What follows belongs to an exercise in optimizing a design on an open flow for small area; a production flow would make more cautious choices.
Where RTL was checked, it was by simulation tests only, not by an equivalence proof against the original.
Some runs may be left out. An edit can pass the tests and still lose a function that they never use.
For run 4, only the layout was checked, not whether the RTL still works.
Power figures rest on the tool's default switching activity, not on a simulated workload.

===== flow/run.sh =====
#!/bin/bash
# synth_recipe.tcl (not shown) runs the flow's synth.tcl, then flattens the netlist and writes it again
# the make line also repeats each setting of config.mk as NAME=value (left out here)
make -C /OpenROAD-flow-scripts/flow DESIGN_CONFIG=/design/flow/config.mk WORK_HOME=/design/flow/orfs CLKGATE_MAP_FILE= SYNTH_SCRIPT=/design/flow/synth_recipe.tcl finish

===== flow/config.mk =====
export PLATFORM = sky130hd
export DESIGN_NAME = mc6809i
export DESIGN_NICKNAME = mc6809i
export VERILOG_FILES = /design/flow/design.v
export SDC_FILE = /design/flow/constraint.sdc
export NUM_CORES = 4
export LEC_CHECK = 0
export CAP_MARGIN = 20
export CORE_MARGIN = 2
export CORE_UTILIZATION = 25
export PLACE_DENSITY = 0.45
export SLEW_MARGIN = 20

===== flow/constraint.sdc =====
create_clock -name core_clock -period 15.0 [get_ports {clk}]
set_input_delay 3.0000 -clock core_clock [delete_from_list [all_inputs] [get_ports {clk}]]
set_output_delay 3.0000 -clock core_clock [all_outputs]
set_load 0.01 [all_outputs]

===== flow/design.v =====
`timescale 1ns / 1ns
module mc6809i
#(
    parameter ILLEGAL_INSTRUCTIONS="GHOST"
) 
(
    input   clk,
    input   [7:0]  D,
    output  [7:0]  DOut,
    output  [15:0] ADDR,
    output  RnW,
    output  BS,
    output  BA,
    input   nIRQ,
    input   nFIRQ,
    input   nNMI,
    output  AVMA,
    output  BUSY,
    output  LIC,
    input   nHALT,
    input   nRESET,
    input   nDMABREQ
);
reg     [7:0]  DOutput;
assign DOut = DOutput;
reg     RnWOut;          
reg     rLIC;
assign LIC = rLIC;
reg     rAVMA;
assign AVMA = rAVMA;
reg     rBUSY;
assign BUSY = rBUSY;
assign RnW = RnWOut;
reg     [7:0]           a;
reg     [7:0]           b;
reg     [15:0]          x;
reg     [15:0]          y;
reg     [15:0]          u;
reg     [15:0]          s;
reg     [15:0]          pc;
reg     [7:0]           dp;
reg     [7:0]           cc;
reg     [15:0]          tmp;
reg     [15:0]          addr;
reg     [15:0]          ea;
reg     [7:0]           a_nxt;
reg     [7:0]           b_nxt;
reg     [15:0]          x_nxt;
reg     [15:0]          y_nxt;
reg     [15:0]          u_nxt;
reg     [15:0]          s_nxt;
reg     [15:0]          pc_nxt;
reg     [7:0]           dp_nxt;
reg     [7:0]           cc_nxt;
reg     [15:0]          addr_nxt;
reg     [15:0]          ea_nxt;
reg     [15:0]          tmp_nxt;
reg                     BS_nxt;
reg                     BA_nxt;
assign BS = BS_nxt;
assign BA = BA_nxt;
assign ADDR=addr_nxt;
localparam CC_E=  8'H80;
localparam CC_F=  8'H40;
localparam CC_H=  8'H20;
localparam CC_I=  8'H10;
localparam CC_N=  8'H08;
localparam CC_Z=  8'H04;
localparam CC_V=  8'H02;
localparam CC_C=  8'H01;
localparam CC_E_BIT=  3'd7;
localparam CC_F_BIT=  3'd6;
localparam CC_H_BIT=  3'd5;
localparam CC_I_BIT=  3'd4;
localparam CC_N_BIT=  3'd3;
localparam CC_Z_BIT=  3'd2;
localparam CC_V_BIT=  3'd1;
localparam CC_C_BIT=  3'd0;
reg     [15:0] pc_p1;
reg     [15:0] pc_p2;
reg     [15:0] pc_p3;
reg     [15:0] s_p1;
reg     [15:0] s_m1;
reg     [15:0] u_p1;
reg     [15:0] u_m1;
reg     [15:0] addr_p1;
reg     [15:0] ea_p1;
reg     NMIMask;
reg     NMILatched;
reg     NMISample;
reg     NMISample2;
reg     NMIClear;
reg     NMIClear_nxt;
wire    wNMIClear = NMIClear;
reg     IRQLatched;
reg     IRQSample;
reg     IRQSample2;
reg     FIRQLatched;
reg     FIRQSample;
reg     FIRQSample2;
reg     HALTLatched;
reg     HALTSample;
reg     HALTSample2;
reg     DMABREQLatched;
reg     DMABREQSample;
reg     DMABREQSample2;
localparam INTTYPE_NMI      = 3'H0 ;
localparam INTTYPE_IRQ      = 3'H1 ;
localparam INTTYPE_FIRQ     = 3'H2 ;
localparam INTTYPE_SWI      = 3'H3 ;
localparam INTTYPE_SWI2     = 3'H4 ;
localparam INTTYPE_SWI3     = 3'H5 ;
reg [2:0] IntType;
reg [2:0] IntType_nxt;
reg     InstPage2;
reg     InstPage3;
reg     InstPage2_nxt;
reg     InstPage3_nxt;
reg     [7:0]        Inst1;
reg     [7:0]        Inst2;
reg     [7:0]        Inst3;
reg     [7:0]        Inst1_nxt;
reg     [7:0]        Inst2_nxt;
reg     [7:0]        Inst3_nxt;
localparam CPUSTATE_RESET      =  7'd0;
localparam CPUSTATE_RESET0     =  7'd1;
localparam CPUSTATE_RESET2     =  7'd3;
localparam CPUSTATE_FETCH_I1   =  7'd4;
localparam CPUSTATE_FETCH_I1V2 =  7'd5;     
localparam CPUSTATE_FETCH_I2   =  7'd8;
localparam CPUSTATE_LBRA_OFFSETLOW =  7'd17;
localparam CPUSTATE_LBRA_DONTCARE  =  7'd18;
localparam CPUSTATE_LBRA_DONTCARE2 =  7'd19;
localparam CPUSTATE_BRA_DONTCARE   =  7'd20;
localparam CPUSTATE_BSR_DONTCARE1  =  7'd21;
localparam CPUSTATE_BSR_DONTCARE2  =  7'd22;
localparam CPUSTATE_BSR_RETURNLOW  =  7'd23;
localparam CPUSTATE_BSR_RETURNHIGH =  7'd24;
localparam CPUSTATE_TFR_DONTCARE1  =  7'd26;
localparam CPUSTATE_TFR_DONTCARE2  =  7'd27;
localparam CPUSTATE_TFR_DONTCARE3  =  7'd28;
localparam CPUSTATE_TFR_DONTCARE4  =  7'd29;
localparam CPUSTATE_EXG_DONTCARE1      =    7'd30;
localparam CPUSTATE_EXG_DONTCARE2      =    7'd31;
localparam CPUSTATE_EXG_DONTCARE3      =    7'd32;
localparam CPUSTATE_EXG_DONTCARE4      =    7'd33;
localparam CPUSTATE_EXG_DONTCARE5      =    7'd34;
localparam CPUSTATE_EXG_DONTCARE6      =    7'd35;
localparam CPUSTATE_ABX_DONTCARE       =    7'd36;
localparam  CPUSTATE_RTS_HI            =    7'd38;
localparam  CPUSTATE_RTS_LO            =    7'd39;     
localparam  CPUSTATE_RTS_DONTCARE2     =    7'd40;          
localparam  CPUSTATE_16IMM_LO          =    7'd41;
localparam CPUSTATE_ALU16_DONTCARE     =    7'd42;
localparam CPUSTATE_DIRECT_DONTCARE    =    7'd43;
localparam CPUSTATE_ALU_EA             =    7'd44;
localparam CPUSTATE_ALU_DONTCARE       =    7'd46;
localparam CPUSTATE_ALU_WRITEBACK      =    7'd47;
localparam CPUSTATE_LD16_LO            =    7'd48;
localparam CPUSTATE_ST16_LO            =    7'd49;
localparam CPUSTATE_ALU16_LO           =    7'd50;
localparam CPUSTATE_JSR_DONTCARE       =    7'd53;
localparam CPUSTATE_JSR_RETLO          =    7'd54;
localparam CPUSTATE_JSR_RETHI          =    7'd55;      
localparam CPUSTATE_EXTENDED_ADDRLO    =    7'd56;
localparam CPUSTATE_EXTENDED_DONTCARE  =    7'd57;      
localparam CPUSTATE_INDEXED_BASE       =    7'd58;                
localparam CPUSTATE_IDX_DONTCARE3      =    7'd60;
localparam CPUSTATE_IDX_OFFSET_LO      =    7'd61;
localparam CPUSTATE_IDX_16OFFSET_LO    =    7'd62;
localparam CPUSTATE_IDX_16OFF_DONTCARE0=    7'd63;
localparam CPUSTATE_IDX_16OFF_DONTCARE1=    7'd64;
localparam CPUSTATE_IDX_16OFF_DONTCARE2=    7'd65;
localparam CPUSTATE_IDX_16OFF_DONTCARE3=    7'd66;
localparam CPUSTATE_IDX_DOFF_DONTCARE1 =    7'd68;
localparam CPUSTATE_IDX_DOFF_DONTCARE2 =    7'd69;
localparam CPUSTATE_IDX_DOFF_DONTCARE3 =    7'd70;
localparam CPUSTATE_IDX_PC16OFF_DONTCARE =  7'd71;
localparam CPUSTATE_IDX_EXTIND_LO =         7'd72;
localparam CPUSTATE_IDX_EXTIND_DONTCARE =   7'd73;
localparam CPUSTATE_INDIRECT_HI         =   7'd74;
localparam CPUSTATE_INDIRECT_LO         =   7'd75;
localparam CPUSTATE_INDIRECT_DONTCARE   =   7'd76;
localparam CPUSTATE_MUL_ACTION          =   7'd77;
localparam CPUSTATE_PSH_DONTCARE1       =   7'd80;
localparam CPUSTATE_PSH_DONTCARE2       =   7'd81;
localparam CPUSTATE_PSH_DONTCARE3       =   7'd82;
localparam CPUSTATE_PSH_ACTION          =   7'd83;
localparam CPUSTATE_PUL_DONTCARE1       =   7'd84;
localparam CPUSTATE_PUL_DONTCARE2       =   7'd85;
localparam CPUSTATE_PUL_ACTION          =   7'd86;
localparam CPUSTATE_NMI_START           =   7'd87;
localparam CPUSTATE_IRQ_DONTCARE        =   7'd88;
localparam CPUSTATE_IRQ_START           =   7'd89;
localparam CPUSTATE_IRQ_DONTCARE2       =   7'd90;
localparam CPUSTATE_IRQ_VECTOR_HI       =   7'd91;
localparam CPUSTATE_IRQ_VECTOR_LO       =   7'd92;
localparam CPUSTATE_FIRQ_START          =   7'd93;
localparam CPUSTATE_CC_DONTCARE         =   7'd94;
localparam CPUSTATE_SWI_START           =   7'd95;
localparam CPUSTATE_TST_DONTCARE1       =   7'd96;
localparam CPUSTATE_TST_DONTCARE2       =   7'd97;
localparam CPUSTATE_DEBUG               =   7'd98;
localparam CPUSTATE_16IMM_DONTCARE      =   7'd99;
localparam CPUSTATE_HALTED              =  7'd100;
localparam CPUSTATE_HALT_EXIT2          =  7'd102;
localparam CPUSTATE_STOP                =  7'd105;
localparam CPUSTATE_STOP2               =  7'd106;
localparam CPUSTATE_STOP3               =  7'd107;
localparam CPUSTATE_CWAI                =  7'd108;
localparam CPUSTATE_CWAI_DONTCARE1      =  7'd109;
localparam CPUSTATE_CWAI_POST           =  7'd110;
localparam CPUSTATE_DMABREQ             =  7'd111;
localparam CPUSTATE_DMABREQ_EXIT        =  7'd112;
localparam CPUSTATE_SYNC                =  7'd113;
localparam CPUSTATE_SYNC_EXIT           =  7'd114;
localparam CPUSTATE_INT_DONTCARE        =  7'd115;
reg     [6:0]    CpuState;
reg     [6:0]    CpuState_nxt;
reg     [1:0]    NextState;
reg     [1:0]    NextState_nxt;
wire    [6:0]    PostIllegalState;
generate
if (ILLEGAL_INSTRUCTIONS=="STOP")
begin : postillegal
    assign PostIllegalState = CPUSTATE_STOP; 
end
else
begin
    assign PostIllegalState = CPUSTATE_FETCH_I1;
end
endgenerate
function [7:0] MapInstruction(input [7:0] i);
reg [3:0] topnyb;
reg [3:0] btmnyb;
reg [7:0] newinst;
begin
    newinst = i;
    topnyb = i[7:4];
    btmnyb = i[3:0];
    if ( (topnyb == 4'H0) || 
         (topnyb == 4'H4) || 
         (topnyb == 4'H5) || 
         (topnyb == 4'H6) ||
         (topnyb == 4'H7) 
        )
    begin
        if (btmnyb == 4'H1)
            newinst = {topnyb, 4'H0};
        if (btmnyb == 4'H2)
            newinst = {topnyb, 4'H3};
        if (btmnyb == 4'H5)
            newinst = {topnyb, 4'H4};
        if (btmnyb == 4'HB)
            newinst = {topnyb, 4'HA};
    end
    MapInstruction = newinst;
end
endfunction
wire [7:0] MappedInstruction;
generate
if (ILLEGAL_INSTRUCTIONS=="GHOST")
begin : ghost
    assign MappedInstruction = MapInstruction(D);  
end
else
begin
    assign MappedInstruction = D;
end
endgenerate
function IllegalInstruction(input [7:0] i);
reg [3:0] hi;
reg [3:0] lo;
reg       illegal;
begin
    illegal = 1'b0;
    hi = i[7:4];
    lo = i[3:0];
    if ( (hi == 4'H0) || (hi == 4'H4) || (hi == 4'H5) || (hi == 4'H6) || (hi == 4'H7) )
    begin
        if ( (lo == 4'H1) || (lo == 4'H2) || (lo == 4'H5) || (lo == 4'HB) )
            illegal = 1'b1;
        if (lo == 4'HE)
            if ( (hi == 4'H4) || (hi == 4'H5) )
                illegal = 1'b1;
    end
    if (hi == 4'H3)
    begin
        if ( (lo == 4'H8) || (lo == 4'HE) )
            illegal = 1'b1;
    end
    if (hi == 4'H1)
    begin
        if ( (lo == 4'H4) || (lo == 4'H5) || (lo == 4'H8) || (lo == 4'HB) )
            illegal = 1'b1;
    end
    if ( (hi == 4'H8) || (hi == 4'HC) )
    begin
        if ( (lo == 4'H7) || (lo == 4'HF) )
            illegal = 1'b1;
        if ( lo == 4'HD )
            if (hi == 4'HC)
                illegal = 1'b1;
    end
    IllegalInstruction = illegal;
end
endfunction
wire IsIllegalInstruction;
generate
if (ILLEGAL_INSTRUCTIONS=="GHOST")
begin : never_illegal
    assign IsIllegalInstruction = 1'b0; 
end
else
begin
    assign IsIllegalInstruction = IllegalInstruction(Inst1);
end
endgenerate
wire [6:0] IllegalInstructionState;
generate
if (ILLEGAL_INSTRUCTIONS=="IGNORE")
begin : illegal_state
    assign IllegalInstructionState = CPUSTATE_FETCH_I1;
end
else if (ILLEGAL_INSTRUCTIONS=="STOP")
begin
    assign IllegalInstructionState = CPUSTATE_STOP;
end
else
begin
    assign IllegalInstructionState = 7'd0;
end
endgenerate
reg rnRESET;  
reg     [15:0]  s_cmp;
reg             s_cmp_en;
wire    nmi_unmask = s_cmp_en && (s != s_cmp) && (CpuState != CPUSTATE_RESET);
wire NMIClear_new = rnRESET ? NMIClear_nxt : 1'b0;
wire NMIMask_new  = rnRESET ? (nmi_unmask ? 1'b0 : NMIMask) : 1'b1;
always @(posedge clk)
begin
    if (rnRESET == 0)
        NMILatched <= 1;
    else if (NMIClear_new == 1)
        NMILatched <= 1;
    else if ((NMISample2 == 1) && (NMISample == 0))
        NMILatched <= NMIMask_new;
end
always @(posedge clk)
begin
    NMISample <= nNMI;
    IRQSample <= nIRQ;
    FIRQSample <= nFIRQ;
    HALTSample <= nHALT;
    DMABREQSample <= nDMABREQ;
end
always @(posedge clk)
begin
    rnRESET <= nRESET;
    NMISample2 <= NMISample;
    IRQSample2 <= IRQSample;
    IRQLatched <= IRQSample2;
    FIRQSample2 <= FIRQSample;
    FIRQLatched <= FIRQSample2;
    HALTSample2 <= HALTSample;
    HALTLatched <= HALTSample2;
    DMABREQSample2 <= DMABREQSample;
    DMABREQLatched <= DMABREQSample2;
    a <= a_nxt;
    b <= b_nxt;
    x <= x_nxt;
    y <= y_nxt;
    s <= s_nxt;
    u <= u_nxt;
    cc <= cc_nxt;
    dp <= dp_nxt;
    pc <= pc_nxt;
    tmp <= tmp_nxt;
    ea <= ea_nxt;
    InstPage2 <= InstPage2_nxt;
    InstPage3 <= InstPage3_nxt;
    Inst1 <= Inst1_nxt;
    Inst2 <= Inst2_nxt;
    NextState <= NextState_nxt;
    IntType <= IntType_nxt;
    if (rnRESET == 1)
    begin
        CpuState <= CpuState_nxt;
        NMIClear <= NMIClear_nxt;
        if (nmi_unmask)
            NMIMask <= 1'b0;
    end
    else
    begin
        CpuState <= CPUSTATE_RESET; 
        NMIMask <= 1'b1;  
        NMIClear <= 1'b0;  
    end
end
localparam IDX_REG_X   =  3'd0;
localparam IDX_REG_Y   =  3'd1;
localparam IDX_REG_U   =  3'd2;
localparam IDX_REG_S   =  3'd3;
localparam IDX_REG_PC  =  3'd4;
localparam IDX_MODE_POSTINC1   =  4'd0;
localparam IDX_MODE_POSTINC2   =  4'd1;
localparam IDX_MODE_PREDEC1    =  4'd2;
localparam IDX_MODE_PREDEC2    =  4'd3;
localparam IDX_MODE_NOOFFSET   =  4'd4;
localparam IDX_MODE_B_OFFSET   =  4'd5;
localparam IDX_MODE_A_OFFSET   =  4'd6;
localparam IDX_MODE_5BIT_OFFSET=  4'd7;     
localparam IDX_MODE_8BIT_OFFSET=  4'd8;
localparam IDX_MODE_16BIT_OFFSET   =  4'd9;
localparam IDX_MODE_D_OFFSET       =  4'd11;
localparam IDX_MODE_8BIT_OFFSET_PC =  4'd12;
localparam IDX_MODE_16BIT_OFFSET_PC=  4'd13;
localparam IDX_MODE_EXTENDED_INDIRECT  =  4'd15;
function [7:0] IndexDecode(input   [7:0] postbyte);
reg     [2:0]  regnum;
reg     indirect;
reg     [3:0]  mode;
begin
    indirect   =  0;
    mode       =  0;
    if (postbyte[7] == 0)            
    begin
        mode   =  IDX_MODE_5BIT_OFFSET;
    end
    else
    begin
        mode   =  postbyte[3:0];
        indirect   =  postbyte[4];
    end            
    if ((mode != IDX_MODE_8BIT_OFFSET_PC) && (mode != IDX_MODE_16BIT_OFFSET_PC))
        regnum[2:0]    =  postbyte[6:5];
    else
        regnum[2:0]    =  IDX_REG_PC;
    IndexDecode    =  {indirect, mode, regnum};
end
endfunction
wire    [3:0]  IndexedMode;
wire    IndexedIndirect;
wire    [2:0]  IndexedRegister;
assign  {IndexedIndirect, IndexedMode, IndexedRegister}    =  IndexDecode(Inst2);
function IsJMP(input   [7:0] inst);
reg     [3:0] hi;
reg     [3:0] lo;
begin
    hi =  inst[7:4];
    lo =  inst[3:0];
    IsJMP  =  0;
    if ((hi == 4'H0) || (hi == 4'H6) || (hi == 4'H7))
        if (lo == 4'HE)
            IsJMP  =  1;
end
endfunction
localparam ST8_REG_A   =  1'b0;
localparam ST8_REG_B   =  1'b1;
function [1:0] IsST8(input   [7:0] inst);
reg     regnum;
reg     IsStore;
begin
    IsStore        =  1'b0;
    regnum =  1'b1;
    if ( (Inst1 == 8'H97) || (Inst1 == 8'HA7) || (Inst1 == 8'HB7) )
    begin
        IsStore    =  1'b1;
        regnum     =  1'b0;
    end
    else if ( (Inst1 == 8'HD7) || (Inst1 == 8'HE7) || (Inst1 == 8'HF7) )
    begin
        IsStore    =  1'b1;
        regnum     =  1'b1;
    end
    IsST8  =  {IsStore, regnum};
end
endfunction
wire    IsStore8;
wire    Store8RegisterNum;
assign  {IsStore8, Store8RegisterNum}  =  IsST8(Inst1);        
localparam ST16_REG_X  =  3'd0;
localparam ST16_REG_Y  =  3'd1;
localparam ST16_REG_U  =  3'd2;
localparam ST16_REG_S  =  3'd3;
localparam ST16_REG_D  =  3'd4;
function [3:0] IsST16(input   [7:0] inst);
reg     [3:0] hi;
reg     [3:0] lo;
reg     [2:0] regnum;
reg     IsStore;
begin
    hi =  inst[7:4];
    lo =  inst[3:0];
    IsStore    =  1'b0;
    regnum     =  3'b111;
    if ((inst == 8'H9F) || (inst == 8'HAF) || (inst == 8'HBF))
    begin
        IsStore    =  1;
        if (~InstPage2)
            regnum =  ST16_REG_X;
        else
            regnum =  ST16_REG_Y;
    end
    else if ((inst == 8'HDF) || (inst == 8'HEF) || (inst == 8'HFF))
    begin
        IsStore        =  1;
        if (~InstPage2)
            regnum =  ST16_REG_U;
        else
            regnum =  ST16_REG_S;
    end
    else if ((inst == 8'HDD) || (inst == 8'HED) || (inst == 8'HFD))
    begin
        IsStore        =  1;
        regnum =  ST16_REG_D;
    end
    IsST16 =  {IsStore, regnum};
end
endfunction
wire    IsStore16;
wire    [2:0] StoreRegisterNum;
assign  {IsStore16, StoreRegisterNum}  =  IsST16(Inst1);
function IsSpecialImm(input   [7:0] inst);
reg     is;
reg     [3:0] hi;
reg     [3:0] lo;
begin
    hi =  inst[7:4];
    lo =  inst[3:0];
    is =  0;
    if (hi == 4'H1)
    begin
        if ( (lo == 4'HA) || (lo == 4'HC) || (lo == 4'HE) || (lo == 4'HF) )      
            is =  1;
    end
    else if (hi == 4'H3)
    begin
        if ( (lo >= 4'H3) && (lo <= 4'H7) )      
            is =  1;
    end
    else
        is =  0;
    IsSpecialImm   =  is;
end
endfunction
wire    IsSpecialImmediate =  IsSpecialImm(Inst1);
function IsOneByteInstruction(input   [7:0] inst);
reg     is;
reg     [3:0] hi;
reg     [3:0] lo;
begin
    hi =  inst[7:4];
    lo =  inst[3:0];
    is = 1'b0;
    if ( (hi == 4'H4) || (hi == 4'H5) )
        is =  1'b1;
    else if ( hi == 4'H1)
    begin
        if ( (lo == 4'H2) || (lo == 4'H3) || (lo == 4'H9) || (lo == 4'HD) )
            is =  1'b1;
    end
    else if (hi == 4'H3)
    begin
        if ( (lo >= 4'H9) && (lo != 4'HC) )
            is =  1'b1;
    end
    else
        is =  1'b0;
    IsOneByteInstruction   =  is;           
end
endfunction 
localparam ALU16_REG_X =  3'd0;
localparam ALU16_REG_Y =  3'd1;
localparam ALU16_REG_U =  3'd2;
localparam ALU16_REG_S =  3'd3;
localparam ALU16_REG_D =  3'd4;
function [2:0] ALU16RegFromInst(input   Page2, input   Page3, input   [7:0] inst);
reg     [2:0] srcreg;
begin
    srcreg =  3'b111;        
    casex ({Page2, Page3, inst})  
        10'b1010xx0011:          
            srcreg =  ALU16_REG_D;
        10'b1010xx1100:          
            srcreg =  ALU16_REG_Y;
        10'b0110xx0011:          
            srcreg =  ALU16_REG_U;
        10'b0110xx1100:          
            srcreg =  ALU16_REG_S;
        10'b0010xx1100:          
            srcreg =  ALU16_REG_X;
        10'b0011xx0011:          
            srcreg =  ALU16_REG_D;
        10'b0011xx1100:          
            srcreg =  ALU16_REG_D;            
        10'b0010xx1110:          
            srcreg =  ALU16_REG_X;
        10'b0011xx1110:          
            srcreg =  ALU16_REG_U;        
        10'b1010xx1110:          
            srcreg =  ALU16_REG_Y;
        10'b1011xx1110:          
            srcreg =  ALU16_REG_S;               
        10'b0010xx0011:          
            srcreg =  ALU16_REG_D;
        10'H03A:                 
            srcreg =  ALU16_REG_X;
        10'H030:                 
            srcreg =  ALU16_REG_X;
        10'H031:                 
            srcreg =  ALU16_REG_Y;
        10'H032:                 
            srcreg =  ALU16_REG_S;
        10'H033:                 
            srcreg =  ALU16_REG_U;
        default:
            srcreg =  3'b111;
    endcase
    ALU16RegFromInst   =  srcreg;
end
endfunction
wire    [2:0] ALU16Reg     =  ALU16RegFromInst(InstPage2, InstPage3, Inst1);
localparam  ALUOP16_SUB        =  3'H0;
localparam  ALUOP16_ADD        =  3'H1;
localparam  ALUOP16_LD         =  3'H2;
localparam  ALUOP16_CMP        =  3'H3;
localparam  ALUOP16_LEA        =  3'H4;
localparam  ALUOP16_INVALID    =  3'H7;
function [3:0] ALU16OpFromInst(input   Page2, input   Page3, input   [7:0] inst);
reg     [2:0] aluop;
reg     writeback;
begin
    aluop  =  3'b111;
    writeback  =  1'b1;
    casex ({Page2, Page3, inst})
        10'b1010xx0011:          
        begin 
            aluop  =  ALUOP16_CMP;
            writeback  =  1'b0;
        end                
        10'b1010xx1100:          
        begin 
            aluop      =  ALUOP16_CMP;
            writeback  =  1'b0;
        end                
        10'b0110xx0011:          
        begin 
            aluop      =  ALUOP16_CMP;
            writeback  =  1'b0;
        end                
        10'b0110xx1100:          
        begin 
            aluop      =  ALUOP16_CMP;
            writeback  =  1'b0;
        end                
        10'b0010xx1100:          
        begin 
            aluop      =  ALUOP16_CMP;
            writeback  =  1'b0;
        end                
        10'b0011xx0011:          
            aluop  =  ALUOP16_ADD;
        10'b0011xx1100:          
            aluop  =  ALUOP16_LD;                
        10'b001xxx1110:          
            aluop  =  ALUOP16_LD;
        10'b101xxx1110:          
            aluop  =  ALUOP16_LD;
        10'b0010xx0011:          
            aluop  =  ALUOP16_SUB;
        10'H03A:                 
            aluop  =  ALUOP16_ADD;
        10'b00001100xx:          
            aluop  =  ALUOP16_LEA;
        default:
            aluop  =  ALUOP16_INVALID;
    endcase
    ALU16OpFromInst    =  {writeback, aluop};
end
endfunction
wire    ALU16OpWriteback;
wire    [2:0]  ALU16Opcode;
assign  {ALU16OpWriteback, ALU16Opcode}    =  ALU16OpFromInst(InstPage2, InstPage3, Inst1);  
wire    IsALU16Opcode  =  (ALU16Opcode != 3'b111);          
reg     [2:0]   ALU16_OP;
reg     [15:0]  ALU16_A;
reg     [15:0]  ALU16_B;
reg     [7:0]   ALU16_CC;     
reg     [23:0]  ALU16;
reg             alu16_sub;
reg     [15:0]  alu16_y;
reg     [16:0]  alu16_sum;
reg     [15:0]  alu16_fn;
reg     [7:0]   alu16_cc;
always @(*)
begin
    alu16_sub = (ALU16_OP == ALUOP16_SUB) || (ALU16_OP == ALUOP16_CMP);
    alu16_y   = alu16_sub ? ~ALU16_B : ALU16_B;
    alu16_sum = {1'b0, ALU16_A} + {1'b0, alu16_y} + {16'h0, alu16_sub};
    alu16_cc  = ALU16_CC;
    case (ALU16_OP)
        ALUOP16_ADD, ALUOP16_SUB, ALUOP16_CMP:
        begin
            alu16_fn = alu16_sum[15:0];
            alu16_cc[CC_C_BIT] = alu16_sum[16] ^ alu16_sub;
            alu16_cc[CC_V_BIT] = (ALU16_A[15] & alu16_y[15] & ~alu16_fn[15]) | (~ALU16_A[15] & ~alu16_y[15] & alu16_fn[15]);
        end
        ALUOP16_LD:
        begin
            alu16_fn = ALU16_B;
            alu16_cc[CC_V_BIT] = 1'b0;
        end
        ALUOP16_LEA:
            alu16_fn = ALU16_A;
        default:
            alu16_fn = 16'H0000;
    endcase
    alu16_cc[CC_Z_BIT] = (alu16_fn == 16'H0000);
    if (ALU16_OP != ALUOP16_LEA)
        alu16_cc[CC_N_BIT] = alu16_fn[15];
    ALU16 = {alu16_cc, alu16_fn};
end
localparam        ALUOP_NEG  =  5'd0;
localparam        ALUOP_COM  =  5'd3;
localparam        ALUOP_LSR  =  5'd4;
localparam        ALUOP_ROR  =  5'd6;
localparam        ALUOP_ASR  =  5'd7;
localparam        ALUOP_ASL  =  5'd8;
localparam        ALUOP_LSL  =  5'd8;
localparam        ALUOP_ROL  =  5'd9;
localparam        ALUOP_DEC  =  5'd10;
localparam        ALUOP_INC  =  5'd12;
localparam        ALUOP_TST  =  5'd13;
localparam        ALUOP_CLR  =  5'd15;
localparam        ALUOP_SUB  =  5'd16;
localparam        ALUOP_CMP  =  5'd17;
localparam        ALUOP_SBC  =  5'd18;
localparam        ALUOP_AND  =  5'd20;
localparam        ALUOP_BIT  =  5'd21;
localparam        ALUOP_LD   =  5'd22;
localparam        ALUOP_EOR  =  5'd24;
localparam        ALUOP_ADC  =  5'd25;
localparam        ALUOP_OR   =  5'd26;
localparam        ALUOP_ADD  =  5'd27;
function [5:0] ALUOpFromInst(input   [7:0] inst);
reg     [4:0] op;
reg     writeback;
begin
    op =  {inst[7], inst[3:0]};
    case (op)
        ALUOP_CMP:
            writeback  =  0;
        ALUOP_TST:
            writeback  =  0;
        ALUOP_BIT:
            writeback  =  0;
        default:
            writeback  =  1;
    endcase
    ALUOpFromInst  =  {writeback, op};                        
end
endfunction
wire    [4:0] ALU8Op;
wire    ALU8Writeback;
assign  {ALU8Writeback, ALU8Op}    =  ALUOpFromInst(Inst1);
reg     [7:0] ALU_A;
reg     [7:0] ALU_B;
reg     [7:0] ALU_CC;
reg     [4:0] ALU_OP;
reg     [15:0]  ALU;
reg     [7:0]   alu_x;
reg     [7:0]   alu_y;
reg             alu_cin;
reg             alu_sub;
reg             alu_arith;
reg     [8:0]   alu_sum;
reg     [7:0]   alu_fn;
reg     [7:0]   alu_cc;
always @(*)
begin
    alu_x   = ALU_A;
    alu_y   = ALU_B;
    alu_cin = 1'b0;
    alu_sub = 1'b0;
    case (ALU_OP)
        ALUOP_NEG: begin alu_x = 8'H00; alu_y = ~ALU_A; alu_cin = 1'b1; alu_sub = 1'b1; end
        ALUOP_SUB, ALUOP_CMP: begin alu_y = ~ALU_B; alu_cin = 1'b1; alu_sub = 1'b1; end
        ALUOP_SBC: begin alu_y = ~ALU_B; alu_cin = ~ALU_CC[CC_C_BIT]; alu_sub = 1'b1; end
        ALUOP_ADC: alu_cin = ALU_CC[CC_C_BIT];
        ALUOP_INC: begin alu_y = 8'H00; alu_cin = 1'b1; end
        ALUOP_DEC: alu_y = 8'HFF;
        default: ;
    endcase
    alu_sum = {1'b0, alu_x} + {1'b0, alu_y} + {8'h0, alu_cin};
    alu_cc = ALU_CC;
    case (ALU_OP)
        ALUOP_NEG, ALUOP_SUB, ALUOP_CMP, ALUOP_SBC, ALUOP_ADD, ALUOP_ADC:
        begin
            alu_fn = alu_sum[7:0];
            alu_cc[CC_C_BIT] = alu_sum[8] ^ alu_sub;
            alu_cc[CC_V_BIT] = (alu_x[7] & alu_y[7] & ~alu_fn[7]) | (~alu_x[7] & ~alu_y[7] & alu_fn[7]);
            if ((ALU_OP == ALUOP_ADD) || (ALU_OP == ALUOP_ADC))
                alu_cc[CC_H_BIT] = alu_x[4] ^ alu_y[4] ^ alu_fn[4];
        end
        ALUOP_INC, ALUOP_DEC:
        begin
            alu_fn = alu_sum[7:0];
            alu_cc[CC_V_BIT] = (alu_x[7] & alu_y[7] & ~alu_fn[7]) | (~alu_x[7] & ~alu_y[7] & alu_fn[7]);
        end
        ALUOP_LSL:
        begin
            {alu_cc[CC_C_BIT], alu_fn} = {ALU_A, 1'b0};
            alu_cc[CC_V_BIT] = ALU_A[7] ^ ALU_A[6];
        end
        ALUOP_ROL:
        begin
            {alu_cc[CC_C_BIT], alu_fn} = {ALU_A, ALU_CC[CC_C_BIT]};
            alu_cc[CC_V_BIT] = ALU_A[7] ^ ALU_A[6];
        end
        ALUOP_LSR: {alu_fn, alu_cc[CC_C_BIT]} = {1'b0, ALU_A};
        ALUOP_ASR: {alu_fn, alu_cc[CC_C_BIT]} = {ALU_A[7], ALU_A};
        ALUOP_ROR: {alu_fn, alu_cc[CC_C_BIT]} = {ALU_CC[CC_C_BIT], ALU_A};
        ALUOP_OR:  begin alu_fn = ALU_A | ALU_B; alu_cc[CC_V_BIT] = 1'b0; end
        ALUOP_AND, ALUOP_BIT: begin alu_fn = ALU_A & ALU_B; alu_cc[CC_V_BIT] = 1'b0; end
        ALUOP_EOR: begin alu_fn = ALU_A ^ ALU_B; alu_cc[CC_V_BIT] = 1'b0; end
        ALUOP_COM: begin alu_fn = ~ALU_A; alu_cc[CC_V_BIT] = 1'b0; alu_cc[CC_C_BIT] = 1'b1; end
        ALUOP_LD:  begin alu_fn = ALU_B; alu_cc[CC_V_BIT] = 1'b0; end
        ALUOP_CLR: begin alu_fn = 8'H00; alu_cc[CC_V_BIT] = 1'b0; alu_cc[CC_C_BIT] = 1'b0; end
        ALUOP_TST: begin alu_fn = ALU_A; alu_cc[CC_V_BIT] = 1'b0; end
        default:   alu_fn = 8'H00;
    endcase
    alu_cc[CC_N_BIT] = alu_fn[7];
    alu_cc[CC_Z_BIT] = (alu_fn == 8'H00);
    ALU = {alu_cc, alu_fn};
end
localparam TYPE_INHERENT   =  3'd0;
localparam TYPE_IMMEDIATE  =  3'd1;
localparam TYPE_DIRECT     =  3'd2;
localparam TYPE_RELATIVE   =  3'd3;
localparam TYPE_INDEXED    =  3'd4;
localparam TYPE_EXTENDED   =  3'd5;
localparam TYPE_INVALID    =  3'd7;
function [2:0] addressing_mode_type(input   [7:0] inst);
begin
    casex (inst)
    8'b0000???? :                 addressing_mode_type   =  TYPE_DIRECT;
    8'b0001???? :
    begin
        casex (inst[3:0])
        4'b0010:
            addressing_mode_type   =  TYPE_INHERENT;
        4'b0011:
            addressing_mode_type   =  TYPE_INHERENT;
        4'b1001:
            addressing_mode_type   =  TYPE_INHERENT;
        4'b1101:
            addressing_mode_type   =  TYPE_INHERENT;
        4'b0110:
            addressing_mode_type   =  TYPE_RELATIVE;
        4'b0111:
            addressing_mode_type   =  TYPE_RELATIVE;
        4'b1010:
            addressing_mode_type   =  TYPE_IMMEDIATE;
        4'b1100:
            addressing_mode_type   =  TYPE_IMMEDIATE;
        4'b1110:
            addressing_mode_type   =  TYPE_IMMEDIATE;
        4'b1111:
            addressing_mode_type   =  TYPE_IMMEDIATE;
        default:
            addressing_mode_type   =  TYPE_INVALID;
        endcase
    end
    8'b0010????:                     addressing_mode_type   =  TYPE_RELATIVE;
    8'b0011????:
    begin
        casex(inst[3:0])
        4'b00??:
            addressing_mode_type   =  TYPE_INDEXED;
        4'b01??:
            addressing_mode_type   =  TYPE_IMMEDIATE;
        4'b1001:
            addressing_mode_type   =  TYPE_INHERENT;
        4'b101?:
            addressing_mode_type   =  TYPE_INHERENT;
        4'b1100:
            addressing_mode_type   =  TYPE_INHERENT;
        4'b1101:
            addressing_mode_type   =  TYPE_INHERENT;
        4'b1111:
            addressing_mode_type   =  TYPE_INHERENT;
        default:
            addressing_mode_type   =  TYPE_INVALID;
        endcase
    end
    8'b010?????:                addressing_mode_type   =  TYPE_INHERENT;
    8'b0110????:                addressing_mode_type   =  TYPE_INDEXED;
    8'b0111????:                addressing_mode_type   =  TYPE_EXTENDED;
    8'b1000????:
    begin
        casex (inst[3:0])
        4'b0111:                addressing_mode_type   =  TYPE_INVALID;
        4'b1111:                addressing_mode_type   =  TYPE_INVALID;
        4'b1101:                addressing_mode_type   =  TYPE_RELATIVE;
        default:                addressing_mode_type   =  TYPE_IMMEDIATE;
        endcase
    end
    8'b1001????:                addressing_mode_type   =  TYPE_DIRECT;
    8'b1010????:                addressing_mode_type   =  TYPE_INDEXED;
    8'b1011????:                addressing_mode_type   =  TYPE_EXTENDED;
    8'b1100????:                addressing_mode_type   =  TYPE_IMMEDIATE;
    8'b1101????:                addressing_mode_type   =  TYPE_DIRECT;
    8'b1110????:                addressing_mode_type   =  TYPE_INDEXED;
    8'b1111????:                addressing_mode_type   =  TYPE_EXTENDED;
    endcase
end
endfunction
wire    [2:0]    AddrModeType   =  addressing_mode_type(Inst1);
localparam OPCODE_INH_ABX           =  8'H3A;
localparam OPCODE_INH_RTS           =  8'H39;
localparam OPCODE_INH_RTI           =  8'H3B;
localparam OPCODE_INH_CWAI          =  8'H3C;
localparam OPCODE_INH_MUL           =  8'H3D;
localparam OPCODE_INH_SWI           =  8'H3F;
localparam OPCODE_INH_SEX           =  8'H1D;
localparam OPCODE_INH_NOP           =  8'H12;
localparam OPCODE_INH_SYNC          =  8'H13;
localparam OPCODE_INH_DAA           =  8'H19;
localparam OPCODE_IMM_ORCC          =  8'H1A;
localparam OPCODE_IMM_ANDCC         =  8'H1C;
localparam OPCODE_IMM_EXG           =  8'H1E;
localparam OPCODE_IMM_TFR           =  8'H1F;
localparam OPCODE_IMM_PSHS          =  8'H34;
localparam OPCODE_IMM_PULS          =  8'H35;
localparam OPCODE_IMM_PSHU          =  8'H36;
localparam OPCODE_IMM_PULU          =  8'H37;
localparam OPCODE_IMM_SUBD          =  8'H83;
localparam OPCODE_IMM_CMPX          =  8'H8C;
localparam OPCODE_IMM_LDX           =  8'H8E;
localparam OPCODE_IMM_ADDD          =  8'HC3;
localparam OPCODE_IMM_LDD           =  8'HCC;
localparam OPCODE_IMM_LDU           =  8'HCE;
localparam OPCODE_IMM_CMPD          =  8'H83;     
localparam OPCODE_IMM_CMPY          =  8'H8C;     
localparam OPCODE_IMM_LDY           =  8'H8E;     
localparam OPCODE_IMM_LDS           =  8'HCE;     
localparam OPCODE_IMM_CMPU          =  8'H83;     
localparam OPCODE_IMM_CMPS          =  8'H8C;     
localparam EXGTFR_REG_D             =  4'H0;
localparam EXGTFR_REG_X             =  4'H1;
localparam EXGTFR_REG_Y             =  4'H2;
localparam EXGTFR_REG_U             =  4'H3;
localparam EXGTFR_REG_S             =  4'H4;
localparam EXGTFR_REG_PC            =  4'H5;
localparam EXGTFR_REG_A             =  4'H8;
localparam EXGTFR_REG_B             =  4'H9;
localparam EXGTFR_REG_CC            =  4'HA;
localparam EXGTFR_REG_DP            =  4'HB;
function IsALU8Set0(input   [7:0] instr);
reg     result;
reg     [3:0] hi;
reg     [3:0] lo;
begin
    hi =  instr[7:4];
    lo =  instr[3:0];
    if ( (hi == 4'H0) || (hi == 4'H4) || (hi == 4'H5) || (hi == 4'H6) || (hi == 4'H7) )
    begin
        if ( (lo != 4'H1) && (lo != 4'H2) && (lo != 4'H5) && (lo != 4'HB) && (lo != 4'HE) )      
            result =  1;
        else
            result =  0;
    end
    else
        result =  0;
    IsALU8Set0     =  result;            
end
endfunction    
function IsALU8Set1(input   [7:0] instr);
reg     result;
reg     [3:0] hi;
reg     [3:0] lo;
begin
    hi =  instr[7:4];
    lo =  instr[3:0];
    if ( (hi >= 4'H8) )
    begin
        if ( (lo <= 4'HB) && (lo != 4'H3) && (lo != 4'H7) )      
            result =  1;
        else
            result =  0;
    end
    else
        result =  0;
    IsALU8Set1     =  result;                
end
endfunction
function ALU8BitOp(input   [7:0] instr);
begin
    ALU8BitOp      =  IsALU8Set0(instr) | IsALU8Set1(instr);
end
endfunction
wire    Is8BitInst     =  ALU8BitOp(Inst1);
function IsRegA(input   [7:0] instr);
reg     result;
reg     [3:0]    hi;
begin
    hi =  instr[7:4];
    if ((hi == 4'H4) || (hi == 4'H8) || (hi == 4'H9) || (hi == 4'HA) || (hi == 4'HB) )
        result =  1;
    else
        result =  0;
    IsRegA =  result;
end
endfunction
wire    IsTargetRegA   =  IsRegA(Inst1);
localparam INST_LBRA   =  8'H16;                 
localparam INST_LBSR   =  8'H17;                
localparam INST_BRA    =  8'H20;            
localparam INST_BRN    =  8'H21;            
localparam INST_BHI    =  8'H22;            
localparam INST_BLS    =  8'H23;            
localparam INST_BCC    =  8'H24;            
localparam INST_BHS    =  8'H24;            
localparam INST_BCS    =  8'H25;            
localparam INST_BLO    =  8'H25;            
localparam INST_BNE    =  8'H26;            
localparam INST_BEQ    =  8'H27;            
localparam INST_BVC    =  8'H28;            
localparam INST_BVS    =  8'H29;            
localparam INST_BPL    =  8'H2A;            
localparam INST_BMI    =  8'H2B;            
localparam INST_BGE    =  8'H2C;            
localparam INST_BLT    =  8'H2D;            
localparam INST_BGT    =  8'H2E;            
localparam INST_BLE    =  8'H2F;            
localparam INST_BSR    =  8'H8D;            
localparam NYB_BRA     =  4'H0;             
localparam NYB_BRN     =  4'H1;             
localparam NYB_BHI     =  4'H2;             
localparam NYB_BLS     =  4'H3;             
localparam NYB_BCC     =  4'H4;             
localparam NYB_BHS     =  4'H4;             
localparam NYB_BCS     =  4'H5;             
localparam NYB_BLO     =  4'H5;             
localparam NYB_BNE     =  4'H6;             
localparam NYB_BEQ     =  4'H7;             
localparam NYB_BVC     =  4'H8;             
localparam NYB_BVS     =  4'H9;             
localparam NYB_BPL     =  4'HA;             
localparam NYB_BMI     =  4'HB;             
localparam NYB_BGE     =  4'HC;             
localparam NYB_BLT     =  4'HD;             
localparam NYB_BGT     =  4'HE;             
localparam NYB_BLE     =  4'HF;             
function take_branch(input   [7:0] Inst1, input   [7:0] cc);
begin
    take_branch    =  0;     
    if ( (Inst1 == INST_BSR) || (Inst1 == INST_LBSR) || (Inst1 == INST_LBRA) )
        take_branch    =  1;
    else
        case (Inst1[3:0])
            NYB_BRA:
                take_branch    =  1;
            NYB_BRN:
                take_branch    =  0;
            NYB_BHI:
                if ( ( cc[CC_Z_BIT] | cc[CC_C_BIT] ) == 0)
                    take_branch    =  1;
            NYB_BLS:
                if ( cc[CC_Z_BIT] | cc[CC_C_BIT] )
                    take_branch    =  1;
            NYB_BCC:
                if ( cc[CC_C_BIT] == 0 )
                    take_branch    =  1;
            NYB_BCS:
                if ( cc[CC_C_BIT] == 1 )
                    take_branch    =  1;
            NYB_BNE:
                if ( cc[CC_Z_BIT] == 0 )
                    take_branch    =  1;
            NYB_BEQ:
                if ( cc[CC_Z_BIT] == 1 )
                    take_branch    =  1;
            NYB_BVC:
                if ( cc[CC_V_BIT] == 0)
                    take_branch    =  1;
            NYB_BVS:
                if ( cc[CC_V_BIT] == 1)
                    take_branch    =  1;
            NYB_BPL:
                if ( cc[CC_N_BIT] == 0 )
                    take_branch    =  1;
            NYB_BMI:
                if (cc[CC_N_BIT] == 1)
                    take_branch    =  1;
            NYB_BGE:
                if ((cc[CC_N_BIT] ^ cc[CC_V_BIT]) == 0)
                    take_branch    =  1;
            NYB_BLT:
                if ((cc[CC_N_BIT] ^ cc[CC_V_BIT]) == 1)
                    take_branch    =  1;
            NYB_BGT:
                if ( ((cc[CC_N_BIT] ^ cc[CC_V_BIT]) == 0) & (cc[CC_Z_BIT] == 0) )
                    take_branch    =  1;
            NYB_BLE:
                if ( ((cc[CC_N_BIT] ^ cc[CC_V_BIT]) == 1) | (cc[CC_Z_BIT] == 1) )
                    take_branch    =  1;
    endcase
end
endfunction
wire    TakeBranch =  take_branch(Inst1, cc);
localparam NS_FETCH_I1  = 2'd0;
localparam NS_IRQ_DC2   = 2'd1;
localparam NS_CWAI_POST = 2'd2;
reg     [3:0]   rcode;
reg             rtmp;
reg     [15:0]  R16;
always @(*)
begin
    if (rtmp)
        R16 = tmp;
    else
        case (rcode)
            4'h0: R16 = {a, b};
            4'h1: R16 = x;
            4'h2: R16 = y;
            4'h3: R16 = u;
            4'h4: R16 = s;
            4'h5: R16 = pc;
            4'h8: R16 = {8'HFF, a};
            4'h9: R16 = {8'HFF, b};
            4'hA: R16 = {8'HFF, cc};
            4'hB: R16 = {8'HFF, dp};
            default: R16 = 16'H0000;
        endcase
end
reg             dhi;
always @(*) DOutput = dhi ? R16[15:8] : R16[7:0];
localparam B_ZERO   = 4'd0;
localparam B_SEXT5  = 4'd1;
localparam B_SEXTD  = 4'd2;
localparam B_SEXTA  = 4'd3;
localparam B_SEXTB  = 4'd4;
localparam B_DREG   = 4'd5;
localparam B_IDXK   = 4'd6;
localparam B_TMPD   = 4'd7;
localparam B_INST2D = 4'd8;
localparam B_SEXTI2 = 4'd9;
localparam B_LBRA   = 4'd10;
localparam B_ZB     = 4'd11;
localparam B_EA     = 4'd12;
localparam B_TWO    = 4'd13;
reg             add_azero;
reg     [3:0]   add_bsel;
reg             add_sub;
reg             add_cin;
reg     [15:0]  add_x;
reg     [15:0]  add_b;
reg     [15:0]  add_y;
reg     [16:0]  add_sum;
wire    [15:0]  add_out = add_sum[15:0];
always @(*)
begin
    add_x = add_azero ? 16'H0000 : R16;
    case (add_bsel)
        B_SEXT5:  add_b = {{11{Inst2[4]}}, Inst2[4:0]};
        B_SEXTD:  add_b = {{8{D[7]}}, D};
        B_SEXTA:  add_b = {{8{a[7]}}, a};
        B_SEXTB:  add_b = {{8{b[7]}}, b};
        B_DREG:   add_b = {a, b};
        B_IDXK:   add_b = Inst2[1] ? {15'h7FFF, ~Inst2[0]} : {14'h0, Inst2[0], ~Inst2[0]};
        B_TMPD:   add_b = {tmp[15:8], D};
        B_INST2D: add_b = {Inst2, D};
        B_SEXTI2: add_b = {{8{Inst2[7]}}, Inst2};
        B_LBRA:   add_b = {Inst2, ea[7:0]};
        B_ZB:     add_b = {8'H00, b};
        B_EA:     add_b = ea;
        B_TWO:    add_b = 16'H0002;
        default:  add_b = 16'H0000;
    endcase
    add_y = add_sub ? ~add_b : add_b;
    add_sum = {1'b0, add_x} + {1'b0, add_y} + {16'h0, add_cin};
end
wire    f16_N = add_out[15];
wire    f16_Z = (add_out == 16'H0000);
wire    f16_V = (add_x[15] & add_y[15] & ~add_out[15]) | (~add_x[15] & ~add_y[15] & add_out[15]);
wire    f16_C = add_sum[16] ^ add_sub;
localparam INC_PC = 2'd0;
localparam INC_EA = 2'd1;
localparam INC_SP = 2'd2;
reg     [1:0]   inc_sel;
reg             inc_dec;
reg             sp_u;            
wire    [15:0]  sp_val = sp_u ? u : s;
reg     [15:0]  inc_in;
always @(*)
    case (inc_sel)
        INC_EA:  inc_in = ea;
        INC_SP:  inc_in = sp_val;
        default: inc_in = pc;
    endcase
wire    [15:0]  inc_out = inc_in + (inc_dec ? 16'HFFFF : 16'H0001);
localparam WS_R16 = 3'd0;
localparam WS_D   = 3'd1;
localparam WS_ADD = 3'd2;
localparam WS_ALU = 3'd3;
localparam WS_MUL = 3'd4;
localparam WS_SEX = 3'd5;
reg     [3:0]   wcode;
reg             whi;
reg             wlo;
reg     [2:0]   wsrc;
reg     [15:0]  wval;
always @(*)
    case (wsrc)
        WS_D:    wval = {D, D};
        WS_ADD:  wval = add_out;
        WS_ALU:  wval = {ALU[7:0], ALU[7:0]};
        WS_MUL:  wval = {ALU[7:0], 1'b0, b[7:1]};
        WS_SEX:  wval = {16{b[7]}};
        default: wval = R16;
    endcase
function [3:0] Reg16Code(input [2:0] r);
begin
    case (r)
        3'd0: Reg16Code = 4'h1;
        3'd1: Reg16Code = 4'h2;
        3'd2: Reg16Code = 4'h3;
        3'd3: Reg16Code = 4'h4;
        3'd4: Reg16Code = 4'h0;
        default: Reg16Code = 4'hF;
    endcase
end
endfunction
wire [3:0] ALU16Code = Reg16Code(ALU16Reg);
wire [3:0] StoreCode = Reg16Code(StoreRegisterNum);
wire [3:0] IdxCode   = {1'b0, IndexedRegister} + 4'h1;
function [6:0] NSState(input [1:0] ns);
begin
    case (ns)
        NS_IRQ_DC2:   NSState = CPUSTATE_IRQ_DONTCARE2;
        NS_CWAI_POST: NSState = CPUSTATE_CWAI_POST;
        default:      NSState = CPUSTATE_FETCH_I1;
    endcase
end
endfunction
wire [6:0] NextStateFull = NSState(NextState);
reg     [3:0]   psh_code;
reg             psh_any;
reg             psh_16;
reg     [7:0]   psh_clr;         
always @(*)
begin
    psh_any = 1'b1;
    psh_16 = 1'b0;
    psh_code = 4'hF;
    psh_clr = tmp[7:0];
    if (tmp[7])      begin psh_code = 4'h5; psh_16 = 1'b1; psh_clr[7] = 1'b0; end
    else if (tmp[6]) begin psh_code = tmp[14] ? 4'h4 : 4'h3; psh_16 = 1'b1; psh_clr[6] = 1'b0; end
    else if (tmp[5]) begin psh_code = 4'h2; psh_16 = 1'b1; psh_clr[5] = 1'b0; end
    else if (tmp[4]) begin psh_code = 4'h1; psh_16 = 1'b1; psh_clr[4] = 1'b0; end
    else if (tmp[3]) begin psh_code = 4'hB; psh_clr[3] = 1'b0; end
    else if (tmp[2]) begin psh_code = 4'h9; psh_clr[2] = 1'b0; end
    else if (tmp[1]) begin psh_code = 4'h8; psh_clr[1] = 1'b0; end
    else if (tmp[0]) begin psh_code = 4'hA; psh_clr[0] = 1'b0; end
    else psh_any = 1'b0;
end
reg     [3:0]   pul_code;
reg             pul_any;
reg             pul_16;
reg     [7:0]   pul_clr;
always @(*)
begin
    pul_any = 1'b1;
    pul_16 = 1'b0;
    pul_code = 4'hF;
    pul_clr = tmp[7:0];
    if (tmp[0])      begin pul_code = 4'hA; pul_clr[0] = 1'b0; end
    else if (tmp[1]) begin pul_code = 4'h8; pul_clr[1] = 1'b0; end
    else if (tmp[2]) begin pul_code = 4'h9; pul_clr[2] = 1'b0; end
    else if (tmp[3]) begin pul_code = 4'hB; pul_clr[3] = 1'b0; end
    else if (tmp[4]) begin pul_code = 4'h1; pul_16 = 1'b1; pul_clr[4] = 1'b0; end
    else if (tmp[5]) begin pul_code = 4'h2; pul_16 = 1'b1; pul_clr[5] = 1'b0; end
    else if (tmp[6]) begin pul_code = tmp[14] ? 4'h4 : 4'h3; pul_16 = 1'b1; pul_clr[6] = 1'b0; end
    else if (tmp[7]) begin pul_code = 4'h5; pul_16 = 1'b1; pul_clr[7] = 1'b0; end
    else pul_any = 1'b0;
end
reg     pc_inc;          
reg     pc_ldadd;        
reg     pc_ldea;         
reg     sp_upd;          
reg     cc_alu8;         
reg     cc_alu16;        
reg     cc_ld16;
reg     cc_lea;          
reg     s_tfr;
reg     [15:0] s_tfr_val;
reg     s_tfr_tgt;
always @(*)
begin
    rLIC       =  1'b0;
    rAVMA      =  1'b1;
    rBUSY      =  1'b0;
    BS_nxt     =  1'b0;
    BA_nxt     =  1'b0;
    RnWOut     =  1'b1;
    addr_nxt   =  16'HFFFF;
    CpuState_nxt = CpuState;
    IntType_nxt = IntType;
    NMIClear_nxt = NMIClear;
    NextState_nxt = NextState;
    Inst1_nxt  =  Inst1;
    Inst2_nxt  =  Inst2;
    InstPage2_nxt  =  InstPage2;
    InstPage3_nxt  =  InstPage3;
    rcode = 4'h5;
    rtmp = 1'b0;
    dhi = 1'b0;
    add_azero = 1'b0;
    add_bsel = B_ZERO;
    add_sub = 1'b0;
    add_cin = 1'b0;
    inc_sel = INC_PC;
    inc_dec = 1'b0;
    sp_u = 1'b0;
    wcode = 4'hF;
    whi = 1'b0;
    wlo = 1'b0;
    wsrc = WS_R16;
    ALU_OP = ALU8Op;
    ALU_A  = IsTargetRegA ? a : b;
    ALU_B  = D;
    ALU_CC = cc;
    pc_inc = 1'b0;
    pc_ldadd = 1'b0;
    pc_ldea = 1'b0;
    sp_upd = 1'b0;
    cc_alu8 = 1'b0;
    cc_alu16 = 1'b0;
    cc_ld16 = 1'b0;
    cc_lea = 1'b0;
    s_tfr = 1'b0;
    s_tfr_val = R16;
    s_tfr_tgt = 1'b0;
    a_nxt = a;
    b_nxt = b;
    x_nxt = x;
    y_nxt = y;
    u_nxt = u;
    s_nxt = s;
    pc_nxt = pc;
    dp_nxt = dp;
    cc_nxt = cc;
    tmp_nxt = tmp;
    ea_nxt = ea;
    case (CpuState)
    CPUSTATE_RESET:
    begin
        NMIClear_nxt = 1'b0;
        IntType_nxt = 3'b111;
        CpuState_nxt = CPUSTATE_RESET0;
    end
    CPUSTATE_RESET0:
    begin
        addr_nxt = 16'HFFFE;
        rBUSY = 1'b1;
        wcode = 4'h5; whi = 1'b1; wsrc = WS_D;
        BS_nxt = 1'b1;
        rLIC = 1'b1;
        CpuState_nxt = CPUSTATE_RESET2;
    end
    CPUSTATE_RESET2:
    begin
        addr_nxt = 16'HFFFF;
        BS_nxt = 1'b1;
        wcode = 4'h5; wlo = 1'b1; wsrc = WS_D;
        rLIC = 1'b1;
        CpuState_nxt = CPUSTATE_FETCH_I1;
    end
    CPUSTATE_FETCH_I1:
    begin
        addr_nxt = pc;
        if (~DMABREQLatched)
        begin
            rAVMA = 1'b0;
            tmp_nxt[3:0] = 4'b1111;
            BS_nxt = 1'b1;
            BA_nxt = 1'b1;
            rLIC = 1'b1;
            CpuState_nxt = CPUSTATE_DMABREQ;
        end
        else if (~HALTLatched)
        begin
            rAVMA = 1'b0;
            BS_nxt = 1'b1;
            BA_nxt = 1'b1;
            rLIC = 1'b1;
            CpuState_nxt = CPUSTATE_HALTED;
        end
        else
        begin
            pc_inc = 1'b1;
            Inst1_nxt = MappedInstruction;
            InstPage2_nxt = 1'b0;
            InstPage3_nxt = 1'b0;
            if (NMILatched == 0)
            begin
                pc_inc = 1'b0;
                CpuState_nxt = CPUSTATE_NMI_START;
            end
            else if ((FIRQLatched == 0) && (cc[CC_F_BIT] == 0))
            begin
                pc_inc = 1'b0;
                CpuState_nxt = CPUSTATE_FIRQ_START;
            end
            else if ((IRQLatched == 0) && (cc[CC_I_BIT] == 0))
            begin
                pc_inc = 1'b0;
                CpuState_nxt = CPUSTATE_IRQ_START;
            end
            else if (MappedInstruction == 8'H10)
            begin
                InstPage2_nxt = 1'b1;
                CpuState_nxt = CPUSTATE_FETCH_I1V2;
            end
            else if (MappedInstruction == 8'H11)
            begin
                InstPage3_nxt = 1'b1;
                CpuState_nxt = CPUSTATE_FETCH_I1V2;
            end
            else
                CpuState_nxt = CPUSTATE_FETCH_I2;
        end
    end
    CPUSTATE_FETCH_I1V2:
    begin
        addr_nxt = pc;
        pc_inc = 1'b1;
        Inst1_nxt = MappedInstruction;
        if (MappedInstruction == 8'H10)
        begin
            if (InstPage3 == 0)
                InstPage2_nxt = 1'b1;
            CpuState_nxt = CPUSTATE_FETCH_I1V2;
        end
        else if (MappedInstruction == 8'H11)
        begin
            if (InstPage2 == 0)
                InstPage3_nxt = 1'b1;
            CpuState_nxt = CPUSTATE_FETCH_I1V2;
        end
        else
            CpuState_nxt = CPUSTATE_FETCH_I2;
    end
    CPUSTATE_FETCH_I2:
    begin
        addr_nxt = pc;
        pc_inc = 1'b1;
        Inst2_nxt = D;
        CpuState_nxt = CPUSTATE_FETCH_I1;
        case (AddrModeType)
            TYPE_INDEXED:
                CpuState_nxt = CPUSTATE_INDEXED_BASE;
            TYPE_EXTENDED:
            begin
                ea_nxt[15:8] = D;
                CpuState_nxt = CPUSTATE_EXTENDED_ADDRLO;
            end
            TYPE_DIRECT:
            begin
                ea_nxt = {dp, D};
                rAVMA = 1'b0;
                CpuState_nxt = CPUSTATE_DIRECT_DONTCARE;
            end
            TYPE_INHERENT:
            begin
                if (IsOneByteInstruction(Inst1))
                    pc_inc = 1'b0;
                if (Inst1 == OPCODE_INH_NOP)
                    rLIC = 1'b1;
                else if (Inst1 == OPCODE_INH_DAA)
                begin
                    ALU_OP = ALUOP_ADD;
                    ALU_A = a;
                    ALU_B[7:4] = ((cc[CC_C_BIT]) || (a[7:4] > 4'H9) || ((a[7:4] > 4'H8) && (a[3:0] > 4'H9))) ? 4'H6 : 4'H0;
                    ALU_B[3:0] = ((cc[CC_H_BIT]) || (a[3:0] > 4'H9)) ? 4'H6 : 4'H0;
                    wcode = 4'h8; wlo = 1'b1; wsrc = WS_ALU;
                    cc_nxt[CC_C_BIT] = cc[CC_C_BIT] | alu_sum[8];
                    cc_nxt[CC_N_BIT] = ALU[7];
                    cc_nxt[CC_Z_BIT] = (ALU[7:0] == 8'H00);
                    rLIC = 1'b1;
                end
                else if (Inst1 == OPCODE_INH_SYNC)
                begin
                    CpuState_nxt = CPUSTATE_SYNC;
                    rLIC = 1'b1;
                    rAVMA = 1'b0;
                end
                else if (Inst1 == OPCODE_INH_MUL)
                begin
                    tmp_nxt = 16'H0000;
                    ea_nxt = {8'H00, a};
                    a_nxt = 8'H08;
                    rAVMA = 1'b0;
                    CpuState_nxt = CPUSTATE_MUL_ACTION;
                end
                else if (Inst1 == OPCODE_INH_RTS)
                    CpuState_nxt = CPUSTATE_RTS_HI;
                else if (Inst1 == OPCODE_INH_RTI)
                begin
                    tmp_nxt = 16'H1001;
                    CpuState_nxt = CPUSTATE_PUL_ACTION;
                    NextState_nxt = NS_FETCH_I1;
                end
                else if (Inst1 == OPCODE_INH_SWI)
                    CpuState_nxt = CPUSTATE_SWI_START;
                else if (Inst1 == OPCODE_INH_CWAI)
                    CpuState_nxt = CPUSTATE_CWAI;
                else if (Inst1 == OPCODE_INH_SEX)
                begin
                    wcode = 4'h8; wlo = 1'b1; wsrc = WS_SEX;
                    rLIC = 1'b1;
                end
                else if (Inst1 == OPCODE_INH_ABX)
                begin
                    rcode = 4'h1;
                    add_bsel = B_ZB;
                    wcode = 4'h1; whi = 1'b1; wlo = 1'b1; wsrc = WS_ADD;
                    rAVMA = 1'b0;
                    CpuState_nxt = CPUSTATE_ABX_DONTCARE;
                end
                else
                begin
                    ALU_B = 8'H00;
                    cc_alu8 = 1'b1;
                    if (ALU8Writeback)
                    begin
                        wcode = IsTargetRegA ? 4'h8 : 4'h9; wlo = 1'b1; wsrc = WS_ALU;
                    end
                    rLIC = 1'b1;
                end
            end
            TYPE_IMMEDIATE:
            begin
                if (IsSpecialImmediate)
                begin
                    if (Inst1 == OPCODE_IMM_ANDCC)
                    begin
                        cc_nxt = cc & D;
                        CpuState_nxt = CPUSTATE_CC_DONTCARE;
                    end
                    else if (Inst1 == OPCODE_IMM_ORCC)
                    begin
                        cc_nxt = cc | D;
                        CpuState_nxt = CPUSTATE_CC_DONTCARE;
                    end
                    else if ((Inst1 == OPCODE_IMM_PSHS) | (Inst1 == OPCODE_IMM_PSHU))
                    begin
                        tmp_nxt = {1'b0, Inst1[1], 6'H00, D};
                        rAVMA = 1'b0;
                        CpuState_nxt = CPUSTATE_PSH_DONTCARE1;
                        NextState_nxt = NS_FETCH_I1;
                    end
                    else if ((Inst1 == OPCODE_IMM_PULS) | (Inst1 == OPCODE_IMM_PULU))
                    begin
                        tmp_nxt = {1'b0, Inst1[1], 6'H00, D};
                        rAVMA = 1'b0;
                        CpuState_nxt = CPUSTATE_PUL_DONTCARE1;
                        NextState_nxt = NS_FETCH_I1;
                    end
                    else if (Inst1 == OPCODE_IMM_TFR)
                    begin
                        rcode = D[7:4];
                        s_tfr = 1'b1;
                        s_tfr_val = (D[7:4] == 4'h5) ? inc_out : R16;
                        s_tfr_tgt = (D[3:0] == 4'h4);
                        rAVMA = 1'b0;
                        CpuState_nxt = CPUSTATE_TFR_DONTCARE1;
                    end
                    else if (Inst1 == OPCODE_IMM_EXG)
                    begin
                        rcode = (D[3:0] == 4'h4) ? D[7:4] : D[3:0];
                        s_tfr = 1'b1;
                        s_tfr_val = (rcode == 4'h5) ? inc_out : R16;
                        s_tfr_tgt = (D[3:0] == 4'h4) || (D[7:4] == 4'h4);
                        rAVMA = 1'b0;
                        CpuState_nxt = CPUSTATE_EXG_DONTCARE1;
                    end
                end
                else if (Is8BitInst)
                begin
                    cc_alu8 = 1'b1;
                    if (ALU8Writeback)
                    begin
                        wcode = IsTargetRegA ? 4'h8 : 4'h9; wlo = 1'b1; wsrc = WS_ALU;
                    end
                    rLIC = 1'b1;
                end
                else if (IsALU16Opcode)
                    CpuState_nxt = CPUSTATE_16IMM_LO;
            end
            TYPE_RELATIVE:
            begin
                if ((InstPage2) || (Inst1 == INST_LBRA) || (Inst1 == INST_LBSR))
                    CpuState_nxt = CPUSTATE_LBRA_OFFSETLOW;
                else
                begin
                    rAVMA = 1'b0;
                    CpuState_nxt = CPUSTATE_BRA_DONTCARE;
                end
            end
            default:
                CpuState_nxt = CPUSTATE_FETCH_I1;
        endcase
    end
    CPUSTATE_LBRA_OFFSETLOW:
    begin
        addr_nxt = pc;
        pc_inc = 1'b1;
        ea_nxt[7:0] = D;
        rAVMA = 1'b0;
        CpuState_nxt = CPUSTATE_LBRA_DONTCARE;
    end
    CPUSTATE_LBRA_DONTCARE:
    begin
        if (TakeBranch)
        begin
            rAVMA = 1'b0;
            CpuState_nxt = CPUSTATE_LBRA_DONTCARE2;
        end
        else
        begin
            rLIC = 1'b1;
            CpuState_nxt = CPUSTATE_FETCH_I1;
        end
    end
    CPUSTATE_BRA_DONTCARE:
    begin
        tmp_nxt = pc;
        rcode = 4'h5;
        add_bsel = B_SEXTI2;
        if (TakeBranch)
        begin
            pc_ldadd = 1'b1;
            if (Inst1 == INST_BSR)
                CpuState_nxt = CPUSTATE_BSR_DONTCARE1;
            else
            begin
                rLIC = 1'b1;
                CpuState_nxt = CPUSTATE_FETCH_I1;
            end
        end
        else
        begin
            rLIC = 1'b1;
            CpuState_nxt = CPUSTATE_FETCH_I1;
        end
    end
    CPUSTATE_LBRA_DONTCARE2:
    begin
        tmp_nxt = pc;
        rcode = 4'h5;
        add_bsel = B_LBRA;
        pc_ldadd = 1'b1;
        if (Inst1 == INST_LBSR)
            CpuState_nxt = CPUSTATE_BSR_DONTCARE1;
        else
        begin
            rLIC = 1'b1;
            CpuState_nxt = CPUSTATE_FETCH_I1;
        end
    end
    CPUSTATE_BSR_DONTCARE1:
    begin
        addr_nxt = pc;
        rAVMA = 1'b0;
        CpuState_nxt = CPUSTATE_BSR_DONTCARE2;
    end
    CPUSTATE_BSR_DONTCARE2:
        CpuState_nxt = CPUSTATE_BSR_RETURNLOW;
    CPUSTATE_BSR_RETURNLOW, CPUSTATE_JSR_RETLO:
    begin
        inc_sel = INC_SP; inc_dec = 1'b1; sp_upd = 1'b1;
        addr_nxt = inc_out;
        rtmp = 1'b1;
        RnWOut = 1'b0;
        CpuState_nxt = (CpuState == CPUSTATE_JSR_RETLO) ? CPUSTATE_JSR_RETHI : CPUSTATE_BSR_RETURNHIGH;
    end
    CPUSTATE_BSR_RETURNHIGH, CPUSTATE_JSR_RETHI:
    begin
        inc_sel = INC_SP; inc_dec = 1'b1; sp_upd = 1'b1;
        addr_nxt = inc_out;
        rtmp = 1'b1;
        dhi = 1'b1;
        RnWOut = 1'b0;
        rLIC = 1'b1;
        CpuState_nxt = CPUSTATE_FETCH_I1;
    end
    CPUSTATE_TFR_DONTCARE1:
    begin
        rcode = Inst2[7:4];
        wcode = Inst2[3:0]; whi = 1'b1; wlo = 1'b1; wsrc = WS_R16;
        rAVMA = 1'b0;
        CpuState_nxt = CPUSTATE_TFR_DONTCARE2;
    end
    CPUSTATE_TFR_DONTCARE2:
    begin
        rAVMA = 1'b0;
        CpuState_nxt = CPUSTATE_TFR_DONTCARE3;
    end
    CPUSTATE_TFR_DONTCARE3:
    begin
        rAVMA = 1'b0;
        CpuState_nxt = CPUSTATE_TFR_DONTCARE4;
    end
    CPUSTATE_TFR_DONTCARE4, CPUSTATE_EXG_DONTCARE6, CPUSTATE_ABX_DONTCARE, CPUSTATE_RTS_DONTCARE2,
    CPUSTATE_ALU16_DONTCARE, CPUSTATE_16IMM_DONTCARE, CPUSTATE_TST_DONTCARE2, CPUSTATE_INT_DONTCARE:
    begin
        rLIC = 1'b1;
        CpuState_nxt = CPUSTATE_FETCH_I1;
    end
    CPUSTATE_EXG_DONTCARE1:
    begin
        rcode = Inst2[7:4];
        tmp_nxt = R16;
        rAVMA = 1'b0;
        CpuState_nxt = CPUSTATE_EXG_DONTCARE2;
    end
    CPUSTATE_EXG_DONTCARE2:
    begin
        rcode = Inst2[3:0];
        wcode = Inst2[7:4]; whi = 1'b1; wlo = 1'b1; wsrc = WS_R16;
        rAVMA = 1'b0;
        CpuState_nxt = CPUSTATE_EXG_DONTCARE3;
    end
    CPUSTATE_EXG_DONTCARE3:
    begin
        rtmp = 1'b1;
        wcode = Inst2[3:0]; whi = 1'b1; wlo = 1'b1; wsrc = WS_R16;
        rAVMA = 1'b0;
        CpuState_nxt = CPUSTATE_EXG_DONTCARE4;
    end
    CPUSTATE_EXG_DONTCARE4:
    begin
        rAVMA = 1'b0;
        CpuState_nxt = CPUSTATE_EXG_DONTCARE5;
    end
    CPUSTATE_EXG_DONTCARE5:
    begin
        rAVMA = 1'b0;
        CpuState_nxt = CPUSTATE_EXG_DONTCARE6;
    end
    CPUSTATE_RTS_HI:
    begin
        addr_nxt = s;
        inc_sel = INC_SP; sp_upd = 1'b1;
        wcode = 4'h5; whi = 1'b1; wsrc = WS_D;
        CpuState_nxt = CPUSTATE_RTS_LO;
    end
    CPUSTATE_RTS_LO:
    begin
        addr_nxt = s;
        inc_sel = INC_SP; sp_upd = 1'b1;
        wcode = 4'h5; wlo = 1'b1; wsrc = WS_D;
        rAVMA = 1'b0;
        CpuState_nxt = CPUSTATE_RTS_DONTCARE2;
    end
    CPUSTATE_16IMM_LO, CPUSTATE_ALU16_LO:
    begin
        if (CpuState == CPUSTATE_16IMM_LO)
        begin
            addr_nxt = pc;
            pc_inc = 1'b1;
            add_bsel = B_INST2D;
        end
        else
        begin
            addr_nxt = ea;
            add_bsel = B_TMPD;
        end
        rcode = ALU16Code;
        if (ALU16Opcode == ALUOP16_LD)
        begin
            add_azero = 1'b1;
            cc_ld16 = 1'b1;
        end
        else
        begin
            add_sub = (ALU16Opcode != ALUOP16_ADD);
            add_cin = (ALU16Opcode != ALUOP16_ADD);
            cc_alu16 = 1'b1;
        end
        if (ALU16OpWriteback)
        begin
            wcode = ALU16Code; whi = 1'b1; wlo = 1'b1; wsrc = WS_ADD;
        end
        if ((CpuState == CPUSTATE_16IMM_LO) && (ALU16Opcode == ALUOP16_LD))
        begin
            rLIC = 1'b1;
            CpuState_nxt = CPUSTATE_FETCH_I1;
        end
        else
        begin
            rAVMA = 1'b0;
            CpuState_nxt = (CpuState == CPUSTATE_16IMM_LO) ? CPUSTATE_16IMM_DONTCARE : CPUSTATE_ALU16_DONTCARE;
        end
    end
    CPUSTATE_DIRECT_DONTCARE, CPUSTATE_EXTENDED_DONTCARE, CPUSTATE_INDIRECT_DONTCARE:
    begin
        if (IsJMP(Inst1))
        begin
            pc_ldea = 1'b1;
            rLIC = 1'b1;
            CpuState_nxt = CPUSTATE_FETCH_I1;
        end
        else
            CpuState_nxt = CPUSTATE_ALU_EA;
    end
    CPUSTATE_ALU_EA:
    begin
        if (IsALU8Set1(Inst1))
        begin
            addr_nxt = ea;
            cc_alu8 = 1'b1;
            if (ALU8Writeback)
            begin
                wcode = IsTargetRegA ? 4'h8 : 4'h9; wlo = 1'b1; wsrc = WS_ALU;
            end
            rLIC = 1'b1;
            CpuState_nxt = CPUSTATE_FETCH_I1;
        end
        else if (IsStore8)
        begin
            addr_nxt = ea;
            RnWOut = 1'b0;
            ALU_OP = ALUOP_LD;
            ALU_B = Store8RegisterNum ? b : a;
            rcode = Store8RegisterNum ? 4'h9 : 4'h8;
            cc_alu8 = 1'b1;
            rLIC = 1'b1;
            CpuState_nxt = CPUSTATE_FETCH_I1;
        end
        else if (IsALU16Opcode & (ALU16Opcode == ALUOP16_LD))
        begin
            addr_nxt = ea;
            inc_sel = INC_EA;
            ea_nxt = inc_out;
            wcode = ALU16Code; whi = 1'b1; wsrc = WS_D;
            tmp_nxt[15:8] = D;
            rBUSY = 1'b1;
            CpuState_nxt = CPUSTATE_LD16_LO;
        end
        else if (IsStore16)
        begin
            addr_nxt = ea;
            inc_sel = INC_EA;
            ea_nxt = inc_out;
            rcode = StoreCode;
            dhi = 1'b1;
            cc_ld16 = 1'b1;
            RnWOut = 1'b0;
            rBUSY = 1'b1;
            CpuState_nxt = CPUSTATE_ST16_LO;
        end
        else if (IsALU8Set0(Inst1))
        begin
            addr_nxt = ea;
            ALU_A = D;
            tmp_nxt[7:0] = ALU[7:0];
            cc_alu8 = 1'b1;
            rAVMA = 1'b0;
            if (ALU8Op == ALUOP_TST)
                CpuState_nxt = CPUSTATE_TST_DONTCARE1;
            else
            begin
                rBUSY = 1'b1;
                CpuState_nxt = CPUSTATE_ALU_DONTCARE;
            end
        end
        else if (IsALU16Opcode && (ALU16Opcode != ALUOP16_LD) && ((Inst1 < 8'H30) || (Inst1 > 8'H33)))
        begin
            addr_nxt = ea;
            inc_sel = INC_EA;
            ea_nxt = inc_out;
            tmp_nxt[15:8] = D;
            rBUSY = 1'b1;
            CpuState_nxt = CPUSTATE_ALU16_LO;
        end
        else if ((Inst1 == 8'H9D) || (Inst1 == 8'HAD) || (Inst1 == 8'HBD))
        begin
            pc_ldea = 1'b1;
            addr_nxt = ea;
            tmp_nxt = pc;
            rAVMA = 1'b0;
            CpuState_nxt = CPUSTATE_JSR_DONTCARE;
        end
        else if ((Inst1 >= 8'H30) && (Inst1 <= 8'H33))
        begin
            add_azero = 1'b1;
            add_bsel = B_EA;
            wcode = ALU16Code; whi = 1'b1; wlo = 1'b1; wsrc = WS_ADD;
            cc_lea = (ALU16Reg == ALU16_REG_X) || (ALU16Reg == ALU16_REG_Y);
            rLIC = 1'b1;
            CpuState_nxt = CPUSTATE_FETCH_I1;
        end
    end
    CPUSTATE_ALU_DONTCARE:
    begin
        rBUSY = 1'b1;
        CpuState_nxt = CPUSTATE_ALU_WRITEBACK;
    end
    CPUSTATE_ALU_WRITEBACK:
    begin
        addr_nxt = ea;
        RnWOut = 1'b0;
        rtmp = 1'b1;
        rLIC = 1'b1;
        CpuState_nxt = CPUSTATE_FETCH_I1;
    end
    CPUSTATE_LD16_LO:
    begin
        addr_nxt = ea;
        wcode = ALU16Code; wlo = 1'b1; wsrc = WS_D;
        add_azero = 1'b1;
        add_bsel = B_TMPD;
        cc_ld16 = 1'b1;
        rLIC = 1'b1;
        CpuState_nxt = CPUSTATE_FETCH_I1;
    end
    CPUSTATE_ST16_LO:
    begin
        addr_nxt = ea;
        inc_sel = INC_EA;
        ea_nxt = inc_out;
        rcode = StoreCode;
        RnWOut = 1'b0;
        rLIC = 1'b1;
        CpuState_nxt = CPUSTATE_FETCH_I1;
    end
    CPUSTATE_JSR_DONTCARE:
        CpuState_nxt = CPUSTATE_JSR_RETLO;
    CPUSTATE_EXTENDED_ADDRLO:
    begin
        addr_nxt = pc;
        pc_inc = 1'b1;
        ea_nxt[7:0] = D;
        rAVMA = 1'b0;
        CpuState_nxt = CPUSTATE_EXTENDED_DONTCARE;
    end
    CPUSTATE_INDEXED_BASE:
    begin
        addr_nxt = pc;
        rcode = IdxCode;
        add_cin = (IndexedRegister == IDX_REG_PC);
        case (IndexedMode)
            IDX_MODE_NOOFFSET:
            begin
                ea_nxt = add_out;
                if (IndexedIndirect)
                    CpuState_nxt = CPUSTATE_INDIRECT_HI;
                else if (IsJMP(Inst1))
                begin
                    pc_ldadd = 1'b1;
                    rLIC = 1'b1;
                    CpuState_nxt = CPUSTATE_FETCH_I1;
                end
                else
                    CpuState_nxt = CPUSTATE_ALU_EA;
            end
            IDX_MODE_5BIT_OFFSET:
            begin
                add_bsel = B_SEXT5;
                ea_nxt = add_out;
                rAVMA = 1'b0;
                CpuState_nxt = CPUSTATE_IDX_DONTCARE3;
            end
            IDX_MODE_8BIT_OFFSET_PC, IDX_MODE_8BIT_OFFSET:
            begin
                add_bsel = B_SEXTD;
                pc_inc = 1'b1;
                ea_nxt = add_out;
                rAVMA = 1'b0;
                CpuState_nxt = CPUSTATE_IDX_DONTCARE3;
            end
            IDX_MODE_A_OFFSET:
            begin
                add_bsel = B_SEXTA;
                ea_nxt = add_out;
                rAVMA = 1'b0;
                CpuState_nxt = CPUSTATE_IDX_DONTCARE3;
            end
            IDX_MODE_B_OFFSET:
            begin
                add_bsel = B_SEXTB;
                ea_nxt = add_out;
                rAVMA = 1'b0;
                CpuState_nxt = CPUSTATE_IDX_DONTCARE3;
            end
            IDX_MODE_D_OFFSET:
            begin
                add_bsel = B_DREG;
                ea_nxt = add_out;
                CpuState_nxt = CPUSTATE_IDX_DOFF_DONTCARE1;
            end
            IDX_MODE_POSTINC1, IDX_MODE_POSTINC2:
            begin
                add_bsel = B_IDXK;
                ea_nxt = R16;
                wcode = IdxCode; whi = 1'b1; wlo = 1'b1; wsrc = WS_ADD;
                rAVMA = 1'b0;
                CpuState_nxt = Inst2[0] ? CPUSTATE_IDX_16OFF_DONTCARE0 : CPUSTATE_IDX_16OFF_DONTCARE2;
            end
            IDX_MODE_PREDEC1, IDX_MODE_PREDEC2:
            begin
                add_bsel = B_IDXK;
                ea_nxt = add_out;
                wcode = IdxCode; whi = 1'b1; wlo = 1'b1; wsrc = WS_ADD;
                rAVMA = Inst2[0];
                CpuState_nxt = Inst2[0] ? CPUSTATE_IDX_16OFF_DONTCARE0 : CPUSTATE_IDX_16OFF_DONTCARE2;
            end
            IDX_MODE_16BIT_OFFSET_PC, IDX_MODE_16BIT_OFFSET:
            begin
                tmp_nxt[15:8] = D;
                pc_inc = 1'b1;
                CpuState_nxt = CPUSTATE_IDX_16OFFSET_LO;
            end
            IDX_MODE_EXTENDED_INDIRECT:
            begin
                ea_nxt[15:8] = D;
                pc_inc = 1'b1;
                CpuState_nxt = CPUSTATE_IDX_EXTIND_LO;
            end
            default:
            begin
                rLIC = 1'b1;
                CpuState_nxt = CPUSTATE_FETCH_I1;
            end
        endcase
    end
    CPUSTATE_IDX_16OFFSET_LO:
    begin
        addr_nxt = pc;
        pc_inc = 1'b1;
        rcode = IdxCode;
        add_cin = (IndexedRegister == IDX_REG_PC);
        add_bsel = B_TMPD;
        ea_nxt = add_out;
        CpuState_nxt = CPUSTATE_IDX_16OFF_DONTCARE1;
    end
    CPUSTATE_IDX_16OFF_DONTCARE1:
    begin
        addr_nxt = pc;
        rAVMA = 1'b0;
        CpuState_nxt = CPUSTATE_IDX_16OFF_DONTCARE2;
    end
    CPUSTATE_IDX_16OFF_DONTCARE0:
    begin
        rAVMA = 1'b0;
        CpuState_nxt = CPUSTATE_IDX_16OFF_DONTCARE2;
    end
    CPUSTATE_IDX_16OFF_DONTCARE2:
    begin
        rAVMA = 1'b0;
        if (IndexedRegister == IDX_REG_PC)
            CpuState_nxt = CPUSTATE_IDX_PC16OFF_DONTCARE;
        else
            CpuState_nxt = CPUSTATE_IDX_16OFF_DONTCARE3;
    end
    CPUSTATE_IDX_PC16OFF_DONTCARE:
    begin
        rAVMA = 1'b0;
        CpuState_nxt = CPUSTATE_IDX_16OFF_DONTCARE3;
    end
    CPUSTATE_IDX_DONTCARE3, CPUSTATE_IDX_16OFF_DONTCARE3, CPUSTATE_IDX_EXTIND_DONTCARE:
    begin
        if (CpuState == CPUSTATE_IDX_EXTIND_DONTCARE)
            addr_nxt = pc;
        if (IndexedIndirect)
            CpuState_nxt = CPUSTATE_INDIRECT_HI;
        else if (IsJMP(Inst1))
        begin
            pc_ldea = 1'b1;
            rLIC = 1'b1;
            CpuState_nxt = CPUSTATE_FETCH_I1;
        end
        else
            CpuState_nxt = CPUSTATE_ALU_EA;
    end
    CPUSTATE_IDX_DOFF_DONTCARE1:
    begin
        addr_nxt = inc_out;
        CpuState_nxt = CPUSTATE_IDX_DOFF_DONTCARE2;
    end
    CPUSTATE_IDX_DOFF_DONTCARE2:
    begin
        rcode = 4'h5;
        add_bsel = B_TWO;
        addr_nxt = add_out;
        rAVMA = 1'b0;
        CpuState_nxt = CPUSTATE_IDX_16OFF_DONTCARE2;
    end
    CPUSTATE_IDX_EXTIND_LO:
    begin
        ea_nxt[7:0] = D;
        addr_nxt = pc;
        pc_inc = 1'b1;
        CpuState_nxt = CPUSTATE_IDX_EXTIND_DONTCARE;
    end
    CPUSTATE_INDIRECT_HI:
    begin
        addr_nxt = ea;
        tmp_nxt[15:8] = D;
        rBUSY = 1'b1;
        CpuState_nxt = CPUSTATE_INDIRECT_LO;
    end
    CPUSTATE_INDIRECT_LO:
    begin
        inc_sel = INC_EA;
        addr_nxt = inc_out;
        add_azero = 1'b1;
        add_bsel = B_TMPD;
        ea_nxt = add_out;
        rAVMA = 1'b0;
        CpuState_nxt = CPUSTATE_INDIRECT_DONTCARE;
    end
    CPUSTATE_MUL_ACTION:
    begin
        rAVMA = 1'b0;
        rtmp = 1'b1;
        if (a != 8'H00)
        begin
            add_bsel = B_EA;
            if (b[0])
                tmp_nxt = add_out;
            ea_nxt = {ea[14:0], 1'b0};
            ALU_OP = ALUOP_DEC;
            ALU_A = a;
            wcode = 4'h0; whi = 1'b1; wlo = 1'b1; wsrc = WS_MUL;
        end
        else
        begin
            wcode = 4'h0; whi = 1'b1; wlo = 1'b1; wsrc = WS_R16;
            cc_nxt[CC_Z_BIT] = (tmp == 16'H0000);
            cc_nxt[CC_C_BIT] = tmp[7];
            rLIC = 1'b1;
            rAVMA = 1'b1;
            CpuState_nxt = CPUSTATE_FETCH_I1;
        end
    end
    CPUSTATE_PSH_DONTCARE1, CPUSTATE_PUL_DONTCARE1:
    begin
        rAVMA = 1'b0;
        CpuState_nxt = (CpuState == CPUSTATE_PSH_DONTCARE1) ? CPUSTATE_PSH_DONTCARE2 : CPUSTATE_PUL_DONTCARE2;
    end
    CPUSTATE_PSH_DONTCARE2:
        CpuState_nxt = CPUSTATE_PSH_DONTCARE3;
    CPUSTATE_PUL_DONTCARE2:
        CpuState_nxt = CPUSTATE_PUL_ACTION;
    CPUSTATE_PSH_DONTCARE3:
    begin
        sp_u = tmp[14];
        addr_nxt = sp_val;
        CpuState_nxt = CPUSTATE_PSH_ACTION;
    end
    CPUSTATE_PSH_ACTION:
    begin
        sp_u = tmp[14];
        inc_sel = INC_SP;
        inc_dec = 1'b1;
        rcode = psh_code;
        dhi = tmp[15];
        if (psh_any)
        begin
            addr_nxt = inc_out;
            sp_upd = 1'b1;
            RnWOut = 1'b0;
            if (psh_16 & ~tmp[15])
                tmp_nxt[15] = 1'b1;
            else
            begin
                tmp_nxt[7:0] = psh_clr;
                tmp_nxt[15] = 1'b0;
            end
        end
        if (tmp[13])
            rLIC = 1'b1;
        if (tmp_nxt[7:0] == 8'H00)
        begin
            if (NextState == NS_FETCH_I1)
                rLIC = 1'b1;
            else
                rAVMA = 1'b0;
            CpuState_nxt = NextStateFull;
        end
    end
    CPUSTATE_PUL_ACTION:
    begin
        sp_u = tmp[14];
        inc_sel = INC_SP;
        addr_nxt = sp_val;
        if (pul_any)
        begin
            sp_upd = 1'b1;
            wcode = pul_code; wsrc = WS_D;
            whi = pul_16 & ~tmp[15];
            wlo = ~(pul_16 & ~tmp[15]);
            if (pul_16 & ~tmp[15])
                tmp_nxt[15] = 1'b1;
            else
            begin
                tmp_nxt[7:0] = pul_clr;
                tmp_nxt[15] = 1'b0;
            end
            if (tmp[0] & tmp[12])
                tmp_nxt[7:0] = D[CC_E_BIT] ? 8'HFE : 8'H80;
        end
        else
        begin
            if (NextState == NS_FETCH_I1)
                rLIC = 1'b1;
            else
                rAVMA = 1'b0;
            CpuState_nxt = NextStateFull;
        end
    end
    CPUSTATE_NMI_START, CPUSTATE_IRQ_START, CPUSTATE_FIRQ_START, CPUSTATE_SWI_START:
    begin
        addr_nxt = pc;
        NextState_nxt = NS_IRQ_DC2;
        CpuState_nxt = CPUSTATE_IRQ_DONTCARE;
        cc_nxt[CC_E_BIT] = 1'b1;
        case (CpuState)
            CPUSTATE_NMI_START:
            begin
                NMIClear_nxt = 1'b1;
                tmp_nxt = 16'H20FF;
                rAVMA = 1'b0;
                IntType_nxt = INTTYPE_NMI;
            end
            CPUSTATE_IRQ_START:
            begin
                tmp_nxt = 16'H20FF;
                IntType_nxt = INTTYPE_IRQ;
            end
            CPUSTATE_FIRQ_START:
            begin
                tmp_nxt = 16'H2081;
                IntType_nxt = INTTYPE_FIRQ;
                cc_nxt[CC_E_BIT] = 1'b0;
            end
            default:
            begin
                tmp_nxt = 16'H00FF;
                IntType_nxt = InstPage2 ? INTTYPE_SWI2 : INTTYPE_SWI;
            end
        endcase
    end
    CPUSTATE_IRQ_DONTCARE:
    begin
        NMIClear_nxt = 1'b0;
        CpuState_nxt = CPUSTATE_PSH_ACTION;
    end
    CPUSTATE_IRQ_DONTCARE2:
    begin
        rLIC = 1'b1;
        CpuState_nxt = CPUSTATE_IRQ_VECTOR_HI;
    end
    CPUSTATE_IRQ_VECTOR_HI:
    begin
        case (IntType)
            INTTYPE_NMI:  begin addr_nxt = 16'HFFFC;  BS_nxt = 1'b1; end
            INTTYPE_SWI:  addr_nxt = 16'HFFFA;
            INTTYPE_FIRQ: begin addr_nxt = 16'HFFF6; BS_nxt = 1'b1; end
            INTTYPE_SWI2: addr_nxt = 16'HFFF4;
            INTTYPE_SWI3: addr_nxt = 16'HFFF2;
            default:      begin addr_nxt = 16'HFFF8;  BS_nxt = 1'b1; end
        endcase
        wcode = 4'h5; whi = 1'b1; wsrc = WS_D;
        rBUSY = 1'b1;
        rLIC = 1'b1;
        CpuState_nxt = CPUSTATE_IRQ_VECTOR_LO;
    end
    CPUSTATE_IRQ_VECTOR_LO:
    begin
        case (IntType)
            INTTYPE_NMI:
            begin
                addr_nxt = 16'HFFFC+16'H1;
                cc_nxt[CC_I_BIT] = 1'b1;
                cc_nxt[CC_F_BIT] = 1'b1;
                BS_nxt = 1'b1;
            end
            INTTYPE_IRQ:
            begin
                addr_nxt = 16'HFFF8+16'H1;
                cc_nxt[CC_I_BIT] = 1'b1;
                BS_nxt = 1'b1;
            end
            INTTYPE_SWI:
            begin
                addr_nxt = 16'HFFFA+16'H1;
                cc_nxt[CC_F_BIT] = 1'b1;
                cc_nxt[CC_I_BIT] = 1'b1;
            end
            INTTYPE_FIRQ:
            begin
                addr_nxt = 16'HFFF6+16'H1;
                cc_nxt[CC_F_BIT] = 1'b1;
                cc_nxt[CC_I_BIT] = 1'b1;
                BS_nxt = 1'b1;
            end
            INTTYPE_SWI2: addr_nxt = 16'HFFF4+16'H1;
            INTTYPE_SWI3: addr_nxt = 16'HFFF2+16'H1;
            default: ;
        endcase
        wcode = 4'h5; wlo = 1'b1; wsrc = WS_D;
        rLIC = 1'b1;
        CpuState_nxt = CPUSTATE_INT_DONTCARE;
    end
    CPUSTATE_CC_DONTCARE:
    begin
        addr_nxt = pc;
        rLIC = 1'b1;
        CpuState_nxt = CPUSTATE_FETCH_I1;
    end
    CPUSTATE_TST_DONTCARE1:
    begin
        rAVMA = 1'b0;
        CpuState_nxt = CPUSTATE_TST_DONTCARE2;
    end
    CPUSTATE_SYNC:
    begin
        BA_nxt = 1'b1;
        rLIC = 1'b1;
        rAVMA = 1'b0;
        if (~(NMILatched & FIRQLatched & IRQLatched))
            CpuState_nxt = CPUSTATE_SYNC_EXIT;
    end
    CPUSTATE_SYNC_EXIT:
    begin
        BA_nxt = 1'b1;
        rLIC = 1'b1;
        CpuState_nxt = CPUSTATE_FETCH_I1;
    end
    CPUSTATE_DMABREQ:
    begin
        rAVMA = 1'b0;
        BS_nxt = 1'b1;
        BA_nxt = 1'b1;
        rLIC = 1'b1;
        tmp_nxt[3:0] = tmp[3:0] - 1'b1;
        if ((tmp[3:0] == 4'H0) | (DMABREQSample2))
            CpuState_nxt = CPUSTATE_DMABREQ_EXIT;
    end
    CPUSTATE_DMABREQ_EXIT, CPUSTATE_HALT_EXIT2:
        CpuState_nxt = CPUSTATE_FETCH_I1;
    CPUSTATE_HALTED:
    begin
        rAVMA = 1'b0;
        BS_nxt = 1'b1;
        BA_nxt = 1'b1;
        rLIC = 1'b1;
        if (HALTSample2)
            CpuState_nxt = CPUSTATE_HALT_EXIT2;
    end
    CPUSTATE_CWAI:
    begin
        addr_nxt = pc;
        cc_nxt = {1'b1, (cc[6:0] & Inst2[6:0])};
        tmp_nxt = 16'H00FF;
        NextState_nxt = NS_CWAI_POST;
        rAVMA = 1'b0;
        CpuState_nxt = CPUSTATE_CWAI_DONTCARE1;
    end
    CPUSTATE_CWAI_DONTCARE1:
        CpuState_nxt = CPUSTATE_PSH_ACTION;
    CPUSTATE_CWAI_POST:
    begin
        rAVMA = 1'b0;
        if (NMILatched == 0)
        begin
            rAVMA = 1'b1;
            IntType_nxt = INTTYPE_NMI;
            cc_nxt[CC_F_BIT] = 1'b1;
            cc_nxt[CC_I_BIT] = 1'b1;
            CpuState_nxt = CPUSTATE_IRQ_VECTOR_HI;
        end
        else if ((FIRQLatched == 0) && (cc[CC_F_BIT] == 0))
        begin
            rAVMA = 1'b1;
            cc_nxt[CC_F_BIT] = 1'b1;
            cc_nxt[CC_I_BIT] = 1'b1;
            IntType_nxt = INTTYPE_FIRQ;
            CpuState_nxt = CPUSTATE_IRQ_VECTOR_HI;
        end
        else if ((IRQLatched == 0) && (cc[CC_I_BIT] == 0))
        begin
            rAVMA = 1'b1;
            cc_nxt[CC_I_BIT] = 1'b1;
            IntType_nxt = INTTYPE_IRQ;
            CpuState_nxt = CPUSTATE_IRQ_VECTOR_HI;
        end
    end
    default:
        CpuState_nxt = CPUSTATE_FETCH_I1;
    endcase
    if (cc_alu8)
        cc_nxt = ALU[15:8];
    if (cc_alu16 | cc_ld16)
    begin
        cc_nxt[CC_N_BIT] = f16_N;
        cc_nxt[CC_Z_BIT] = f16_Z;
        cc_nxt[CC_V_BIT] = cc_ld16 ? 1'b0 : f16_V;
        if (cc_alu16)
            cc_nxt[CC_C_BIT] = f16_C;
    end
    if (cc_lea)
        cc_nxt[CC_Z_BIT] = f16_Z;
    if (pc_inc)
        pc_nxt = inc_out;
    if (pc_ldadd)
        pc_nxt = add_out;
    if (pc_ldea)
        pc_nxt = ea;
    if (sp_upd)
    begin
        if (sp_u)
            u_nxt = inc_out;
        else
            s_nxt = inc_out;
    end
    case (wcode)
        4'h0: begin if (whi) a_nxt = wval[15:8]; if (wlo) b_nxt = wval[7:0]; end
        4'h1: begin if (whi) x_nxt[15:8] = wval[15:8]; if (wlo) x_nxt[7:0] = wval[7:0]; end
        4'h2: begin if (whi) y_nxt[15:8] = wval[15:8]; if (wlo) y_nxt[7:0] = wval[7:0]; end
        4'h3: begin if (whi) u_nxt[15:8] = wval[15:8]; if (wlo) u_nxt[7:0] = wval[7:0]; end
        4'h4: begin if (whi) s_nxt[15:8] = wval[15:8]; if (wlo) s_nxt[7:0] = wval[7:0]; end
        4'h5: begin if (whi) pc_nxt[15:8] = wval[15:8]; if (wlo) pc_nxt[7:0] = wval[7:0]; end
        4'h8: if (wlo) a_nxt = wval[7:0];
        4'h9: if (wlo) b_nxt = wval[7:0];
        4'hA: if (wlo) cc_nxt = wval[7:0];
        4'hB: if (wlo) dp_nxt = wval[7:0];
        default: ;
    endcase
    if (CpuState == CPUSTATE_RESET)
    begin
        a_nxt = 8'H00;
        b_nxt = 8'H00;
        x_nxt = 16'H0000;
        y_nxt = 16'H0000;
        s_nxt = 16'HFFFD;
        u_nxt = 16'H0000;
        cc_nxt = CC_F | CC_I;
        dp_nxt = 8'H00;
        ea_nxt = 16'HFFFF;
    end
    if (s_tfr)
    begin
        s_cmp = s_tfr_val;
        s_cmp_en = s_tfr_tgt;
    end
    else
    begin
        s_cmp = s_nxt;
        s_cmp_en = 1'b1;
    end
end
endmodule

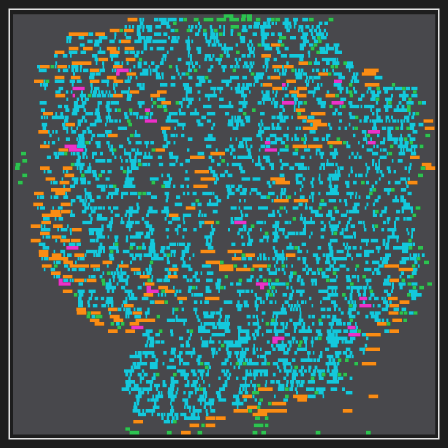
Fig. 1. Cell classes on the final placement (run 1).
Fill, decap, tap and diode cells in grey.
- remaining buffers and delay cells: green (cells 269)
- clock drivers and dummy loads: magenta (cells 31)
- remaining logic cells: cyan (cells 3142)
- registers: orange (cells 195)

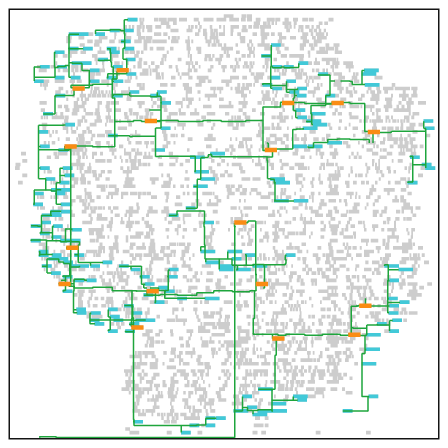
Fig. 2. Routed clock nets over the placement (run 1).
- clock wires: green (length 3800 um)
- clock-net drivers: orange (count 17)
- flip-flops: cyan (count 195)
- flops lie: all over the die
- routed clock nets: 18

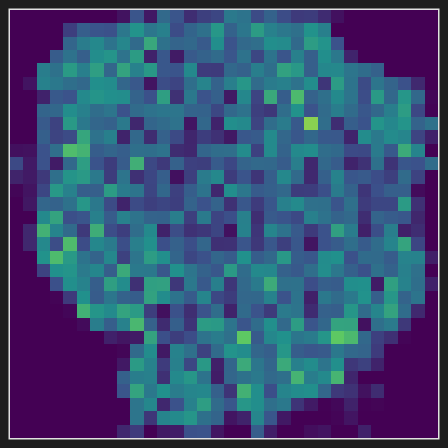
Fig. 3. Cell area per tile (run 1).
32 x 32 tiles, from dark purple (low) to yellow (high), 0 to 100% covered.
- mean over tiles: 26%
- emptiest ninth of the die: south-west
- tiles over 75% full: 0.10%
- nearly empty tiles: 22%
- fullest tile: 82%

==> metrics.md, run 1 <==
| Metric | Value |
|---|---|
| Status | `finished clean` |
| Max-slew violations | `0` |
| Sw Ratio | `0.624` |
| Gate Count Post-Synth | `between 3k and 4k` |
| DR iter-0 viols | `about 6.0k` |
| RSZ-0062 raised after global routing | `false` |
| FP Rows | `around 120` |
| Pwr/cell area | `191 nW/um^2` |
| Crit path largest cell delay | `0.91 ns` |
| PnR worst setup slack | `about 1.5 ns` |
| Tcrit/Tclk final | `0.897` |
| Max-cap viol count | `0` |
| Synth area leaders | `dfxtp_1, nor2_1, nand2_1` |
| Layout Cells excl Fill | `about 5k` |
| Most frequent cells in the layout | `nor2_1, nand2_1, o21ai_0, a21oi_1, buf_4` |
| Placed Area | `approximately 28000 um^2` |
| Total gr overflow | `0` |
| Slowest cell on crit path | `o311ai_0` |
| TritonCTS clock tree | `done` |
| Fillcell total | `between 10k and 15k` |
| Die width | `approximately 320 um` |
| GRT met1 Usage | `0.461` |
| Pre-CTS worst setup slack | `1.76 ns` |
| Global route hottest layer | `met2` |
| Tot Pwr | `between 5 and 6 mW` |
| Antenna violations before repair | `14` |
| Pin count of the biggest net entering global routing | `53` |
| Clk Latency, worst-skew pair | `approximately 0.57 ns` |
| Sequential share of the synthesized area | `0.171` |
| H-tree depth | `4` |
| CP delay by family, top | `compound AO/OA/AOI/OAI gates` |
| Post-route cell area | `28400 um^2` |
| Syn_area_per_cell | `around 7.0 um^2` |
| Area Overhead vs Synth | `13.0%` |
| Setup Buffers After CTS | `0` |
| Met3 Usage GRT | `0.111` |
| Critical path required time | `approximately 12 ns` |
| Vias in the first global route | `approximately 30k` |
| Commonest cells in the netlist | `nor2_1, nand2_1, o21ai_0` |
| #FFs+latches synth | `between 150 and 200` |
| Count of hold-fix buffers inserted at cts | `0` |
| Placed Instances | `roughly 4.9k` |
| Final nets | `about 3.7k` |
| Total GRT Usage | `0.360` |
| Main power group | `combinational logic` |
| Die Y-Extent | `about 320 um` |
| CP arrival | `roughly 10 ns` |
| Max layer used | `met5` |
| Crit start category | `primary input` |
| Clock Path Buffers | `2` |
| Syn_nets | `approximately 3.7k` |
| Final TNS setup | `0 ns` |
| Number of nets with antenna violations after routing | `0` |
| Util after Layout | `0.284` |
| Routing usage on met2 | `0.518` |
| Post-DR wirelength/cell | `about 40 um` |
| F_max | `approximately 0.074 GHz` |
| Routed length on met3 | `roughly 24000 um` |
| CP Capture Type | `output pin` |
| Root Driver | `clkbuf_16` |
| Sequential share of power | `0.157` |
| Slew @ Worst Pin | `roughly 1.2 ns` |
| Internal power | `2.04 mW` |
| Die ar. | `~100000 um^2` |
| Clock sink count | `just under 200` |
| First-pass GRT wire length | `approximately 260000 um` |
| CTS resizes | `0` |
| Total CTS buffers | `17` |
| Final setup viols | `0` |
| Starting Density | `0.252` |
| Final min period | `13.45 ns` |
| Synth Cell Area | `25200 um^2` |
| Routability cong. | `roughly 1.1` |
| Comb. pwr | `4.06 mW` |
| Layout cells sized above 1 | `0.108` |
| Async set or reset register ratio after synthesis | `0` |
==> run 1: cell type report <==
cell class                      instances  area, um^2  share of cell area
Antenna cell                            5        12.5            0.000440
Inverter                               99         372              0.0131
Tap cell                             1298        1620              0.0571
Timing Repair Buffer                  269        2130              0.0750
Clock inverter                         14         175             0.00616
Clock buffer                           17         425              0.0150
Multi-Input combinational cell       3043       19400               0.682
Sequential cell                       195        4290               0.151
==> run 1: final timing paths <==
| path | endpoint | startpoint | slack (ns) | cells past startpoint |
|---|---|---|---|---|
| worst min register to register | DMABREQSample2 | DMABREQSample | 0.33 | 0 |
| worst min-delay path | DMABREQSample2 | DMABREQSample | 0.33 | 0 |
| worst max-delay path | ADDR[14] | D[7] | 1.55 | 24 |
| worst max register to register | NMILatched | CpuState[3] | 4.43 | 27 |
==> run 1: kinds of logic after synthesis <==
group	count (synthesis)	synth area share
AO/OA/AOI/OAI	1305	0.358
XOR/XNOR	67	0.0236
adder cells (fa/ha/maj)	73	0.0377
buffers and inverters	385	0.0640
flip-flops	195	0.171
multiplexers	161	0.0661
AND/OR/NAND/NOR	1437	0.280
Fig. 4: run 1, final layout
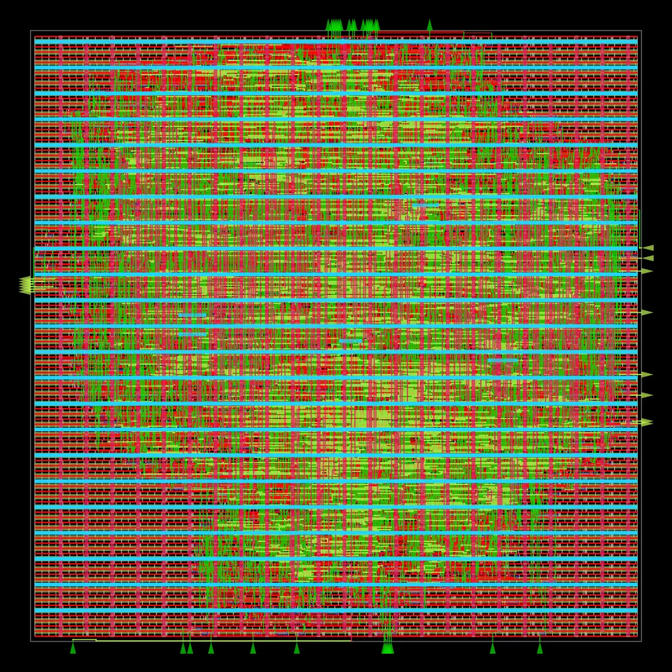

==> run 2, diff against run 1 <==
--- a/flow/design.v
+++ b/flow/design.v
@@ -1119,7 +1119,7 @@
 always @(*)
 begin
     if (rtmp)
-        R16 = tmp;
+        R16 = {ea[15:8], tmp[7:0]};
     else
         case (rcode)
             4'h0: R16 = {a, b};
@@ -1170,13 +1170,12 @@
         B_SEXTB:  add_b = {{8{b[7]}}, b};
         B_DREG:   add_b = {a, b};
         B_IDXK:   add_b = Inst2[1] ? {15'h7FFF, ~Inst2[0]} : {14'h0, Inst2[0], ~Inst2[0]};
-        B_TMPD:   add_b = {tmp[15:8], D};
+        B_TMPD:   add_b = {ea[15:8], D};
         B_INST2D: add_b = {Inst2, D};
         B_SEXTI2: add_b = {{8{Inst2[7]}}, Inst2};
         B_LBRA:   add_b = {Inst2, ea[7:0]};
         B_ZB:     add_b = {8'H00, b};
         B_EA:     add_b = ea;
-        B_TWO:    add_b = 16'H0002;
         default:  add_b = 16'H0000;
     endcase
     add_y = add_sub ? ~add_b : add_b;
@@ -1191,6 +1190,7 @@
 localparam INC_SP = 2'd2;
 reg     [1:0]   inc_sel;
 reg             inc_dec;
+reg             inc_two;         
 reg             sp_u;            
 wire    [15:0]  sp_val = sp_u ? u : s;
 reg     [15:0]  inc_in;
@@ -1200,7 +1200,7 @@
         INC_SP:  inc_in = sp_val;
         default: inc_in = pc;
     endcase
-wire    [15:0]  inc_out = inc_in + (inc_dec ? 16'HFFFF : 16'H0001);
+wire    [15:0]  inc_out = inc_in + (inc_dec ? 16'HFFFF : {14'H0000, inc_two, ~inc_two});
 localparam WS_R16 = 3'd0;
 localparam WS_D   = 3'd1;
 localparam WS_ADD = 3'd2;
@@ -1217,7 +1217,7 @@
         WS_D:    wval = {D, D};
         WS_ADD:  wval = add_out;
         WS_ALU:  wval = {ALU[7:0], ALU[7:0]};
-        WS_MUL:  wval = {ALU[7:0], 1'b0, b[7:1]};
+        WS_MUL:  wval = {8'H00, alu_sum[0], b[7:1]};
         WS_SEX:  wval = {16{b[7]}};
         default: wval = R16;
     endcase
@@ -1323,6 +1323,7 @@
     add_cin = 1'b0;
     inc_sel = INC_PC;
     inc_dec = 1'b0;
+    inc_two = 1'b0;
     sp_u = 1'b0;
     wcode = 4'hF;
     whi = 1'b0;
@@ -1380,7 +1381,7 @@
     end
     CPUSTATE_FETCH_I1:
     begin
-        addr_nxt = pc;
+        addr_nxt = inc_in;
         if (~DMABREQLatched)
         begin
             rAVMA = 1'b0;
@@ -1435,7 +1436,7 @@
     end
     CPUSTATE_FETCH_I1V2:
     begin
-        addr_nxt = pc;
+        addr_nxt = inc_in;
         pc_inc = 1'b1;
         Inst1_nxt = MappedInstruction;
         if (MappedInstruction == 8'H10)
@@ -1455,7 +1456,7 @@
     end
     CPUSTATE_FETCH_I2:
     begin
-        addr_nxt = pc;
+        addr_nxt = inc_in;
         pc_inc = 1'b1;
         Inst2_nxt = D;
         CpuState_nxt = CPUSTATE_FETCH_I1;
@@ -1499,9 +1500,8 @@
                 end
                 else if (Inst1 == OPCODE_INH_MUL)
                 begin
-                    tmp_nxt = 16'H0000;
-                    ea_nxt = {8'H00, a};
-                    a_nxt = 8'H08;
+                    ea_nxt[15:8] = 8'H80;    
+                    tmp_nxt[7:0] = 8'H00;    
                     rAVMA = 1'b0;
                     CpuState_nxt = CPUSTATE_MUL_ACTION;
                 end
@@ -1528,7 +1528,7 @@
                     add_bsel = B_ZB;
                     wcode = 4'h1; whi = 1'b1; wlo = 1'b1; wsrc = WS_ADD;
                     rAVMA = 1'b0;
-                    CpuState_nxt = CPUSTATE_ABX_DONTCARE;
+                    CpuState_nxt = CPUSTATE_TFR_DONTCARE4;
                 end
                 else
                 begin
@@ -1616,7 +1616,7 @@
     end
     CPUSTATE_LBRA_OFFSETLOW:
     begin
-        addr_nxt = pc;
+        addr_nxt = inc_in;
         pc_inc = 1'b1;
         ea_nxt[7:0] = D;
         rAVMA = 1'b0;
@@ -1637,16 +1637,18 @@
     end
     CPUSTATE_BRA_DONTCARE:
     begin
-        tmp_nxt = pc;
         rcode = 4'h5;
         add_bsel = B_SEXTI2;
         if (TakeBranch)
         begin
-            pc_ldadd = 1'b1;
             if (Inst1 == INST_BSR)
+            begin
+                ea_nxt = add_out;        
                 CpuState_nxt = CPUSTATE_BSR_DONTCARE1;
+            end
             else
             begin
+                pc_ldadd = 1'b1;
                 rLIC = 1'b1;
                 CpuState_nxt = CPUSTATE_FETCH_I1;
             end
@@ -1659,40 +1661,44 @@
     end
     CPUSTATE_LBRA_DONTCARE2:
     begin
-        tmp_nxt = pc;
         rcode = 4'h5;
         add_bsel = B_LBRA;
-        pc_ldadd = 1'b1;
         if (Inst1 == INST_LBSR)
+        begin
+            ea_nxt = add_out;
             CpuState_nxt = CPUSTATE_BSR_DONTCARE1;
+        end
         else
         begin
+            pc_ldadd = 1'b1;
             rLIC = 1'b1;
             CpuState_nxt = CPUSTATE_FETCH_I1;
         end
     end
     CPUSTATE_BSR_DONTCARE1:
     begin
-        addr_nxt = pc;
+        inc_sel = INC_EA;
+        addr_nxt = inc_in;
         rAVMA = 1'b0;
         CpuState_nxt = CPUSTATE_BSR_DONTCARE2;
     end
     CPUSTATE_BSR_DONTCARE2:
         CpuState_nxt = CPUSTATE_BSR_RETURNLOW;
-    CPUSTATE_BSR_RETURNLOW, CPUSTATE_JSR_RETLO:
+    CPUSTATE_BSR_RETURNLOW:
     begin
         inc_sel = INC_SP; inc_dec = 1'b1; sp_upd = 1'b1;
         addr_nxt = inc_out;
-        rtmp = 1'b1;
+        rcode = 4'h5;
         RnWOut = 1'b0;
-        CpuState_nxt = (CpuState == CPUSTATE_JSR_RETLO) ? CPUSTATE_JSR_RETHI : CPUSTATE_BSR_RETURNHIGH;
+        CpuState_nxt = CPUSTATE_BSR_RETURNHIGH;
     end
-    CPUSTATE_BSR_RETURNHIGH, CPUSTATE_JSR_RETHI:
+    CPUSTATE_BSR_RETURNHIGH:
     begin
         inc_sel = INC_SP; inc_dec = 1'b1; sp_upd = 1'b1;
         addr_nxt = inc_out;
-        rtmp = 1'b1;
+        rcode = 4'h5;
         dhi = 1'b1;
+        pc_ldea = 1'b1;
         RnWOut = 1'b0;
         rLIC = 1'b1;
         CpuState_nxt = CPUSTATE_FETCH_I1;
@@ -1714,8 +1720,7 @@
         rAVMA = 1'b0;
         CpuState_nxt = CPUSTATE_TFR_DONTCARE4;
     end
-    CPUSTATE_TFR_DONTCARE4, CPUSTATE_EXG_DONTCARE6, CPUSTATE_ABX_DONTCARE, CPUSTATE_RTS_DONTCARE2,
-    CPUSTATE_ALU16_DONTCARE, CPUSTATE_16IMM_DONTCARE, CPUSTATE_TST_DONTCARE2, CPUSTATE_INT_DONTCARE:
+    CPUSTATE_TFR_DONTCARE4:
     begin
         rLIC = 1'b1;
         CpuState_nxt = CPUSTATE_FETCH_I1;
@@ -1723,7 +1728,8 @@
     CPUSTATE_EXG_DONTCARE1:
     begin
         rcode = Inst2[7:4];
-        tmp_nxt = R16;
+        ea_nxt[15:8] = R16[15:8];
+        tmp_nxt[7:0] = R16[7:0];
         rAVMA = 1'b0;
         CpuState_nxt = CPUSTATE_EXG_DONTCARE2;
     end
@@ -1739,45 +1745,35 @@
         rtmp = 1'b1;
         wcode = Inst2[3:0]; whi = 1'b1; wlo = 1'b1; wsrc = WS_R16;
         rAVMA = 1'b0;
-        CpuState_nxt = CPUSTATE_EXG_DONTCARE4;
-    end
-    CPUSTATE_EXG_DONTCARE4:
-    begin
-        rAVMA = 1'b0;
-        CpuState_nxt = CPUSTATE_EXG_DONTCARE5;
-    end
-    CPUSTATE_EXG_DONTCARE5:
-    begin
-        rAVMA = 1'b0;
-        CpuState_nxt = CPUSTATE_EXG_DONTCARE6;
+        CpuState_nxt = CPUSTATE_TFR_DONTCARE2;
     end
     CPUSTATE_RTS_HI:
     begin
-        addr_nxt = s;
+        addr_nxt = inc_in;
         inc_sel = INC_SP; sp_upd = 1'b1;
         wcode = 4'h5; whi = 1'b1; wsrc = WS_D;
         CpuState_nxt = CPUSTATE_RTS_LO;
     end
     CPUSTATE_RTS_LO:
     begin
-        addr_nxt = s;
+        addr_nxt = inc_in;
         inc_sel = INC_SP; sp_upd = 1'b1;
         wcode = 4'h5; wlo = 1'b1; wsrc = WS_D;
         rAVMA = 1'b0;
-        CpuState_nxt = CPUSTATE_RTS_DONTCARE2;
+        CpuState_nxt = CPUSTATE_TFR_DONTCARE4;
     end
     CPUSTATE_16IMM_LO, CPUSTATE_ALU16_LO:
     begin
         if (CpuState == CPUSTATE_16IMM_LO)
         begin
-            addr_nxt = pc;
+            addr_nxt = inc_in;
             pc_inc = 1'b1;
             add_bsel = B_INST2D;
         end
         else
         begin
-            addr_nxt = ea;
-            add_bsel = B_TMPD;
+            inc_sel = INC_EA; addr_nxt = inc_in;
+            add_bsel = B_INST2D;
         end
         rcode = ALU16Code;
         if (ALU16Opcode == ALUOP16_LD)
@@ -1803,10 +1799,10 @@
         else
         begin
             rAVMA = 1'b0;
-            CpuState_nxt = (CpuState == CPUSTATE_16IMM_LO) ? CPUSTATE_16IMM_DONTCARE : CPUSTATE_ALU16_DONTCARE;
+            CpuState_nxt = (CpuState == CPUSTATE_16IMM_LO) ? CPUSTATE_TFR_DONTCARE4 : CPUSTATE_TFR_DONTCARE4;
         end
     end
-    CPUSTATE_DIRECT_DONTCARE, CPUSTATE_EXTENDED_DONTCARE, CPUSTATE_INDIRECT_DONTCARE:
+    CPUSTATE_DIRECT_DONTCARE:
     begin
         if (IsJMP(Inst1))
         begin
@@ -1821,7 +1817,7 @@
     begin
         if (IsALU8Set1(Inst1))
         begin
-            addr_nxt = ea;
+            inc_sel = INC_EA; addr_nxt = inc_in;
             cc_alu8 = 1'b1;
             if (ALU8Writeback)
             begin
@@ -1832,7 +1828,7 @@
         end
         else if (IsStore8)
         begin
-            addr_nxt = ea;
+            inc_sel = INC_EA; addr_nxt = inc_in;
             RnWOut = 1'b0;
             ALU_OP = ALUOP_LD;
             ALU_B = Store8RegisterNum ? b : a;
@@ -1843,17 +1839,17 @@
         end
         else if (IsALU16Opcode & (ALU16Opcode == ALUOP16_LD))
         begin
-            addr_nxt = ea;
+            inc_sel = INC_EA; addr_nxt = inc_in;
             inc_sel = INC_EA;
             ea_nxt = inc_out;
             wcode = ALU16Code; whi = 1'b1; wsrc = WS_D;
-            tmp_nxt[15:8] = D;
+            Inst2_nxt = D;
             rBUSY = 1'b1;
             CpuState_nxt = CPUSTATE_LD16_LO;
         end
         else if (IsStore16)
         begin
-            addr_nxt = ea;
+            inc_sel = INC_EA; addr_nxt = inc_in;
             inc_sel = INC_EA;
             ea_nxt = inc_out;
             rcode = StoreCode;
@@ -1865,7 +1861,7 @@
         end
         else if (IsALU8Set0(Inst1))
         begin
-            addr_nxt = ea;
+            inc_sel = INC_EA; addr_nxt = inc_in;
             ALU_A = D;
             tmp_nxt[7:0] = ALU[7:0];
             cc_alu8 = 1'b1;
@@ -1880,20 +1876,18 @@
         end
         else if (IsALU16Opcode && (ALU16Opcode != ALUOP16_LD) && ((Inst1 < 8'H30) || (Inst1 > 8'H33)))
         begin
-            addr_nxt = ea;
+            inc_sel = INC_EA; addr_nxt = inc_in;
             inc_sel = INC_EA;
             ea_nxt = inc_out;
-            tmp_nxt[15:8] = D;
+            Inst2_nxt = D;
             rBUSY = 1'b1;
             CpuState_nxt = CPUSTATE_ALU16_LO;
         end
         else if ((Inst1 == 8'H9D) || (Inst1 == 8'HAD) || (Inst1 == 8'HBD))
         begin
-            pc_ldea = 1'b1;
-            addr_nxt = ea;
-            tmp_nxt = pc;
+            inc_sel = INC_EA; addr_nxt = inc_in;
             rAVMA = 1'b0;
-            CpuState_nxt = CPUSTATE_JSR_DONTCARE;
+            CpuState_nxt = CPUSTATE_BSR_DONTCARE2;
         end
         else if ((Inst1 >= 8'H30) && (Inst1 <= 8'H33))
         begin
@@ -1912,7 +1906,7 @@
     end
     CPUSTATE_ALU_WRITEBACK:
     begin
-        addr_nxt = ea;
+        inc_sel = INC_EA; addr_nxt = inc_in;
         RnWOut = 1'b0;
         rtmp = 1'b1;
         rLIC = 1'b1;
@@ -1920,17 +1914,17 @@
     end
     CPUSTATE_LD16_LO:
     begin
-        addr_nxt = ea;
+        inc_sel = INC_EA; addr_nxt = inc_in;
         wcode = ALU16Code; wlo = 1'b1; wsrc = WS_D;
         add_azero = 1'b1;
-        add_bsel = B_TMPD;
+        add_bsel = B_INST2D;
         cc_ld16 = 1'b1;
         rLIC = 1'b1;
         CpuState_nxt = CPUSTATE_FETCH_I1;
     end
     CPUSTATE_ST16_LO:
     begin
-        addr_nxt = ea;
+        inc_sel = INC_EA; addr_nxt = inc_in;
         inc_sel = INC_EA;
         ea_nxt = inc_out;
         rcode = StoreCode;
@@ -1938,19 +1932,17 @@
         rLIC = 1'b1;
         CpuState_nxt = CPUSTATE_FETCH_I1;
     end
-    CPUSTATE_JSR_DONTCARE:
-        CpuState_nxt = CPUSTATE_JSR_RETLO;
     CPUSTATE_EXTENDED_ADDRLO:
     begin
-        addr_nxt = pc;
+        addr_nxt = inc_in;
         pc_inc = 1'b1;
         ea_nxt[7:0] = D;
         rAVMA = 1'b0;
-        CpuState_nxt = CPUSTATE_EXTENDED_DONTCARE;
+        CpuState_nxt = CPUSTATE_DIRECT_DONTCARE;
     end
     CPUSTATE_INDEXED_BASE:
     begin
-        addr_nxt = pc;
+        addr_nxt = inc_in;
         rcode = IdxCode;
         add_cin = (IndexedRegister == IDX_REG_PC);
         case (IndexedMode)
@@ -2021,7 +2013,7 @@
             end
             IDX_MODE_16BIT_OFFSET_PC, IDX_MODE_16BIT_OFFSET:
             begin
-                tmp_nxt[15:8] = D;
+                ea_nxt[15:8] = D;
                 pc_inc = 1'b1;
                 CpuState_nxt = CPUSTATE_IDX_16OFFSET_LO;
             end
@@ -2040,7 +2032,7 @@
     end
     CPUSTATE_IDX_16OFFSET_LO:
     begin
-        addr_nxt = pc;
+        addr_nxt = inc_in;
         pc_inc = 1'b1;
         rcode = IdxCode;
         add_cin = (IndexedRegister == IDX_REG_PC);
@@ -2050,7 +2042,7 @@
     end
     CPUSTATE_IDX_16OFF_DONTCARE1:
     begin
-        addr_nxt = pc;
+        addr_nxt = inc_in;
         rAVMA = 1'b0;
         CpuState_nxt = CPUSTATE_IDX_16OFF_DONTCARE2;
     end
@@ -2065,17 +2057,17 @@
         if (IndexedRegister == IDX_REG_PC)
             CpuState_nxt = CPUSTATE_IDX_PC16OFF_DONTCARE;
         else
-            CpuState_nxt = CPUSTATE_IDX_16OFF_DONTCARE3;
+            CpuState_nxt = CPUSTATE_IDX_DONTCARE3;
     end
     CPUSTATE_IDX_PC16OFF_DONTCARE:
     begin
         rAVMA = 1'b0;
-        CpuState_nxt = CPUSTATE_IDX_16OFF_DONTCARE3;
+        CpuState_nxt = CPUSTATE_IDX_DONTCARE3;
     end
-    CPUSTATE_IDX_DONTCARE3, CPUSTATE_IDX_16OFF_DONTCARE3, CPUSTATE_IDX_EXTIND_DONTCARE:
+    CPUSTATE_IDX_DONTCARE3, CPUSTATE_IDX_EXTIND_DONTCARE:
     begin
         if (CpuState == CPUSTATE_IDX_EXTIND_DONTCARE)
-            addr_nxt = pc;
+            addr_nxt = inc_in;
         if (IndexedIndirect)
             CpuState_nxt = CPUSTATE_INDIRECT_HI;
         else if (IsJMP(Inst1))
@@ -2094,23 +2086,22 @@
     end
     CPUSTATE_IDX_DOFF_DONTCARE2:
     begin
-        rcode = 4'h5;
-        add_bsel = B_TWO;
-        addr_nxt = add_out;
+        inc_two = 1'b1;
+        addr_nxt = inc_out;
         rAVMA = 1'b0;
         CpuState_nxt = CPUSTATE_IDX_16OFF_DONTCARE2;
     end
     CPUSTATE_IDX_EXTIND_LO:
     begin
         ea_nxt[7:0] = D;
-        addr_nxt = pc;
+        addr_nxt = inc_in;
         pc_inc = 1'b1;
         CpuState_nxt = CPUSTATE_IDX_EXTIND_DONTCARE;
     end
     CPUSTATE_INDIRECT_HI:
     begin
-        addr_nxt = ea;
-        tmp_nxt[15:8] = D;
+        inc_sel = INC_EA; addr_nxt = inc_in;
+        Inst2_nxt = D;
         rBUSY = 1'b1;
         CpuState_nxt = CPUSTATE_INDIRECT_LO;
     end
@@ -2119,30 +2110,29 @@
         inc_sel = INC_EA;
         addr_nxt = inc_out;
         add_azero = 1'b1;
-        add_bsel = B_TMPD;
+        add_bsel = B_INST2D;
         ea_nxt = add_out;
         rAVMA = 1'b0;
-        CpuState_nxt = CPUSTATE_INDIRECT_DONTCARE;
+        CpuState_nxt = CPUSTATE_DIRECT_DONTCARE;
     end
     CPUSTATE_MUL_ACTION:
     begin
         rAVMA = 1'b0;
         rtmp = 1'b1;
-        if (a != 8'H00)
+        if (ea[15:8] != 8'H00)
         begin
-            add_bsel = B_EA;
-            if (b[0])
-                tmp_nxt = add_out;
-            ea_nxt = {ea[14:0], 1'b0};
-            ALU_OP = ALUOP_DEC;
-            ALU_A = a;
-            wcode = 4'h0; whi = 1'b1; wlo = 1'b1; wsrc = WS_MUL;
+            ALU_OP = ALUOP_ADD;
+            ALU_A = tmp[7:0];
+            ALU_B = b[0] ? a : 8'H00;
+            tmp_nxt[7:0] = alu_sum[8:1];
+            ea_nxt[15:8] = {1'b0, ea[15:9]};
+            wcode = 4'h9; wlo = 1'b1; wsrc = WS_MUL;
         end
         else
         begin
-            wcode = 4'h0; whi = 1'b1; wlo = 1'b1; wsrc = WS_R16;
-            cc_nxt[CC_Z_BIT] = (tmp == 16'H0000);
-            cc_nxt[CC_C_BIT] = tmp[7];
+            wcode = 4'h8; wlo = 1'b1; wsrc = WS_R16;
+            cc_nxt[CC_Z_BIT] = ({tmp[7:0], b} == 16'H0000);
+            cc_nxt[CC_C_BIT] = b[7];
             rLIC = 1'b1;
             rAVMA = 1'b1;
             CpuState_nxt = CPUSTATE_FETCH_I1;
@@ -2160,7 +2150,8 @@
     CPUSTATE_PSH_DONTCARE3:
     begin
         sp_u = tmp[14];
-        addr_nxt = sp_val;
+        inc_sel = INC_SP;
+        addr_nxt = inc_in;
         CpuState_nxt = CPUSTATE_PSH_ACTION;
     end
     CPUSTATE_PSH_ACTION:
@@ -2198,7 +2189,7 @@
     begin
         sp_u = tmp[14];
         inc_sel = INC_SP;
-        addr_nxt = sp_val;
+        addr_nxt = inc_in;
         if (pul_any)
         begin
             sp_upd = 1'b1;
@@ -2226,7 +2217,7 @@
     end
     CPUSTATE_NMI_START, CPUSTATE_IRQ_START, CPUSTATE_FIRQ_START, CPUSTATE_SWI_START:
     begin
-        addr_nxt = pc;
+        addr_nxt = inc_in;
         NextState_nxt = NS_IRQ_DC2;
         CpuState_nxt = CPUSTATE_IRQ_DONTCARE;
         cc_nxt[CC_E_BIT] = 1'b1;
@@ -2316,18 +2307,18 @@
         endcase
         wcode = 4'h5; wlo = 1'b1; wsrc = WS_D;
         rLIC = 1'b1;
-        CpuState_nxt = CPUSTATE_INT_DONTCARE;
+        CpuState_nxt = CPUSTATE_TFR_DONTCARE4;
     end
     CPUSTATE_CC_DONTCARE:
     begin
-        addr_nxt = pc;
+        addr_nxt = inc_in;
         rLIC = 1'b1;
         CpuState_nxt = CPUSTATE_FETCH_I1;
     end
     CPUSTATE_TST_DONTCARE1:
     begin
         rAVMA = 1'b0;
-        CpuState_nxt = CPUSTATE_TST_DONTCARE2;
+        CpuState_nxt = CPUSTATE_TFR_DONTCARE4;
     end
     CPUSTATE_SYNC:
     begin
@@ -2351,9 +2342,9 @@
         rLIC = 1'b1;
         tmp_nxt[3:0] = tmp[3:0] - 1'b1;
         if ((tmp[3:0] == 4'H0) | (DMABREQSample2))
-            CpuState_nxt = CPUSTATE_DMABREQ_EXIT;
+            CpuState_nxt = CPUSTATE_HALT_EXIT2;
     end
-    CPUSTATE_DMABREQ_EXIT, CPUSTATE_HALT_EXIT2:
+    CPUSTATE_HALT_EXIT2:
         CpuState_nxt = CPUSTATE_FETCH_I1;
     CPUSTATE_HALTED:
     begin
@@ -2366,7 +2357,7 @@
     end
     CPUSTATE_CWAI:
     begin
-        addr_nxt = pc;
+        addr_nxt = inc_in;
         cc_nxt = {1'b1, (cc[6:0] & Inst2[6:0])};
         tmp_nxt = 16'H00FF;
         NextState_nxt = NS_CWAI_POST;
--- a/flow/config.mk
+++ b/flow/config.mk
@@ -7,6 +7,6 @@
 export LEC_CHECK = 0
 export CAP_MARGIN = 20
 export CORE_MARGIN = 2
-export CORE_UTILIZATION = 25
-export PLACE_DENSITY = 0.45
+export CORE_UTILIZATION = 30
+export PLACE_DENSITY = 0.5
 export SLEW_MARGIN = 20
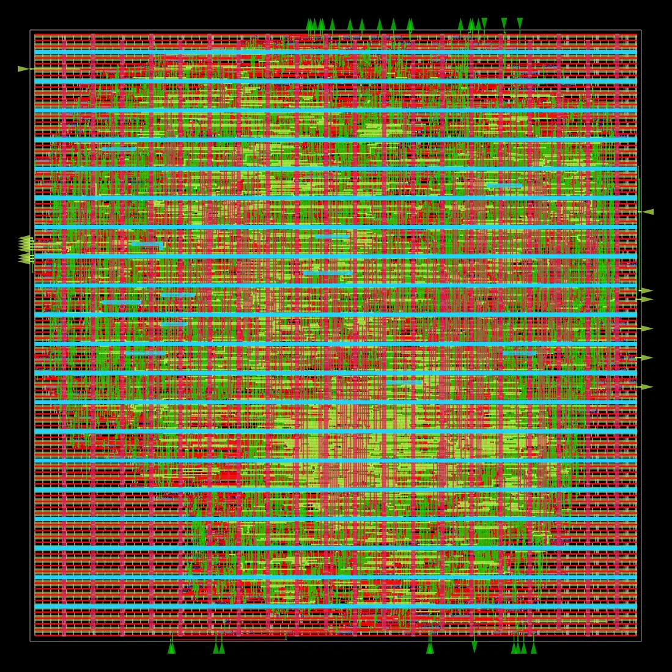
Fig. 5. Final layout (run 2).
FP Rows: 103
routed wire length: 160000 um
Util after Layout: 0.334

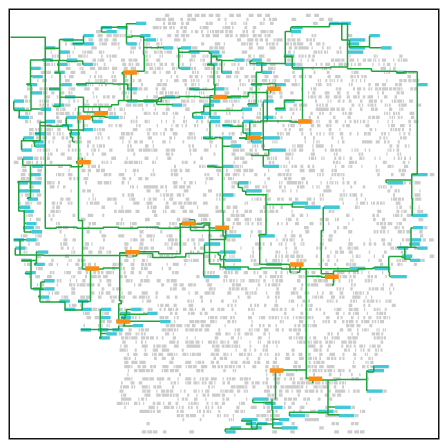
Fig. 6. Routed clock nets over the placement (run 2).
- flip-flops: cyan (count 191)
- clock-net drivers: orange (count 17)
- clock wires: green (length 3770 um)
- routed clock nets: 18
- flops lie: all over the die

==> metrics.md, run 2 <==
| Metric | Value |
|---|---|
| Most frequent cells in the layout | `nor2_1, nand2_1, a21oi_1, o21ai_0, dfxtp_1` |
| Slew @ Worst Pin | `1.23 ns (+0.0136 ns)` |
| Fin Hold WS | `0.319 ns` |
| Critical path required time | `12.00 ns (about the same)` |
| Clk pwr share | `0.103` |
| Antenna violations before repair | `18 (+4)` |
| Placed Area | `25600 um^2 (-8.1%)` |
| TritonCTS clock tree | `done` |
| Simple-Gate Fraction of Synth Area | `0.281 (+0.000585)` |
| Max-slew violations | `0 (unchanged)` |
| Count of hold-fix buffers inserted at cts | `0 (unchanged)` |
| Layout Cells excl Fill | `4420 (-11%)` |
| Total GRT Usage | `0.379 (+0.0188)` |
| CP delay by family, top | `compound AO/OA/AOI/OAI gates` |
| Number of nets with antenna violations after routing | `0 (unchanged)` |
| Internal power | `2.00 mW (-2.1%)` |
| Starting Density | `0.301 (+0.0496)` |
| DR iter-0 viols | `5244 (-12%)` |
| Crit path largest cell delay | `0.80 ns (-0.11 ns)` |
| #FFs+latches synth | `191 (-2.1%)` |
| Pin count of the biggest net entering global routing | `73 (+38%)` |
| Vias in the first global route | `27.5k (-9.6%)` |
| Top cell by count, worst path | `o21ai_0` |
| Area of the multi-input gates | `18200 um^2 (-6.4%)` |
| Rel. slew slack | `0.173` |
| Async set or reset register ratio after synthesis | `0 (unchanged)` |
| Synth top area share | `0.132` |
| Total of warnings raised by yosys | `1` |
| Synth Flop Type | `dfxtp_1` |
| Met3 Usage GRT | `0.127 (+0.0162)` |
| Main power group | `combinational logic` |
| Combinational group share of total power | `0.741` |
| Cell taking the most area after synthesis | `dfxtp_1` |
| FF+latch area | `4170 um^2 (-2.8%)` |
| Cell with the most instances after synthesis | `nor2_1` |
| Post-synth EDFFs | `35` |
| Commonest cells in the netlist | `nor2_1, nand2_1, a21oi_1` |
| Pre-antenna DRT Iters | `8` |
| Met2 WL | `64500 um` |
| Sequential share of the synthesized area | `0.176 (+0.00563)` |
| Routed length on met3 | `19500 um (-19%)` |
| Post-route cell area | `26200 um^2 (-7.7%)` |
| Global route hottest layer | `met2` |
| Slowest cell on crit path | `a311oi_2` |
| Clk Latency, worst-skew pair | `0.56 ns (about the same)` |
| Xor and xnor fraction of the mapped netlist area | `0.0285 (+0.00486)` |
| Total gr overflow | `0 (unchanged)` |
| Top-Level Pins | `45` |
| Crit path buf inv count | `5` |
| Dpl hpwl | `roughly 120000 um` |
| Gate Count Post-Synth | `3406 (-6.0%)` |
| Setup Skew | `roughly 0.044 ns` |
| Final min period | `12.22 ns (-1.24 ns)` |
| Total number of vias | `between 30k and 40k` |
| Die Y-Extent | `285 um (-11%)` |
| Critical path class | `flip-flop to output pin` |
| Layout cells sized above 1 | `0.0970 (-0.0111)` |
| Die width | `285 um (-11%)` |
| PnR worst setup slack | `2.78 ns (+1.24 ns)` |
| Post-synthesis compound-gate area fraction | `0.333 (-0.0243)` |
| Clock Path Buffers | `2 (unchanged)` |
| Met1 wire length | `approximately 62000 um` |
| Total CTS buffers | `17 (unchanged)` |
| Combinational family with the most area after synthesis | `compound AO/OA/AOI/OAI gates` |
| Max layer used | `met5` |
| RSZ-0062 raised after global routing | `false` |
| Seq power | `between 0.8 and 0.9 mW` |
| Clock slew at reported path FFs | `approximately 0.11 ns` |
| Routability cong. | `1.07 (-1.0%)` |
| Worst vdd ir | `approximately 0.095 mV` |
| Vias per std cell | `about 6.8` |
| Core ar. | `just under 80000 um^2` |
| Root Driver | `clkbuf_16` |
| Final TNS setup | `0 ns (unchanged)` |
| First-pass GRT wire length | `221000 um (-15%)` |
| Final setup viols | `0 (unchanged)` |
| Syn_nets | `3494 (-5.8%)` |
| Post-synthesis mux area share | `0.0783 (+0.0122)` |
| Final Hold Violating Endpoints | `0` |
| Pwr/cell area | `200 nW/um^2 (+4.9%)` |
| Fillcell total | `8639 (-22%)` |
| Post-DR wirelength/cell | `36.1 um (-7.0%)` |
| Routing usage on met2 | `0.538 (+0.0205)` |
| Clock sink count | `191 (-2.1%)` |
| Worst-path fanout max | `57` |
| F_max | `0.0818 GHz (+10%)` |
| Comb. pwr | `3.89 mW (-4%)` |
| Clk pwr | `approximately 0.54 mW` |
| Area Overhead vs Synth | `10.7%` |
| Most common cell after layout, fill and taps aside | `nor2_1` |
| Syn_area_per_cell | `6.96 um^2 (about the same)` |
| Setup Buffers After CTS | `0 (unchanged)` |
| Synth Cell Area | `23700 um^2 (-5.9%)` |
| CP arrival | `9.22 ns (-1.23 ns)` |
| Distinct cells, synth | `117` |
| CTS resizes | `0 (unchanged)` |
| Post-Synth Adder-Cell Area | `0.0401 (+0.00247)` |
| Crit start category | `flip-flop` |
| Sequential share of power | `0.156 (about the same)` |
| Leakage Power | `roughly 10 nW` |
| Die ar. | `81300 um^2 (-21%)` |
| H-tree depth | `4 (unchanged)` |
| Sw power | `about 3.3 mW` |
| Synth area leaders | `dfxtp_1, nor2_1, nand2_1` |
| Max-cap viol count | `0 (unchanged)` |
| Worst Hold Class | `flip-flop to flip-flop` |
| Sw Ratio | `0.620 (-0.00466)` |
| Number of remaining DRC errors | `0` |
| Status | `finished clean` |
| Pre-CTS worst setup slack | `3.05 ns (+1.29 ns)` |
| CP Capture Type | `output pin` |
| Tot Pwr | `5.25 mW (-3.3%)` |
| Placed Instances | `4377 (-11%)` |
| GRT met1 Usage | `0.481 (+0.0196)` |
| Final nets | `3436 (-7.4%)` |
| Port Buf Inserts | `44` |
| Tcrit/Tclk final | `0.815 (-0.0824)` |
run 2: cell count changes in the layout (fill, tap and decap cells not counted), moves of 17 or more:
cell | previous run | this run
a221oi_1 | 53 | 34
a22oi_1 | 71 | 31
nand3_1 | 141 | 111
nand2_1 | 408 | 391
buf_4 | 224 | 154
o21ai_0 | 289 | 244
run 2: final cells by class:
cell class	count	area share
multi-input cells	2851	0.692
flip-flops and latches	191	0.159
repair buffers	199	0.0610
well taps	1050	0.0501
clock buffers	17	0.0162
inverters	88	0.0126
clock inverters	15	0.00825
diodes	9	0.000858
run 2: logic make-up after synthesis:
kind of cell	Yosys count
compound gates	1153
xor+xnor	77
buf+inv	364
fa+ha+maj	73
simple gates	1369
flops	191
mux	179
run 2: final timing paths:
kind	slack, ns	endpoint	startpoint	depth (start not counted)
worst max register to register	4.28	NMILatched	Inst1[1]	31
worst max-delay path	2.78	ADDR[15]	Inst1[2]	26
worst min-delay path	0.32	DMABREQSample2	DMABREQSample	0
worst min register to register	0.32	DMABREQSample2	DMABREQSample	0
Fig. 7: run 2, cell sizes after repair
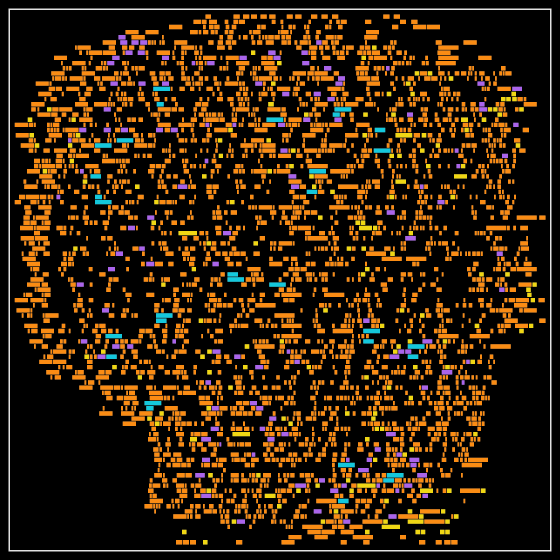

==> run 3, diff against run 2 <==
==> flow/flow/run.sh (new file) <==
#!/bin/bash
# Own flow: the standard layout, with the synthesis step's ABC mapping script
# replaced by an area-oriented one (see synth_area.tcl). Everything after synthesis
# is standard.sh unchanged.
set -euo pipefail
W=$(pwd)
export AREA_ABC_SCRIPT=$W/flow/area.abc
# standard.sh with its synthesis script pointed at flow/synth_area.tcl
sed "s#SYNTH_SCRIPT=[^ ]*#SYNTH_SCRIPT=$W/flow/synth_area.tcl #" standard.sh > area_standard.sh
grep -q "synth_area.tcl" area_standard.sh
bash area_standard.sh synth > synth.log 2>&1
bash standard.sh > layout.log 2>&1
test -f out/final.def
==> flow/flow/area.abc (new file) <==
strash
ifraig
scorr
dc2
dretime
strash
&get -n
&dch -f
&nf -R 1000
&put
strash
ifraig
dc2
strash
&get -n
&dch -f
&nf -R 1000
&put
==> flow/flow/synth_area.tcl (new file) <==
# The standard synthesis (synth_recipe.tcl), with one change: the technology mapping runs
# an area-oriented ABC script (flow/area.abc) in place of ORFS's abc_*.script.
# Registers come from the steps before ABC, so they are the standard synthesis's.
proc synth {args} { yosys synth -nofsm -noshare {*}$args }
proc abc {args} {
  set i [lsearch -exact $args -script]
  if {$i >= 0} {
    lset args [expr {$i + 1}] $::env(AREA_ABC_SCRIPT)
  }
  yosys abc {*}$args
}
source $::env(SCRIPTS_DIR)/synth.tcl
# left out here: clear keep_hierarchy, flatten, clean up, hide names made inside functions, write 1_2_yosys.v
==> flow/standard.sh (new file) <==
#!/bin/bash
# synth_recipe.tcl (not shown) runs the flow's synth.tcl, then flattens the netlist and writes it again
# the make line also repeats each setting of config.mk as NAME=value (left out here)
make -C /OpenROAD-flow-scripts/flow DESIGN_CONFIG=/design/flow/config.mk WORK_HOME=/design/flow/orfs CLKGATE_MAP_FILE= SYNTH_SCRIPT=/design/flow/synth_recipe.tcl "${@:-finish}"
--- a/flow/config.mk
+++ b/flow/config.mk
@@ -7,6 +7,6 @@
 export LEC_CHECK = 0
 export CAP_MARGIN = 20
 export CORE_MARGIN = 2
-export CORE_UTILIZATION = 30
-export PLACE_DENSITY = 0.5
+export CORE_UTILIZATION = 40
+export PLACE_DENSITY = 0.55
 export SLEW_MARGIN = 20
removed: flow/run.sh
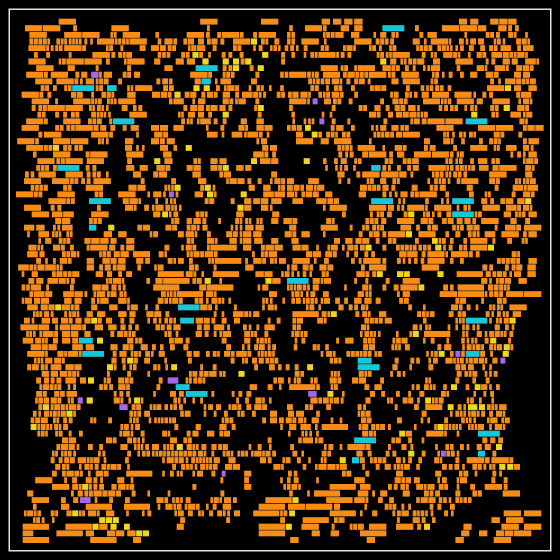
Fig. 8. Cell sizes after repair (run 3).
- x2: purple (cells 13; most used nor2_2)
- x3 and x4: yellow (cells 97; most used buf_4)
- x6 and larger: cyan (cells 29; most used clkbuf_16)
- x1 and smaller: orange (cells 2816; most used nor2_1)

==> metrics.md, run 3 <==
| Metric | Value |
|---|---|
| Clock slew at reported path FFs | `0.09 ns (-0.02 ns)` |
| Most common cell after layout, fill and taps aside | `nor2_1` |
| Total GRT Usage | `0.476 (+0.0971)` |
| Post-synthesis compound-gate area fraction | `0.372 (+0.0383)` |
| Worst-path fanout max | `23 (-60%)` |
| Gate Count Post-Synth | `2788 (-18%)` |
| CP arrival | `9.41 ns (+0.19 ns)` |
| Final nets | `3030 (-12%)` |
| GRT met1 Usage | `0.606 (+0.126)` |
| Util after Layout | `0.460 (+0.126)` |
| Total gr overflow | `0 (unchanged)` |
| Routability cong. | `1.21 (+13%)` |
| Top cell by count, worst path | `a21oi_1` |
| Top-Level Pins | `45 (unchanged)` |
| Synth area leaders | `dfxtp_1, a21oi_1, o21ai_0` |
| Setup Buffers After CTS | `0 (unchanged)` |
| Critical path required time | `12.00 ns (about the same)` |
| Routing usage on met2 | `0.634 (+0.0961)` |
| Routed length on met3 | `21900 um (+12%)` |
| Hold wc startpoint | `FIRQSample` |
| CTS resizes | `0 (unchanged)` |
| Status | `finished clean` |
| Most frequent cells in the layout | `nor2_1, nand2_1, a21oi_1, o21ai_0, dfxtp_1` |
| Worst hold path cell count | `0 (unchanged)` |
| Final min period | `12.41 ns (+0.196 ns)` |
| Max-cap viol count | `0 (unchanged)` |
| Crit start category | `flip-flop` |
| Post-DR wirelength/cell | `34.2 um (-5.5%)` |
| Leakage Power | `7.88 nW (-21%)` |
| Commonest cells in the netlist | `nor2_1, nand2_1, a21oi_1` |
| Dpl hpwl | `93600 um (-23%)` |
| Met1 wire length | `44900 um (-28%)` |
| Area Overhead vs Synth | `13.6%` |
| Die width | `221 um (-22%)` |
| Placed Area | `20700 um^2 (-19%)` |
| Port Buf Inserts | `44 (unchanged)` |
| Number of remaining DRC errors | `0 (unchanged)` |
| Clock Path Buffers | `2 (unchanged)` |
| Synth top area share | `0.166 (+0.0340)` |
| Hold Path Sink | `FIRQSample2` |
| Number of nets with antenna violations after routing | `0 (unchanged)` |
| Total CTS buffers | `17 (unchanged)` |
| CP delay by family, top | `compound AO/OA/AOI/OAI gates` |
| Max-slew violations | `0 (unchanged)` |
| Cell with the most instances after synthesis | `nor2_1` |
| Layout cells sized above 1 | `0.0470 (-0.0500)` |
| Final Hold Violating Endpoints | `0 (unchanged)` |
| Slowest cell on crit path | `edfxtp_1` |
| CP Capture Point | `ADDR[15]` |
| Synth Cell Area | `18800 um^2 (-21%)` |
| Core ar. | `46600 um^2 (-41%)` |
| Die Y-Extent | `221 um (-22%)` |
| Pwr/cell area | `217 nW/um^2 (+8.3%)` |
| Async set or reset register ratio after synthesis | `0 (unchanged)` |
| Met2 WL | `45800 um (-29%)` |
| FP Rows | `79 (-23%)` |
| Final setup viols | `0 (unchanged)` |
| Crit path depth | `34 (+31%)` |
| Starting Density | `0.405 (+0.103)` |
| Vias per std cell | `7.51 (+9.7%)` |
| Rel. slew slack | `0.115 (-0.0583)` |
| F_max | `0.0805 GHz (-1.6%)` |
| H-tree depth | `4 (unchanged)` |
| Antenna violations before repair | `7 (-11)` |
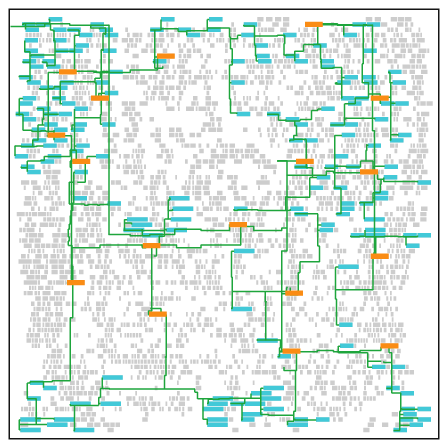
Fig. 9. Routed clock nets over the placement (run 3).
- clock wires: green (length 3360 um)
- flip-flops: cyan (count 191)
- clock-net drivers: orange (count 17)
- flops lie: all over the die
- routed clock nets: 18
Setup Skew: 0.0179 ns
Clk pwr share: 0.109
clk pwr: 0.507 mW
Clk Latency, worst-skew pair: 0.53 ns

run 3: changes by cell type after synthesis, sizes merged, moves of 17 or more:
cell    change
a22o       -24
clkbuf    -193
a222oi     +41
o211ai     -25
o21bai     +17
clkinv    +102
mux2       -45
a21oi      +55
mux2i     -110
o21ai      +66
buf        -80
inv        -86
nand2      -24
run 3: through the flow:
step,setup WS (ns),cells,hold WS (ns),power [mW]
after floorplan,5.60,2788,0.310,2.36
after global placement,3.67,3528,0.311,3.85
after detailed placement,3.49,3528,0.317,3.87
after CTS,2.86,3560,0.331,4.38
after global routing,2.09,3562,0.338,4.70
final,2.59,3567,0.331,4.64
run 3: area by class of cell:
| type | count | area (um^2) |
|---|---|---|
| fill | 4899 | 25200 |
| multi-input combinational | 2490 | 14300 |
| sequential | 191 | 4170 |
| timing repair buffer | 138 | 1140 |
| tap | 607 | 759 |
| clock buffer | 18 | 450 |
| inverter | 104 | 390 |
| clock inverter | 14 | 164 |
| antenna | 5 | 12.5 |
run 3: power breakdown:
part,switching (mW),internal (mW),total (mW),leakage [nW]
combinational,2.29,0.979,3.26,6.02
clock,0.273,0.234,0.507,0.289
sequential,0.242,0.626,0.868,1.58
==> run 4, diff against run 3 <==
--- a/flow/design.v
+++ b/flow/design.v
@@ -332,9 +332,10 @@
 end
 endgenerate
 reg rnRESET;  
-reg     [15:0]  s_cmp;
-reg             s_cmp_en;
-wire    nmi_unmask = s_cmp_en && (s != s_cmp) && (CpuState != CPUSTATE_RESET);
+wire    nmi_unmask = (s_nxt != 16'HFFFD) && (CpuState != CPUSTATE_RESET);
+wire    nmi_edge = (NMISample2 == 1) && (NMISample == 0);
+reg     NMIPend;
+reg     tfr_window;
 wire NMIClear_new = rnRESET ? NMIClear_nxt : 1'b0;
 wire NMIMask_new  = rnRESET ? (nmi_unmask ? 1'b0 : NMIMask) : 1'b1;
 always @(posedge clk)
@@ -343,8 +344,11 @@
         NMILatched <= 1;
     else if (NMIClear_new == 1)
         NMILatched <= 1;
-    else if ((NMISample2 == 1) && (NMISample == 0))
+    else if (nmi_edge)
         NMILatched <= NMIMask_new;
+    else if (nmi_unmask && NMIPend)
+        NMILatched <= 0;
+    NMIPend <= tfr_window & (NMIPend | (nmi_edge & NMIMask));
 end
 always @(posedge clk)
 begin
@@ -1246,6 +1250,8 @@
 end
 endfunction
 wire [6:0] NextStateFull = NSState(NextState);
+wire    stk_u   = (NextState == NS_FETCH_I1) && (Inst1[7:2] == 6'b001101) && Inst1[1];
+wire    stk_irq = (NextState == NS_IRQ_DC2) && ~IntType[2] && ~(IntType[1] & IntType[0]);
 reg     [3:0]   psh_code;
 reg             psh_any;
 reg             psh_16;
@@ -1257,7 +1263,7 @@
     psh_code = 4'hF;
     psh_clr = tmp[7:0];
     if (tmp[7])      begin psh_code = 4'h5; psh_16 = 1'b1; psh_clr[7] = 1'b0; end
-    else if (tmp[6]) begin psh_code = tmp[14] ? 4'h4 : 4'h3; psh_16 = 1'b1; psh_clr[6] = 1'b0; end
+    else if (tmp[6]) begin psh_code = stk_u ? 4'h4 : 4'h3; psh_16 = 1'b1; psh_clr[6] = 1'b0; end
     else if (tmp[5]) begin psh_code = 4'h2; psh_16 = 1'b1; psh_clr[5] = 1'b0; end
     else if (tmp[4]) begin psh_code = 4'h1; psh_16 = 1'b1; psh_clr[4] = 1'b0; end
     else if (tmp[3]) begin psh_code = 4'hB; psh_clr[3] = 1'b0; end
@@ -1282,7 +1288,7 @@
     else if (tmp[3]) begin pul_code = 4'hB; pul_clr[3] = 1'b0; end
     else if (tmp[4]) begin pul_code = 4'h1; pul_16 = 1'b1; pul_clr[4] = 1'b0; end
     else if (tmp[5]) begin pul_code = 4'h2; pul_16 = 1'b1; pul_clr[5] = 1'b0; end
-    else if (tmp[6]) begin pul_code = tmp[14] ? 4'h4 : 4'h3; pul_16 = 1'b1; pul_clr[6] = 1'b0; end
+    else if (tmp[6]) begin pul_code = stk_u ? 4'h4 : 4'h3; pul_16 = 1'b1; pul_clr[6] = 1'b0; end
     else if (tmp[7]) begin pul_code = 4'h5; pul_16 = 1'b1; pul_clr[7] = 1'b0; end
     else pul_any = 1'b0;
 end
@@ -1294,9 +1300,6 @@
 reg     cc_alu16;        
 reg     cc_ld16;
 reg     cc_lea;          
-reg     s_tfr;
-reg     [15:0] s_tfr_val;
-reg     s_tfr_tgt;
 always @(*)
 begin
     rLIC       =  1'b0;
@@ -1341,9 +1344,8 @@
     cc_alu16 = 1'b0;
     cc_ld16 = 1'b0;
     cc_lea = 1'b0;
-    s_tfr = 1'b0;
-    s_tfr_val = R16;
-    s_tfr_tgt = 1'b0;
+    tfr_window = (CpuState == CPUSTATE_TFR_DONTCARE1) || (CpuState == CPUSTATE_EXG_DONTCARE1) ||
+                 (CpuState == CPUSTATE_EXG_DONTCARE2);
     a_nxt = a;
     b_nxt = b;
     x_nxt = x;
@@ -1516,7 +1518,12 @@
                 else if (Inst1 == OPCODE_INH_SWI)
                     CpuState_nxt = CPUSTATE_SWI_START;
                 else if (Inst1 == OPCODE_INH_CWAI)
+                begin
+                    ALU_OP = ALUOP_AND;
+                    ALU_A = cc;
+                    wcode = 4'hA; wlo = 1'b1; wsrc = WS_ALU;
                     CpuState_nxt = CPUSTATE_CWAI;
+                end
                 else if (Inst1 == OPCODE_INH_SEX)
                 begin
                     wcode = 4'h8; wlo = 1'b1; wsrc = WS_SEX;
@@ -1547,12 +1554,16 @@
                 begin
                     if (Inst1 == OPCODE_IMM_ANDCC)
                     begin
-                        cc_nxt = cc & D;
+                        ALU_OP = ALUOP_AND;
+                        ALU_A = cc;
+                        wcode = 4'hA; wlo = 1'b1; wsrc = WS_ALU;
                         CpuState_nxt = CPUSTATE_CC_DONTCARE;
                     end
                     else if (Inst1 == OPCODE_IMM_ORCC)
                     begin
-                        cc_nxt = cc | D;
+                        ALU_OP = ALUOP_OR;
+                        ALU_A = cc;
+                        wcode = 4'hA; wlo = 1'b1; wsrc = WS_ALU;
                         CpuState_nxt = CPUSTATE_CC_DONTCARE;
                     end
                     else if ((Inst1 == OPCODE_IMM_PSHS) | (Inst1 == OPCODE_IMM_PSHU))
@@ -1571,19 +1582,13 @@
                     end
                     else if (Inst1 == OPCODE_IMM_TFR)
                     begin
-                        rcode = D[7:4];
-                        s_tfr = 1'b1;
-                        s_tfr_val = (D[7:4] == 4'h5) ? inc_out : R16;
-                        s_tfr_tgt = (D[3:0] == 4'h4);
+                        tfr_window = 1'b1;
                         rAVMA = 1'b0;
                         CpuState_nxt = CPUSTATE_TFR_DONTCARE1;
                     end
                     else if (Inst1 == OPCODE_IMM_EXG)
                     begin
-                        rcode = (D[3:0] == 4'h4) ? D[7:4] : D[3:0];
-                        s_tfr = 1'b1;
-                        s_tfr_val = (rcode == 4'h5) ? inc_out : R16;
-                        s_tfr_tgt = (D[3:0] == 4'h4) || (D[7:4] == 4'h4);
+                        tfr_window = 1'b1;
                         rAVMA = 1'b0;
                         CpuState_nxt = CPUSTATE_EXG_DONTCARE1;
                     end
@@ -2149,14 +2154,14 @@
         CpuState_nxt = CPUSTATE_PUL_ACTION;
     CPUSTATE_PSH_DONTCARE3:
     begin
-        sp_u = tmp[14];
+        sp_u = stk_u;
         inc_sel = INC_SP;
         addr_nxt = inc_in;
         CpuState_nxt = CPUSTATE_PSH_ACTION;
     end
     CPUSTATE_PSH_ACTION:
     begin
-        sp_u = tmp[14];
+        sp_u = stk_u;
         inc_sel = INC_SP;
         inc_dec = 1'b1;
         rcode = psh_code;
@@ -2174,7 +2179,7 @@
                 tmp_nxt[15] = 1'b0;
             end
         end
-        if (tmp[13])
+        if (stk_irq)
             rLIC = 1'b1;
         if (tmp_nxt[7:0] == 8'H00)
         begin
@@ -2187,7 +2192,7 @@
     end
     CPUSTATE_PUL_ACTION:
     begin
-        sp_u = tmp[14];
+        sp_u = stk_u;
         inc_sel = INC_SP;
         addr_nxt = inc_in;
         if (pul_any)
@@ -2203,7 +2208,7 @@
                 tmp_nxt[7:0] = pul_clr;
                 tmp_nxt[15] = 1'b0;
             end
-            if (tmp[0] & tmp[12])
+            if (tmp[0] & (Inst1 == OPCODE_INH_RTI))
                 tmp_nxt[7:0] = D[CC_E_BIT] ? 8'HFE : 8'H80;
         end
         else
@@ -2358,7 +2363,7 @@
     CPUSTATE_CWAI:
     begin
         addr_nxt = inc_in;
-        cc_nxt = {1'b1, (cc[6:0] & Inst2[6:0])};
+        cc_nxt[CC_E_BIT] = 1'b1;
         tmp_nxt = 16'H00FF;
         NextState_nxt = NS_CWAI_POST;
         rAVMA = 1'b0;
@@ -2446,15 +2451,5 @@
         dp_nxt = 8'H00;
         ea_nxt = 16'HFFFF;
     end
-    if (s_tfr)
-    begin
-        s_cmp = s_tfr_val;
-        s_cmp_en = s_tfr_tgt;
-    end
-    else
-    begin
-        s_cmp = s_nxt;
-        s_cmp_en = 1'b1;
-    end
 end
 endmodule
==> flow/flow/run.sh (replaced) <==
#!/bin/bash
# Own flow: the standard layout (standard.sh) with two changes:
#  - synthesis maps with an area-oriented ABC script (synth_area.tcl, area.abc);
#    everything before ABC, and so every register, is the standard synthesis's;
#  - the port buffers that placement inserts on every input and output are buf_1.
# Each step's full tool output is in orfs/logs/; make's output in synth.log and layout.log.
set -euo pipefail
W=$(pwd)
export AREA_ABC_SCRIPT=$W/flow/area.abc
export BUFFER_PORTS_ARGS="-buffer_cell sky130_fd_sc_hd__buf_1"
sed "s#SYNTH_SCRIPT=[^ ]*#SYNTH_SCRIPT=$W/flow/synth_area.tcl #" standard.sh > area_standard.sh
grep -q "synth_area.tcl" area_standard.sh
bash area_standard.sh synth > synth.log 2>&1
bash standard.sh > layout.log 2>&1
test -f out/final.def
==> flow/flow/area.abc (replaced) <==
strash
ifraig
scorr
dc2
dretime
strash
ifraig
dc2
strash
&get -n
&dch -f
&nf -R 1000
&put
strash
ifraig
dc2
strash
&get -n
&dch -f
&nf -R 1000
&put
strash
ifraig
dc2
strash
&get -n
&dch -f
&nf -R 1000
&put
strash
ifraig
dc2
strash
&get -n
&dch -f
&nf -R 1000
&put
strash
ifraig
dc2
strash
&get -n
&dch -f
&nf -R 1000
&put
--- a/flow/config.mk
+++ b/flow/config.mk
@@ -7,6 +7,8 @@
 export LEC_CHECK = 0
 export CAP_MARGIN = 20
 export CORE_MARGIN = 2
-export CORE_UTILIZATION = 40
-export PLACE_DENSITY = 0.55
+export CORE_UTILIZATION = 45
+export CTS_BUF_LIST = sky130_fd_sc_hd__clkbuf_8
+export GPL_TIMING_DRIVEN = 0
+export PLACE_DENSITY = 0.6
 export SLEW_MARGIN = 20
==> metrics.md, run 4 <==
| Metric | Value |
|---|---|
| Status | `finished clean` |
| First-pass GRT wire length | `between 150000 and 200000 um` |
| RSZ-0062 raised after global routing | `false` |
| Final TNS setup | `0 ns` |
| Syn_area_per_cell | `6.82 um^2` |
| Root Driver | `clkbuf_8` |
| Reg-to-reg slack, setup | `2.32 ns` |
| Synth Flop Type | `dfxtp_1` |
| Synth area leaders | `dfxtp_1, nor2_1, o21ai_0` |
| Final setup viols | `0 (unchanged)` |
| Crit path largest cell delay | `0.97 ns` |
| Global route hottest layer | `met2` |
| Number of remaining DRC errors | `0 (unchanged)` |
| Reg-to-reg endpoint | `NMILatched` |
| Tcrit/Tclk final | `0.918` |
| Worst Hold Class | `flip-flop to flip-flop` |
| Count of hold-fix buffers inserted at cts | `0` |
| Die width | `204 um (-7.6%)` |
| Synth Cell Area | `18000 um^2 (-4.2%)` |
| Xor and xnor fraction of the mapped netlist area | `0.0262` |
| Synth top area share | `0.174 (+0.00840)` |
| TritonCTS clock tree | `done` |
| Area Overhead vs Synth | `9.10%` |
| Max-slew violations | `0 (unchanged)` |
| Post-DR wirelength/cell | `33.6 um (-1.7%)` |
| Vias per std cell | `7.61 (+1.2%)` |
| Combinational family with the most area after synthesis | `compound AO/OA/AOI/OAI gates` |
| H-tree depth | `4 (unchanged)` |
| Cell taking the most area after synthesis | `dfxtp_1` |
| Crit start category | `flip-flop` |
| Fillcell total | `4169 (-15%)` |
| CP Capture Point | `ADDR[15]` |
| Total CTS buffers | `17 (unchanged)` |
| Setup Skew | `0.0248 ns (+0.00693 ns)` |
| Post-synth EDFFs | `32` |
| Simple-Gate Fraction of Synth Area | `0.300` |
| Top cell by count, worst path | `a21oi_1` |
| Die ar. | `about 42000 um^2` |
| Vias in the first global route | `around 22k` |
| Met2 WL | `43800 um (-4.3%)` |
| Pre-CTS worst setup slack | `2.52 ns (-0.966 ns)` |
| Met1 wire length | `38300 um (-15%)` |
| Slew @ Worst Pin | `around 1.3 ns` |
| Pre-antenna DRT Iters | `11` |
| Total number of vias | `24.9k` |
| Distinct cells, synth | `66` |
| Syn_nets | `about 2.7k` |
| Post-synthesis compound-gate area fraction | `0.360 (-0.0113)` |
| Total of warnings raised by yosys | `1` |
| Setup Buffers After CTS | `0 (unchanged)` |
| Total GRT Usage | `0.515 (+0.0396)` |
| Critical path required time | `12.00 ns (about the same)` |
| Rel. slew slack | `0.136 (+0.0208)` |
| Max-cap viol count | `0 (unchanged)` |
| Worst hold path cell count | `0 (unchanged)` |
| Worst-path fanout max | `31 (+35%)` |
| GRT met1 Usage | `0.631 (+0.0245)` |
| Placed Instances | `3234 (-8.3%)` |
| Worst vdd ir | `approximately 0.12 mV` |
| Slowest cell on crit path | `ha_1` |
| Gate Count Post-Synth | `2645 (-5.1%)` |
| Most frequent cells in the layout | `nor2_1, nand2_1, o21ai_0, a21oi_1, dfxtp_1` |
| Sequential share of the synthesized area | `0.227` |
| Layout cells sized above 1 | `0.0376 (-0.00949)` |
| Most common cell after layout, fill and taps aside | `nor2_1` |
| Pin count of the biggest net entering global routing | `69` |
| Final min period | `13.77 ns (+1.35 ns)` |
| Clock sink count | `~190` |
| Clk Latency, worst-skew pair | `0.60 ns (+0.07 ns)` |
| Tot Pwr | `3.76 mW (-19%)` |
| Top-Level Pins | `45 (unchanged)` |
| #FFs+latches synth | `around 190` |
| Cell with the most instances after synthesis | `nor2_1` |
| CP Capture Type | `output pin` |
| Number of nets with antenna violations after routing | `0 (unchanged)` |
| Hold Path Sink | `FIRQSample2` |
| Worst Setup SP | `Inst1[0]` |
| F_max | `0.0726 GHz (-9.8%)` |
| Final nets | `2818 (-7.0%)` |
| Clock Path Buffers | `2 (unchanged)` |
| Antenna violations before repair | `4 (-3)` |
| CTS resizes | `0 (unchanged)` |
| R2R cell count | `38` |
| Post-Synth Adder-Cell Area | `0.0527` |
| Routing usage on met2 | `0.737 (+0.103)` |
| Met3 Usage GRT | `0.190` |
| Routability cong. | `1.11 (-8.2%)` |
| Worst r2r src | `Inst1[3]` |
| Layout Cells excl Fill | `3270 (-8.3%)` |
| Placed Area | `19300 um^2 (-7.2%)` |
| Pwr/cell area | `191 nW/um^2 (-12%)` |
| Routed length on met3 | `16900 um (-23%)` |
| Starting Density | `0.455 (+0.0506)` |
| Fin Hold WS | `0.338 ns (+0.00700 ns)` |
| CP arrival | `10.77 ns (+1.36 ns)` |
| Dpl hpwl | `84300 um (-10%)` |
| Die Y-Extent | `204 um (-7.6%)` |
| PnR worst setup slack | `1.23 ns (-1.35 ns)` |
| Async set or reset register ratio after synthesis | `0 (unchanged)` |
| Final Hold Violating Endpoints | `0 (unchanged)` |
| Max layer used | `met5` |
| Total gr overflow | `0 (unchanged)` |
| Critical path class | `flip-flop to output pin` |
| Leakage Power | `7.18 nW (-8.9%)` |
| Port Buf Inserts | `44 (unchanged)` |
| Clock slew at reported path FFs | `0.10 ns (about the same)` |
| Post-synthesis mux area share | `0.0114` |
| DR iter-0 viols | `between 5k and 6k` |
| Hold wc startpoint | `FIRQSample` |
| Commonest cells in the netlist | `nor2_1, o21ai_0, nand2_1` |
[run 4: changes by cell type after synthesis, sizes merged, moves of 17 or more]
cell	delta
nand2	-60
nor2	+31
a21oi	-62
o21ai	-21
xor2	-17
nor3	-18
[run 4: critical path, delay by kind of cell (launching register included)]
family | cells | cell delay [ns]
flip-flops | 1 | 0.81
AND/OR/NAND/NOR | 5 | 2.22
AO/OA/AOI/OAI | 20 | 4.62
adder cells (fa/ha/maj) | 2 | 1.30
buffers and inverters | 3 | 0.84
XOR/XNOR | 1 | 0.37
[run 4: area by class of cell]
| class | count | area, um^2 | area share |
|---|---|---|---|
| diodes | 2 | 5.00 | 0.000254 |
| plain buffers | 3 | 11.3 | 0.000572 |
| repair buffers | 66 | 368 | 0.0187 |
| multi-input cells | 2351 | 13800 | 0.700 |
| well taps | 525 | 657 | 0.0334 |
| flip-flops and latches | 189 | 4110 | 0.209 |
| clock buffers | 17 | 234 | 0.0119 |
| inverters | 102 | 383 | 0.0195 |
| clock inverters | 15 | 148 | 0.00750 |
[run 4: where the power goes]
part	switching, mW	internal [mW]	total, mW
Combinational	1.79	0.687	2.48
Clock	0.227	0.137	0.364
Sequential	0.290	0.622	0.912
Total	2.31	1.45	3.76
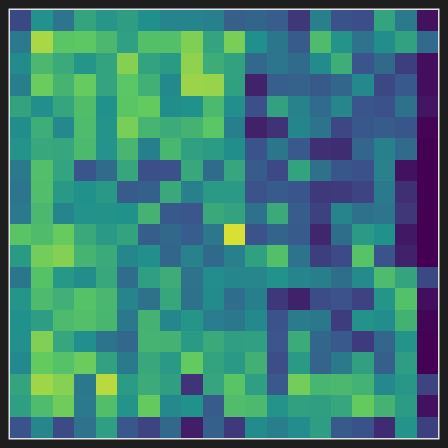
Fig. 10. Cell area per tile (run 4).
20 x 20 tiles, from dark purple (low) to yellow (high), 0 to 100% covered.
- emptiest ninth of the die: east
- nearly empty tiles: 2.5%
- tiles over 75% full: 6.5%
- mean over tiles: 46%
- fullest tile: 94%
Util after Layout: 0.497
Core ar.: 39600 um^2

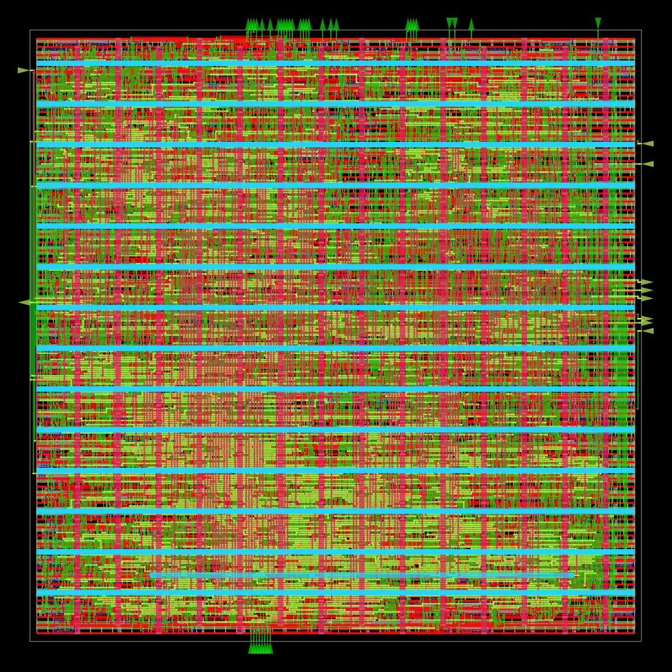
Fig. 11. Final layout (run 4).
post-route cell area: 19700 um^2
routed wire length: 110000 um
FP Rows: 73

==> run 5, diff against run 4 <==
--- a/flow/design.v
+++ b/flow/design.v
@@ -379,7 +379,7 @@
     cc <= cc_nxt;
     dp <= dp_nxt;
     pc <= pc_nxt;
-    tmp <= tmp_nxt;
+    tmp <= {tmp_nxt[15], 7'h00, tmp_nxt[7:0]};    
     ea <= ea_nxt;
     InstPage2 <= InstPage2_nxt;
     InstPage3 <= InstPage3_nxt;
@@ -851,30 +851,14 @@
     8'b0000???? :                 addressing_mode_type   =  TYPE_DIRECT;
     8'b0001???? :
     begin
-        casex (inst[3:0])
-        4'b0010:
+        if ((inst[3:0] == 4'b0010) || (inst[3:0] == 4'b0011) || (inst[3:0] == 4'b1001) || (inst[3:0] == 4'b1101))
             addressing_mode_type   =  TYPE_INHERENT;
-        4'b0011:
-            addressing_mode_type   =  TYPE_INHERENT;
-        4'b1001:
-            addressing_mode_type   =  TYPE_INHERENT;
-        4'b1101:
-            addressing_mode_type   =  TYPE_INHERENT;
-        4'b0110:
+        else if ((inst[3:0] == 4'b0110) || (inst[3:0] == 4'b0111))
             addressing_mode_type   =  TYPE_RELATIVE;
-        4'b0111:
-            addressing_mode_type   =  TYPE_RELATIVE;
-        4'b1010:
-            addressing_mode_type   =  TYPE_IMMEDIATE;
-        4'b1100:
+        else if ((inst[3:0] == 4'b1010) || (inst[3:0] == 4'b1100) || (inst[3:0] == 4'b1110) || (inst[3:0] == 4'b1111))
             addressing_mode_type   =  TYPE_IMMEDIATE;
-        4'b1110:
-            addressing_mode_type   =  TYPE_IMMEDIATE;
-        4'b1111:
-            addressing_mode_type   =  TYPE_IMMEDIATE;
-        default:
+        else
             addressing_mode_type   =  TYPE_INVALID;
-        endcase
     end
     8'b0010????:                     addressing_mode_type   =  TYPE_RELATIVE;
     8'b0011????:
--- a/flow/config.mk
+++ b/flow/config.mk
@@ -8,7 +8,8 @@
 export CAP_MARGIN = 20
 export CORE_MARGIN = 2
 export CORE_UTILIZATION = 45
-export CTS_BUF_LIST = sky130_fd_sc_hd__clkbuf_8
+export CTS_CLUSTER_DIAMETER = 100
+export CTS_CLUSTER_SIZE = 40
 export GPL_TIMING_DRIVEN = 0
 export PLACE_DENSITY = 0.6
 export SLEW_MARGIN = 20
==> metrics.md, run 5 <==
| Metric | Value |
|---|---|
| Top-Level Pins | `45 (unchanged)` |
| Clock slew at reported path FFs | `0.09 ns (about the same)` |
| Vias per std cell | `7.83 (+2.9%)` |
| First-pass GRT wire length | `159000 um (+2.2%)` |
| CP arrival | `9.57 ns (-1.20 ns)` |
| Fin Hold WS | `0.331 ns (-0.00675 ns)` |
| Die Y-Extent | `203 um (-0.49%)` |
| Sequential share of the synthesized area | `0.226 (-0.00108)` |
| # diodes | `8 (+6)` |
| Root Driver | `clkbuf_16` |
| Clk Latency, worst-skew pair | `0.53 ns (-0.07 ns)` |
| Well Taps | `518 (-1.3%)` |
| Number of nets with antenna violations after routing | `0 (unchanged)` |
| Total gr overflow | `0 (unchanged)` |
| Total GRT Usage | `0.530 (+0.0142)` |
| Critical path class | `flip-flop to output pin` |
| Worst-path fanout max | `17 (-45%)` |
| Die width | `203 um (-0.49%)` |
| FF+latch area | `4040 um^2 (-1.5%)` |
| PnR worst setup slack | `2.43 ns (+1.20 ns)` |
| Cell with the most instances after synthesis | `nor2_1` |
| Pre-antenna DRT Iters | `17 (+6)` |
| Clk tree area frac | `0.0327 (+0.0133)` |
| Crit path largest cell delay | `0.87 ns (-0.10 ns)` |
| Post-route cell area | `19700 um^2 (+0.15%)` |
| Area Overhead vs Synth | `10.4%` |
| Leakage Power | `7.28 nW (+1.5%)` |
| Final setup viols | `0 (unchanged)` |
| Fraction of area in multi-input gates | `0.692 (-0.00742)` |
| Total of warnings raised by yosys | `1 (unchanged)` |
| Final Hold Violating Endpoints | `0 (unchanged)` |
| Non-clock buffer share | `0.0177 (-0.00155)` |
| Reg-to-reg endpoint | `NMILatched` |
| Count of hold-fix buffers inserted at cts | `0 (unchanged)` |
| Reg-to-reg slack, setup | `2.56 ns (+0.24 ns)` |
| Worst vdd ir | `0.137 mV (+14%)` |
| Pwr/cell area | `202 nW/um^2 (+5.9%)` |
| Rel. slew slack | `0.0930 (-0.0427)` |
| Core ar. | `38900 um^2 (-1.8%)` |
| Synth area leaders | `dfxtp_1, a21oi_1, o21ai_0` |
| TritonCTS clock tree | `done` |
| Layout Cells excl Fill | `3243 (-0.83%)` |
| Most frequent cells in the layout | `nand2_1, nor2_1, a21oi_1, o21ai_0, dfxtp_1` |
| F_max | `0.0796 GHz (+9.5%)` |
| CP Capture Type | `output pin` |
| Vias in the first global route | `23.1k (+3.4%)` |
| Die ar. | `41300 um^2 (-0.97%)` |
| Cell taking the most area after synthesis | `dfxtp_1` |
| Tot Pwr | `3.98 mW (+6.0%)` |
| Final TNS setup | `0 ns (unchanged)` |
| Status | `finished clean` |
| Syn_area_per_cell | `6.81 um^2 (-0.16%)` |
| Critical path required time | `12.00 ns (about the same)` |
| Layout cells sized above 1 | `0.0353 (-0.00222)` |
| Top cell by count, worst path | `a21oi_1` |
| Syn_nets | `2709 (-0.88%)` |
| Max-slew violations | `0 (unchanged)` |
| Async set or reset register ratio after synthesis | `0 (unchanged)` |
| Starting Density | `0.459 (+0.00386)` |
| RSZ-0062 raised after global routing | `false` |
| Worst hold path cell count | `0 (unchanged)` |
| Area of the multi-input gates | `13600 um^2 (-0.91%)` |
| CLK BUF | `18 (+1)` |
| #FFs+latches synth | `186 (-1.6%)` |
| Fillcell total | `3998 (-4.1%)` |
| Synth top area share | `0.173 (-0.00162)` |
| Post-DR wirelength/cell | `34.6 um (+3.2%)` |
| Most common cell after layout, fill and taps aside | `nand2_1` |
| Hold wc startpoint | `IRQSample` |
| Worst Hold Class | `flip-flop to flip-flop` |
| Post-synth EDFFs | `32 (unchanged)` |
| Commonest cells in the netlist | `nor2_1, nand2_1, a21oi_1` |
| Slew @ Worst Pin | `1.33 ns (+0.0433 ns)` |
| Clock Path Buffers | `2 (unchanged)` |
| Pre-CTS worst setup slack | `3.50 ns (+0.977 ns)` |
| Final nets | `2790 (-0.99%)` |
| Placed Area | `19000 um^2 (-1.4%)` |
| Final min period | `12.57 ns (-1.20 ns)` |
| Max-cap viol count | `0 (unchanged)` |
| Dpl hpwl | `85500 um (+1.4%)` |
| Largest class | `multi-input combinational cells` |
| Distinct cells, synth | `67 (+1.5%)` |
| CTS resizes | `0 (unchanged)` |
| Routed wire length | `112000 um (+2.3%)` |
| Gate Count Post-Synth | `2623 (-0.83%)` |
| Tcrit/Tclk final | `0.838 (-0.0799)` |
| Antenna violations before repair | `3 (-1)` |
| DR iter-0 viols | `5578 (+4.1%)` |
| Sequential cells | `186 (-1.6%)` |
| Crit start category | `flip-flop` |
| Hold Path Sink | `IRQSample2` |
| Routability cong. | `1.13 (+1.6%)` |
| Multi-input comb cells | `2338 (-0.55%)` |
| Synth Flop Type | `dfxtp_1` |
| Slowest cell on crit path | `edfxtp_1` |
| Pin count of the biggest net entering global routing | `73 (+5.8%)` |
| Clock sink count | `186 (-1.6%)` |
| H-tree depth | `4 (unchanged)` |
| Inverters | `96 (-5.9%)` |
| Util after Layout | `0.507 (+0.0100)` |
| Seq/total area | `0.205 (-0.00343)` |
| Setup Skew | `0.0109 ns (-0.0139 ns)` |
| Total number of vias | `25.4k (+2.1%)` |
| Total CTS buffers | `17 (unchanged)` |
| R2R cell count | `37 (-2.6%)` |
| Placed Instances | `3201 (-1.0%)` |
| Setup Buffers After CTS | `0 (unchanged)` |
| Number of remaining DRC errors | `0 (unchanged)` |
| Worst r2r src | `Inst1[6]` |
| Port Buf Inserts | `44 (unchanged)` |
| CP Capture Point | `ADDR[14]` |
| Nonclk buf count | `65 (-5.8%)` |
| FP Rows | `72 (-1.4%)` |
| Synth Cell Area | `17900 um^2 (-0.99%)` |
| Worst Setup SP | `Inst1[6]` |
## run 5: critical path, delay by kind of cell (launching register included)
family,cells,cell delay (ns)
xor+xnor,1,0.51
compound gates,11,1.77
mux,1,0.43
buf+inv,1,0.16
simple gates,14,3.77
fa+ha+maj,3,1.52
flops,1,0.87
## run 5: report_power, final
part | internal [mW] | switching [mW]
combinational | 0.688 | 1.98
clock | 0.274 | 0.263
sequential | 0.587 | 0.196
## run 5: cell families after synthesis
kind of cell	count (synthesis)	share of synthesized area
and+or+nand+nor	1179	0.300
muxes	32	0.0191
adders and majority gates	71	0.0518
xor gates and xnor gates	56	0.0275
buffers and inverters	99	0.0208
DFF	186	0.226
AOI/OAI and AO/OA	1000	0.355
## run 5: metal layers
| metal | routed length, um | share of wire | vias to the layer above | global-route usage |
|---|---|---|---|---|
| met2 | 41700 | 0.37 | 2715 | 0.705 |
| li1 | - | - | 10200 | - |
| met4 | 9910 | 0.088 | 4 | 0.355 |
| met3 | 21300 | 0.19 | 721 | 0.294 |
| met5 | 83 | 0.00074 | - | 0.00476 |
| met1 | 39400 | 0.35 | 11700 | 0.643 |
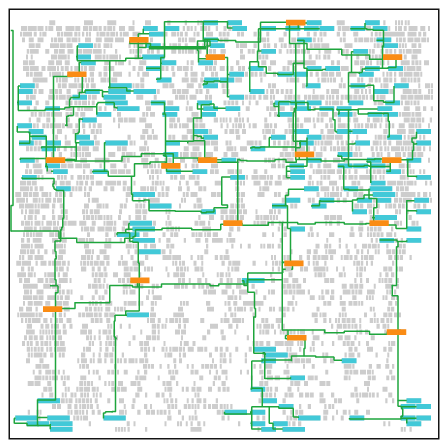
Fig. 12. Routed clock nets over the placement (run 5).
- clock wires: green (length 3300 um)
- flip-flops: cyan (count 186)
- clock-net drivers: orange (count 17)
- flops lie: all over the die

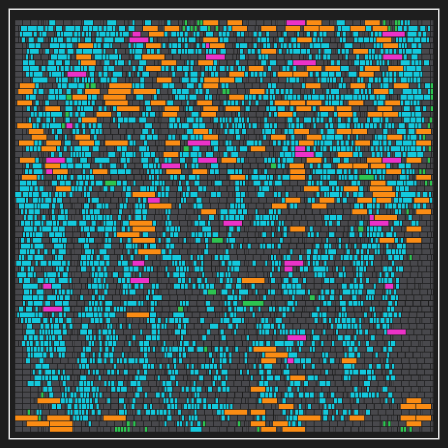
Fig. 13. Cell classes on the final placement (run 5).
Fill, decap, tap and diode cells in grey.
- registers: orange (cells 186)
- clock drivers and dummy loads: magenta (cells 32)
- remaining logic cells: cyan (cells 2434)
- remaining buffers and delay cells: green (cells 65)

Fig. 14: run 5, cell area per tile
20 x 20 tiles, from dark purple (low) to yellow (high), 0 to 100% covered.
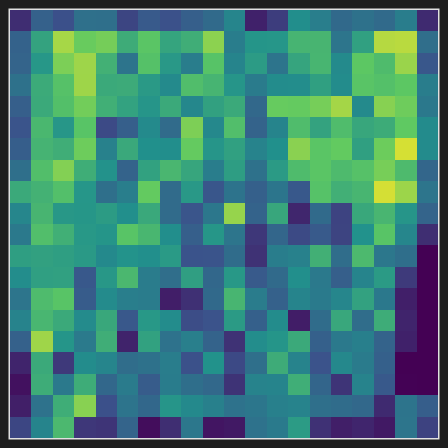

==> run 6, diff against run 5 <==
--- a/flow/config.mk
+++ b/flow/config.mk
@@ -7,9 +7,7 @@
 export LEC_CHECK = 0
 export CAP_MARGIN = 20
 export CORE_MARGIN = 2
-export CORE_UTILIZATION = 45
-export CTS_CLUSTER_DIAMETER = 100
-export CTS_CLUSTER_SIZE = 40
+export CORE_UTILIZATION = 40
 export GPL_TIMING_DRIVEN = 0
-export PLACE_DENSITY = 0.6
+export PLACE_DENSITY = 0.55
 export SLEW_MARGIN = 20
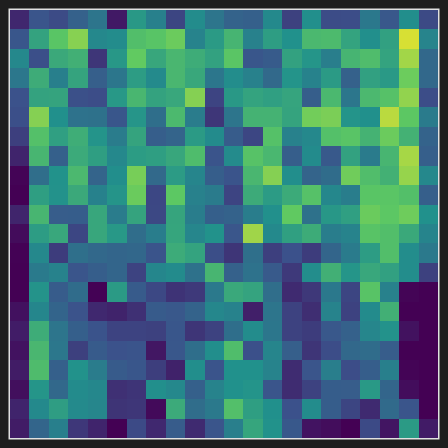
Fig. 15. Cell area per tile (run 6).
22 x 22 tiles, from dark purple (low) to yellow (high), 0 to 100% covered.
- emptiest ninth of the die: south-east
- nearly empty tiles: 3.9%
- mean over tiles: 41%

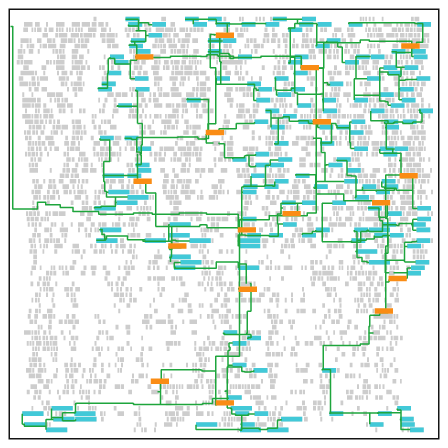
Fig. 16. Routed clock nets over the placement (run 6).
- clock-net drivers: orange (count 17)
- flip-flops: cyan (count 186)
- clock wires: green (length 3290 um)
- routed clock nets: 18
Clk pwr share: 0.129
Clk Latency, worst-skew pair: 0.52 ns

==> metrics.md, run 6 <==
| Metric | Value |
|---|---|
| Post-synth EDFFs | `32 (unchanged)` |
| Final nets | `2796 (+0.22%)` |
| Most frequent cells in the layout | `nand2_1, nor2_1, a21oi_1, o21ai_0, dfxtp_1` |
| Xor and xnor fraction of the mapped netlist area | `0.0275 (unchanged)` |
| Area Overhead vs Synth | `11.0%` |
| Comb. pwr | `2.60 mW (-2%)` |
| Cell with the most instances after synthesis | `nor2_1` |
| Commonest cells in the netlist | `nor2_1, nand2_1, a21oi_1` |
| Tot Pwr | `3.90 mW (-2.0%)` |
| CLK BUF | `19 (+1)` |
| Count of hold-fix buffers inserted at cts | `0 (unchanged)` |
| Critical path required time | `12.00 ns (about the same)` |
| Vias in the first global route | `23.0k (-0.30%)` |
| Synth area leaders | `dfxtp_1, a21oi_1, o21ai_0` |
| Post-route cell area | `19800 um^2 (+0.54%)` |
| Number of remaining DRC errors | `0 (unchanged)` |
| Sequential cells | `186 (unchanged)` |
| Slew @ Worst Pin | `1.39 ns (+0.0603 ns)` |
| DR iter-0 viols | `4989 (-11%)` |
| Status | `finished clean` |
| Crit start category | `flip-flop` |
| Worst r2r src | `CpuState[5]` |
| Seq power | `0.795 mW (+2%)` |
| Post-DR wirelength/cell | `34.8 um (+0.64%)` |
| FP Rows | `77 (+6.9%)` |
| Global route hottest layer | `met2` |
| Total number of vias | `24.8k (-2.5%)` |
| Async set or reset register ratio after synthesis | `0 (unchanged)` |
| # diodes | `6 (-2)` |
| CTS resizes | `0 (unchanged)` |
| CP Capture Point | `ADDR[14]` |
| Root Driver | `clkbuf_16` |
| First-pass GRT wire length | `165000 um (+3.4%)` |
| Clk tree area frac | `0.0299 (-0.00283)` |
| RSZ-0062 raised after global routing | `false` |
| Die ar. | `46400 um^2 (+12%)` |
| Clock slew at reported path FFs | `0.08 ns (about the same)` |
| CP Capture Type | `output pin` |
| Pre-antenna DRT Iters | `10 (-7)` |
| Critical path class | `flip-flop to output pin` |
| Internal power | `1.53 mW (-1.3%)` |
| Area of the multi-input gates | `13600 um^2 (about the same)` |
| Pin count of the biggest net entering global routing | `73 (unchanged)` |
| Total GRT Usage | `0.485 (-0.0450)` |
| Largest class | `multi-input combinational cells` |
| Post-synthesis mux area share | `0.0191 (unchanged)` |
| Max-slew violations | `0 (unchanged)` |
| Fillcell total | `4757 (+19%)` |
| Routability cong. | `1.13 (about the same)` |
| Clk pwr | `0.504 mW (-6.1%)` |
| Top-Level Pins | `45 (unchanged)` |
| Synth Flop Type | `dfxtp_1` |
| Fraction of area in multi-input gates | `0.688 (-0.00422)` |
| Core ar. | `44100 um^2 (+13%)` |
| #FFs+latches synth | `186 (unchanged)` |
| Sw power | `2.37 mW (-2.5%)` |
| Cell taking the most area after synthesis | `dfxtp_1` |
| Port Buf Inserts | `44 (unchanged)` |
| FF+latch area | `4040 um^2 (unchanged)` |
| Worst-path fanout max | `17 (unchanged)` |
| Sequential share of the synthesized area | `0.226 (unchanged)` |
| F_max | `0.0792 GHz (-0.51%)` |
| Worst Setup SP | `Inst1[6]` |
| GRT met1 Usage | `0.625 (-0.0181)` |
| Total of warnings raised by yosys | `1 (unchanged)` |
| Fin Hold WS | `0.336 ns (+0.00476 ns)` |
| Reg-to-reg endpoint | `NMILatched` |
| Starting Density | `0.405 (-0.0542)` |
| Synth Cell Area | `17900 um^2 (unchanged)` |
| R2R cell count | `34 (-8.1%)` |
run 6: cell types whose count changed in the layout (fill, tap and decap cells not counted), moves of 2 or more:
cell,before,now
nor2_1,351,354
clkinv_4,3,0
inv_6,0,4
buf_6,1,7
diode_2,8,6
bufinv_16,3,1
nor2_2,18,15
buf_2,6,8
a2111oi_0,13,11
run 6: critical path: cells and delay by family, from the launching register on:
kind                       cells  cell delay, ns
AOI/OAI and AO/OA             11            1.78
xor gates and xnor gates       1            0.54
adders and majority gates      3            1.65
DFF                            1            0.84
buffers and inverters          1            0.16
muxes                          1            0.44
and+or+nand+nor               14            3.66
run 6: layer usage:
metal / part of all wire / vias up
li1: - / 10200
met1: 0.38 / 11700
met2: 0.40 / 2327
met5: 0.00089 / -
met4: 0.074 / 6
met3: 0.15 / 548
run 6: how the worst min path moves through the flow:
stage                        startpoint             end  slack, ns  cells past startpoint
after floorplan           DMABREQSample  DMABREQSample2       0.31                      0
after global routing      DMABREQSample  DMABREQSample2       0.34                      0
after global placement    DMABREQSample  DMABREQSample2       0.31                      0
after CTS                    HALTSample     HALTSample2       0.34                      0
final                        HALTSample     HALTSample2       0.34                      0
after detailed placement    FIRQSample2     FIRQLatched       0.32                      0
==> run 7, diff against run 6 <==
--- a/flow/flow/run.sh
+++ b/flow/flow/run.sh
@@ -1,6 +1,7 @@
 #!/bin/bash
 # Own flow: the standard layout (standard.sh) with two changes:
-#  - synthesis maps with an area-oriented ABC script (synth_area.tcl, area.abc);
+#  - synthesis maps with an area-oriented ABC script and no adder pre-mapping
+#    (synth_area.tcl, area.abc);
 #    everything before ABC, and so every register, is the standard synthesis's;
 #  - the port buffers that placement inserts on every input and output are buf_1.
 # Each step's full tool output is in orfs/logs/; make's output in synth.log and layout.log.
==> flow/flow/synth_area.tcl (replaced) <==
# The standard synthesis (synth_recipe.tcl), with two changes to the combinational
# mapping only: adders are left to ABC instead of being pre-mapped to full/half-adder
# cells (ADDER_MAP_FILE unset), and ABC runs an area-oriented script (flow/area.abc)
# in place of ORFS's abc_*.script. Registers come from the steps before ABC, so they
# are the standard synthesis's.
proc synth {args} { yosys synth -nofsm -noshare {*}$args }
proc abc {args} {
  set i [lsearch -exact $args -script]
  if {$i >= 0} {
    lset args [expr {$i + 1}] $::env(AREA_ABC_SCRIPT)
  }
  yosys abc {*}$args
}
unset -nocomplain ::env(ADDER_MAP_FILE)
source $::env(SCRIPTS_DIR)/synth.tcl
# left out here: clear keep_hierarchy, flatten, clean up, hide names made inside functions, write 1_2_yosys.v
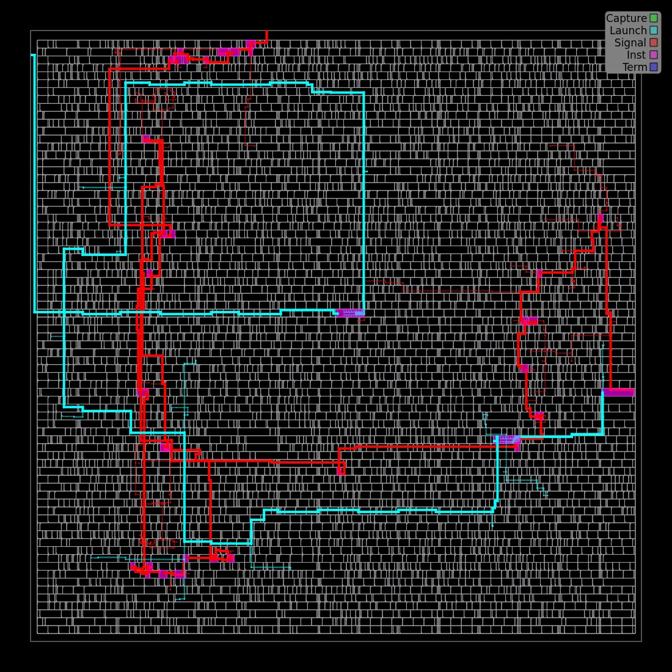
Fig. 17. Worst path highlighted (run 7).
Util after Layout: 0.449
PnR worst setup slack: 1.71 ns

==> metrics.md, run 7 <==
| Metric | Value |
|---|---|
| Status | `finished clean` |
| Clk pwr | `0.478 mW (-5.2%)` |
| Die ar. | `44100 um^2 (-4.9%)` |
| Die width | `210 um` |
| Main power group | `combinational logic` |
| Comb. pwr | `2.98 mW (+15%)` |
| Area Overhead vs Synth | `10.9% (about the same)` |
| Sequential cells | `186 (unchanged)` |
| Worst-path fanout max | `22 (+5)` |
| Final nets | `2632 (-5.9%)` |
| Async set or reset register ratio after synthesis | `0 (unchanged)` |
| Worst vdd ir | `0.139 mV` |
| Distinct cells, synth | `slightly below 70` |
| Crit path largest cell delay | `approximately 1 ns` |
| #FFs+latches synth | `186 (unchanged)` |
| CP Capture Type | `output pin` |
| Inverters | `36` |
| Hold wc startpoint | `FIRQSample` |
| CLK BUF | `19 (unchanged)` |
| Top cell by count, worst path | `nand2_1` |
| Number of remaining DRC errors | `0 (unchanged)` |
| Reg-to-reg endpoint | `NMILatched` |
| GRT met1 Usage | `0.598 (-0.0271)` |
| Gate Count Post-Synth | `about 2.5k` |
| Critical path required time | `12.00 ns (about the same)` |
| Synth Flop Type | `dfxtp_1` |
| Max-cap viol count | `0` |
| Leakage Power | `just under 7 nW` |
| Non-clock buffer share | `0.0217` |
| Post-synthesis compound-gate area fraction | `0.366` |
| Count of hold-fix buffers inserted at cts | `0 (unchanged)` |
| Well Taps | `539` |
| Total GRT Usage | `0.474 (-0.0105)` |
| Slew @ Worst Pin | `1.25 ns (-0.134 ns)` |
| CP delay by family, top | `simple AND/OR/NAND/NOR gates` |
| Clock Path Buffers | `2` |
| Vias in the first global route | `21.6k (-6.2%)` |
| Rel. slew slack | `0.165` |
| Syn_nets | `approximately 2.5k` |
| Setup Skew | `0.0320 ns` |
| R2R cell count | `50 (+47%)` |
| Setup Buffers After CTS | `0` |
| Nonclk buf count | `68` |
| Xor and xnor fraction of the mapped netlist area | `0.0375 (+0.0101)` |
| DR iter-0 viols | `4717 (-5.5%)` |
| Clk tree area frac | `0.0308 (+0.000978)` |
| Synth top area share | `0.182` |
| Final TNS setup | `0 ns` |
| Routing usage on met2 | `0.689` |
| Routability cong. | `1.13 (about the same)` |
| Pin count of the biggest net entering global routing | `70 (-4.1%)` |
| Largest class | `multi-input combinational cells` |
| Most common cell after layout, fill and taps aside | `nand2_1` |
| Max-slew violations | `0 (unchanged)` |
| Synth area leaders | `dfxtp_1, nand2_1, nor2_1` |
| Root Driver | `clkbuf_16` |
| Cell taking the most area after synthesis | `dfxtp_1` |
| Worst r2r src | `Inst1[7]` |
| RSZ-0062 raised after global routing | `false` |
| Cell with the most instances after synthesis | `nand2_1` |
| F_max | `0.0753 GHz (-4.9%)` |
| Clock sink count | `approximately 190` |
| Fin Hold WS | `0.331 ns (-0.00426 ns)` |
| Area of the multi-input gates | `13000 um^2 (-4.8%)` |
| Clock slew at reported path FFs | `0.08 ns (about the same)` |
| Fillcell total | `4452 (-6.4%)` |
| Total number of vias | `23.8k (-3.7%)` |
| Worst Hold Class | `flip-flop to flip-flop` |
| Internal power | `1.63 mW (+6.6%)` |
| Clk Latency, worst-skew pair | `0.52 ns (about the same)` |
| Global route hottest layer | `met2` |
| Core ar. | `41900 um^2 (-4.9%)` |
| Reg-to-reg slack, setup | `1.82 ns` |
| Hold Path Sink | `FIRQSample2` |
| Tot Pwr | `4.35 mW (+11%)` |
| CP arrival | `10.29 ns` |
| Combinational group share of total power | `0.685` |
| Sequential share of the synthesized area | `0.238 (+0.0118)` |
| Number of nets with antenna violations after routing | `0` |
| Total gr overflow | `0` |
| Fraction of area in multi-input gates | `0.689 (+0.00122)` |
| Tcrit/Tclk final | `0.886` |
| Simple-Gate Fraction of Synth Area | `0.331` |
| FP Rows | `75 (-2.6%)` |
| Layout cells sized above 1 | `0.0384` |
| CTS resizes | `0 (unchanged)` |
| Crit start category | `flip-flop` |
| Port Buf Inserts | `44 (unchanged)` |
| Pre-antenna DRT Iters | `13 (+3)` |
| Dpl hpwl | `82200 um` |
| Post-synth EDFFs | `32 (unchanged)` |
| FF+latch area | `4040 um^2 (unchanged)` |
| Final Hold Violating Endpoints | `0` |
| Most frequent cells in the layout | `nand2_1, nor2_1, a21oi_1, o21ai_0, dfxtp_1` |
| H-tree depth | `4` |
| Sequential share of power | `0.205` |
| Antenna violations before repair | `6` |
| Critical path class | `flip-flop to output pin` |
| Total of warnings raised by yosys | `1 (unchanged)` |
| First-pass GRT wire length | `152000 um (-7.5%)` |
| Final setup viols | `0` |
| Vias per std cell | `between 7 and 8` |
| Pwr/cell area | `231 nW/um^2` |
| Worst hold path cell count | `0 (unchanged)` |
| TritonCTS clock tree | `done` |
| Met3 Usage GRT | `0.161` |
| Post-DR wirelength/cell | `33.9 um (-2.7%)` |
| Synth Cell Area | `17000 um^2 (-5.0%)` |
| Placed Instances | `3132` |
| Seq/total area | `0.215` |
| Combinational family with the most area after synthesis | `compound AO/OA/AOI/OAI gates` |
| Sw power | `2.72 mW (+14%)` |
| Post-synthesis mux area share | `0.0150 (-0.00409)` |
| Syn_area_per_cell | `between 6 and 7 um^2` |
| Crit path buf inv count | `1 (unchanged)` |
| Post-Synth Adder-Cell Area | `0.00413` |
| Sw Ratio | `0.625` |
| Multi-input comb cells | `around 2.3k` |
| Slowest cell on crit path | `nor3_1` |
| Seq power | `0.891 mW (+12%)` |
| Clk pwr share | `0.110 (-0.019)` |
| Final min period | `13.29 ns` |
| Starting Density | `0.405 (about the same)` |
| Total CTS buffers | `17` |
| # diodes | `3 (-3)` |
| Commonest cells in the netlist | `nand2_1, nor2_1, a21oi_1` |
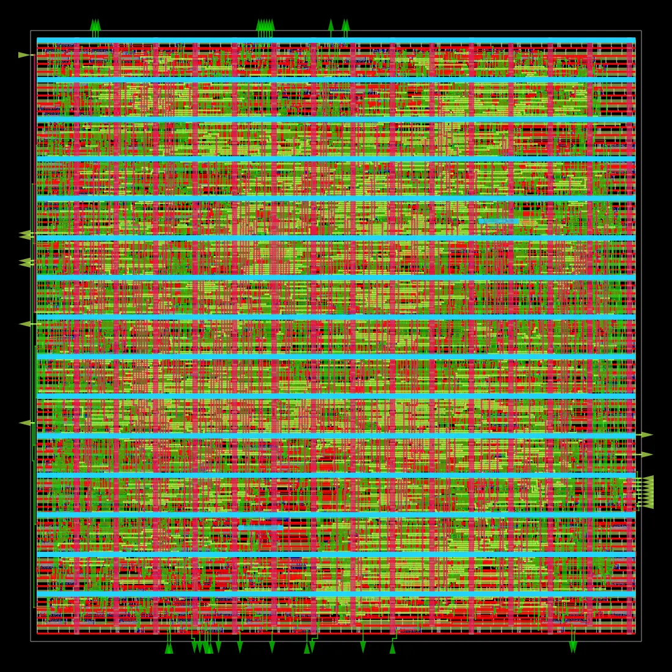
Fig. 18. Final layout (run 7).
Layout Cells excl Fill: 3172
Top-Level Pins: 45
post-route cell area: 18800 um^2
Die Y-Extent: 210 um
routed wire length: 108000 um

==> run 7: cell families after synthesis <==
logic type               after synthesis
AO/OA/AOI/OAI                        964
XOR/XNOR                              71
adder cells (fa/ha/maj)                7
buffers and inverters                 39
flip-flops                           186
multiplexers                          25
AND/OR/NAND/NOR                     1241
==> run 7: stage by stage <==
step	instance area, um^2	util	setup WS (ns)
2_1_floorplan	17000	-	5.50
3_5_place_dp	18200	0.433	2.30
5_1_grt	18800	0.449	0.872
3_3_place_gp	17800	0.425	1.26
6_report	18800	0.449	1.71
4_1_cts	18800	0.447	2.26
==> run 7: per-layer routing <==
metal,up-vias,part of all wire
li1,9956,-
met1,11100,0.37
met2,2194,0.40
met3,564,0.15
met4,4,0.081
met5,-,0.00023
==> run 7: worst max-delay path by stage <==
stage / startpoint / end / slack (ns) / cells after the start
final: Inst1[7] / ADDR[14] / 1.71 / 34
after global routing: Inst1[7] / NMILatched / 0.87 / 50
after CTS: Inst1[7] / NMILatched / 2.26 / 49
after detailed placement: Inst1[7] / NMILatched / 2.30 / 49
after global placement: Inst1[7] / NMILatched / 1.26 / 46
after floorplan: Inst1[7] / ADDR[14] / 5.50 / 33
Fig. 19: run 7, routed clock nets over the placement
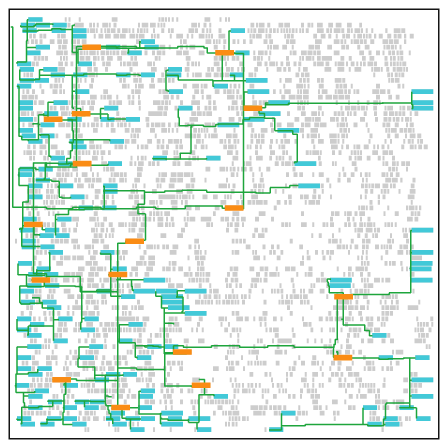

==> run 8, diff against run 7 <==
--- a/flow/design.v
+++ b/flow/design.v
@@ -1317,7 +1317,7 @@
     wlo = 1'b0;
     wsrc = WS_R16;
     ALU_OP = ALU8Op;
-    ALU_A  = IsTargetRegA ? a : b;
+    ALU_A  = R16[7:0];
     ALU_B  = D;
     ALU_CC = cc;
     pc_inc = 1'b0;
@@ -1442,6 +1442,7 @@
     end
     CPUSTATE_FETCH_I2:
     begin
+        rcode = IsTargetRegA ? 4'h8 : 4'h9;       
         addr_nxt = inc_in;
         pc_inc = 1'b1;
         Inst2_nxt = D;
@@ -1469,7 +1470,7 @@
                 else if (Inst1 == OPCODE_INH_DAA)
                 begin
                     ALU_OP = ALUOP_ADD;
-                    ALU_A = a;
+                    rcode = 4'h8;
                     ALU_B[7:4] = ((cc[CC_C_BIT]) || (a[7:4] > 4'H9) || ((a[7:4] > 4'H8) && (a[3:0] > 4'H9))) ? 4'H6 : 4'H0;
                     ALU_B[3:0] = ((cc[CC_H_BIT]) || (a[3:0] > 4'H9)) ? 4'H6 : 4'H0;
                     wcode = 4'h8; wlo = 1'b1; wsrc = WS_ALU;
@@ -1504,7 +1505,7 @@
                 else if (Inst1 == OPCODE_INH_CWAI)
                 begin
                     ALU_OP = ALUOP_AND;
-                    ALU_A = cc;
+                    rcode = 4'hA;
                     wcode = 4'hA; wlo = 1'b1; wsrc = WS_ALU;
                     CpuState_nxt = CPUSTATE_CWAI;
                 end
@@ -1539,14 +1540,14 @@
                     if (Inst1 == OPCODE_IMM_ANDCC)
                     begin
                         ALU_OP = ALUOP_AND;
-                        ALU_A = cc;
+                        rcode = 4'hA;
                         wcode = 4'hA; wlo = 1'b1; wsrc = WS_ALU;
                         CpuState_nxt = CPUSTATE_CC_DONTCARE;
                     end
                     else if (Inst1 == OPCODE_IMM_ORCC)
                     begin
                         ALU_OP = ALUOP_OR;
-                        ALU_A = cc;
+                        rcode = 4'hA;
                         wcode = 4'hA; wlo = 1'b1; wsrc = WS_ALU;
                         CpuState_nxt = CPUSTATE_CC_DONTCARE;
                     end
@@ -1561,7 +1562,7 @@
                     begin
                         tmp_nxt = {1'b0, Inst1[1], 6'H00, D};
                         rAVMA = 1'b0;
-                        CpuState_nxt = CPUSTATE_PUL_DONTCARE1;
+                        CpuState_nxt = CPUSTATE_PSH_DONTCARE1;
                         NextState_nxt = NS_FETCH_I1;
                     end
                     else if (Inst1 == OPCODE_IMM_TFR)
@@ -1806,6 +1807,7 @@
     begin
         if (IsALU8Set1(Inst1))
         begin
+            rcode = IsTargetRegA ? 4'h8 : 4'h9;
             inc_sel = INC_EA; addr_nxt = inc_in;
             cc_alu8 = 1'b1;
             if (ALU8Writeback)
@@ -1819,8 +1821,7 @@
         begin
             inc_sel = INC_EA; addr_nxt = inc_in;
             RnWOut = 1'b0;
-            ALU_OP = ALUOP_LD;
-            ALU_B = Store8RegisterNum ? b : a;
+            ALU_OP = ALUOP_TST;          
             rcode = Store8RegisterNum ? 4'h9 : 4'h8;
             cc_alu8 = 1'b1;
             rLIC = 1'b1;
@@ -1856,7 +1857,7 @@
             cc_alu8 = 1'b1;
             rAVMA = 1'b0;
             if (ALU8Op == ALUOP_TST)
-                CpuState_nxt = CPUSTATE_TST_DONTCARE1;
+                CpuState_nxt = CPUSTATE_TFR_DONTCARE3;
             else
             begin
                 rBUSY = 1'b1;
@@ -2111,7 +2112,6 @@
         if (ea[15:8] != 8'H00)
         begin
             ALU_OP = ALUOP_ADD;
-            ALU_A = tmp[7:0];
             ALU_B = b[0] ? a : 8'H00;
             tmp_nxt[7:0] = alu_sum[8:1];
             ea_nxt[15:8] = {1'b0, ea[15:9]};
@@ -2127,15 +2127,13 @@
             CpuState_nxt = CPUSTATE_FETCH_I1;
         end
     end
-    CPUSTATE_PSH_DONTCARE1, CPUSTATE_PUL_DONTCARE1:
+    CPUSTATE_PSH_DONTCARE1:              
     begin
         rAVMA = 1'b0;
-        CpuState_nxt = (CpuState == CPUSTATE_PSH_DONTCARE1) ? CPUSTATE_PSH_DONTCARE2 : CPUSTATE_PUL_DONTCARE2;
+        CpuState_nxt = CPUSTATE_PSH_DONTCARE2;
     end
     CPUSTATE_PSH_DONTCARE2:
-        CpuState_nxt = CPUSTATE_PSH_DONTCARE3;
-    CPUSTATE_PUL_DONTCARE2:
-        CpuState_nxt = CPUSTATE_PUL_ACTION;
+        CpuState_nxt = Inst1[0] ? CPUSTATE_PUL_ACTION : CPUSTATE_PSH_DONTCARE3;
     CPUSTATE_PSH_DONTCARE3:
     begin
         sp_u = stk_u;
@@ -2304,11 +2302,6 @@
         rLIC = 1'b1;
         CpuState_nxt = CPUSTATE_FETCH_I1;
     end
-    CPUSTATE_TST_DONTCARE1:
-    begin
-        rAVMA = 1'b0;
-        CpuState_nxt = CPUSTATE_TFR_DONTCARE4;
-    end
     CPUSTATE_SYNC:
     begin
         BA_nxt = 1'b1;
@@ -2351,10 +2344,8 @@
         tmp_nxt = 16'H00FF;
         NextState_nxt = NS_CWAI_POST;
         rAVMA = 1'b0;
-        CpuState_nxt = CPUSTATE_CWAI_DONTCARE1;
+        CpuState_nxt = CPUSTATE_IRQ_DONTCARE;
     end
-    CPUSTATE_CWAI_DONTCARE1:
-        CpuState_nxt = CPUSTATE_PSH_ACTION;
     CPUSTATE_CWAI_POST:
     begin
         rAVMA = 1'b0;
==> flow/flow/run.sh (replaced) <==
#!/bin/bash
# Own flow: the standard layout (standard.sh) with two changes.
#  - Synthesis (synth_area.tcl): the standard synthesis script, except that adders are
#    not pre-mapped to full/half-adder cells and ABC maps with an area-oriented script
#    (area.abc) instead of ORFS's abc_*.script. Only the combinational mapping changes;
#    the registers (names, count, cell types) are the standard synthesis's.
#  - The port buffers that placement inserts on every input and output are buf_1.
# Each step's full tool output is in orfs/logs/; make's output in synth.log and layout.log.
set -euo pipefail
W=$(pwd)
export AREA_ABC_SCRIPT=$W/flow/area.abc
export BUFFER_PORTS_ARGS="-buffer_cell sky130_fd_sc_hd__buf_1"
sed "s#SYNTH_SCRIPT=[^ ]*#SYNTH_SCRIPT=$W/flow/synth_area.tcl #" standard.sh > area_standard.sh
grep -q "synth_area.tcl" area_standard.sh
bash area_standard.sh synth > synth.log 2>&1
bash standard.sh > layout.log 2>&1
test -f out/final.def
--- a/flow/flow/area.abc
+++ b/flow/flow/area.abc
@@ -43,3 +43,59 @@
 &dch -f
 &nf -R 1000
 &put
+strash
+ifraig
+dc2
+strash
+&get -n
+&dch -f
+&nf -R 1000
+&put
+strash
+ifraig
+dc2
+strash
+&get -n
+&dch -f
+&nf -R 1000
+&put
+strash
+ifraig
+dc2
+strash
+&get -n
+&dch -f
+&nf -R 1000
+&put
+strash
+ifraig
+dc2
+strash
+&get -n
+&dch -f
+&nf -R 1000
+&put
+strash
+ifraig
+dc2
+strash
+&get -n
+&dch -f
+&nf -R 1000
+&put
+strash
+ifraig
+dc2
+strash
+&get -n
+&dch -f
+&nf -R 1000
+&put
+strash
+ifraig
+dc2
+strash
+&get -n
+&dch -f
+&nf -R 1000
+&put
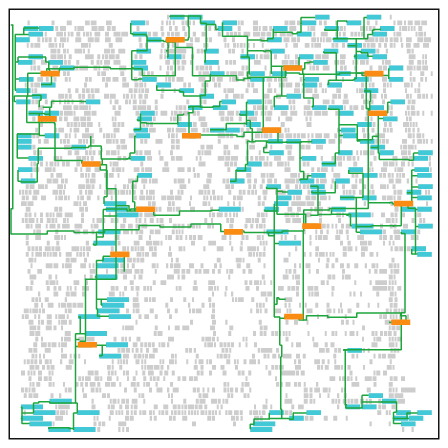
Fig. 20. Routed clock nets over the placement (run 8).
- clock-net drivers: orange (count 17)
- flip-flops: cyan (count 186)
- clock wires: green (length 3180 um)
- routed clock nets: 18
Clk pwr share: 0.120
clk pwr: 0.498 mW

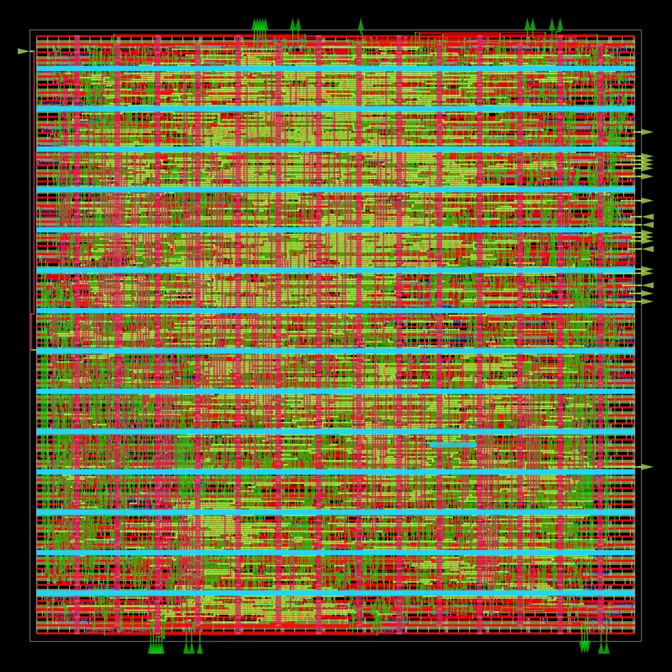
Fig. 21. Final layout (run 8).
Util after Layout: 0.450
Die Y-Extent: 206 um
post-route cell area: 18300 um^2
Layout Cells excl Fill: 3041
FP Rows: 74

==> metrics.md, run 8 <==
| Metric | Value |
|---|---|
| Critical path class | `flip-flop to flip-flop` |
| Routed length on met3 | `16000 um (+2.1%)` |
| Seq power | `0.764 mW (-14%)` |
| Final setup viols | `0 (unchanged)` |
| Fillcell total | `4342 (-2.5%)` |
| Met1 wire length | `39500 um (-0.32%)` |
| Max-cap viol count | `0 (unchanged)` |
| Area of the multi-input gates | `12400 um^2 (-4.7%)` |
| DR iter-0 viols | `4635 (-1.7%)` |
| Die ar. | `42500 um^2 (-3.7%)` |
| Top cell by count, worst path | `nand2_1` |
| Combinational family with the most area after synthesis | `compound AO/OA/AOI/OAI gates` |
| Reg-to-reg endpoint | `NMILatched` |
| Vias in the first global route | `20.5k (-5.2%)` |
| Post-synthesis compound-gate area fraction | `0.388 (+0.0222)` |
| Tot Pwr | `4.15 mW (-4.6%)` |
| Crit path largest cell delay | `0.93 ns (-0.06 ns)` |
| TritonCTS clock tree | `done` |
| Distinct cells, synth | `64 (-5.9%)` |
| Synth area leaders | `dfxtp_1, a21oi_1, o21ai_0` |
| Pre-CTS worst setup slack | `2.12 ns (-0.179 ns)` |
| Final nets | `2509 (-4.7%)` |
| Routing usage on met2 | `0.647 (-0.0421)` |
| PnR worst setup slack | `1.35 ns (-0.359 ns)` |
| Crit start category | `flip-flop` |
| Simple-Gate Fraction of Synth Area | `0.310 (-0.0207)` |
| Sw Ratio | `0.620 (-0.00571)` |
| #FFs+latches synth | `186 (unchanged)` |
| Total of warnings raised by yosys | `1 (unchanged)` |
| Clock sink count | `186 (unchanged)` |
| Comb. pwr | `2.89 mW (-3%)` |
| Cell with the most instances after synthesis | `nor2_1` |
| Reg-to-reg slack, setup | `1.35 ns (-0.47 ns)` |
| Sequential share of power | `0.184 (-0.021)` |
| Global route hottest layer | `met2` |
| First-pass GRT wire length | `144000 um (-5.1%)` |
| Worst Hold Class | `flip-flop to flip-flop` |
| Gate Count Post-Synth | `2408 (-4.9%)` |
| Synth top area share | `0.189 (+0.00712)` |
| Number of remaining DRC errors | `0 (unchanged)` |
| Post-synth EDFFs | `32 (unchanged)` |
| Pre-antenna DRT Iters | `9 (-4)` |
| Total CTS buffers | `17 (unchanged)` |
| Async set or reset register ratio after synthesis | `0 (unchanged)` |
| Met3 Usage GRT | `0.183 (+0.0220)` |
| Post-synthesis mux area share | `0.00712 (-0.00784)` |
| Vias per std cell | `7.52 (about the same)` |
| Final Hold Violating Endpoints | `0 (unchanged)` |
| GRT met1 Usage | `0.622 (+0.0237)` |
| Cell taking the most area after synthesis | `dfxtp_1` |
| Post-DR wirelength/cell | `33.8 um (-0.29%)` |
| Internal power | `1.58 mW (-3.1%)` |
| Max-slew violations | `0 (unchanged)` |
| Met2 WL | `39700 um (-8.6%)` |
| RSZ-0062 raised after global routing | `false` |
| Slowest cell on crit path | `dfxtp_1` |
| Worst-path fanout max | `22 (unchanged)` |
| Clock slew at reported path FFs | `0.08 ns (about the same)` |
| Root Driver | `clkbuf_16` |
| Antenna violations before repair | `3 (-3)` |
| Main power group | `combinational logic` |
| Most common cell after layout, fill and taps aside | `nor2_1` |
| Synth Flop Type | `dfxtp_1` |
| Total gr overflow | `0 (unchanged)` |
| Final min period | `13.65 ns (+0.359 ns)` |
| Count of hold-fix buffers inserted at cts | `0 (unchanged)` |
| Final TNS setup | `0 ns (unchanged)` |
| Clk Latency, worst-skew pair | `0.53 ns (about the same)` |
| Rel. slew slack | `0.221 (+0.0566)` |
| Top-Level Pins | `45 (unchanged)` |
| Starting Density | `0.403 (-0.00190)` |
| Hold Path Sink | `FIRQSample2` |
| Combinational group share of total power | `0.696 (+0.011)` |
| Area Overhead vs Synth | `11.7%` |
| Setup Skew | `0.0238 ns (-0.00819 ns)` |
| Port Buf Inserts | `44 (unchanged)` |
| Routed wire length | `103000 um (-4.4%)` |
| F_max | `0.0733 GHz (-2.6%)` |
| Pin count of the biggest net entering global routing | `71 (+1.4%)` |
| Slew @ Worst Pin | `1.16 ns (-0.0971 ns)` |
| Worst vdd ir | `0.150 mV (+7.9%)` |
| Setup Buffers After CTS | `0 (unchanged)` |
| Layout cells sized above 1 | `0.0431 (+0.00468)` |
| Xor and xnor fraction of the mapped netlist area | `0.0343 (-0.00320)` |
| Dpl hpwl | `78000 um (-5.0%)` |
| Most frequent cells in the layout | `nor2_1, nand2_1, a21oi_1, o21ai_0, dfxtp_1` |
| Critical path required time | `15.40 ns (+3.40 ns)` |
| Number of nets with antenna violations after routing | `0 (unchanged)` |
| Crit path depth | `40 (+18%)` |
| Status | `finished clean` |
| CP delay by family, top | `simple AND/OR/NAND/NOR gates` |
| CP Capture Type | `flip-flop` |
| CP Capture Point | `NMILatched` |
| Syn_area_per_cell | `6.78 um^2 (+1.2%)` |
| Leakage Power | `6.31 nW (-7.2%)` |
| Clock Path Buffers | `2 (unchanged)` |
| Worst r2r src | `CpuState[2]` |
| Hold wc startpoint | `FIRQSample` |
| Commonest cells in the netlist | `nor2_1, nand2_1, a21oi_1` |
| Total number of vias | `22.9k (-4.1%)` |
| Max layer used | `met5` |
| Core ar. | `40600 um^2 (-3.3%)` |
| Total GRT Usage | `0.475 (+0.000627)` |
| R2R cell count | `40 (-20%)` |
| Post-Synth Adder-Cell Area | `0.00306 (-0.00106)` |
| Die width | `206 um (-1.9%)` |
| Crit path buf inv count | `1 (unchanged)` |
| CTS resizes | `0 (unchanged)` |
| FF+latch area | `4040 um^2 (unchanged)` |
| Worst Setup SP | `CpuState[2]` |
| Syn_nets | `2423 (-4.9%)` |
| Worst hold path cell count | `0 (unchanged)` |
| Synth Cell Area | `16300 um^2 (-3.8%)` |
| Tcrit/Tclk final | `0.910 (+0.0240)` |
| CP arrival | `14.04 ns (+3.75 ns)` |
| H-tree depth | `4 (unchanged)` |
| Pwr/cell area | `227 nW/um^2 (-1.6%)` |
| Sw power | `2.57 mW (-5.5%)` |
| Sequential share of the synthesized area | `0.248 (+0.00934)` |
| Routability cong. | `1.09 (-3.3%)` |
run 8: cell types whose count changed after synthesis, sizes merged, moves of 9 or more:
cell	previous run	this run
nand2	404	319
a21oi	272	301
a22oi	56	28
nand3	118	97
nor2	368	347
mux2i	22	6
nor2b	25	36
a221oi	50	40
o221ai	16	6
a222oi	56	65
a31oi	17	26
nand2b	32	41
nor4	36	27
run 8: layout make-up:
| class | instances | share of cell area |
|---|---|---|
| flip-flops and latches | 186 | 0.222 |
| clock inverters | 13 | 0.00836 |
| plain buffers | 3 | 0.000617 |
| well taps | 532 | 0.0365 |
| inverters | 40 | 0.00822 |
| clock buffers | 19 | 0.0248 |
| multi-input cells | 2179 | 0.677 |
| repair buffers | 67 | 0.0225 |
| diodes | 2 | 0.000274 |
run 8: per-stage QoR:
stage	cell area, um^2	utilization	std cells	hold WS (ns)
final	18300	0.450	3041	0.330
after global routing	18300	0.450	3039	0.342
after CTS	18200	0.449	3037	0.333
after detailed placement	17600	0.434	3005	0.312
after global placement	17200	0.423	2984	0.312
after floorplan	16300	-	2408	0.310
==> run 9, diff against run 8 <==
==> flow/flow/area.abc (replaced) <==
strash
ifraig
scorr
dc2
dretime
strash
ifraig
dc2
strash
&get -n
&dch -f
&nf -R 1000 -E 100 -p -F 8 -C 32
&put
strash
ifraig
dc2
strash
&get -n
&dch -f
&nf -R 1000 -E 100 -p -F 8 -C 32
&put
strash
ifraig
dc2
strash
&get -n
&dch -f
&nf -R 1000 -E 100 -p -F 8 -C 32
&put
strash
ifraig
dc2
strash
&get -n
&dch -f
&nf -R 1000 -E 100 -p -F 8 -C 32
&put
strash
ifraig
dc2
strash
&get -n
&dch -f
&nf -R 1000 -E 100 -p -F 8 -C 32
&put
strash
ifraig
dc2
strash
&get -n
&dch -f
&nf -R 1000 -E 100 -p -F 8 -C 32
&put
strash
ifraig
dc2
strash
&get -n
&dch -f
&nf -R 1000 -E 100 -p -F 8 -C 32
&put
strash
ifraig
dc2
strash
&get -n
&dch -f
&nf -R 1000 -E 100 -p -F 8 -C 32
&put
strash
ifraig
dc2
strash
&get -n
&dch -f
&nf -R 1000 -E 100 -p -F 8 -C 32
&put
strash
ifraig
dc2
strash
&get -n
&dch -f
&nf -R 1000 -E 100 -p -F 8 -C 32
&put
strash
ifraig
dc2
strash
&get -n
&dch -f
&nf -R 1000 -E 100 -p -F 8 -C 32
&put
strash
ifraig
dc2
strash
&get -n
&dch -f
&nf -R 1000 -E 100 -p -F 8 -C 32
&put
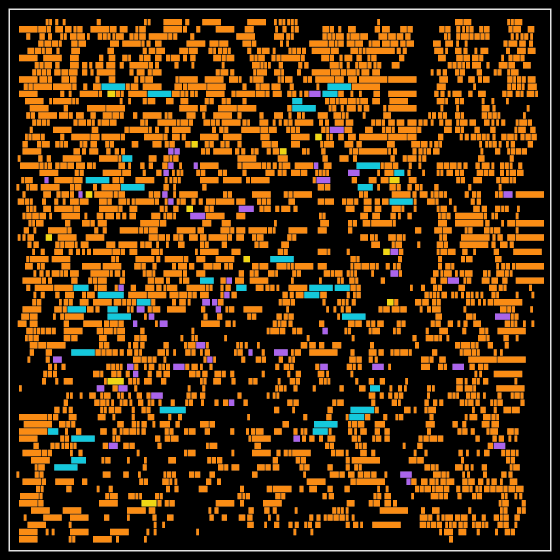
Fig. 22. Cell sizes after repair (run 9).
- x6 and larger: cyan (cells 37; most used clkbuf_16)
- x1 and smaller: orange (cells 2278; most used nand2_1)
- x2: purple (cells 52; most used nor2_2)
- x3 and x4: yellow (cells 13; most used buf_4)
nonclk buf count: 69
post-route cell area: 18000 um^2

==> metrics.md, run 9 <==
| Metric | Value |
|---|---|
| Largest class | `multi-input combinational cells` |
| Slowest cell on crit path | `a41oi_1` |
| Core ar. | `39700 um^2 (-2.0%)` |
| Crit start category | `flip-flop` |
| Post-synth EDFFs | `32 (unchanged)` |
| Total CTS buffers | `17 (unchanged)` |
| Dpl hpwl | `76800 um (-1.6%)` |
| Total of warnings raised by yosys | `1 (unchanged)` |
| Clock slew at reported path FFs | `0.09 ns (about the same)` |
| Async set or reset register ratio after synthesis | `0 (unchanged)` |
| Multi-input comb cells | `2043 (-6.2%)` |
| Starting Density | `0.405 (+0.00188)` |
| Seq/total area | `0.225 (+0.00352)` |
| First-pass GRT wire length | `143000 um (-0.66%)` |
| Layout Cells excl Fill | `2905 (-4.5%)` |
| Sequential cells | `186 (unchanged)` |
| H-tree depth | `4 (unchanged)` |
| Clk tree area frac | `0.0350 (+0.00178)` |
| Worst Hold Class | `flip-flop to flip-flop` |
| Synth area leaders | `dfxtp_1, a21oi_1, o21ai_0` |
| Reg-to-reg endpoint | `NMILatched` |
| Number of remaining DRC errors | `0 (unchanged)` |
| Pwr/cell area | `225 nW/um^2 (-1.1%)` |
| Slew @ Worst Pin | `1.25 ns (+0.0980 ns)` |
| Non-clock buffer share | `0.0222 (-0.000955)` |
| Final nets | `2382 (-5.1%)` |
| CP Capture Point | `NMILatched` |
| Antenna violations before repair | `3 (unchanged)` |
| FF+latch area | `4040 um^2 (unchanged)` |
| Leakage Power | `6.05 nW (-4.2%)` |
| Status | `finished clean` |
| DR iter-0 viols | `4649 (+0.30%)` |
| Gate Count Post-Synth | `2282 (-5.2%)` |
| Cell with the most instances after synthesis | `nor2_1` |
| Placed Instances | `2873 (-4.4%)` |
| Setup Buffers After CTS | `0 (unchanged)` |
| Vias per std cell | `7.70 (+2.4%)` |
| Total GRT Usage | `0.472 (-0.00237)` |
| Count of hold-fix buffers inserted at cts | `0 (unchanged)` |
| Rel. slew slack | `0.153 (-0.0682)` |
| Final setup viols | `0 (unchanged)` |
| Pin count of the biggest net entering global routing | `50 (-30%)` |
| Fin Hold WS | `0.331 ns (+0.000655 ns)` |
| Distinct cells, synth | `67 (+4.7%)` |
| Vias in the first global route | `20.2k (-1.5%)` |
| Tot Pwr | `4.04 mW (-2.6%)` |
| Max-cap viol count | `0 (unchanged)` |
| Worst r2r src | `Inst1[1]` |
| Total gr overflow | `0 (unchanged)` |
| Max-slew violations | `0 (unchanged)` |
| Hold wc startpoint | `DMABREQSample` |
| TritonCTS clock tree | `done` |
| Hold Path Sink | `DMABREQSample2` |
| Inverters | `50 (+25%)` |
| Pre-CTS worst setup slack | `1.48 ns (-0.635 ns)` |
| CP Capture Type | `flip-flop` |
| Port Buf Inserts | `44 (unchanged)` |
| CP arrival | `14.78 ns (+0.74 ns)` |
| Worst-path fanout max | `22 (unchanged)` |
| Clock sink count | `186 (unchanged)` |
| Top-Level Pins | `45 (unchanged)` |
| Number of nets with antenna violations after routing | `0 (unchanged)` |
| R2R cell count | `44 (+10%)` |
| Fraction of area in multi-input gates | `0.671 (-0.00638)` |
| Placed Area | `17300 um^2 (-1.7%)` |
| #FFs+latches synth | `186 (unchanged)` |
| Syn_area_per_cell | `7.05 um^2 (+3.9%)` |
| Clock Path Buffers | `2 (unchanged)` |
| Synth top area share | `0.192 (+0.00301)` |
| Reg-to-reg slack, setup | `0.58 ns (-0.77 ns)` |
| Total number of vias | `22.4k (-2.2%)` |
| Synth Cell Area | `16100 um^2 (-1.6%)` |
| Worst vdd ir | `0.137 mV (-9.2%)` |
| Root Driver | `clkbuf_16` |
| Pre-antenna DRT Iters | `11 (+2)` |
| Well Taps | `525 (-1.3%)` |
| Final TNS setup | `0 ns (unchanged)` |
| Critical path required time | `15.36 ns (-0.04 ns)` |
| Tcrit/Tclk final | `0.961 (+0.0514)` |
| Final min period | `14.42 ns (+0.771 ns)` |
| Cell taking the most area after synthesis | `dfxtp_1` |
| Commonest cells in the netlist | `nor2_1, nand2_1, a21oi_1` |
| Most frequent cells in the layout | `nand2_1, nor2_1, a21oi_1, o21ai_0, dfxtp_1` |
| CLK BUF | `17 (-2)` |
| PnR worst setup slack | `0.582 ns (-0.771 ns)` |
| F_max | `0.0694 GHz (-5.3%)` |
| Layout cells sized above 1 | `0.0429 (-0.000222)` |
| Synth Flop Type | `dfxtp_1` |
| RSZ-0062 raised after global routing | `false` |
| Worst hold path cell count | `0 (unchanged)` |
| Sequential share of the synthesized area | `0.251 (+0.00395)` |
| Most common cell after layout, fill and taps aside | `nand2_1` |
| Setup Skew | `0.0159 ns (-0.00785 ns)` |
| # diodes | `0 (-2)` |
| Post-DR wirelength/cell | `34.8 um (+3.1%)` |
| Area of the multi-input gates | `12100 um^2 (-2.5%)` |
| Crit path largest cell delay | `1.05 ns (+0.12 ns)` |
| Routability cong. | `1.06 (-3.0%)` |
| Routed wire length | `101000 um (-1.5%)` |
| Worst Setup SP | `Inst1[1]` |
| Fillcell total | `4184 (-3.6%)` |
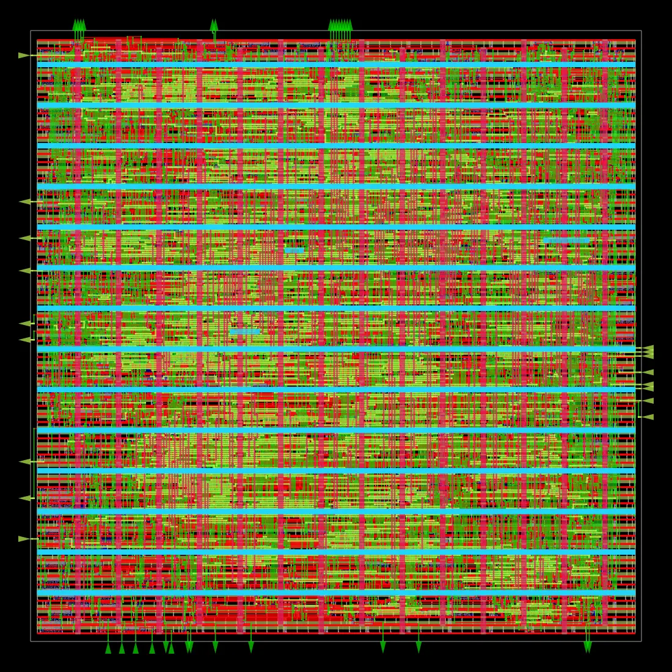
Fig. 23. Final layout (run 9).
Die ar.: 41800 um^2
Util after Layout: 0.452
FP Rows: 73
die width: 205 um
Die Y-Extent: 205 um

run 9: cell count changes after synthesis, moves of 19 or more:
cell / before / now
nor3_1: 92 / 66
nand2_1: 319 / 277
nor2_1: 347 / 279
o221ai_1: 6 / 26
a211oi_1: 65 / 32
o21ai_0: 266 / 247
a21oi_1: 301 / 254
run 9: worst max-delay path: cells and delay by family, from the launching register on:
family	cells	cell delay (ns)
compound gates	15	4.57
xor+xnor	1	0.53
fa+ha+maj	5	1.66
buf+inv	2	0.15
flops	1	1.00
simple gates	21	6.31
run 9: layer usage:
layer / part of all wire / GRT usage
met3: 0.16 / 0.178
met4: 0.068 / 0.267
met1: 0.38 / 0.619
met2: 0.39 / 0.660
met5: 0.00026 / 0
run 9: cells by family after synthesis:
family	count (synthesis)	synth area share
flip-flops	186	0.251
XOR/XNOR	68	0.0379
adder cells (fa/ha/maj)	9	0.00560
multiplexers	20	0.0127
AND/OR/NAND/NOR	1000	0.293
buffers and inverters	53	0.0124
AO/OA/AOI/OAI	946	0.386
run 9: power breakdown:
group          internal, mW  switching [mW]
clock network         0.233           0.274
registers             0.594           0.189
logic                 0.720            2.03
total                  1.55            2.49
==> run 10, diff against run 9 <==
--- a/flow/config.mk
+++ b/flow/config.mk
@@ -8,6 +8,5 @@
 export CAP_MARGIN = 20
 export CORE_MARGIN = 2
 export CORE_UTILIZATION = 40
-export GPL_TIMING_DRIVEN = 0
 export PLACE_DENSITY = 0.55
 export SLEW_MARGIN = 20
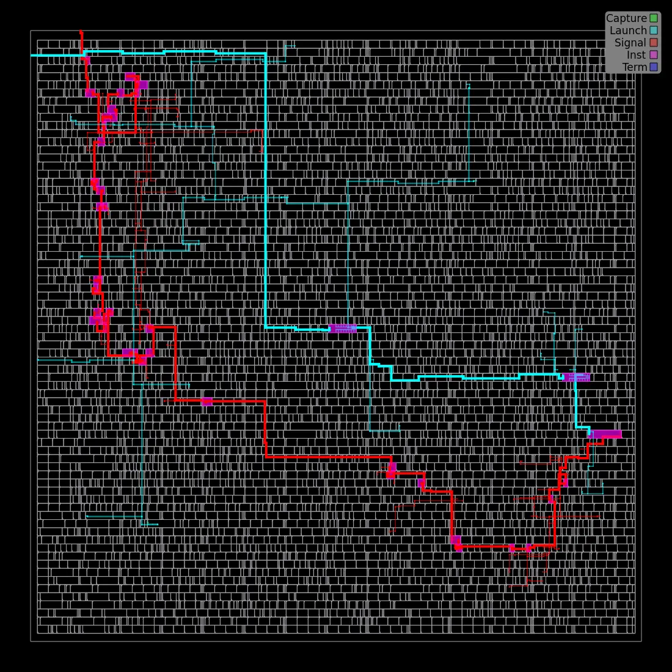
Fig. 24. Worst path highlighted (run 10).
PnR worst setup slack: 1.57 ns
Util after Layout: 0.462
Layout Cells excl Fill: 2981
Final min period: 13.43 ns

==> metrics.md, run 10 <==
| Metric | Value |
|---|---|
| Status | `finished clean` |
| Synth area leaders | `dfxtp_1, a21oi_1, o21ai_0` |
| Setup Buffers After CTS | `0 (unchanged)` |
| Fraction of area in multi-input gates | `0.649 (-0.0221)` |
| Port Buf Inserts | `44 (unchanged)` |
| Clock sink count | `186 (unchanged)` |
| FP Rows | `73 (unchanged)` |
| DR iter-0 viols | `4713 (+1.4%)` |
| Syn_area_per_cell | `7.05 um^2 (unchanged)` |
| Setup Skew | `0.0244 ns (+0.00845 ns)` |
| Sequential cells | `186 (unchanged)` |
| Total GRT Usage | `0.481 (+0.00899)` |
| Gate Count Post-Synth | `2282 (unchanged)` |
| # diodes | `3 (+3)` |
| H-tree depth | `4 (unchanged)` |
| Die ar. | `41800 um^2 (unchanged)` |
| CP Capture Point | `ADDR[15]` |
| Nonclk buf count | `142 (+110%)` |
| Final setup viols | `0 (unchanged)` |
| Tcrit/Tclk final | `0.896 (-0.0655)` |
| Pin count of the biggest net entering global routing | `73 (+46%)` |
| Placed Instances | `2946 (+2.5%)` |
| Placed Area | `17700 um^2 (+2.1%)` |
| Worst vdd ir | `0.143 mV (+4.9%)` |
| Count of hold-fix buffers inserted at cts | `0 (unchanged)` |
| Total gr overflow | `0 (unchanged)` |
| Max-slew violations | `0 (unchanged)` |
| Dpl hpwl | `78000 um (+1.7%)` |
| Fin Hold WS | `0.331 ns (+0.0000430 ns)` |
| Max-cap viol count | `0 (unchanged)` |
| Antenna violations before repair | `5 (+2)` |
| Pre-antenna DRT Iters | `13 (+2)` |
| Vias per std cell | `7.64 (-0.69%)` |
| Worst Hold Class | `flip-flop to flip-flop` |
| Vias in the first global route | `20.8k (+3.1%)` |
| Worst r2r src | `Inst1[2]` |
| Rel. slew slack | `0.160 (+0.00707)` |
| First-pass GRT wire length | `146000 um (+1.7%)` |
| Total number of vias | `22.8k (+1.9%)` |
| Worst-path fanout max | `17 (-23%)` |
| Slowest cell on crit path | `nor2b_1` |
| FF+latch area | `4040 um^2 (unchanged)` |
| Synth top area share | `0.192 (unchanged)` |
| Final TNS setup | `0 ns (unchanged)` |
| Tot Pwr | `4.08 mW (+1.2%)` |
| Total of warnings raised by yosys | `1 (unchanged)` |
| Synth Cell Area | `16100 um^2 (unchanged)` |
| Met2 WL | `40100 um (+1.0%)` |
| Layout cells sized above 1 | `0.0583 (+0.0154)` |
| Total CTS buffers | `17 (unchanged)` |
| Crit path largest cell delay | `0.85 ns (-0.20 ns)` |
| #FFs+latches synth | `186 (unchanged)` |
| CLK BUF | `18 (+1)` |
| CP arrival | `10.43 ns (-4.35 ns)` |
| Area of the multi-input gates | `11900 um^2 (-1.3%)` |
| Routed wire length | `103000 um (+1.7%)` |
| Sequential share of the synthesized area | `0.251 (unchanged)` |
| F_max | `0.0744 GHz (+7.3%)` |
| Pre-CTS worst setup slack | `2.40 ns (+0.917 ns)` |
| Slew @ Worst Pin | `1.25 ns (-0.00370 ns)` |
| Clock Path Buffers | `2 (unchanged)` |
| R2R cell count | `45 (+2.3%)` |
| Top-Level Pins | `45 (unchanged)` |
| Crit start category | `flip-flop` |
| Clk tree area frac | `0.0352 (+0.000247)` |
| Multi-input comb cells | `2043 (unchanged)` |
| Die Y-Extent | `205 um (unchanged)` |
| Root Driver | `clkbuf_16` |
| CP Capture Type | `output pin` |
| Max layer used | `met5` |
| Non-clock buffer share | `0.0491 (+0.0269)` |
| Routed length on met3 | `17000 um (+7.1%)` |
| Leakage Power | `6.39 nW (+5.8%)` |
| Worst hold path cell count | `0 (unchanged)` |
| Fillcell total | `4152 (-0.76%)` |
| Async set or reset register ratio after synthesis | `0 (unchanged)` |
| Die width | `205 um (unchanged)` |
| Critical path required time | `12.00 ns (-3.36 ns)` |
| Synth Flop Type | `dfxtp_1` |
| Hold wc startpoint | `FIRQSample` |
| Starting Density | `0.405 (unchanged)` |
| Routability cong. | `1.09 (+2.8%)` |
| Inverters | `50 (unchanged)` |
| Pwr/cell area | `223 nW/um^2 (-0.88%)` |
| Hold Path Sink | `FIRQSample2` |
| Most common cell after layout, fill and taps aside | `nand2_1` |
| Worst Setup SP | `Inst1[2]` |
| Post-DR wirelength/cell | `34.5 um (-0.94%)` |
| Largest class | `multi-input combinational cells` |
| Most frequent cells in the layout | `nand2_1, nor2_1, a21oi_1, o21ai_0, dfxtp_1` |
| Number of remaining DRC errors | `0 (unchanged)` |
| Final nets | `2455 (+3.1%)` |
| Number of nets with antenna violations after routing | `0 (unchanged)` |
| Reg-to-reg endpoint | `NMILatched` |
| Reg-to-reg slack, setup | `2.49 ns (+1.91 ns)` |
| Well Taps | `525 (unchanged)` |
| Distinct cells, synth | `67 (unchanged)` |
| Cell taking the most area after synthesis | `dfxtp_1` |
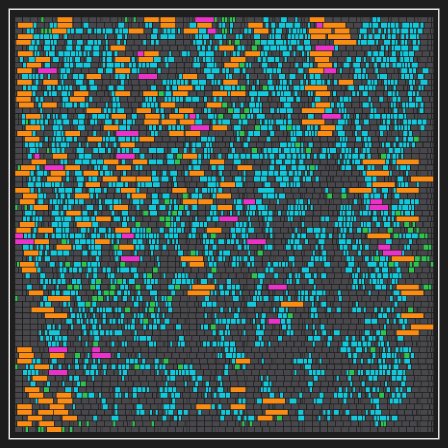
Fig. 25. Cell classes on the final placement (run 10).
Fill, decap, tap and diode cells in grey.
- clock drivers and dummy loads: magenta (cells 32)
- remaining logic cells: cyan (cells 2093)
- remaining buffers and delay cells: green (cells 142)
- registers: orange (cells 186)
Seq/total area: 0.220
post-route cell area: 18300 um^2
Core ar.: 39700 um^2

## run 10: worst max-delay path: cells and delay by family (launching register included)
family	cells	cell delay (ns)
compound gates	9	2.37
xor+xnor	1	0.61
fa+ha+maj	2	0.76
buf+inv	3	0.66
flops	1	0.71
mux	1	0.11
simple gates	22	4.70
## run 10: report_power, final
part           internal [mW]  leakage (nW)  switching, mW
clock                  0.252         0.309          0.258
combinational          0.778          4.55           2.05
sequential             0.593          1.53          0.158
total                   1.62          6.39           2.46
## run 10: kinds of logic (layout without fill, tap and decap cells)
family,count (synthesis),after routing,share of synthesized area
simple gates,1000,1000,0.293
compound gates,946,946,0.386
flops,186,186,0.251
xor+xnor,68,68,0.0379
buf+inv,53,224,0.0124
mux,20,20,0.0127
fa+ha+maj,9,9,0.00560
other cells,0,3,0
## run 10: per-layer routing
| layer | global-route usage | vias up |
|---|---|---|
| met5 | 0.0119 | - |
| met3 | 0.199 | 502 |
| met4 | 0.260 | 6 |
| li1 | - | 9379 |
| met2 | 0.667 | 2227 |
| met1 | 0.627 | 10700 |
==> run 11, diff against run 10 <==
==> flow/flow/area.abc (replaced) <==
strash
ifraig
scorr
dc2
dretime
strash
ifraig
dc2
strash
&get -n
&dch -f
&nf -R 1000 -E 100 -F 8 -C 32
&put
strash
ifraig
dc2
strash
&get -n
&dch -f
&nf -R 1000 -E 100 -F 8 -C 32
&put
strash
ifraig
dc2
strash
&get -n
&dch -f
&nf -R 1000 -E 100 -F 8 -C 32
&put
strash
ifraig
dc2
strash
&get -n
&dch -f
&nf -R 1000 -E 100 -F 8 -C 32
&put
strash
ifraig
dc2
strash
&get -n
&dch -f
&nf -R 1000 -E 100 -F 8 -C 32
&put
strash
ifraig
dc2
strash
&get -n
&dch -f
&nf -R 1000 -E 100 -F 8 -C 32
&put
strash
ifraig
dc2
strash
&get -n
&dch -f
&nf -R 1000 -E 100 -F 8 -C 32
&put
strash
ifraig
dc2
strash
&get -n
&dch -f
&nf -R 1000 -E 100 -F 8 -C 32
&put
strash
ifraig
dc2
strash
&get -n
&dch -f
&nf -R 1000 -E 100 -F 8 -C 32
&put
strash
ifraig
dc2
strash
&get -n
&dch -f
&nf -R 1000 -E 100 -F 8 -C 32
&put
strash
ifraig
dc2
strash
&get -n
&dch -f
&nf -R 1000 -E 100 -F 8 -C 32
&put
strash
ifraig
dc2
strash
&get -n
&dch -f
&nf -R 1000 -E 100 -F 8 -C 32
&put
--- a/flow/config.mk
+++ b/flow/config.mk
@@ -8,5 +8,6 @@
 export CAP_MARGIN = 20
 export CORE_MARGIN = 2
 export CORE_UTILIZATION = 40
+export GPL_TIMING_DRIVEN = 0
 export PLACE_DENSITY = 0.55
 export SLEW_MARGIN = 20
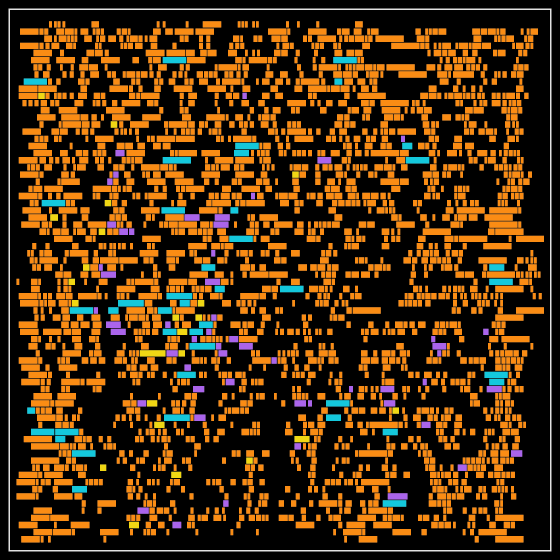
Fig. 26. Cell sizes after repair (run 11).
- x1 and smaller: orange (cells 2311; most used nor2_1)
- x6 and larger: cyan (cells 42; most used clkbuf_16)
- x2: purple (cells 54; most used buf_2)
- x3 and x4: yellow (cells 23; most used buf_4)
PnR worst setup slack: 0.813 ns
Area Overhead vs Synth: 13.0%
nonclk buf count: 84

==> metrics.md, run 11 <==
| Metric | Value |
|---|---|
| Layout cells sized above 1 | `0.0490 (-0.00932)` |
| Tot Pwr | `4.06 mW (-0.56%)` |
| Status | `finished clean` |
| Pre-CTS worst setup slack | `1.23 ns (-1.18 ns)` |
| CP delay by family, top | `compound AO/OA/AOI/OAI gates` |
| Synth Flop Type | `dfxtp_1` |
| Crit path largest cell delay | `1.04 ns (+0.19 ns)` |
| Worst-path fanout max | `27 (+10)` |
| Worst r2r src | `Inst1[3]` |
| Combinational group share of total power | `0.681 (-0.010)` |
| # diodes | `0 (-3)` |
| Top-Level Pins | `45 (unchanged)` |
| Critical path required time | `15.46 ns (+3.46 ns)` |
| Simple-Gate Fraction of Synth Area | `0.282 (-0.0120)` |
| Layout Cells excl Fill | `2955 (-0.87%)` |
| Total number of vias | `22.4k (-1.6%)` |
| Total GRT Usage | `0.470 (-0.0116)` |
| Sequential share of the synthesized area | `0.249 (-0.00225)` |
| #FFs+latches synth | `186 (unchanged)` |
| CP Capture Point | `NMILatched` |
| Final setup viols | `0 (unchanged)` |
| Crit start category | `flip-flop` |
| Synth Cell Area | `16200 um^2 (+0.90%)` |
| Core ar. | `39900 um^2 (+0.46%)` |
| Routability cong. | `1.06 (-2.3%)` |
| Total of warnings raised by yosys | `1 (unchanged)` |
| Setup Skew | `0.0205 ns (-0.00389 ns)` |
| Post-Synth Adder-Cell Area | `0.00617 (+0.000567)` |
| Distinct cells, synth | `69 (+3.0%)` |
| Reg-to-reg slack, setup | `0.81 ns (-1.68 ns)` |
| Fillcell total | `4134 (-0.43%)` |
| Pre-antenna DRT Iters | `14 (+1)` |
| Root Driver | `clkbuf_16` |
| Number of remaining DRC errors | `0 (unchanged)` |
| Rel. slew slack | `0.156 (-0.00402)` |
| Total gr overflow | `0 (unchanged)` |
| Antenna violations before repair | `2 (-3)` |
| Vias in the first global route | `20.5k (-1.5%)` |
| Reg-to-reg endpoint | `NMILatched` |
| Placed Area | `17700 um^2 (about the same)` |
| Sw Ratio | `0.610 (+0.00768)` |
| Port Buf Inserts | `44 (unchanged)` |
| Clock Path Buffers | `2 (unchanged)` |
| Sw power | `2.48 mW (+0.71%)` |
| Syn_area_per_cell | `7.00 um^2 (-0.62%)` |
| Dpl hpwl | `76400 um (-2.1%)` |
| Final nets | `2432 (-0.94%)` |
| H-tree depth | `4 (unchanged)` |
| Internal power | `1.58 mW (-2.5%)` |
| Sequential share of power | `0.194 (+0.010)` |
| Cell taking the most area after synthesis | `dfxtp_1` |
| FP Rows | `73 (unchanged)` |
| Tcrit/Tclk final | `0.946 (+0.0501)` |
| R2R cell count | `48 (+6.7%)` |
| Setup Buffers After CTS | `0 (unchanged)` |
| F_max | `0.0705 GHz (-5.3%)` |
| Hold Path Sink | `IRQSample2` |
| Async set or reset register ratio after synthesis | `0 (unchanged)` |
| Hold wc startpoint | `IRQSample` |
| Comb. pwr | `2.77 mW (-2%)` |
| Post-synthesis compound-gate area fraction | `0.393 (+0.00695)` |
| Final TNS setup | `0 ns (unchanged)` |
| Max-slew violations | `0 (unchanged)` |
| Most common cell after layout, fill and taps aside | `nor2_1` |
| Placed Instances | `2919 (-0.92%)` |
| Starting Density | `0.407 (+0.00178)` |
| CP Capture Type | `flip-flop` |
| Number of nets with antenna violations after routing | `0 (unchanged)` |
| Most frequent cells in the layout | `nor2_1, a21oi_1, nand2_1, o21ai_0, dfxtp_1` |
| Crit path depth | `48 (+26%)` |
| Total CTS buffers | `17 (unchanged)` |
| Count of hold-fix buffers inserted at cts | `0 (unchanged)` |
| Clock sink count | `186 (unchanged)` |
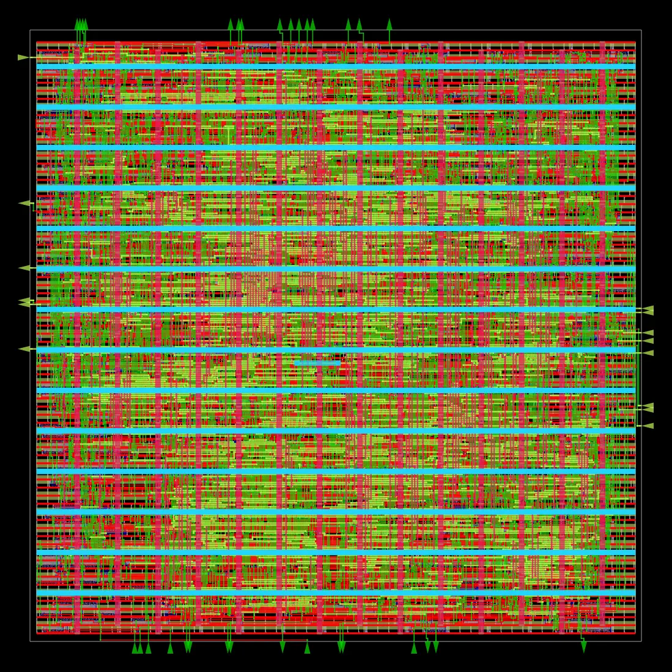
Fig. 27. Final layout (run 11).
Util after Layout: 0.460
Die Y-Extent: 205 um
die width: 205 um

## run 11: changes by cell type after synthesis, moves of 11 or more
cell / previous run / this run
clkinv_1: 50 / 80
o221ai_1: 26 / 41
nor2_1: 279 / 293
nor3_1: 66 / 79
nand4_1: 46 / 35
o21ai_0: 247 / 234
or2_0: 13 / 26
nand2b_1: 45 / 27
a21oi_1: 254 / 276
xor2_1: 15 / 27
## run 11: per-layer routing
metal | vias to the layer above | track usage | part of all wire
li1 | 9371 | - | -
met1 | 10600 | 0.617 | 0.38
met2 | 1974 | 0.675 | 0.40
met3 | 443 | 0.154 | 0.15
met4 | 2 | 0.259 | 0.064
met5 | - | 0 | 0.00013
## run 11: final cells by class
| type | count | area share |
|---|---|---|
| well taps | 525 | 0.0358 |
| plain buffers | 3 | 0.000614 |
| repair buffers | 81 | 0.0304 |
| clock inverters | 15 | 0.0109 |
| clock buffers | 17 | 0.0232 |
| flip-flops and latches | 186 | 0.221 |
| multi-input cells | 2048 | 0.662 |
| inverters | 80 | 0.0164 |
==> run 12, diff against run 11 <==
==> flow/flow/area.abc (replaced) <==
strash
ifraig
scorr
dc2
dretime
strash
ifraig
dc2
strash
&get -n
&dch -f
&nf -R 1000 -E 100 -p -F 8 -C 32
&put
strash
ifraig
dc2
strash
&get -n
&dch -f
&nf -R 1000 -E 100 -p -F 8 -C 32
&put
strash
ifraig
dc2
strash
&get -n
&dch -f
&nf -R 1000 -E 100 -p -F 8 -C 32
&put
strash
ifraig
dc2
strash
&get -n
&dch -f
&nf -R 1000 -E 100 -p -F 8 -C 32
&put
strash
ifraig
dc2
strash
&get -n
&dch -f
&nf -R 1000 -E 100 -p -F 8 -C 32
&put
strash
ifraig
dc2
strash
&get -n
&dch -f
&nf -R 1000 -E 100 -p -F 8 -C 32
&put
strash
ifraig
dc2
strash
&get -n
&dch -f
&nf -R 1000 -E 100 -p -F 8 -C 32
&put
strash
ifraig
dc2
strash
&get -n
&dch -f
&nf -R 1000 -E 100 -p -F 8 -C 32
&put
strash
ifraig
dc2
strash
&get -n
&dch -f
&nf -R 1000 -E 100 -p -F 8 -C 32
&put
strash
ifraig
dc2
strash
&get -n
&dch -f
&nf -R 1000 -E 100 -p -F 8 -C 32
&put
strash
ifraig
dc2
strash
&get -n
&dch -f
&nf -R 1000 -E 100 -p -F 8 -C 32
&put
strash
ifraig
dc2
strash
&get -n
&dch -f
&nf -R 1000 -E 100 -p -F 8 -C 32
&put
--- a/flow/config.mk
+++ b/flow/config.mk
@@ -8,6 +8,7 @@
 export CAP_MARGIN = 20
 export CORE_MARGIN = 2
 export CORE_UTILIZATION = 40
+export CTS_BUF_LIST = sky130_fd_sc_hd__clkbuf_8 sky130_fd_sc_hd__clkbuf_16
 export GPL_TIMING_DRIVEN = 0
 export PLACE_DENSITY = 0.55
 export SLEW_MARGIN = 20
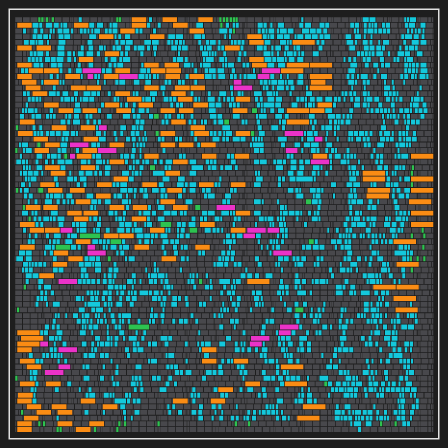
Fig. 28. Cell classes on the final placement (run 12).
Fill, decap, tap and diode cells in grey.
- remaining buffers and delay cells: green (cells 69)
- registers: orange (cells 186)
- remaining logic cells: cyan (cells 2093)
- clock drivers and dummy loads: magenta (cells 32)
Seq/total area: 0.225
Util after Layout: 0.452
post-route cell area: 18000 um^2

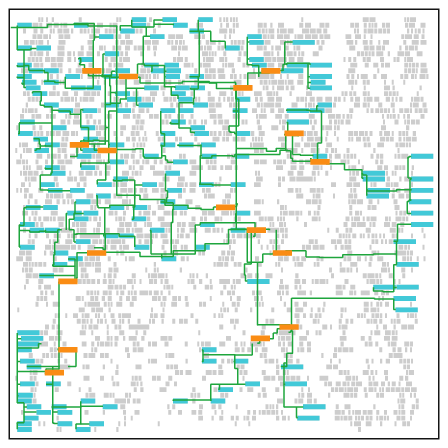
Fig. 29. Routed clock nets over the placement (run 12).
- clock-net drivers: orange (count 17)
- flip-flops: cyan (count 186)
- clock wires: green (length 2990 um)
- routed clock nets: 18
Setup Skew: 0.0159 ns
clk pwr: 0.507 mW

==> metrics.md, run 12 <==
| Metric | Value |
|---|---|
| Combinational group share of total power | `0.681 (about the same)` |
| Area of the multi-input gates | `between 10000 and 15000 um^2` |
| Placed Instances | `2873 (-1.6%)` |
| Synth Flop Type | `dfxtp_1` |
| Sw Ratio | `0.617 (+0.00659)` |
| Non-clock buffer share | `0.0222 (-0.00876)` |
| Cell taking the most area after synthesis | `dfxtp_1` |
| Clock Path Buffers | `2 (unchanged)` |
| Most frequent cells in the layout | `nand2_1, nor2_1, a21oi_1, o21ai_0, dfxtp_1` |
| Sequential cells | `186 (unchanged)` |
| Synth Cell Area | `16100 um^2 (-0.89%)` |
| Multi-input comb cells | `2043 (-0.24%)` |
| Starting Density | `0.405 (-0.00178)` |
| Pwr/cell area | `between 200 and 250 nW/um^2` |
| Fraction of area in multi-input gates | `0.671 (+0.00861)` |
| Vias in the first global route | `20.2k (-1.5%)` |
| Final min period | `approximately 14 ns` |
| RSZ-0062 raised after global routing | `false` |
| Synth area leaders | `dfxtp_1, a21oi_1, o21ai_0` |
| FP Rows | `73 (unchanged)` |
| Final nets | `2382 (-2.1%)` |
| Crit path depth | `44 (-8.3%)` |
| Critical path class | `flip-flop to flip-flop` |
| Post-DR wirelength/cell | `around 35 um` |
| Worst Setup SP | `Inst1[1]` |
| Clk tree area frac | `0.0350 (+0.000845)` |
| Most common cell after layout, fill and taps aside | `nand2_1` |
| Slew @ Worst Pin | `between 1 and 1.5 ns` |
| Nonclk buf count | `69 (-18%)` |
| Die ar. | `around 42000 um^2` |
| Dpl hpwl | `76800 um (+0.44%)` |
| Layout cells sized above 1 | `0.0429 (-0.00611)` |
| Setup Buffers After CTS | `0 (unchanged)` |
| Hold wc startpoint | `DMABREQSample` |
| Final setup viols | `0 (unchanged)` |
| Routed wire length | `slightly above 100000 um` |
| Tot Pwr | `4.04 mW (-0.60%)` |
| Reg-to-reg endpoint | `NMILatched` |
| Async set or reset register ratio after synthesis | `0 (unchanged)` |
| Worst r2r src | `Inst1[1]` |
| Comb. pwr | `2.75 mW (about the same)` |
| H-tree depth | `4 (unchanged)` |
| Number of remaining DRC errors | `0 (unchanged)` |
| Status | `finished clean` |
| Tcrit/Tclk final | `0.961 (+0.0154)` |
| Die Y-Extent | `205 um (-0.44%)` |
| CTS resizes | `0` |
| Gate Count Post-Synth | `around 2.3k` |
| Layout Cells excl Fill | `2905 (-1.7%)` |
| Antenna violations before repair | `3 (+1)` |
| Synth top area share | `0.192` |
| Clk pwr share | `0.126` |
| Sw power | `2.49 mW (+0.47%)` |
| Sequential share of power | `0.194 (about the same)` |
| R2R cell count | `44 (-8.3%)` |
| CP Capture Type | `flip-flop` |
| Commonest cells in the netlist | `nor2_1, nand2_1, a21oi_1` |
| Leakage Power | `roughly 6 nW` |
| Worst-path fanout max | `22 (-19%)` |
| Pin count of the biggest net entering global routing | `50` |
| Root Driver | `clkbuf_16` |
| Max-slew violations | `0 (unchanged)` |
| Crit start category | `flip-flop` |
| Final TNS setup | `0 ns (unchanged)` |
| Total CTS buffers | `17 (unchanged)` |
| Critical path required time | `15.36 ns (-0.10 ns)` |
| Syn_nets | `2297` |
| Pre-CTS worst setup slack | `1.48 ns (+0.258 ns)` |
| Crit path largest cell delay | `1.05 ns (about the same)` |
| Total of warnings raised by yosys | `1 (unchanged)` |
| Worst vdd ir | `approximately 0.14 mV` |
| Fillcell total | `4184 (+1.2%)` |
| DR iter-0 viols | `about 4.6k` |
| Number of nets with antenna violations after routing | `0 (unchanged)` |
| #FFs+latches synth | `186 (unchanged)` |
| Distinct cells, synth | `67 (-2.9%)` |
| F_max | `0.0694 GHz (-1.6%)` |
| Routability cong. | `1.06 (-0.47%)` |
| Die width | `205 um (-0.44%)` |
| CP delay by family, top | `simple AND/OR/NAND/NOR gates` |
| Crit path buf inv count | `2` |
| PnR worst setup slack | `0.582 ns (-0.231 ns)` |
| Internal power | `1.55 mW (-2.3%)` |
| # diodes | `0 (unchanged)` |
| Largest class | `multi-input combinational cells` |
| Total number of vias | `22.4k (-0.31%)` |
| Sequential share of the synthesized area | `0.251 (+0.00225)` |
| Worst hold path cell count | `0` |
| Hold Path Sink | `DMABREQSample2` |
| Count of hold-fix buffers inserted at cts | `0 (unchanged)` |
| Reg-to-reg slack, setup | `0.58 ns (-0.23 ns)` |
| Total GRT Usage | `0.472 (+0.00265)` |
| Seq power | `approximately 0.8 mW` |
| Total gr overflow | `0 (unchanged)` |
| CLK BUF | `17 (unchanged)` |
| Well Taps | `525 (unchanged)` |
| Rel. slew slack | `0.153 (-0.00305)` |
| Final Hold Violating Endpoints | `0` |
| Area Overhead vs Synth | `11.7%` |
| Cell with the most instances after synthesis | `nor2_1` |
| Syn_area_per_cell | `7.05 um^2 (+0.63%)` |
| Port Buf Inserts | `44 (unchanged)` |
| Core ar. | `39700 um^2 (-0.46%)` |
| Pre-antenna DRT Iters | `11 (-3)` |
| Top-Level Pins | `45 (unchanged)` |
| Clock sink count | `186 (unchanged)` |
| CP Capture Point | `NMILatched` |
| Inverters | `50 (-38%)` |
[run 12: cell types whose count changed in the layout (fill, tap and decap cells not counted), sizes merged, moves of 10 or more]
cell / previous run / this run
nand4: 35 / 46
nand2b: 27 / 45
buf: 84 / 69
o21ai: 234 / 247
o221ai: 41 / 26
nor2: 293 / 279
or2: 26 / 13
a21oi: 276 / 254
nor3: 79 / 66
clkinv: 85 / 55
nor2b: 22 / 32
xor2: 27 / 15
[run 12: through the flow]
stage | hold WS, ns | cell area, um^2
after floorplan | 0.310 | 16100
after global placement | 0.310 | 16900
after detailed placement | 0.315 | 17300
after CTS | 0.334 | 17900
after global routing | 0.346 | 18000
final | 0.331 | 18000
[run 12: cells by family after synthesis]
logic type | count (synthesis) | synth area share
flops | 186 | 0.251
buf+inv | 53 | 0.0124
compound gates | 946 | 0.386
xor+xnor | 68 | 0.0379
simple gates | 1000 | 0.293
fa+ha+maj | 9 | 0.00560
mux | 20 | 0.0127
[run 12: per-layer routing]
metal  part of all wire  vias to the layer above  global-route usage
met5            0.00026                        -                   0
met4              0.068                        6               0.267
met3               0.16                      463               0.178
met2               0.39                     2127               0.660
met1               0.38                    10500               0.619
li1                   -                     9224                   -
Fig. 30: run 12, cell area per tile
20 x 20 tiles, from dark purple (low) to yellow (high), 0 to 100% covered.
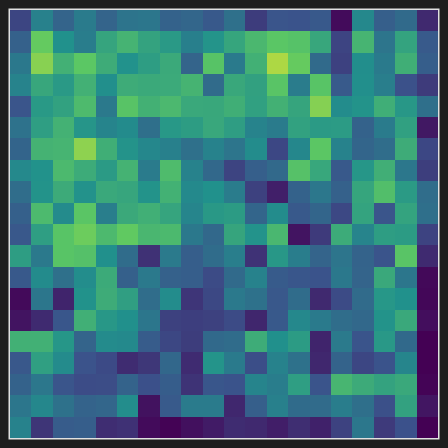

==> run 13, diff against run 12 <==
--- a/flow/config.mk
+++ b/flow/config.mk
@@ -8,7 +8,6 @@
 export CAP_MARGIN = 20
 export CORE_MARGIN = 2
 export CORE_UTILIZATION = 40
-export CTS_BUF_LIST = sky130_fd_sc_hd__clkbuf_8 sky130_fd_sc_hd__clkbuf_16
 export GPL_TIMING_DRIVEN = 0
-export PLACE_DENSITY = 0.55
+export PLACE_DENSITY = 0.7
 export SLEW_MARGIN = 20
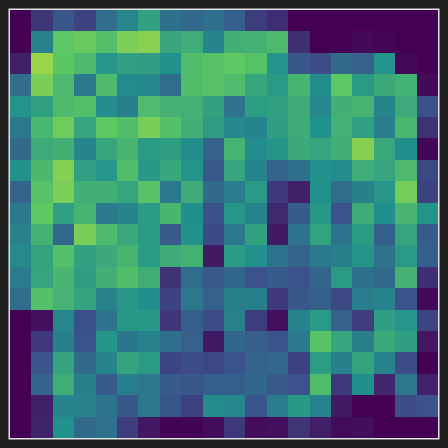
Fig. 31. Cell area per tile (run 13).
20 x 20 tiles, from dark purple (low) to yellow (high), 0 to 100% covered.
- densest ninth of the die: west
- nearly empty tiles: 7.2%
- tiles over 75% full: 3.0%
Starting Density: 0.405
Util after Layout: 0.452

==> metrics.md, run 13 <==
| Metric | Value |
|---|---|
| Pre-antenna DRT Iters | `9 (-2)` |
| Number of nets with antenna violations after routing | `0 (unchanged)` |
| H-tree depth | `4 (unchanged)` |
| Critical path required time | `15.41 ns (+0.05 ns)` |
| Post-DR wirelength/cell | `33.5 um (-4.0%)` |
| Max-cap viol count | `0` |
| Core ar. | `39700 um^2 (unchanged)` |
| Area Overhead vs Synth | `11.7% (about the same)` |
| Post-synth EDFFs | `32` |
| Vias per std cell | `about 7.7` |
| Top-Level Pins | `45 (unchanged)` |
| Clk tree area frac | `0.0332 (-0.00179)` |
| Cell taking the most area after synthesis | `dfxtp_1` |
| Gate Count Post-Synth | `2282 (unchanged)` |
| Setup Buffers After CTS | `0 (unchanged)` |
| Synth top area share | `0.192 (unchanged)` |
| Die width | `205 um (unchanged)` |
| Pin count of the biggest net entering global routing | `60 (+20%)` |
| Distinct cells, synth | `67 (unchanged)` |
| Worst Hold Class | `flip-flop to flip-flop` |
| Root Driver | `clkbuf_16` |
| Antenna violations before repair | `3 (unchanged)` |
| Vias in the first global route | `20.2k (-0.12%)` |
| Total of warnings raised by yosys | `1 (unchanged)` |
| DR iter-0 viols | `4844 (+4.2%)` |
| Crit path largest cell delay | `1.11 ns (+0.06 ns)` |
| Fin Hold WS | `0.332 ns (+0.00191 ns)` |
| Async set or reset register ratio after synthesis | `0 (unchanged)` |
| CP Capture Type | `flip-flop` |
| Fraction of area in multi-input gates | `0.671 (about the same)` |
| Most common cell after layout, fill and taps aside | `nand2_1` |
| Dpl hpwl | `73500 um (-4.2%)` |
| Layout Cells excl Fill | `2910 (+0.17%)` |
| F_max | `0.0687 GHz (-0.95%)` |
| Well Taps | `525 (unchanged)` |
| Layout cells sized above 1 | `0.0436 (+0.000767)` |
| Crit path buf inv count | `2 (unchanged)` |
| # diodes | `1 (+1)` |
| Routability cong. | `1.09 (+3.0%)` |
| Final setup viols | `0 (unchanged)` |
| Syn_area_per_cell | `7.05 um^2 (unchanged)` |
| FF+latch area | `between 4000 and 5000 um^2` |
| Synth Cell Area | `16100 um^2 (unchanged)` |
| Nonclk buf count | `73 (+5.8%)` |
| Worst-path fanout max | `16 (-27%)` |
| Setup Skew | `0.0152 ns (-0.000752 ns)` |
| Most frequent cells in the layout | `nand2_1, nor2_1, a21oi_1, o21ai_0, dfxtp_1` |
| Total gr overflow | `0 (unchanged)` |
| Total GRT Usage | `0.455 (-0.0177)` |
| Multi-input comb cells | `2043 (unchanged)` |
| Tcrit/Tclk final | `0.970 (+0.00917)` |
| First-pass GRT wire length | `139000 um` |
| Fillcell total | `4203 (+0.45%)` |
| Clk Latency, worst-skew pair | `between 0.5 and 0.6 ns` |
| Critical path class | `flip-flop to flip-flop` |
| Sequential share of the synthesized area | `0.251 (unchanged)` |
| Total CTS buffers | `17 (unchanged)` |
| Placed Instances | `2875 (+0.070%)` |
| #FFs+latches synth | `186 (unchanged)` |
| Largest class | `multi-input combinational cells` |
| Crit start category | `flip-flop` |
| Commonest cells in the netlist | `nor2_1, nand2_1, a21oi_1` |
| FP Rows | `73 (unchanged)` |
| Worst vdd ir | `0.178 mV (+31%)` |
| Number of remaining DRC errors | `0 (unchanged)` |
| Area of the multi-input gates | `12100 um^2 (about the same)` |
| Pwr/cell area | `221 nW/um^2 (-1.8%)` |
| Count of hold-fix buffers inserted at cts | `0 (unchanged)` |
| Status | `finished clean` |
| RSZ-0062 raised after global routing | `false` |
| Leakage Power | `6.04 nW (about the same)` |
| Pre-CTS worst setup slack | `1.35 ns (-0.130 ns)` |
| Clock sink count | `186 (unchanged)` |
| Routed wire length | `97300 um (-3.8%)` |
| Synth area leaders | `dfxtp_1, a21oi_1, o21ai_0` |
| Die ar. | `41800 um^2 (unchanged)` |
| Slowest cell on crit path | `a41oi_1` |
| TritonCTS clock tree | `done` |
| Tot Pwr | `3.96 mW (-1.8%)` |
| Non-clock buffer share | `0.0233 (+0.00106)` |
| CLK BUF | `18 (+1)` |
| Final Hold Violating Endpoints | `0 (unchanged)` |
| Sequential cells | `186 (unchanged)` |
| Cell with the most instances after synthesis | `nor2_1` |
| Clock slew at reported path FFs | `around 0.08 ns` |
| Inverters | `50 (unchanged)` |
| Die Y-Extent | `205 um (unchanged)` |
| Seq/total area | `0.225 (about the same)` |
| Final min period | `14.56 ns (+0.138 ns)` |
| Syn_nets | `2297 (unchanged)` |
| CP arrival | `approximately 15 ns` |
| PnR worst setup slack | `0.445 ns (-0.138 ns)` |
| Synth Flop Type | `dfxtp_1` |
| Clock Path Buffers | `2 (unchanged)` |
| Final TNS setup | `0 ns (unchanged)` |
| Final nets | `2386 (+0.17%)` |
| Max-slew violations | `0 (unchanged)` |
| Placed Area | `17300 um^2 (about the same)` |
| CP delay by family, top | `simple AND/OR/NAND/NOR gates` |
| Rel. slew slack | `0.124 (-0.0289)` |
| Total number of vias | `22.4k (+0.19%)` |
| Slew @ Worst Pin | `1.30 ns (+0.0427 ns)` |
| Port Buf Inserts | `44 (unchanged)` |
| Post-route cell area | `18000 um^2 (about the same)` |
| CTS resizes | `0 (unchanged)` |
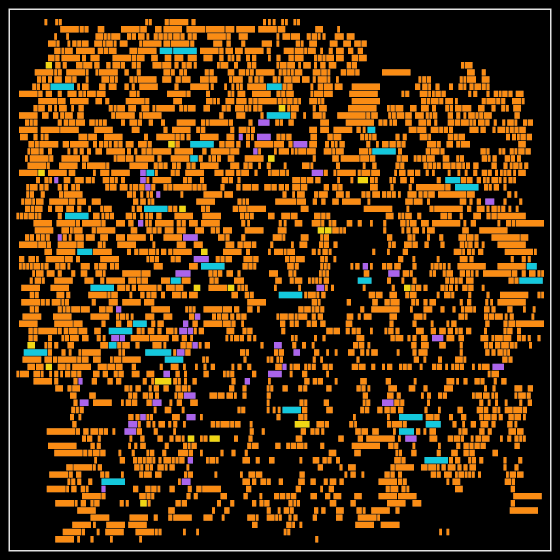
Fig. 32. Cell sizes after repair (run 13).
- x3 and x4: yellow (cells 20; most used buf_4)
- x6 and larger: cyan (cells 34; most used clkbuf_16)
- x1 and smaller: orange (cells 2280; most used nand2_1)
- x2: purple (cells 50; most used nor2_2)

[run 13: cells by family (layout without fill, tap and decap cells)]
kind of cell / Yosys count / in the layout / synth area share
buffers and inverters: 53 / 155 / 0.0124
XOR/XNOR: 68 / 68 / 0.0379
adder cells (fa/ha/maj): 9 / 9 / 0.00560
AND/OR/NAND/NOR: 1000 / 1000 / 0.293
AO/OA/AOI/OAI: 946 / 946 / 0.386
multiplexers: 20 / 20 / 0.0127
other: 0 / 1 / 0
flip-flops: 186 / 186 / 0.251
[run 13: per-layer routing]
layer	global-route usage	up-vias	share of wire
li1	-	9236	-
met1	0.602	10500	0.37
met2	0.644	2179	0.39
met3	0.150	477	0.16
met4	0.255	4	0.071
met5	0	-	0.00026
[run 13: path summary, 6_finish.rpt]
check / start / end / slack (ns) / cells past startpoint
worst max-delay path: CpuState[1] / NMILatched / 0.44 / 40
worst min-delay path: IRQSample / IRQSample2 / 0.33 / 0
worst max register to register: CpuState[1] / NMILatched / 0.44 / 40
worst min register to register: IRQSample / IRQSample2 / 0.33 / 0
[run 13: where the power goes]
group / leakage [nW] / internal, mW / switching (mW)
logic: 4.23 / 0.730 / 1.97
registers: 1.53 / 0.594 / 0.185
clock network: 0.284 / 0.227 / 0.256
==> run 14, diff against run 13 <==
--- a/flow/design.v
+++ b/flow/design.v
@@ -332,7 +332,9 @@
 end
 endgenerate
 reg rnRESET;  
-wire    nmi_unmask = (s_nxt != 16'HFFFD) && (CpuState != CPUSTATE_RESET);
+reg     s_wval_new;
+wire    s_chg = (sp_upd & ~sp_u) | ((wcode == 4'h4) & s_wval_new);
+wire    nmi_unmask = s_chg && (CpuState != CPUSTATE_RESET);
 wire    nmi_edge = (NMISample2 == 1) && (NMISample == 0);
 reg     NMIPend;
 reg     tfr_window;
@@ -1209,6 +1211,12 @@
         WS_SEX:  wval = {16{b[7]}};
         default: wval = R16;
     endcase
+always @(*)
+    case (wsrc)
+        WS_D:    s_wval_new = (whi & (D != 8'HFF)) | (wlo & (D != 8'HFD));
+        WS_ADD:  s_wval_new = add_azero ? ((whi & (add_b[15:8] != 8'HFF)) | (wlo & (add_b[7:0] != 8'HFD))) : (whi | wlo);
+        default: s_wval_new = (whi & (R16[15:8] != 8'HFF)) | (wlo & (R16[7:0] != 8'HFD));
+    endcase
 function [3:0] Reg16Code(input [2:0] r);
 begin
     case (r)
--- a/flow/config.mk
+++ b/flow/config.mk
@@ -9,5 +9,5 @@
 export CORE_MARGIN = 2
 export CORE_UTILIZATION = 40
 export GPL_TIMING_DRIVEN = 0
-export PLACE_DENSITY = 0.7
+export PLACE_DENSITY = 0.55
 export SLEW_MARGIN = 20
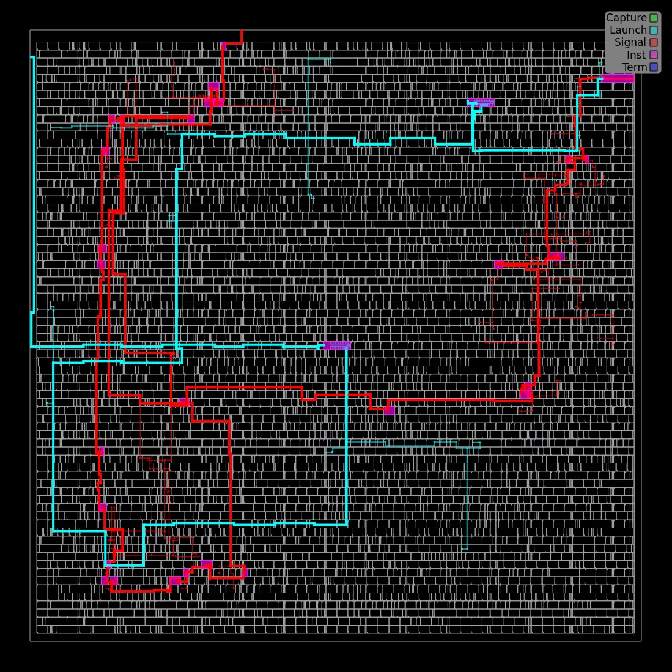
Fig. 33. Worst path highlighted (run 14).
Util after Layout: 0.460
Final min period: 13.79 ns
PnR worst setup slack: 1.21 ns
Layout Cells excl Fill: 2984

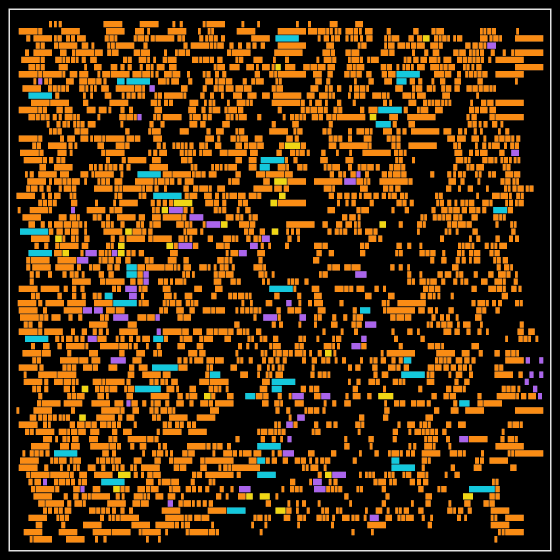
Fig. 34. Cell sizes after repair (run 14).
- x2: purple (cells 59; most used buf_2)
- x6 and larger: cyan (cells 41; most used clkbuf_16)
- x1 and smaller: orange (cells 2327; most used nand2_1)
- x3 and x4: yellow (cells 30; most used buf_4)

==> metrics.md, run 14 <==
| Metric | Value |
|---|---|
| Total GRT Usage | `0.460 (+0.00582)` |
| Area Overhead vs Synth | `13.0%` |
| Slew @ Worst Pin | `1.27 ns (-0.0228 ns)` |
| Placed Instances | `2950 (+2.6%)` |
| Port Buf Inserts | `44 (unchanged)` |
| Final setup viols | `0 (unchanged)` |
| Gate Count Post-Synth | `2340 (+2.5%)` |
| DR iter-0 viols | `4057 (-16%)` |
| Placed Area | `17700 um^2 (+2.2%)` |
| Critical path required time | `12.00 ns (-3.41 ns)` |
| CP Capture Type | `output pin` |
| Worst-path fanout max | `22 (+6)` |
| Max-slew violations | `0 (unchanged)` |
| FP Rows | `73 (unchanged)` |
| Vias in the first global route | `20.2k (+0.37%)` |
| Sw power | `2.14 mW (-11%)` |
| #FFs+latches synth | `186 (unchanged)` |
| Tot Pwr | `3.65 mW (-8.0%)` |
| Fin Hold WS | `0.330 ns (-0.00219 ns)` |
| Status | `finished clean` |
| Count of hold-fix buffers inserted at cts | `0 (unchanged)` |
| Clk Latency, worst-skew pair | `0.52 ns (about the same)` |
| Synth Cell Area | `16200 um^2 (+0.79%)` |
| Clock Path Buffers | `2 (unchanged)` |
| Final TNS setup | `0 ns (unchanged)` |
| F_max | `0.0725 GHz (+5.6%)` |
| Main power group | `combinational logic` |
| Leakage Power | `6.28 nW (+3.9%)` |
| Most common cell after layout, fill and taps aside | `nand2_1` |
| Crit path depth | `30 (-25%)` |
| Clk pwr share | `0.136 (+0.014)` |
| H-tree depth | `4 (unchanged)` |
| Final Hold Violating Endpoints | `0 (unchanged)` |
| Core ar. | `39800 um^2 (+0.23%)` |
| Number of nets with antenna violations after routing | `0 (unchanged)` |
| Most frequent cells in the layout | `nand2_1, a21oi_1, nor2_1, o21ai_0, dfxtp_1` |
| Die Y-Extent | `205 um (+0.39%)` |
| Pre-antenna DRT Iters | `11 (+2)` |
| Pwr/cell area | `199 nW/um^2 (-9.8%)` |
| Sequential share of power | `0.213 (+0.017)` |
| Die width | `205 um (+0.39%)` |
| Synth top area share | `0.190 (-0.00149)` |
| CTS resizes | `0 (unchanged)` |
| Distinct cells, synth | `62 (-7.5%)` |
| Die ar. | `42100 um^2 (+0.77%)` |
| Max-cap viol count | `0 (unchanged)` |
| Number of remaining DRC errors | `0 (unchanged)` |
| Routability cong. | `1.07 (-1.7%)` |
| Post-synthesis mux area share | `0.00695 (-0.00573)` |
| Dpl hpwl | `75000 um (+2.1%)` |
| Top-Level Pins | `45 (unchanged)` |
| First-pass GRT wire length | `141000 um (+1.7%)` |
| Combinational group share of total power | `0.651 (-0.031)` |
| Clock slew at reported path FFs | `0.07 ns (about the same)` |
| Commonest cells in the netlist | `nand2_1, nor2_1, a21oi_1` |
| CP delay by family, top | `compound AO/OA/AOI/OAI gates` |
| Pin count of the biggest net entering global routing | `76 (+27%)` |
| RSZ-0062 raised after global routing | `false` |
| Simple-Gate Fraction of Synth Area | `0.297 (+0.00366)` |
| Total of warnings raised by yosys | `1 (unchanged)` |
| Starting Density | `0.407 (+0.00225)` |
| Rel. slew slack | `0.143 (+0.0188)` |
| Worst Hold Class | `flip-flop to flip-flop` |
| Clk pwr | `0.495 mW (+3%)` |
| Reg-to-reg slack, setup | `1.57 ns (+1.13 ns)` |
| Setup Skew | `0.0148 ns (-0.000365 ns)` |
| Sw Ratio | `0.587 (-0.0218)` |
| Hold Path Sink | `IRQLatched` |
| Post-synth EDFFs | `32 (unchanged)` |
| Post-route cell area | `18300 um^2 (+2.0%)` |
| Seq power | `0.776 mW (about the same)` |
| Crit path buf inv count | `2 (unchanged)` |
| Post-Synth Adder-Cell Area | `0.00494 (-0.000661)` |
| Slowest cell on crit path | `nor3_1` |
| Xor and xnor fraction of the mapped netlist area | `0.0351 (-0.00277)` |
-- run 14: cell types whose count changed in the layout (fill, tap and decap cells not counted), sizes merged, moves of 9 or more --
| cell | before | now |
|---|---|---|
| a21boi | 24 | 9 |
| a21o | 6 | 16 |
| a222oi | 78 | 54 |
| clkinv | 56 | 67 |
| nand2 | 277 | 298 |
| nor3 | 66 | 82 |
| o21ai | 247 | 259 |
| a31oi | 37 | 28 |
| nand3 | 104 | 86 |
| a221oi | 48 | 66 |
| xnor2 | 52 | 40 |
| xor2 | 15 | 25 |
| buf | 72 | 87 |
| a21oi | 254 | 280 |
-- run 14: cell type report --
type | instances | area, um^2
Antenna cell | 2 | 5.00
Clock inverter | 15 | 178
Clock buffer | 17 | 425
Inverter | 64 | 240
Fill cell | 4238 | 21500
Tap cell | 525 | 657
Buffer | 3 | 11.3
Sequential cell | 186 | 4040
Timing Repair Buffer | 85 | 581
Multi-Input combinational cell | 2087 | 12200
-- run 14: routing by layer --
metal,vias up,GRT usage,share of wire
met3,453,0.144,0.14
met5,-,0,0.00016
met2,1911,0.676,0.41
li1,9437,-,-
met1,10600,0.584,0.37
met4,2,0.288,0.073

==> gallery <==
Final layout.
(a)
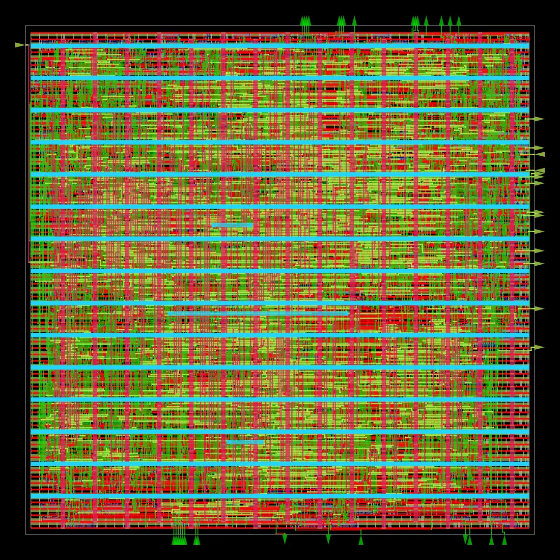
(b)
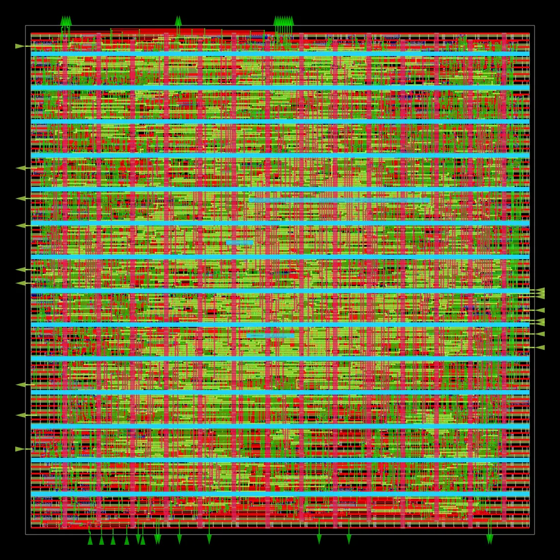
(c)
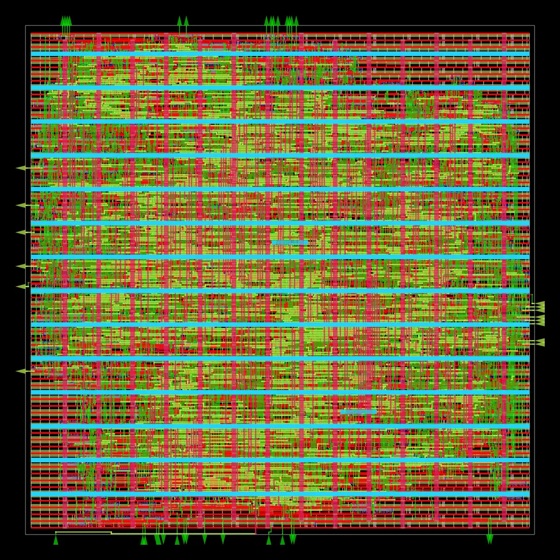
(d)
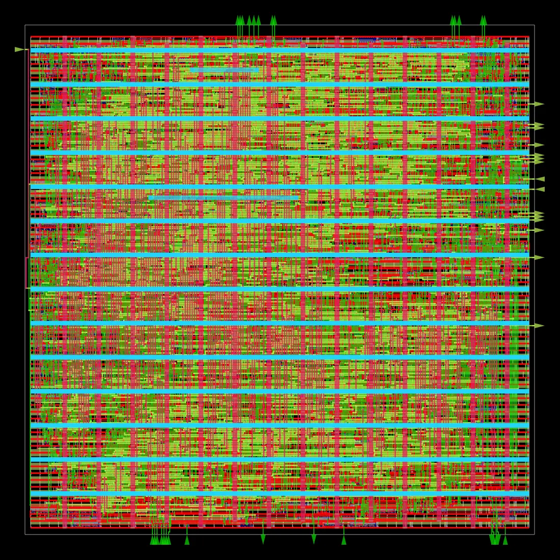
(e)
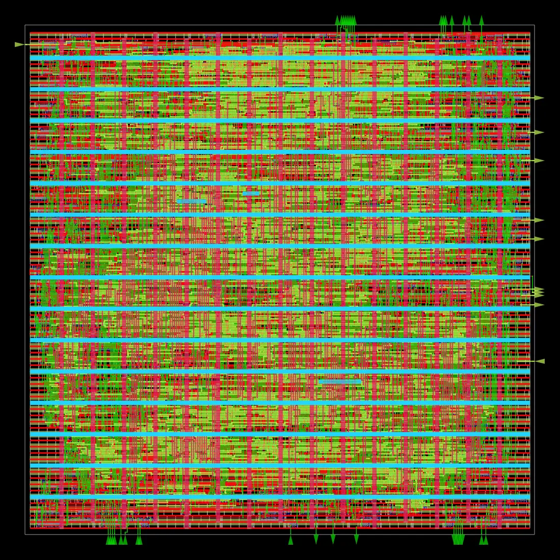
(f)
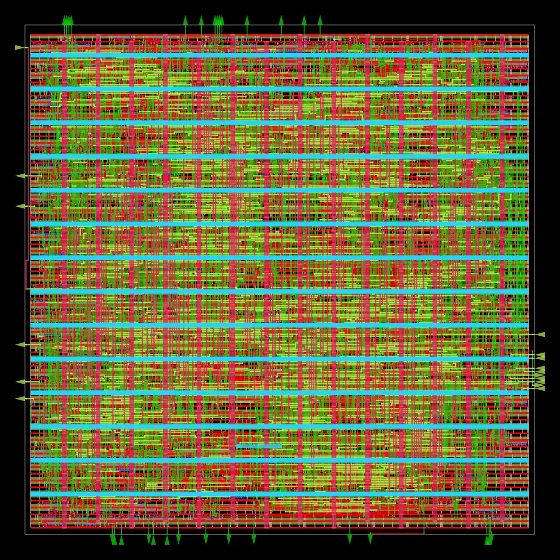
Run 3 is (e).
Run 10 is (b).
Run 14 is (f).
Run 5 is (d).
Run 6 is (a).
Run 13 is (c).


==> notes/layouts.md <==
Pictures saved along the way, in no particular order.

Worst path highlighted.
image #1
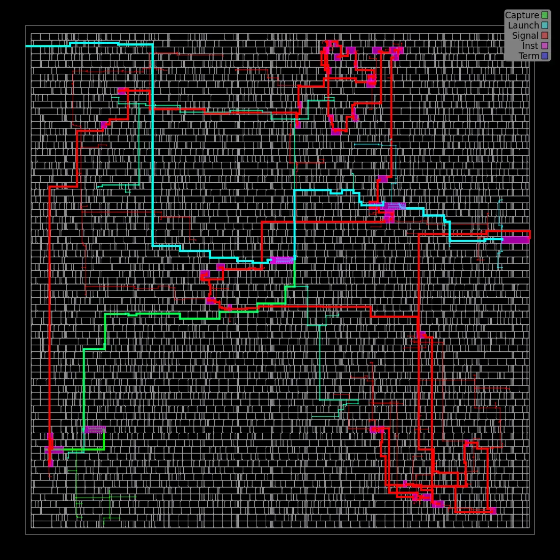
image #2
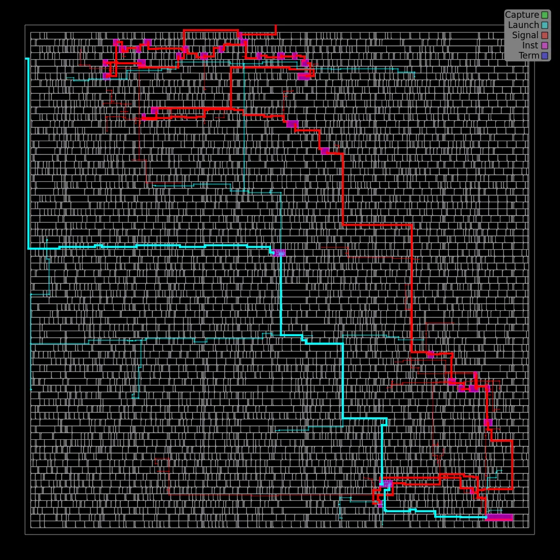
image #3
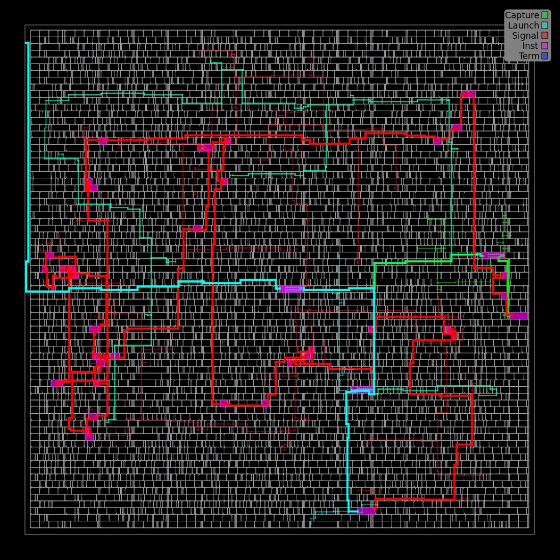
run 4: image #2
run 9: image #1
run 8: image #3

-- afterwards: timing with drivers on the ports --
No port has a modelled driver above. Below, the same layouts with a new extraction and two added sets of constraints.
Step 1 assumes that a clkbuf_16 drives the clock port and a buf_2 every other input.
Step 2 adds t to the input delays and takes it off the output delays; t is the mean of the earliest and latest rising clock arrival at the registers after step 1. Input paths then give back, and output paths get back, about the clock's delay inside the block.
Three values: ideal ports, drivers, drivers and shift; two values: the first two.
| run | t (ns) | setup slack, ns | hold slack, ns | worst slew at a driven data input, ns | pins driven straight from the clock port |
|---|---|---|---|---|---|
| run 1 | 0.614 | 1.546 / 1.516 / 1.516 | 0.334 / 0.334 / 0.334 | 0.04 | 1 |
| run 2 | 0.611 | 2.781 / 2.707 / 2.611 | 0.319 / 0.319 / 0.319 | 0.05 | 1 |
| run 3 | 0.588 | 2.585 / 2.519 / 2.926 | 0.331 / 0.331 / 0.331 | 0.04 | 1 |
| run 4 | 0.643 | 1.234 / 1.177 / 1.821 | 0.338 / 0.338 / 0.338 | 0.04 | 1 |
| run 5 | 0.587 | 2.431 / 2.372 / 2.556 | 0.331 / 0.331 / 0.331 | 0.03 | 1 |
| run 6 | 0.578 | 2.366 / 2.301 / 2.879 | 0.336 / 0.336 / 0.336 | 0.05 | 1 |
| run 7 | 0.565 | 1.713 / 1.654 / 1.822 | 0.331 / 0.331 / 0.331 | 0.03 | 1 |
| run 8 | 0.573 | 1.353 / 1.353 / 1.353 | 0.330 / 0.330 / 0.330 | 0.03 | 1 |
| run 9 | 0.544 | 0.582 / 0.582 / 0.582 | 0.331 / 0.331 / 0.331 | 0.05 | 1 |
| run 10 | 0.572 | 1.566 / 1.506 / 2.078 | 0.331 / 0.331 / 0.331 | 0.04 | 1 |
| run 11 | 0.575 | 0.813 / 0.813 / 0.813 | 0.316 / 0.316 / 0.316 | 0.05 | 1 |
| run 12 | 0.544 | 0.582 / 0.582 / 0.582 | 0.331 / 0.331 / 0.331 | 0.05 | 1 |
| run 13 | 0.566 | 0.445 / 0.445 / 0.445 | 0.332 / 0.332 / 0.332 | 0.06 | 1 |
| run 14 | 0.563 | 1.214 / 1.160 / 1.571 | 0.330 / 0.330 / 0.330 | 0.05 | 1 |
After both steps every run listed still meets setup and hold. The setup slack of run 2, which loses most, moves by -0.074 ns with the drivers and by -0.170 ns with both steps.
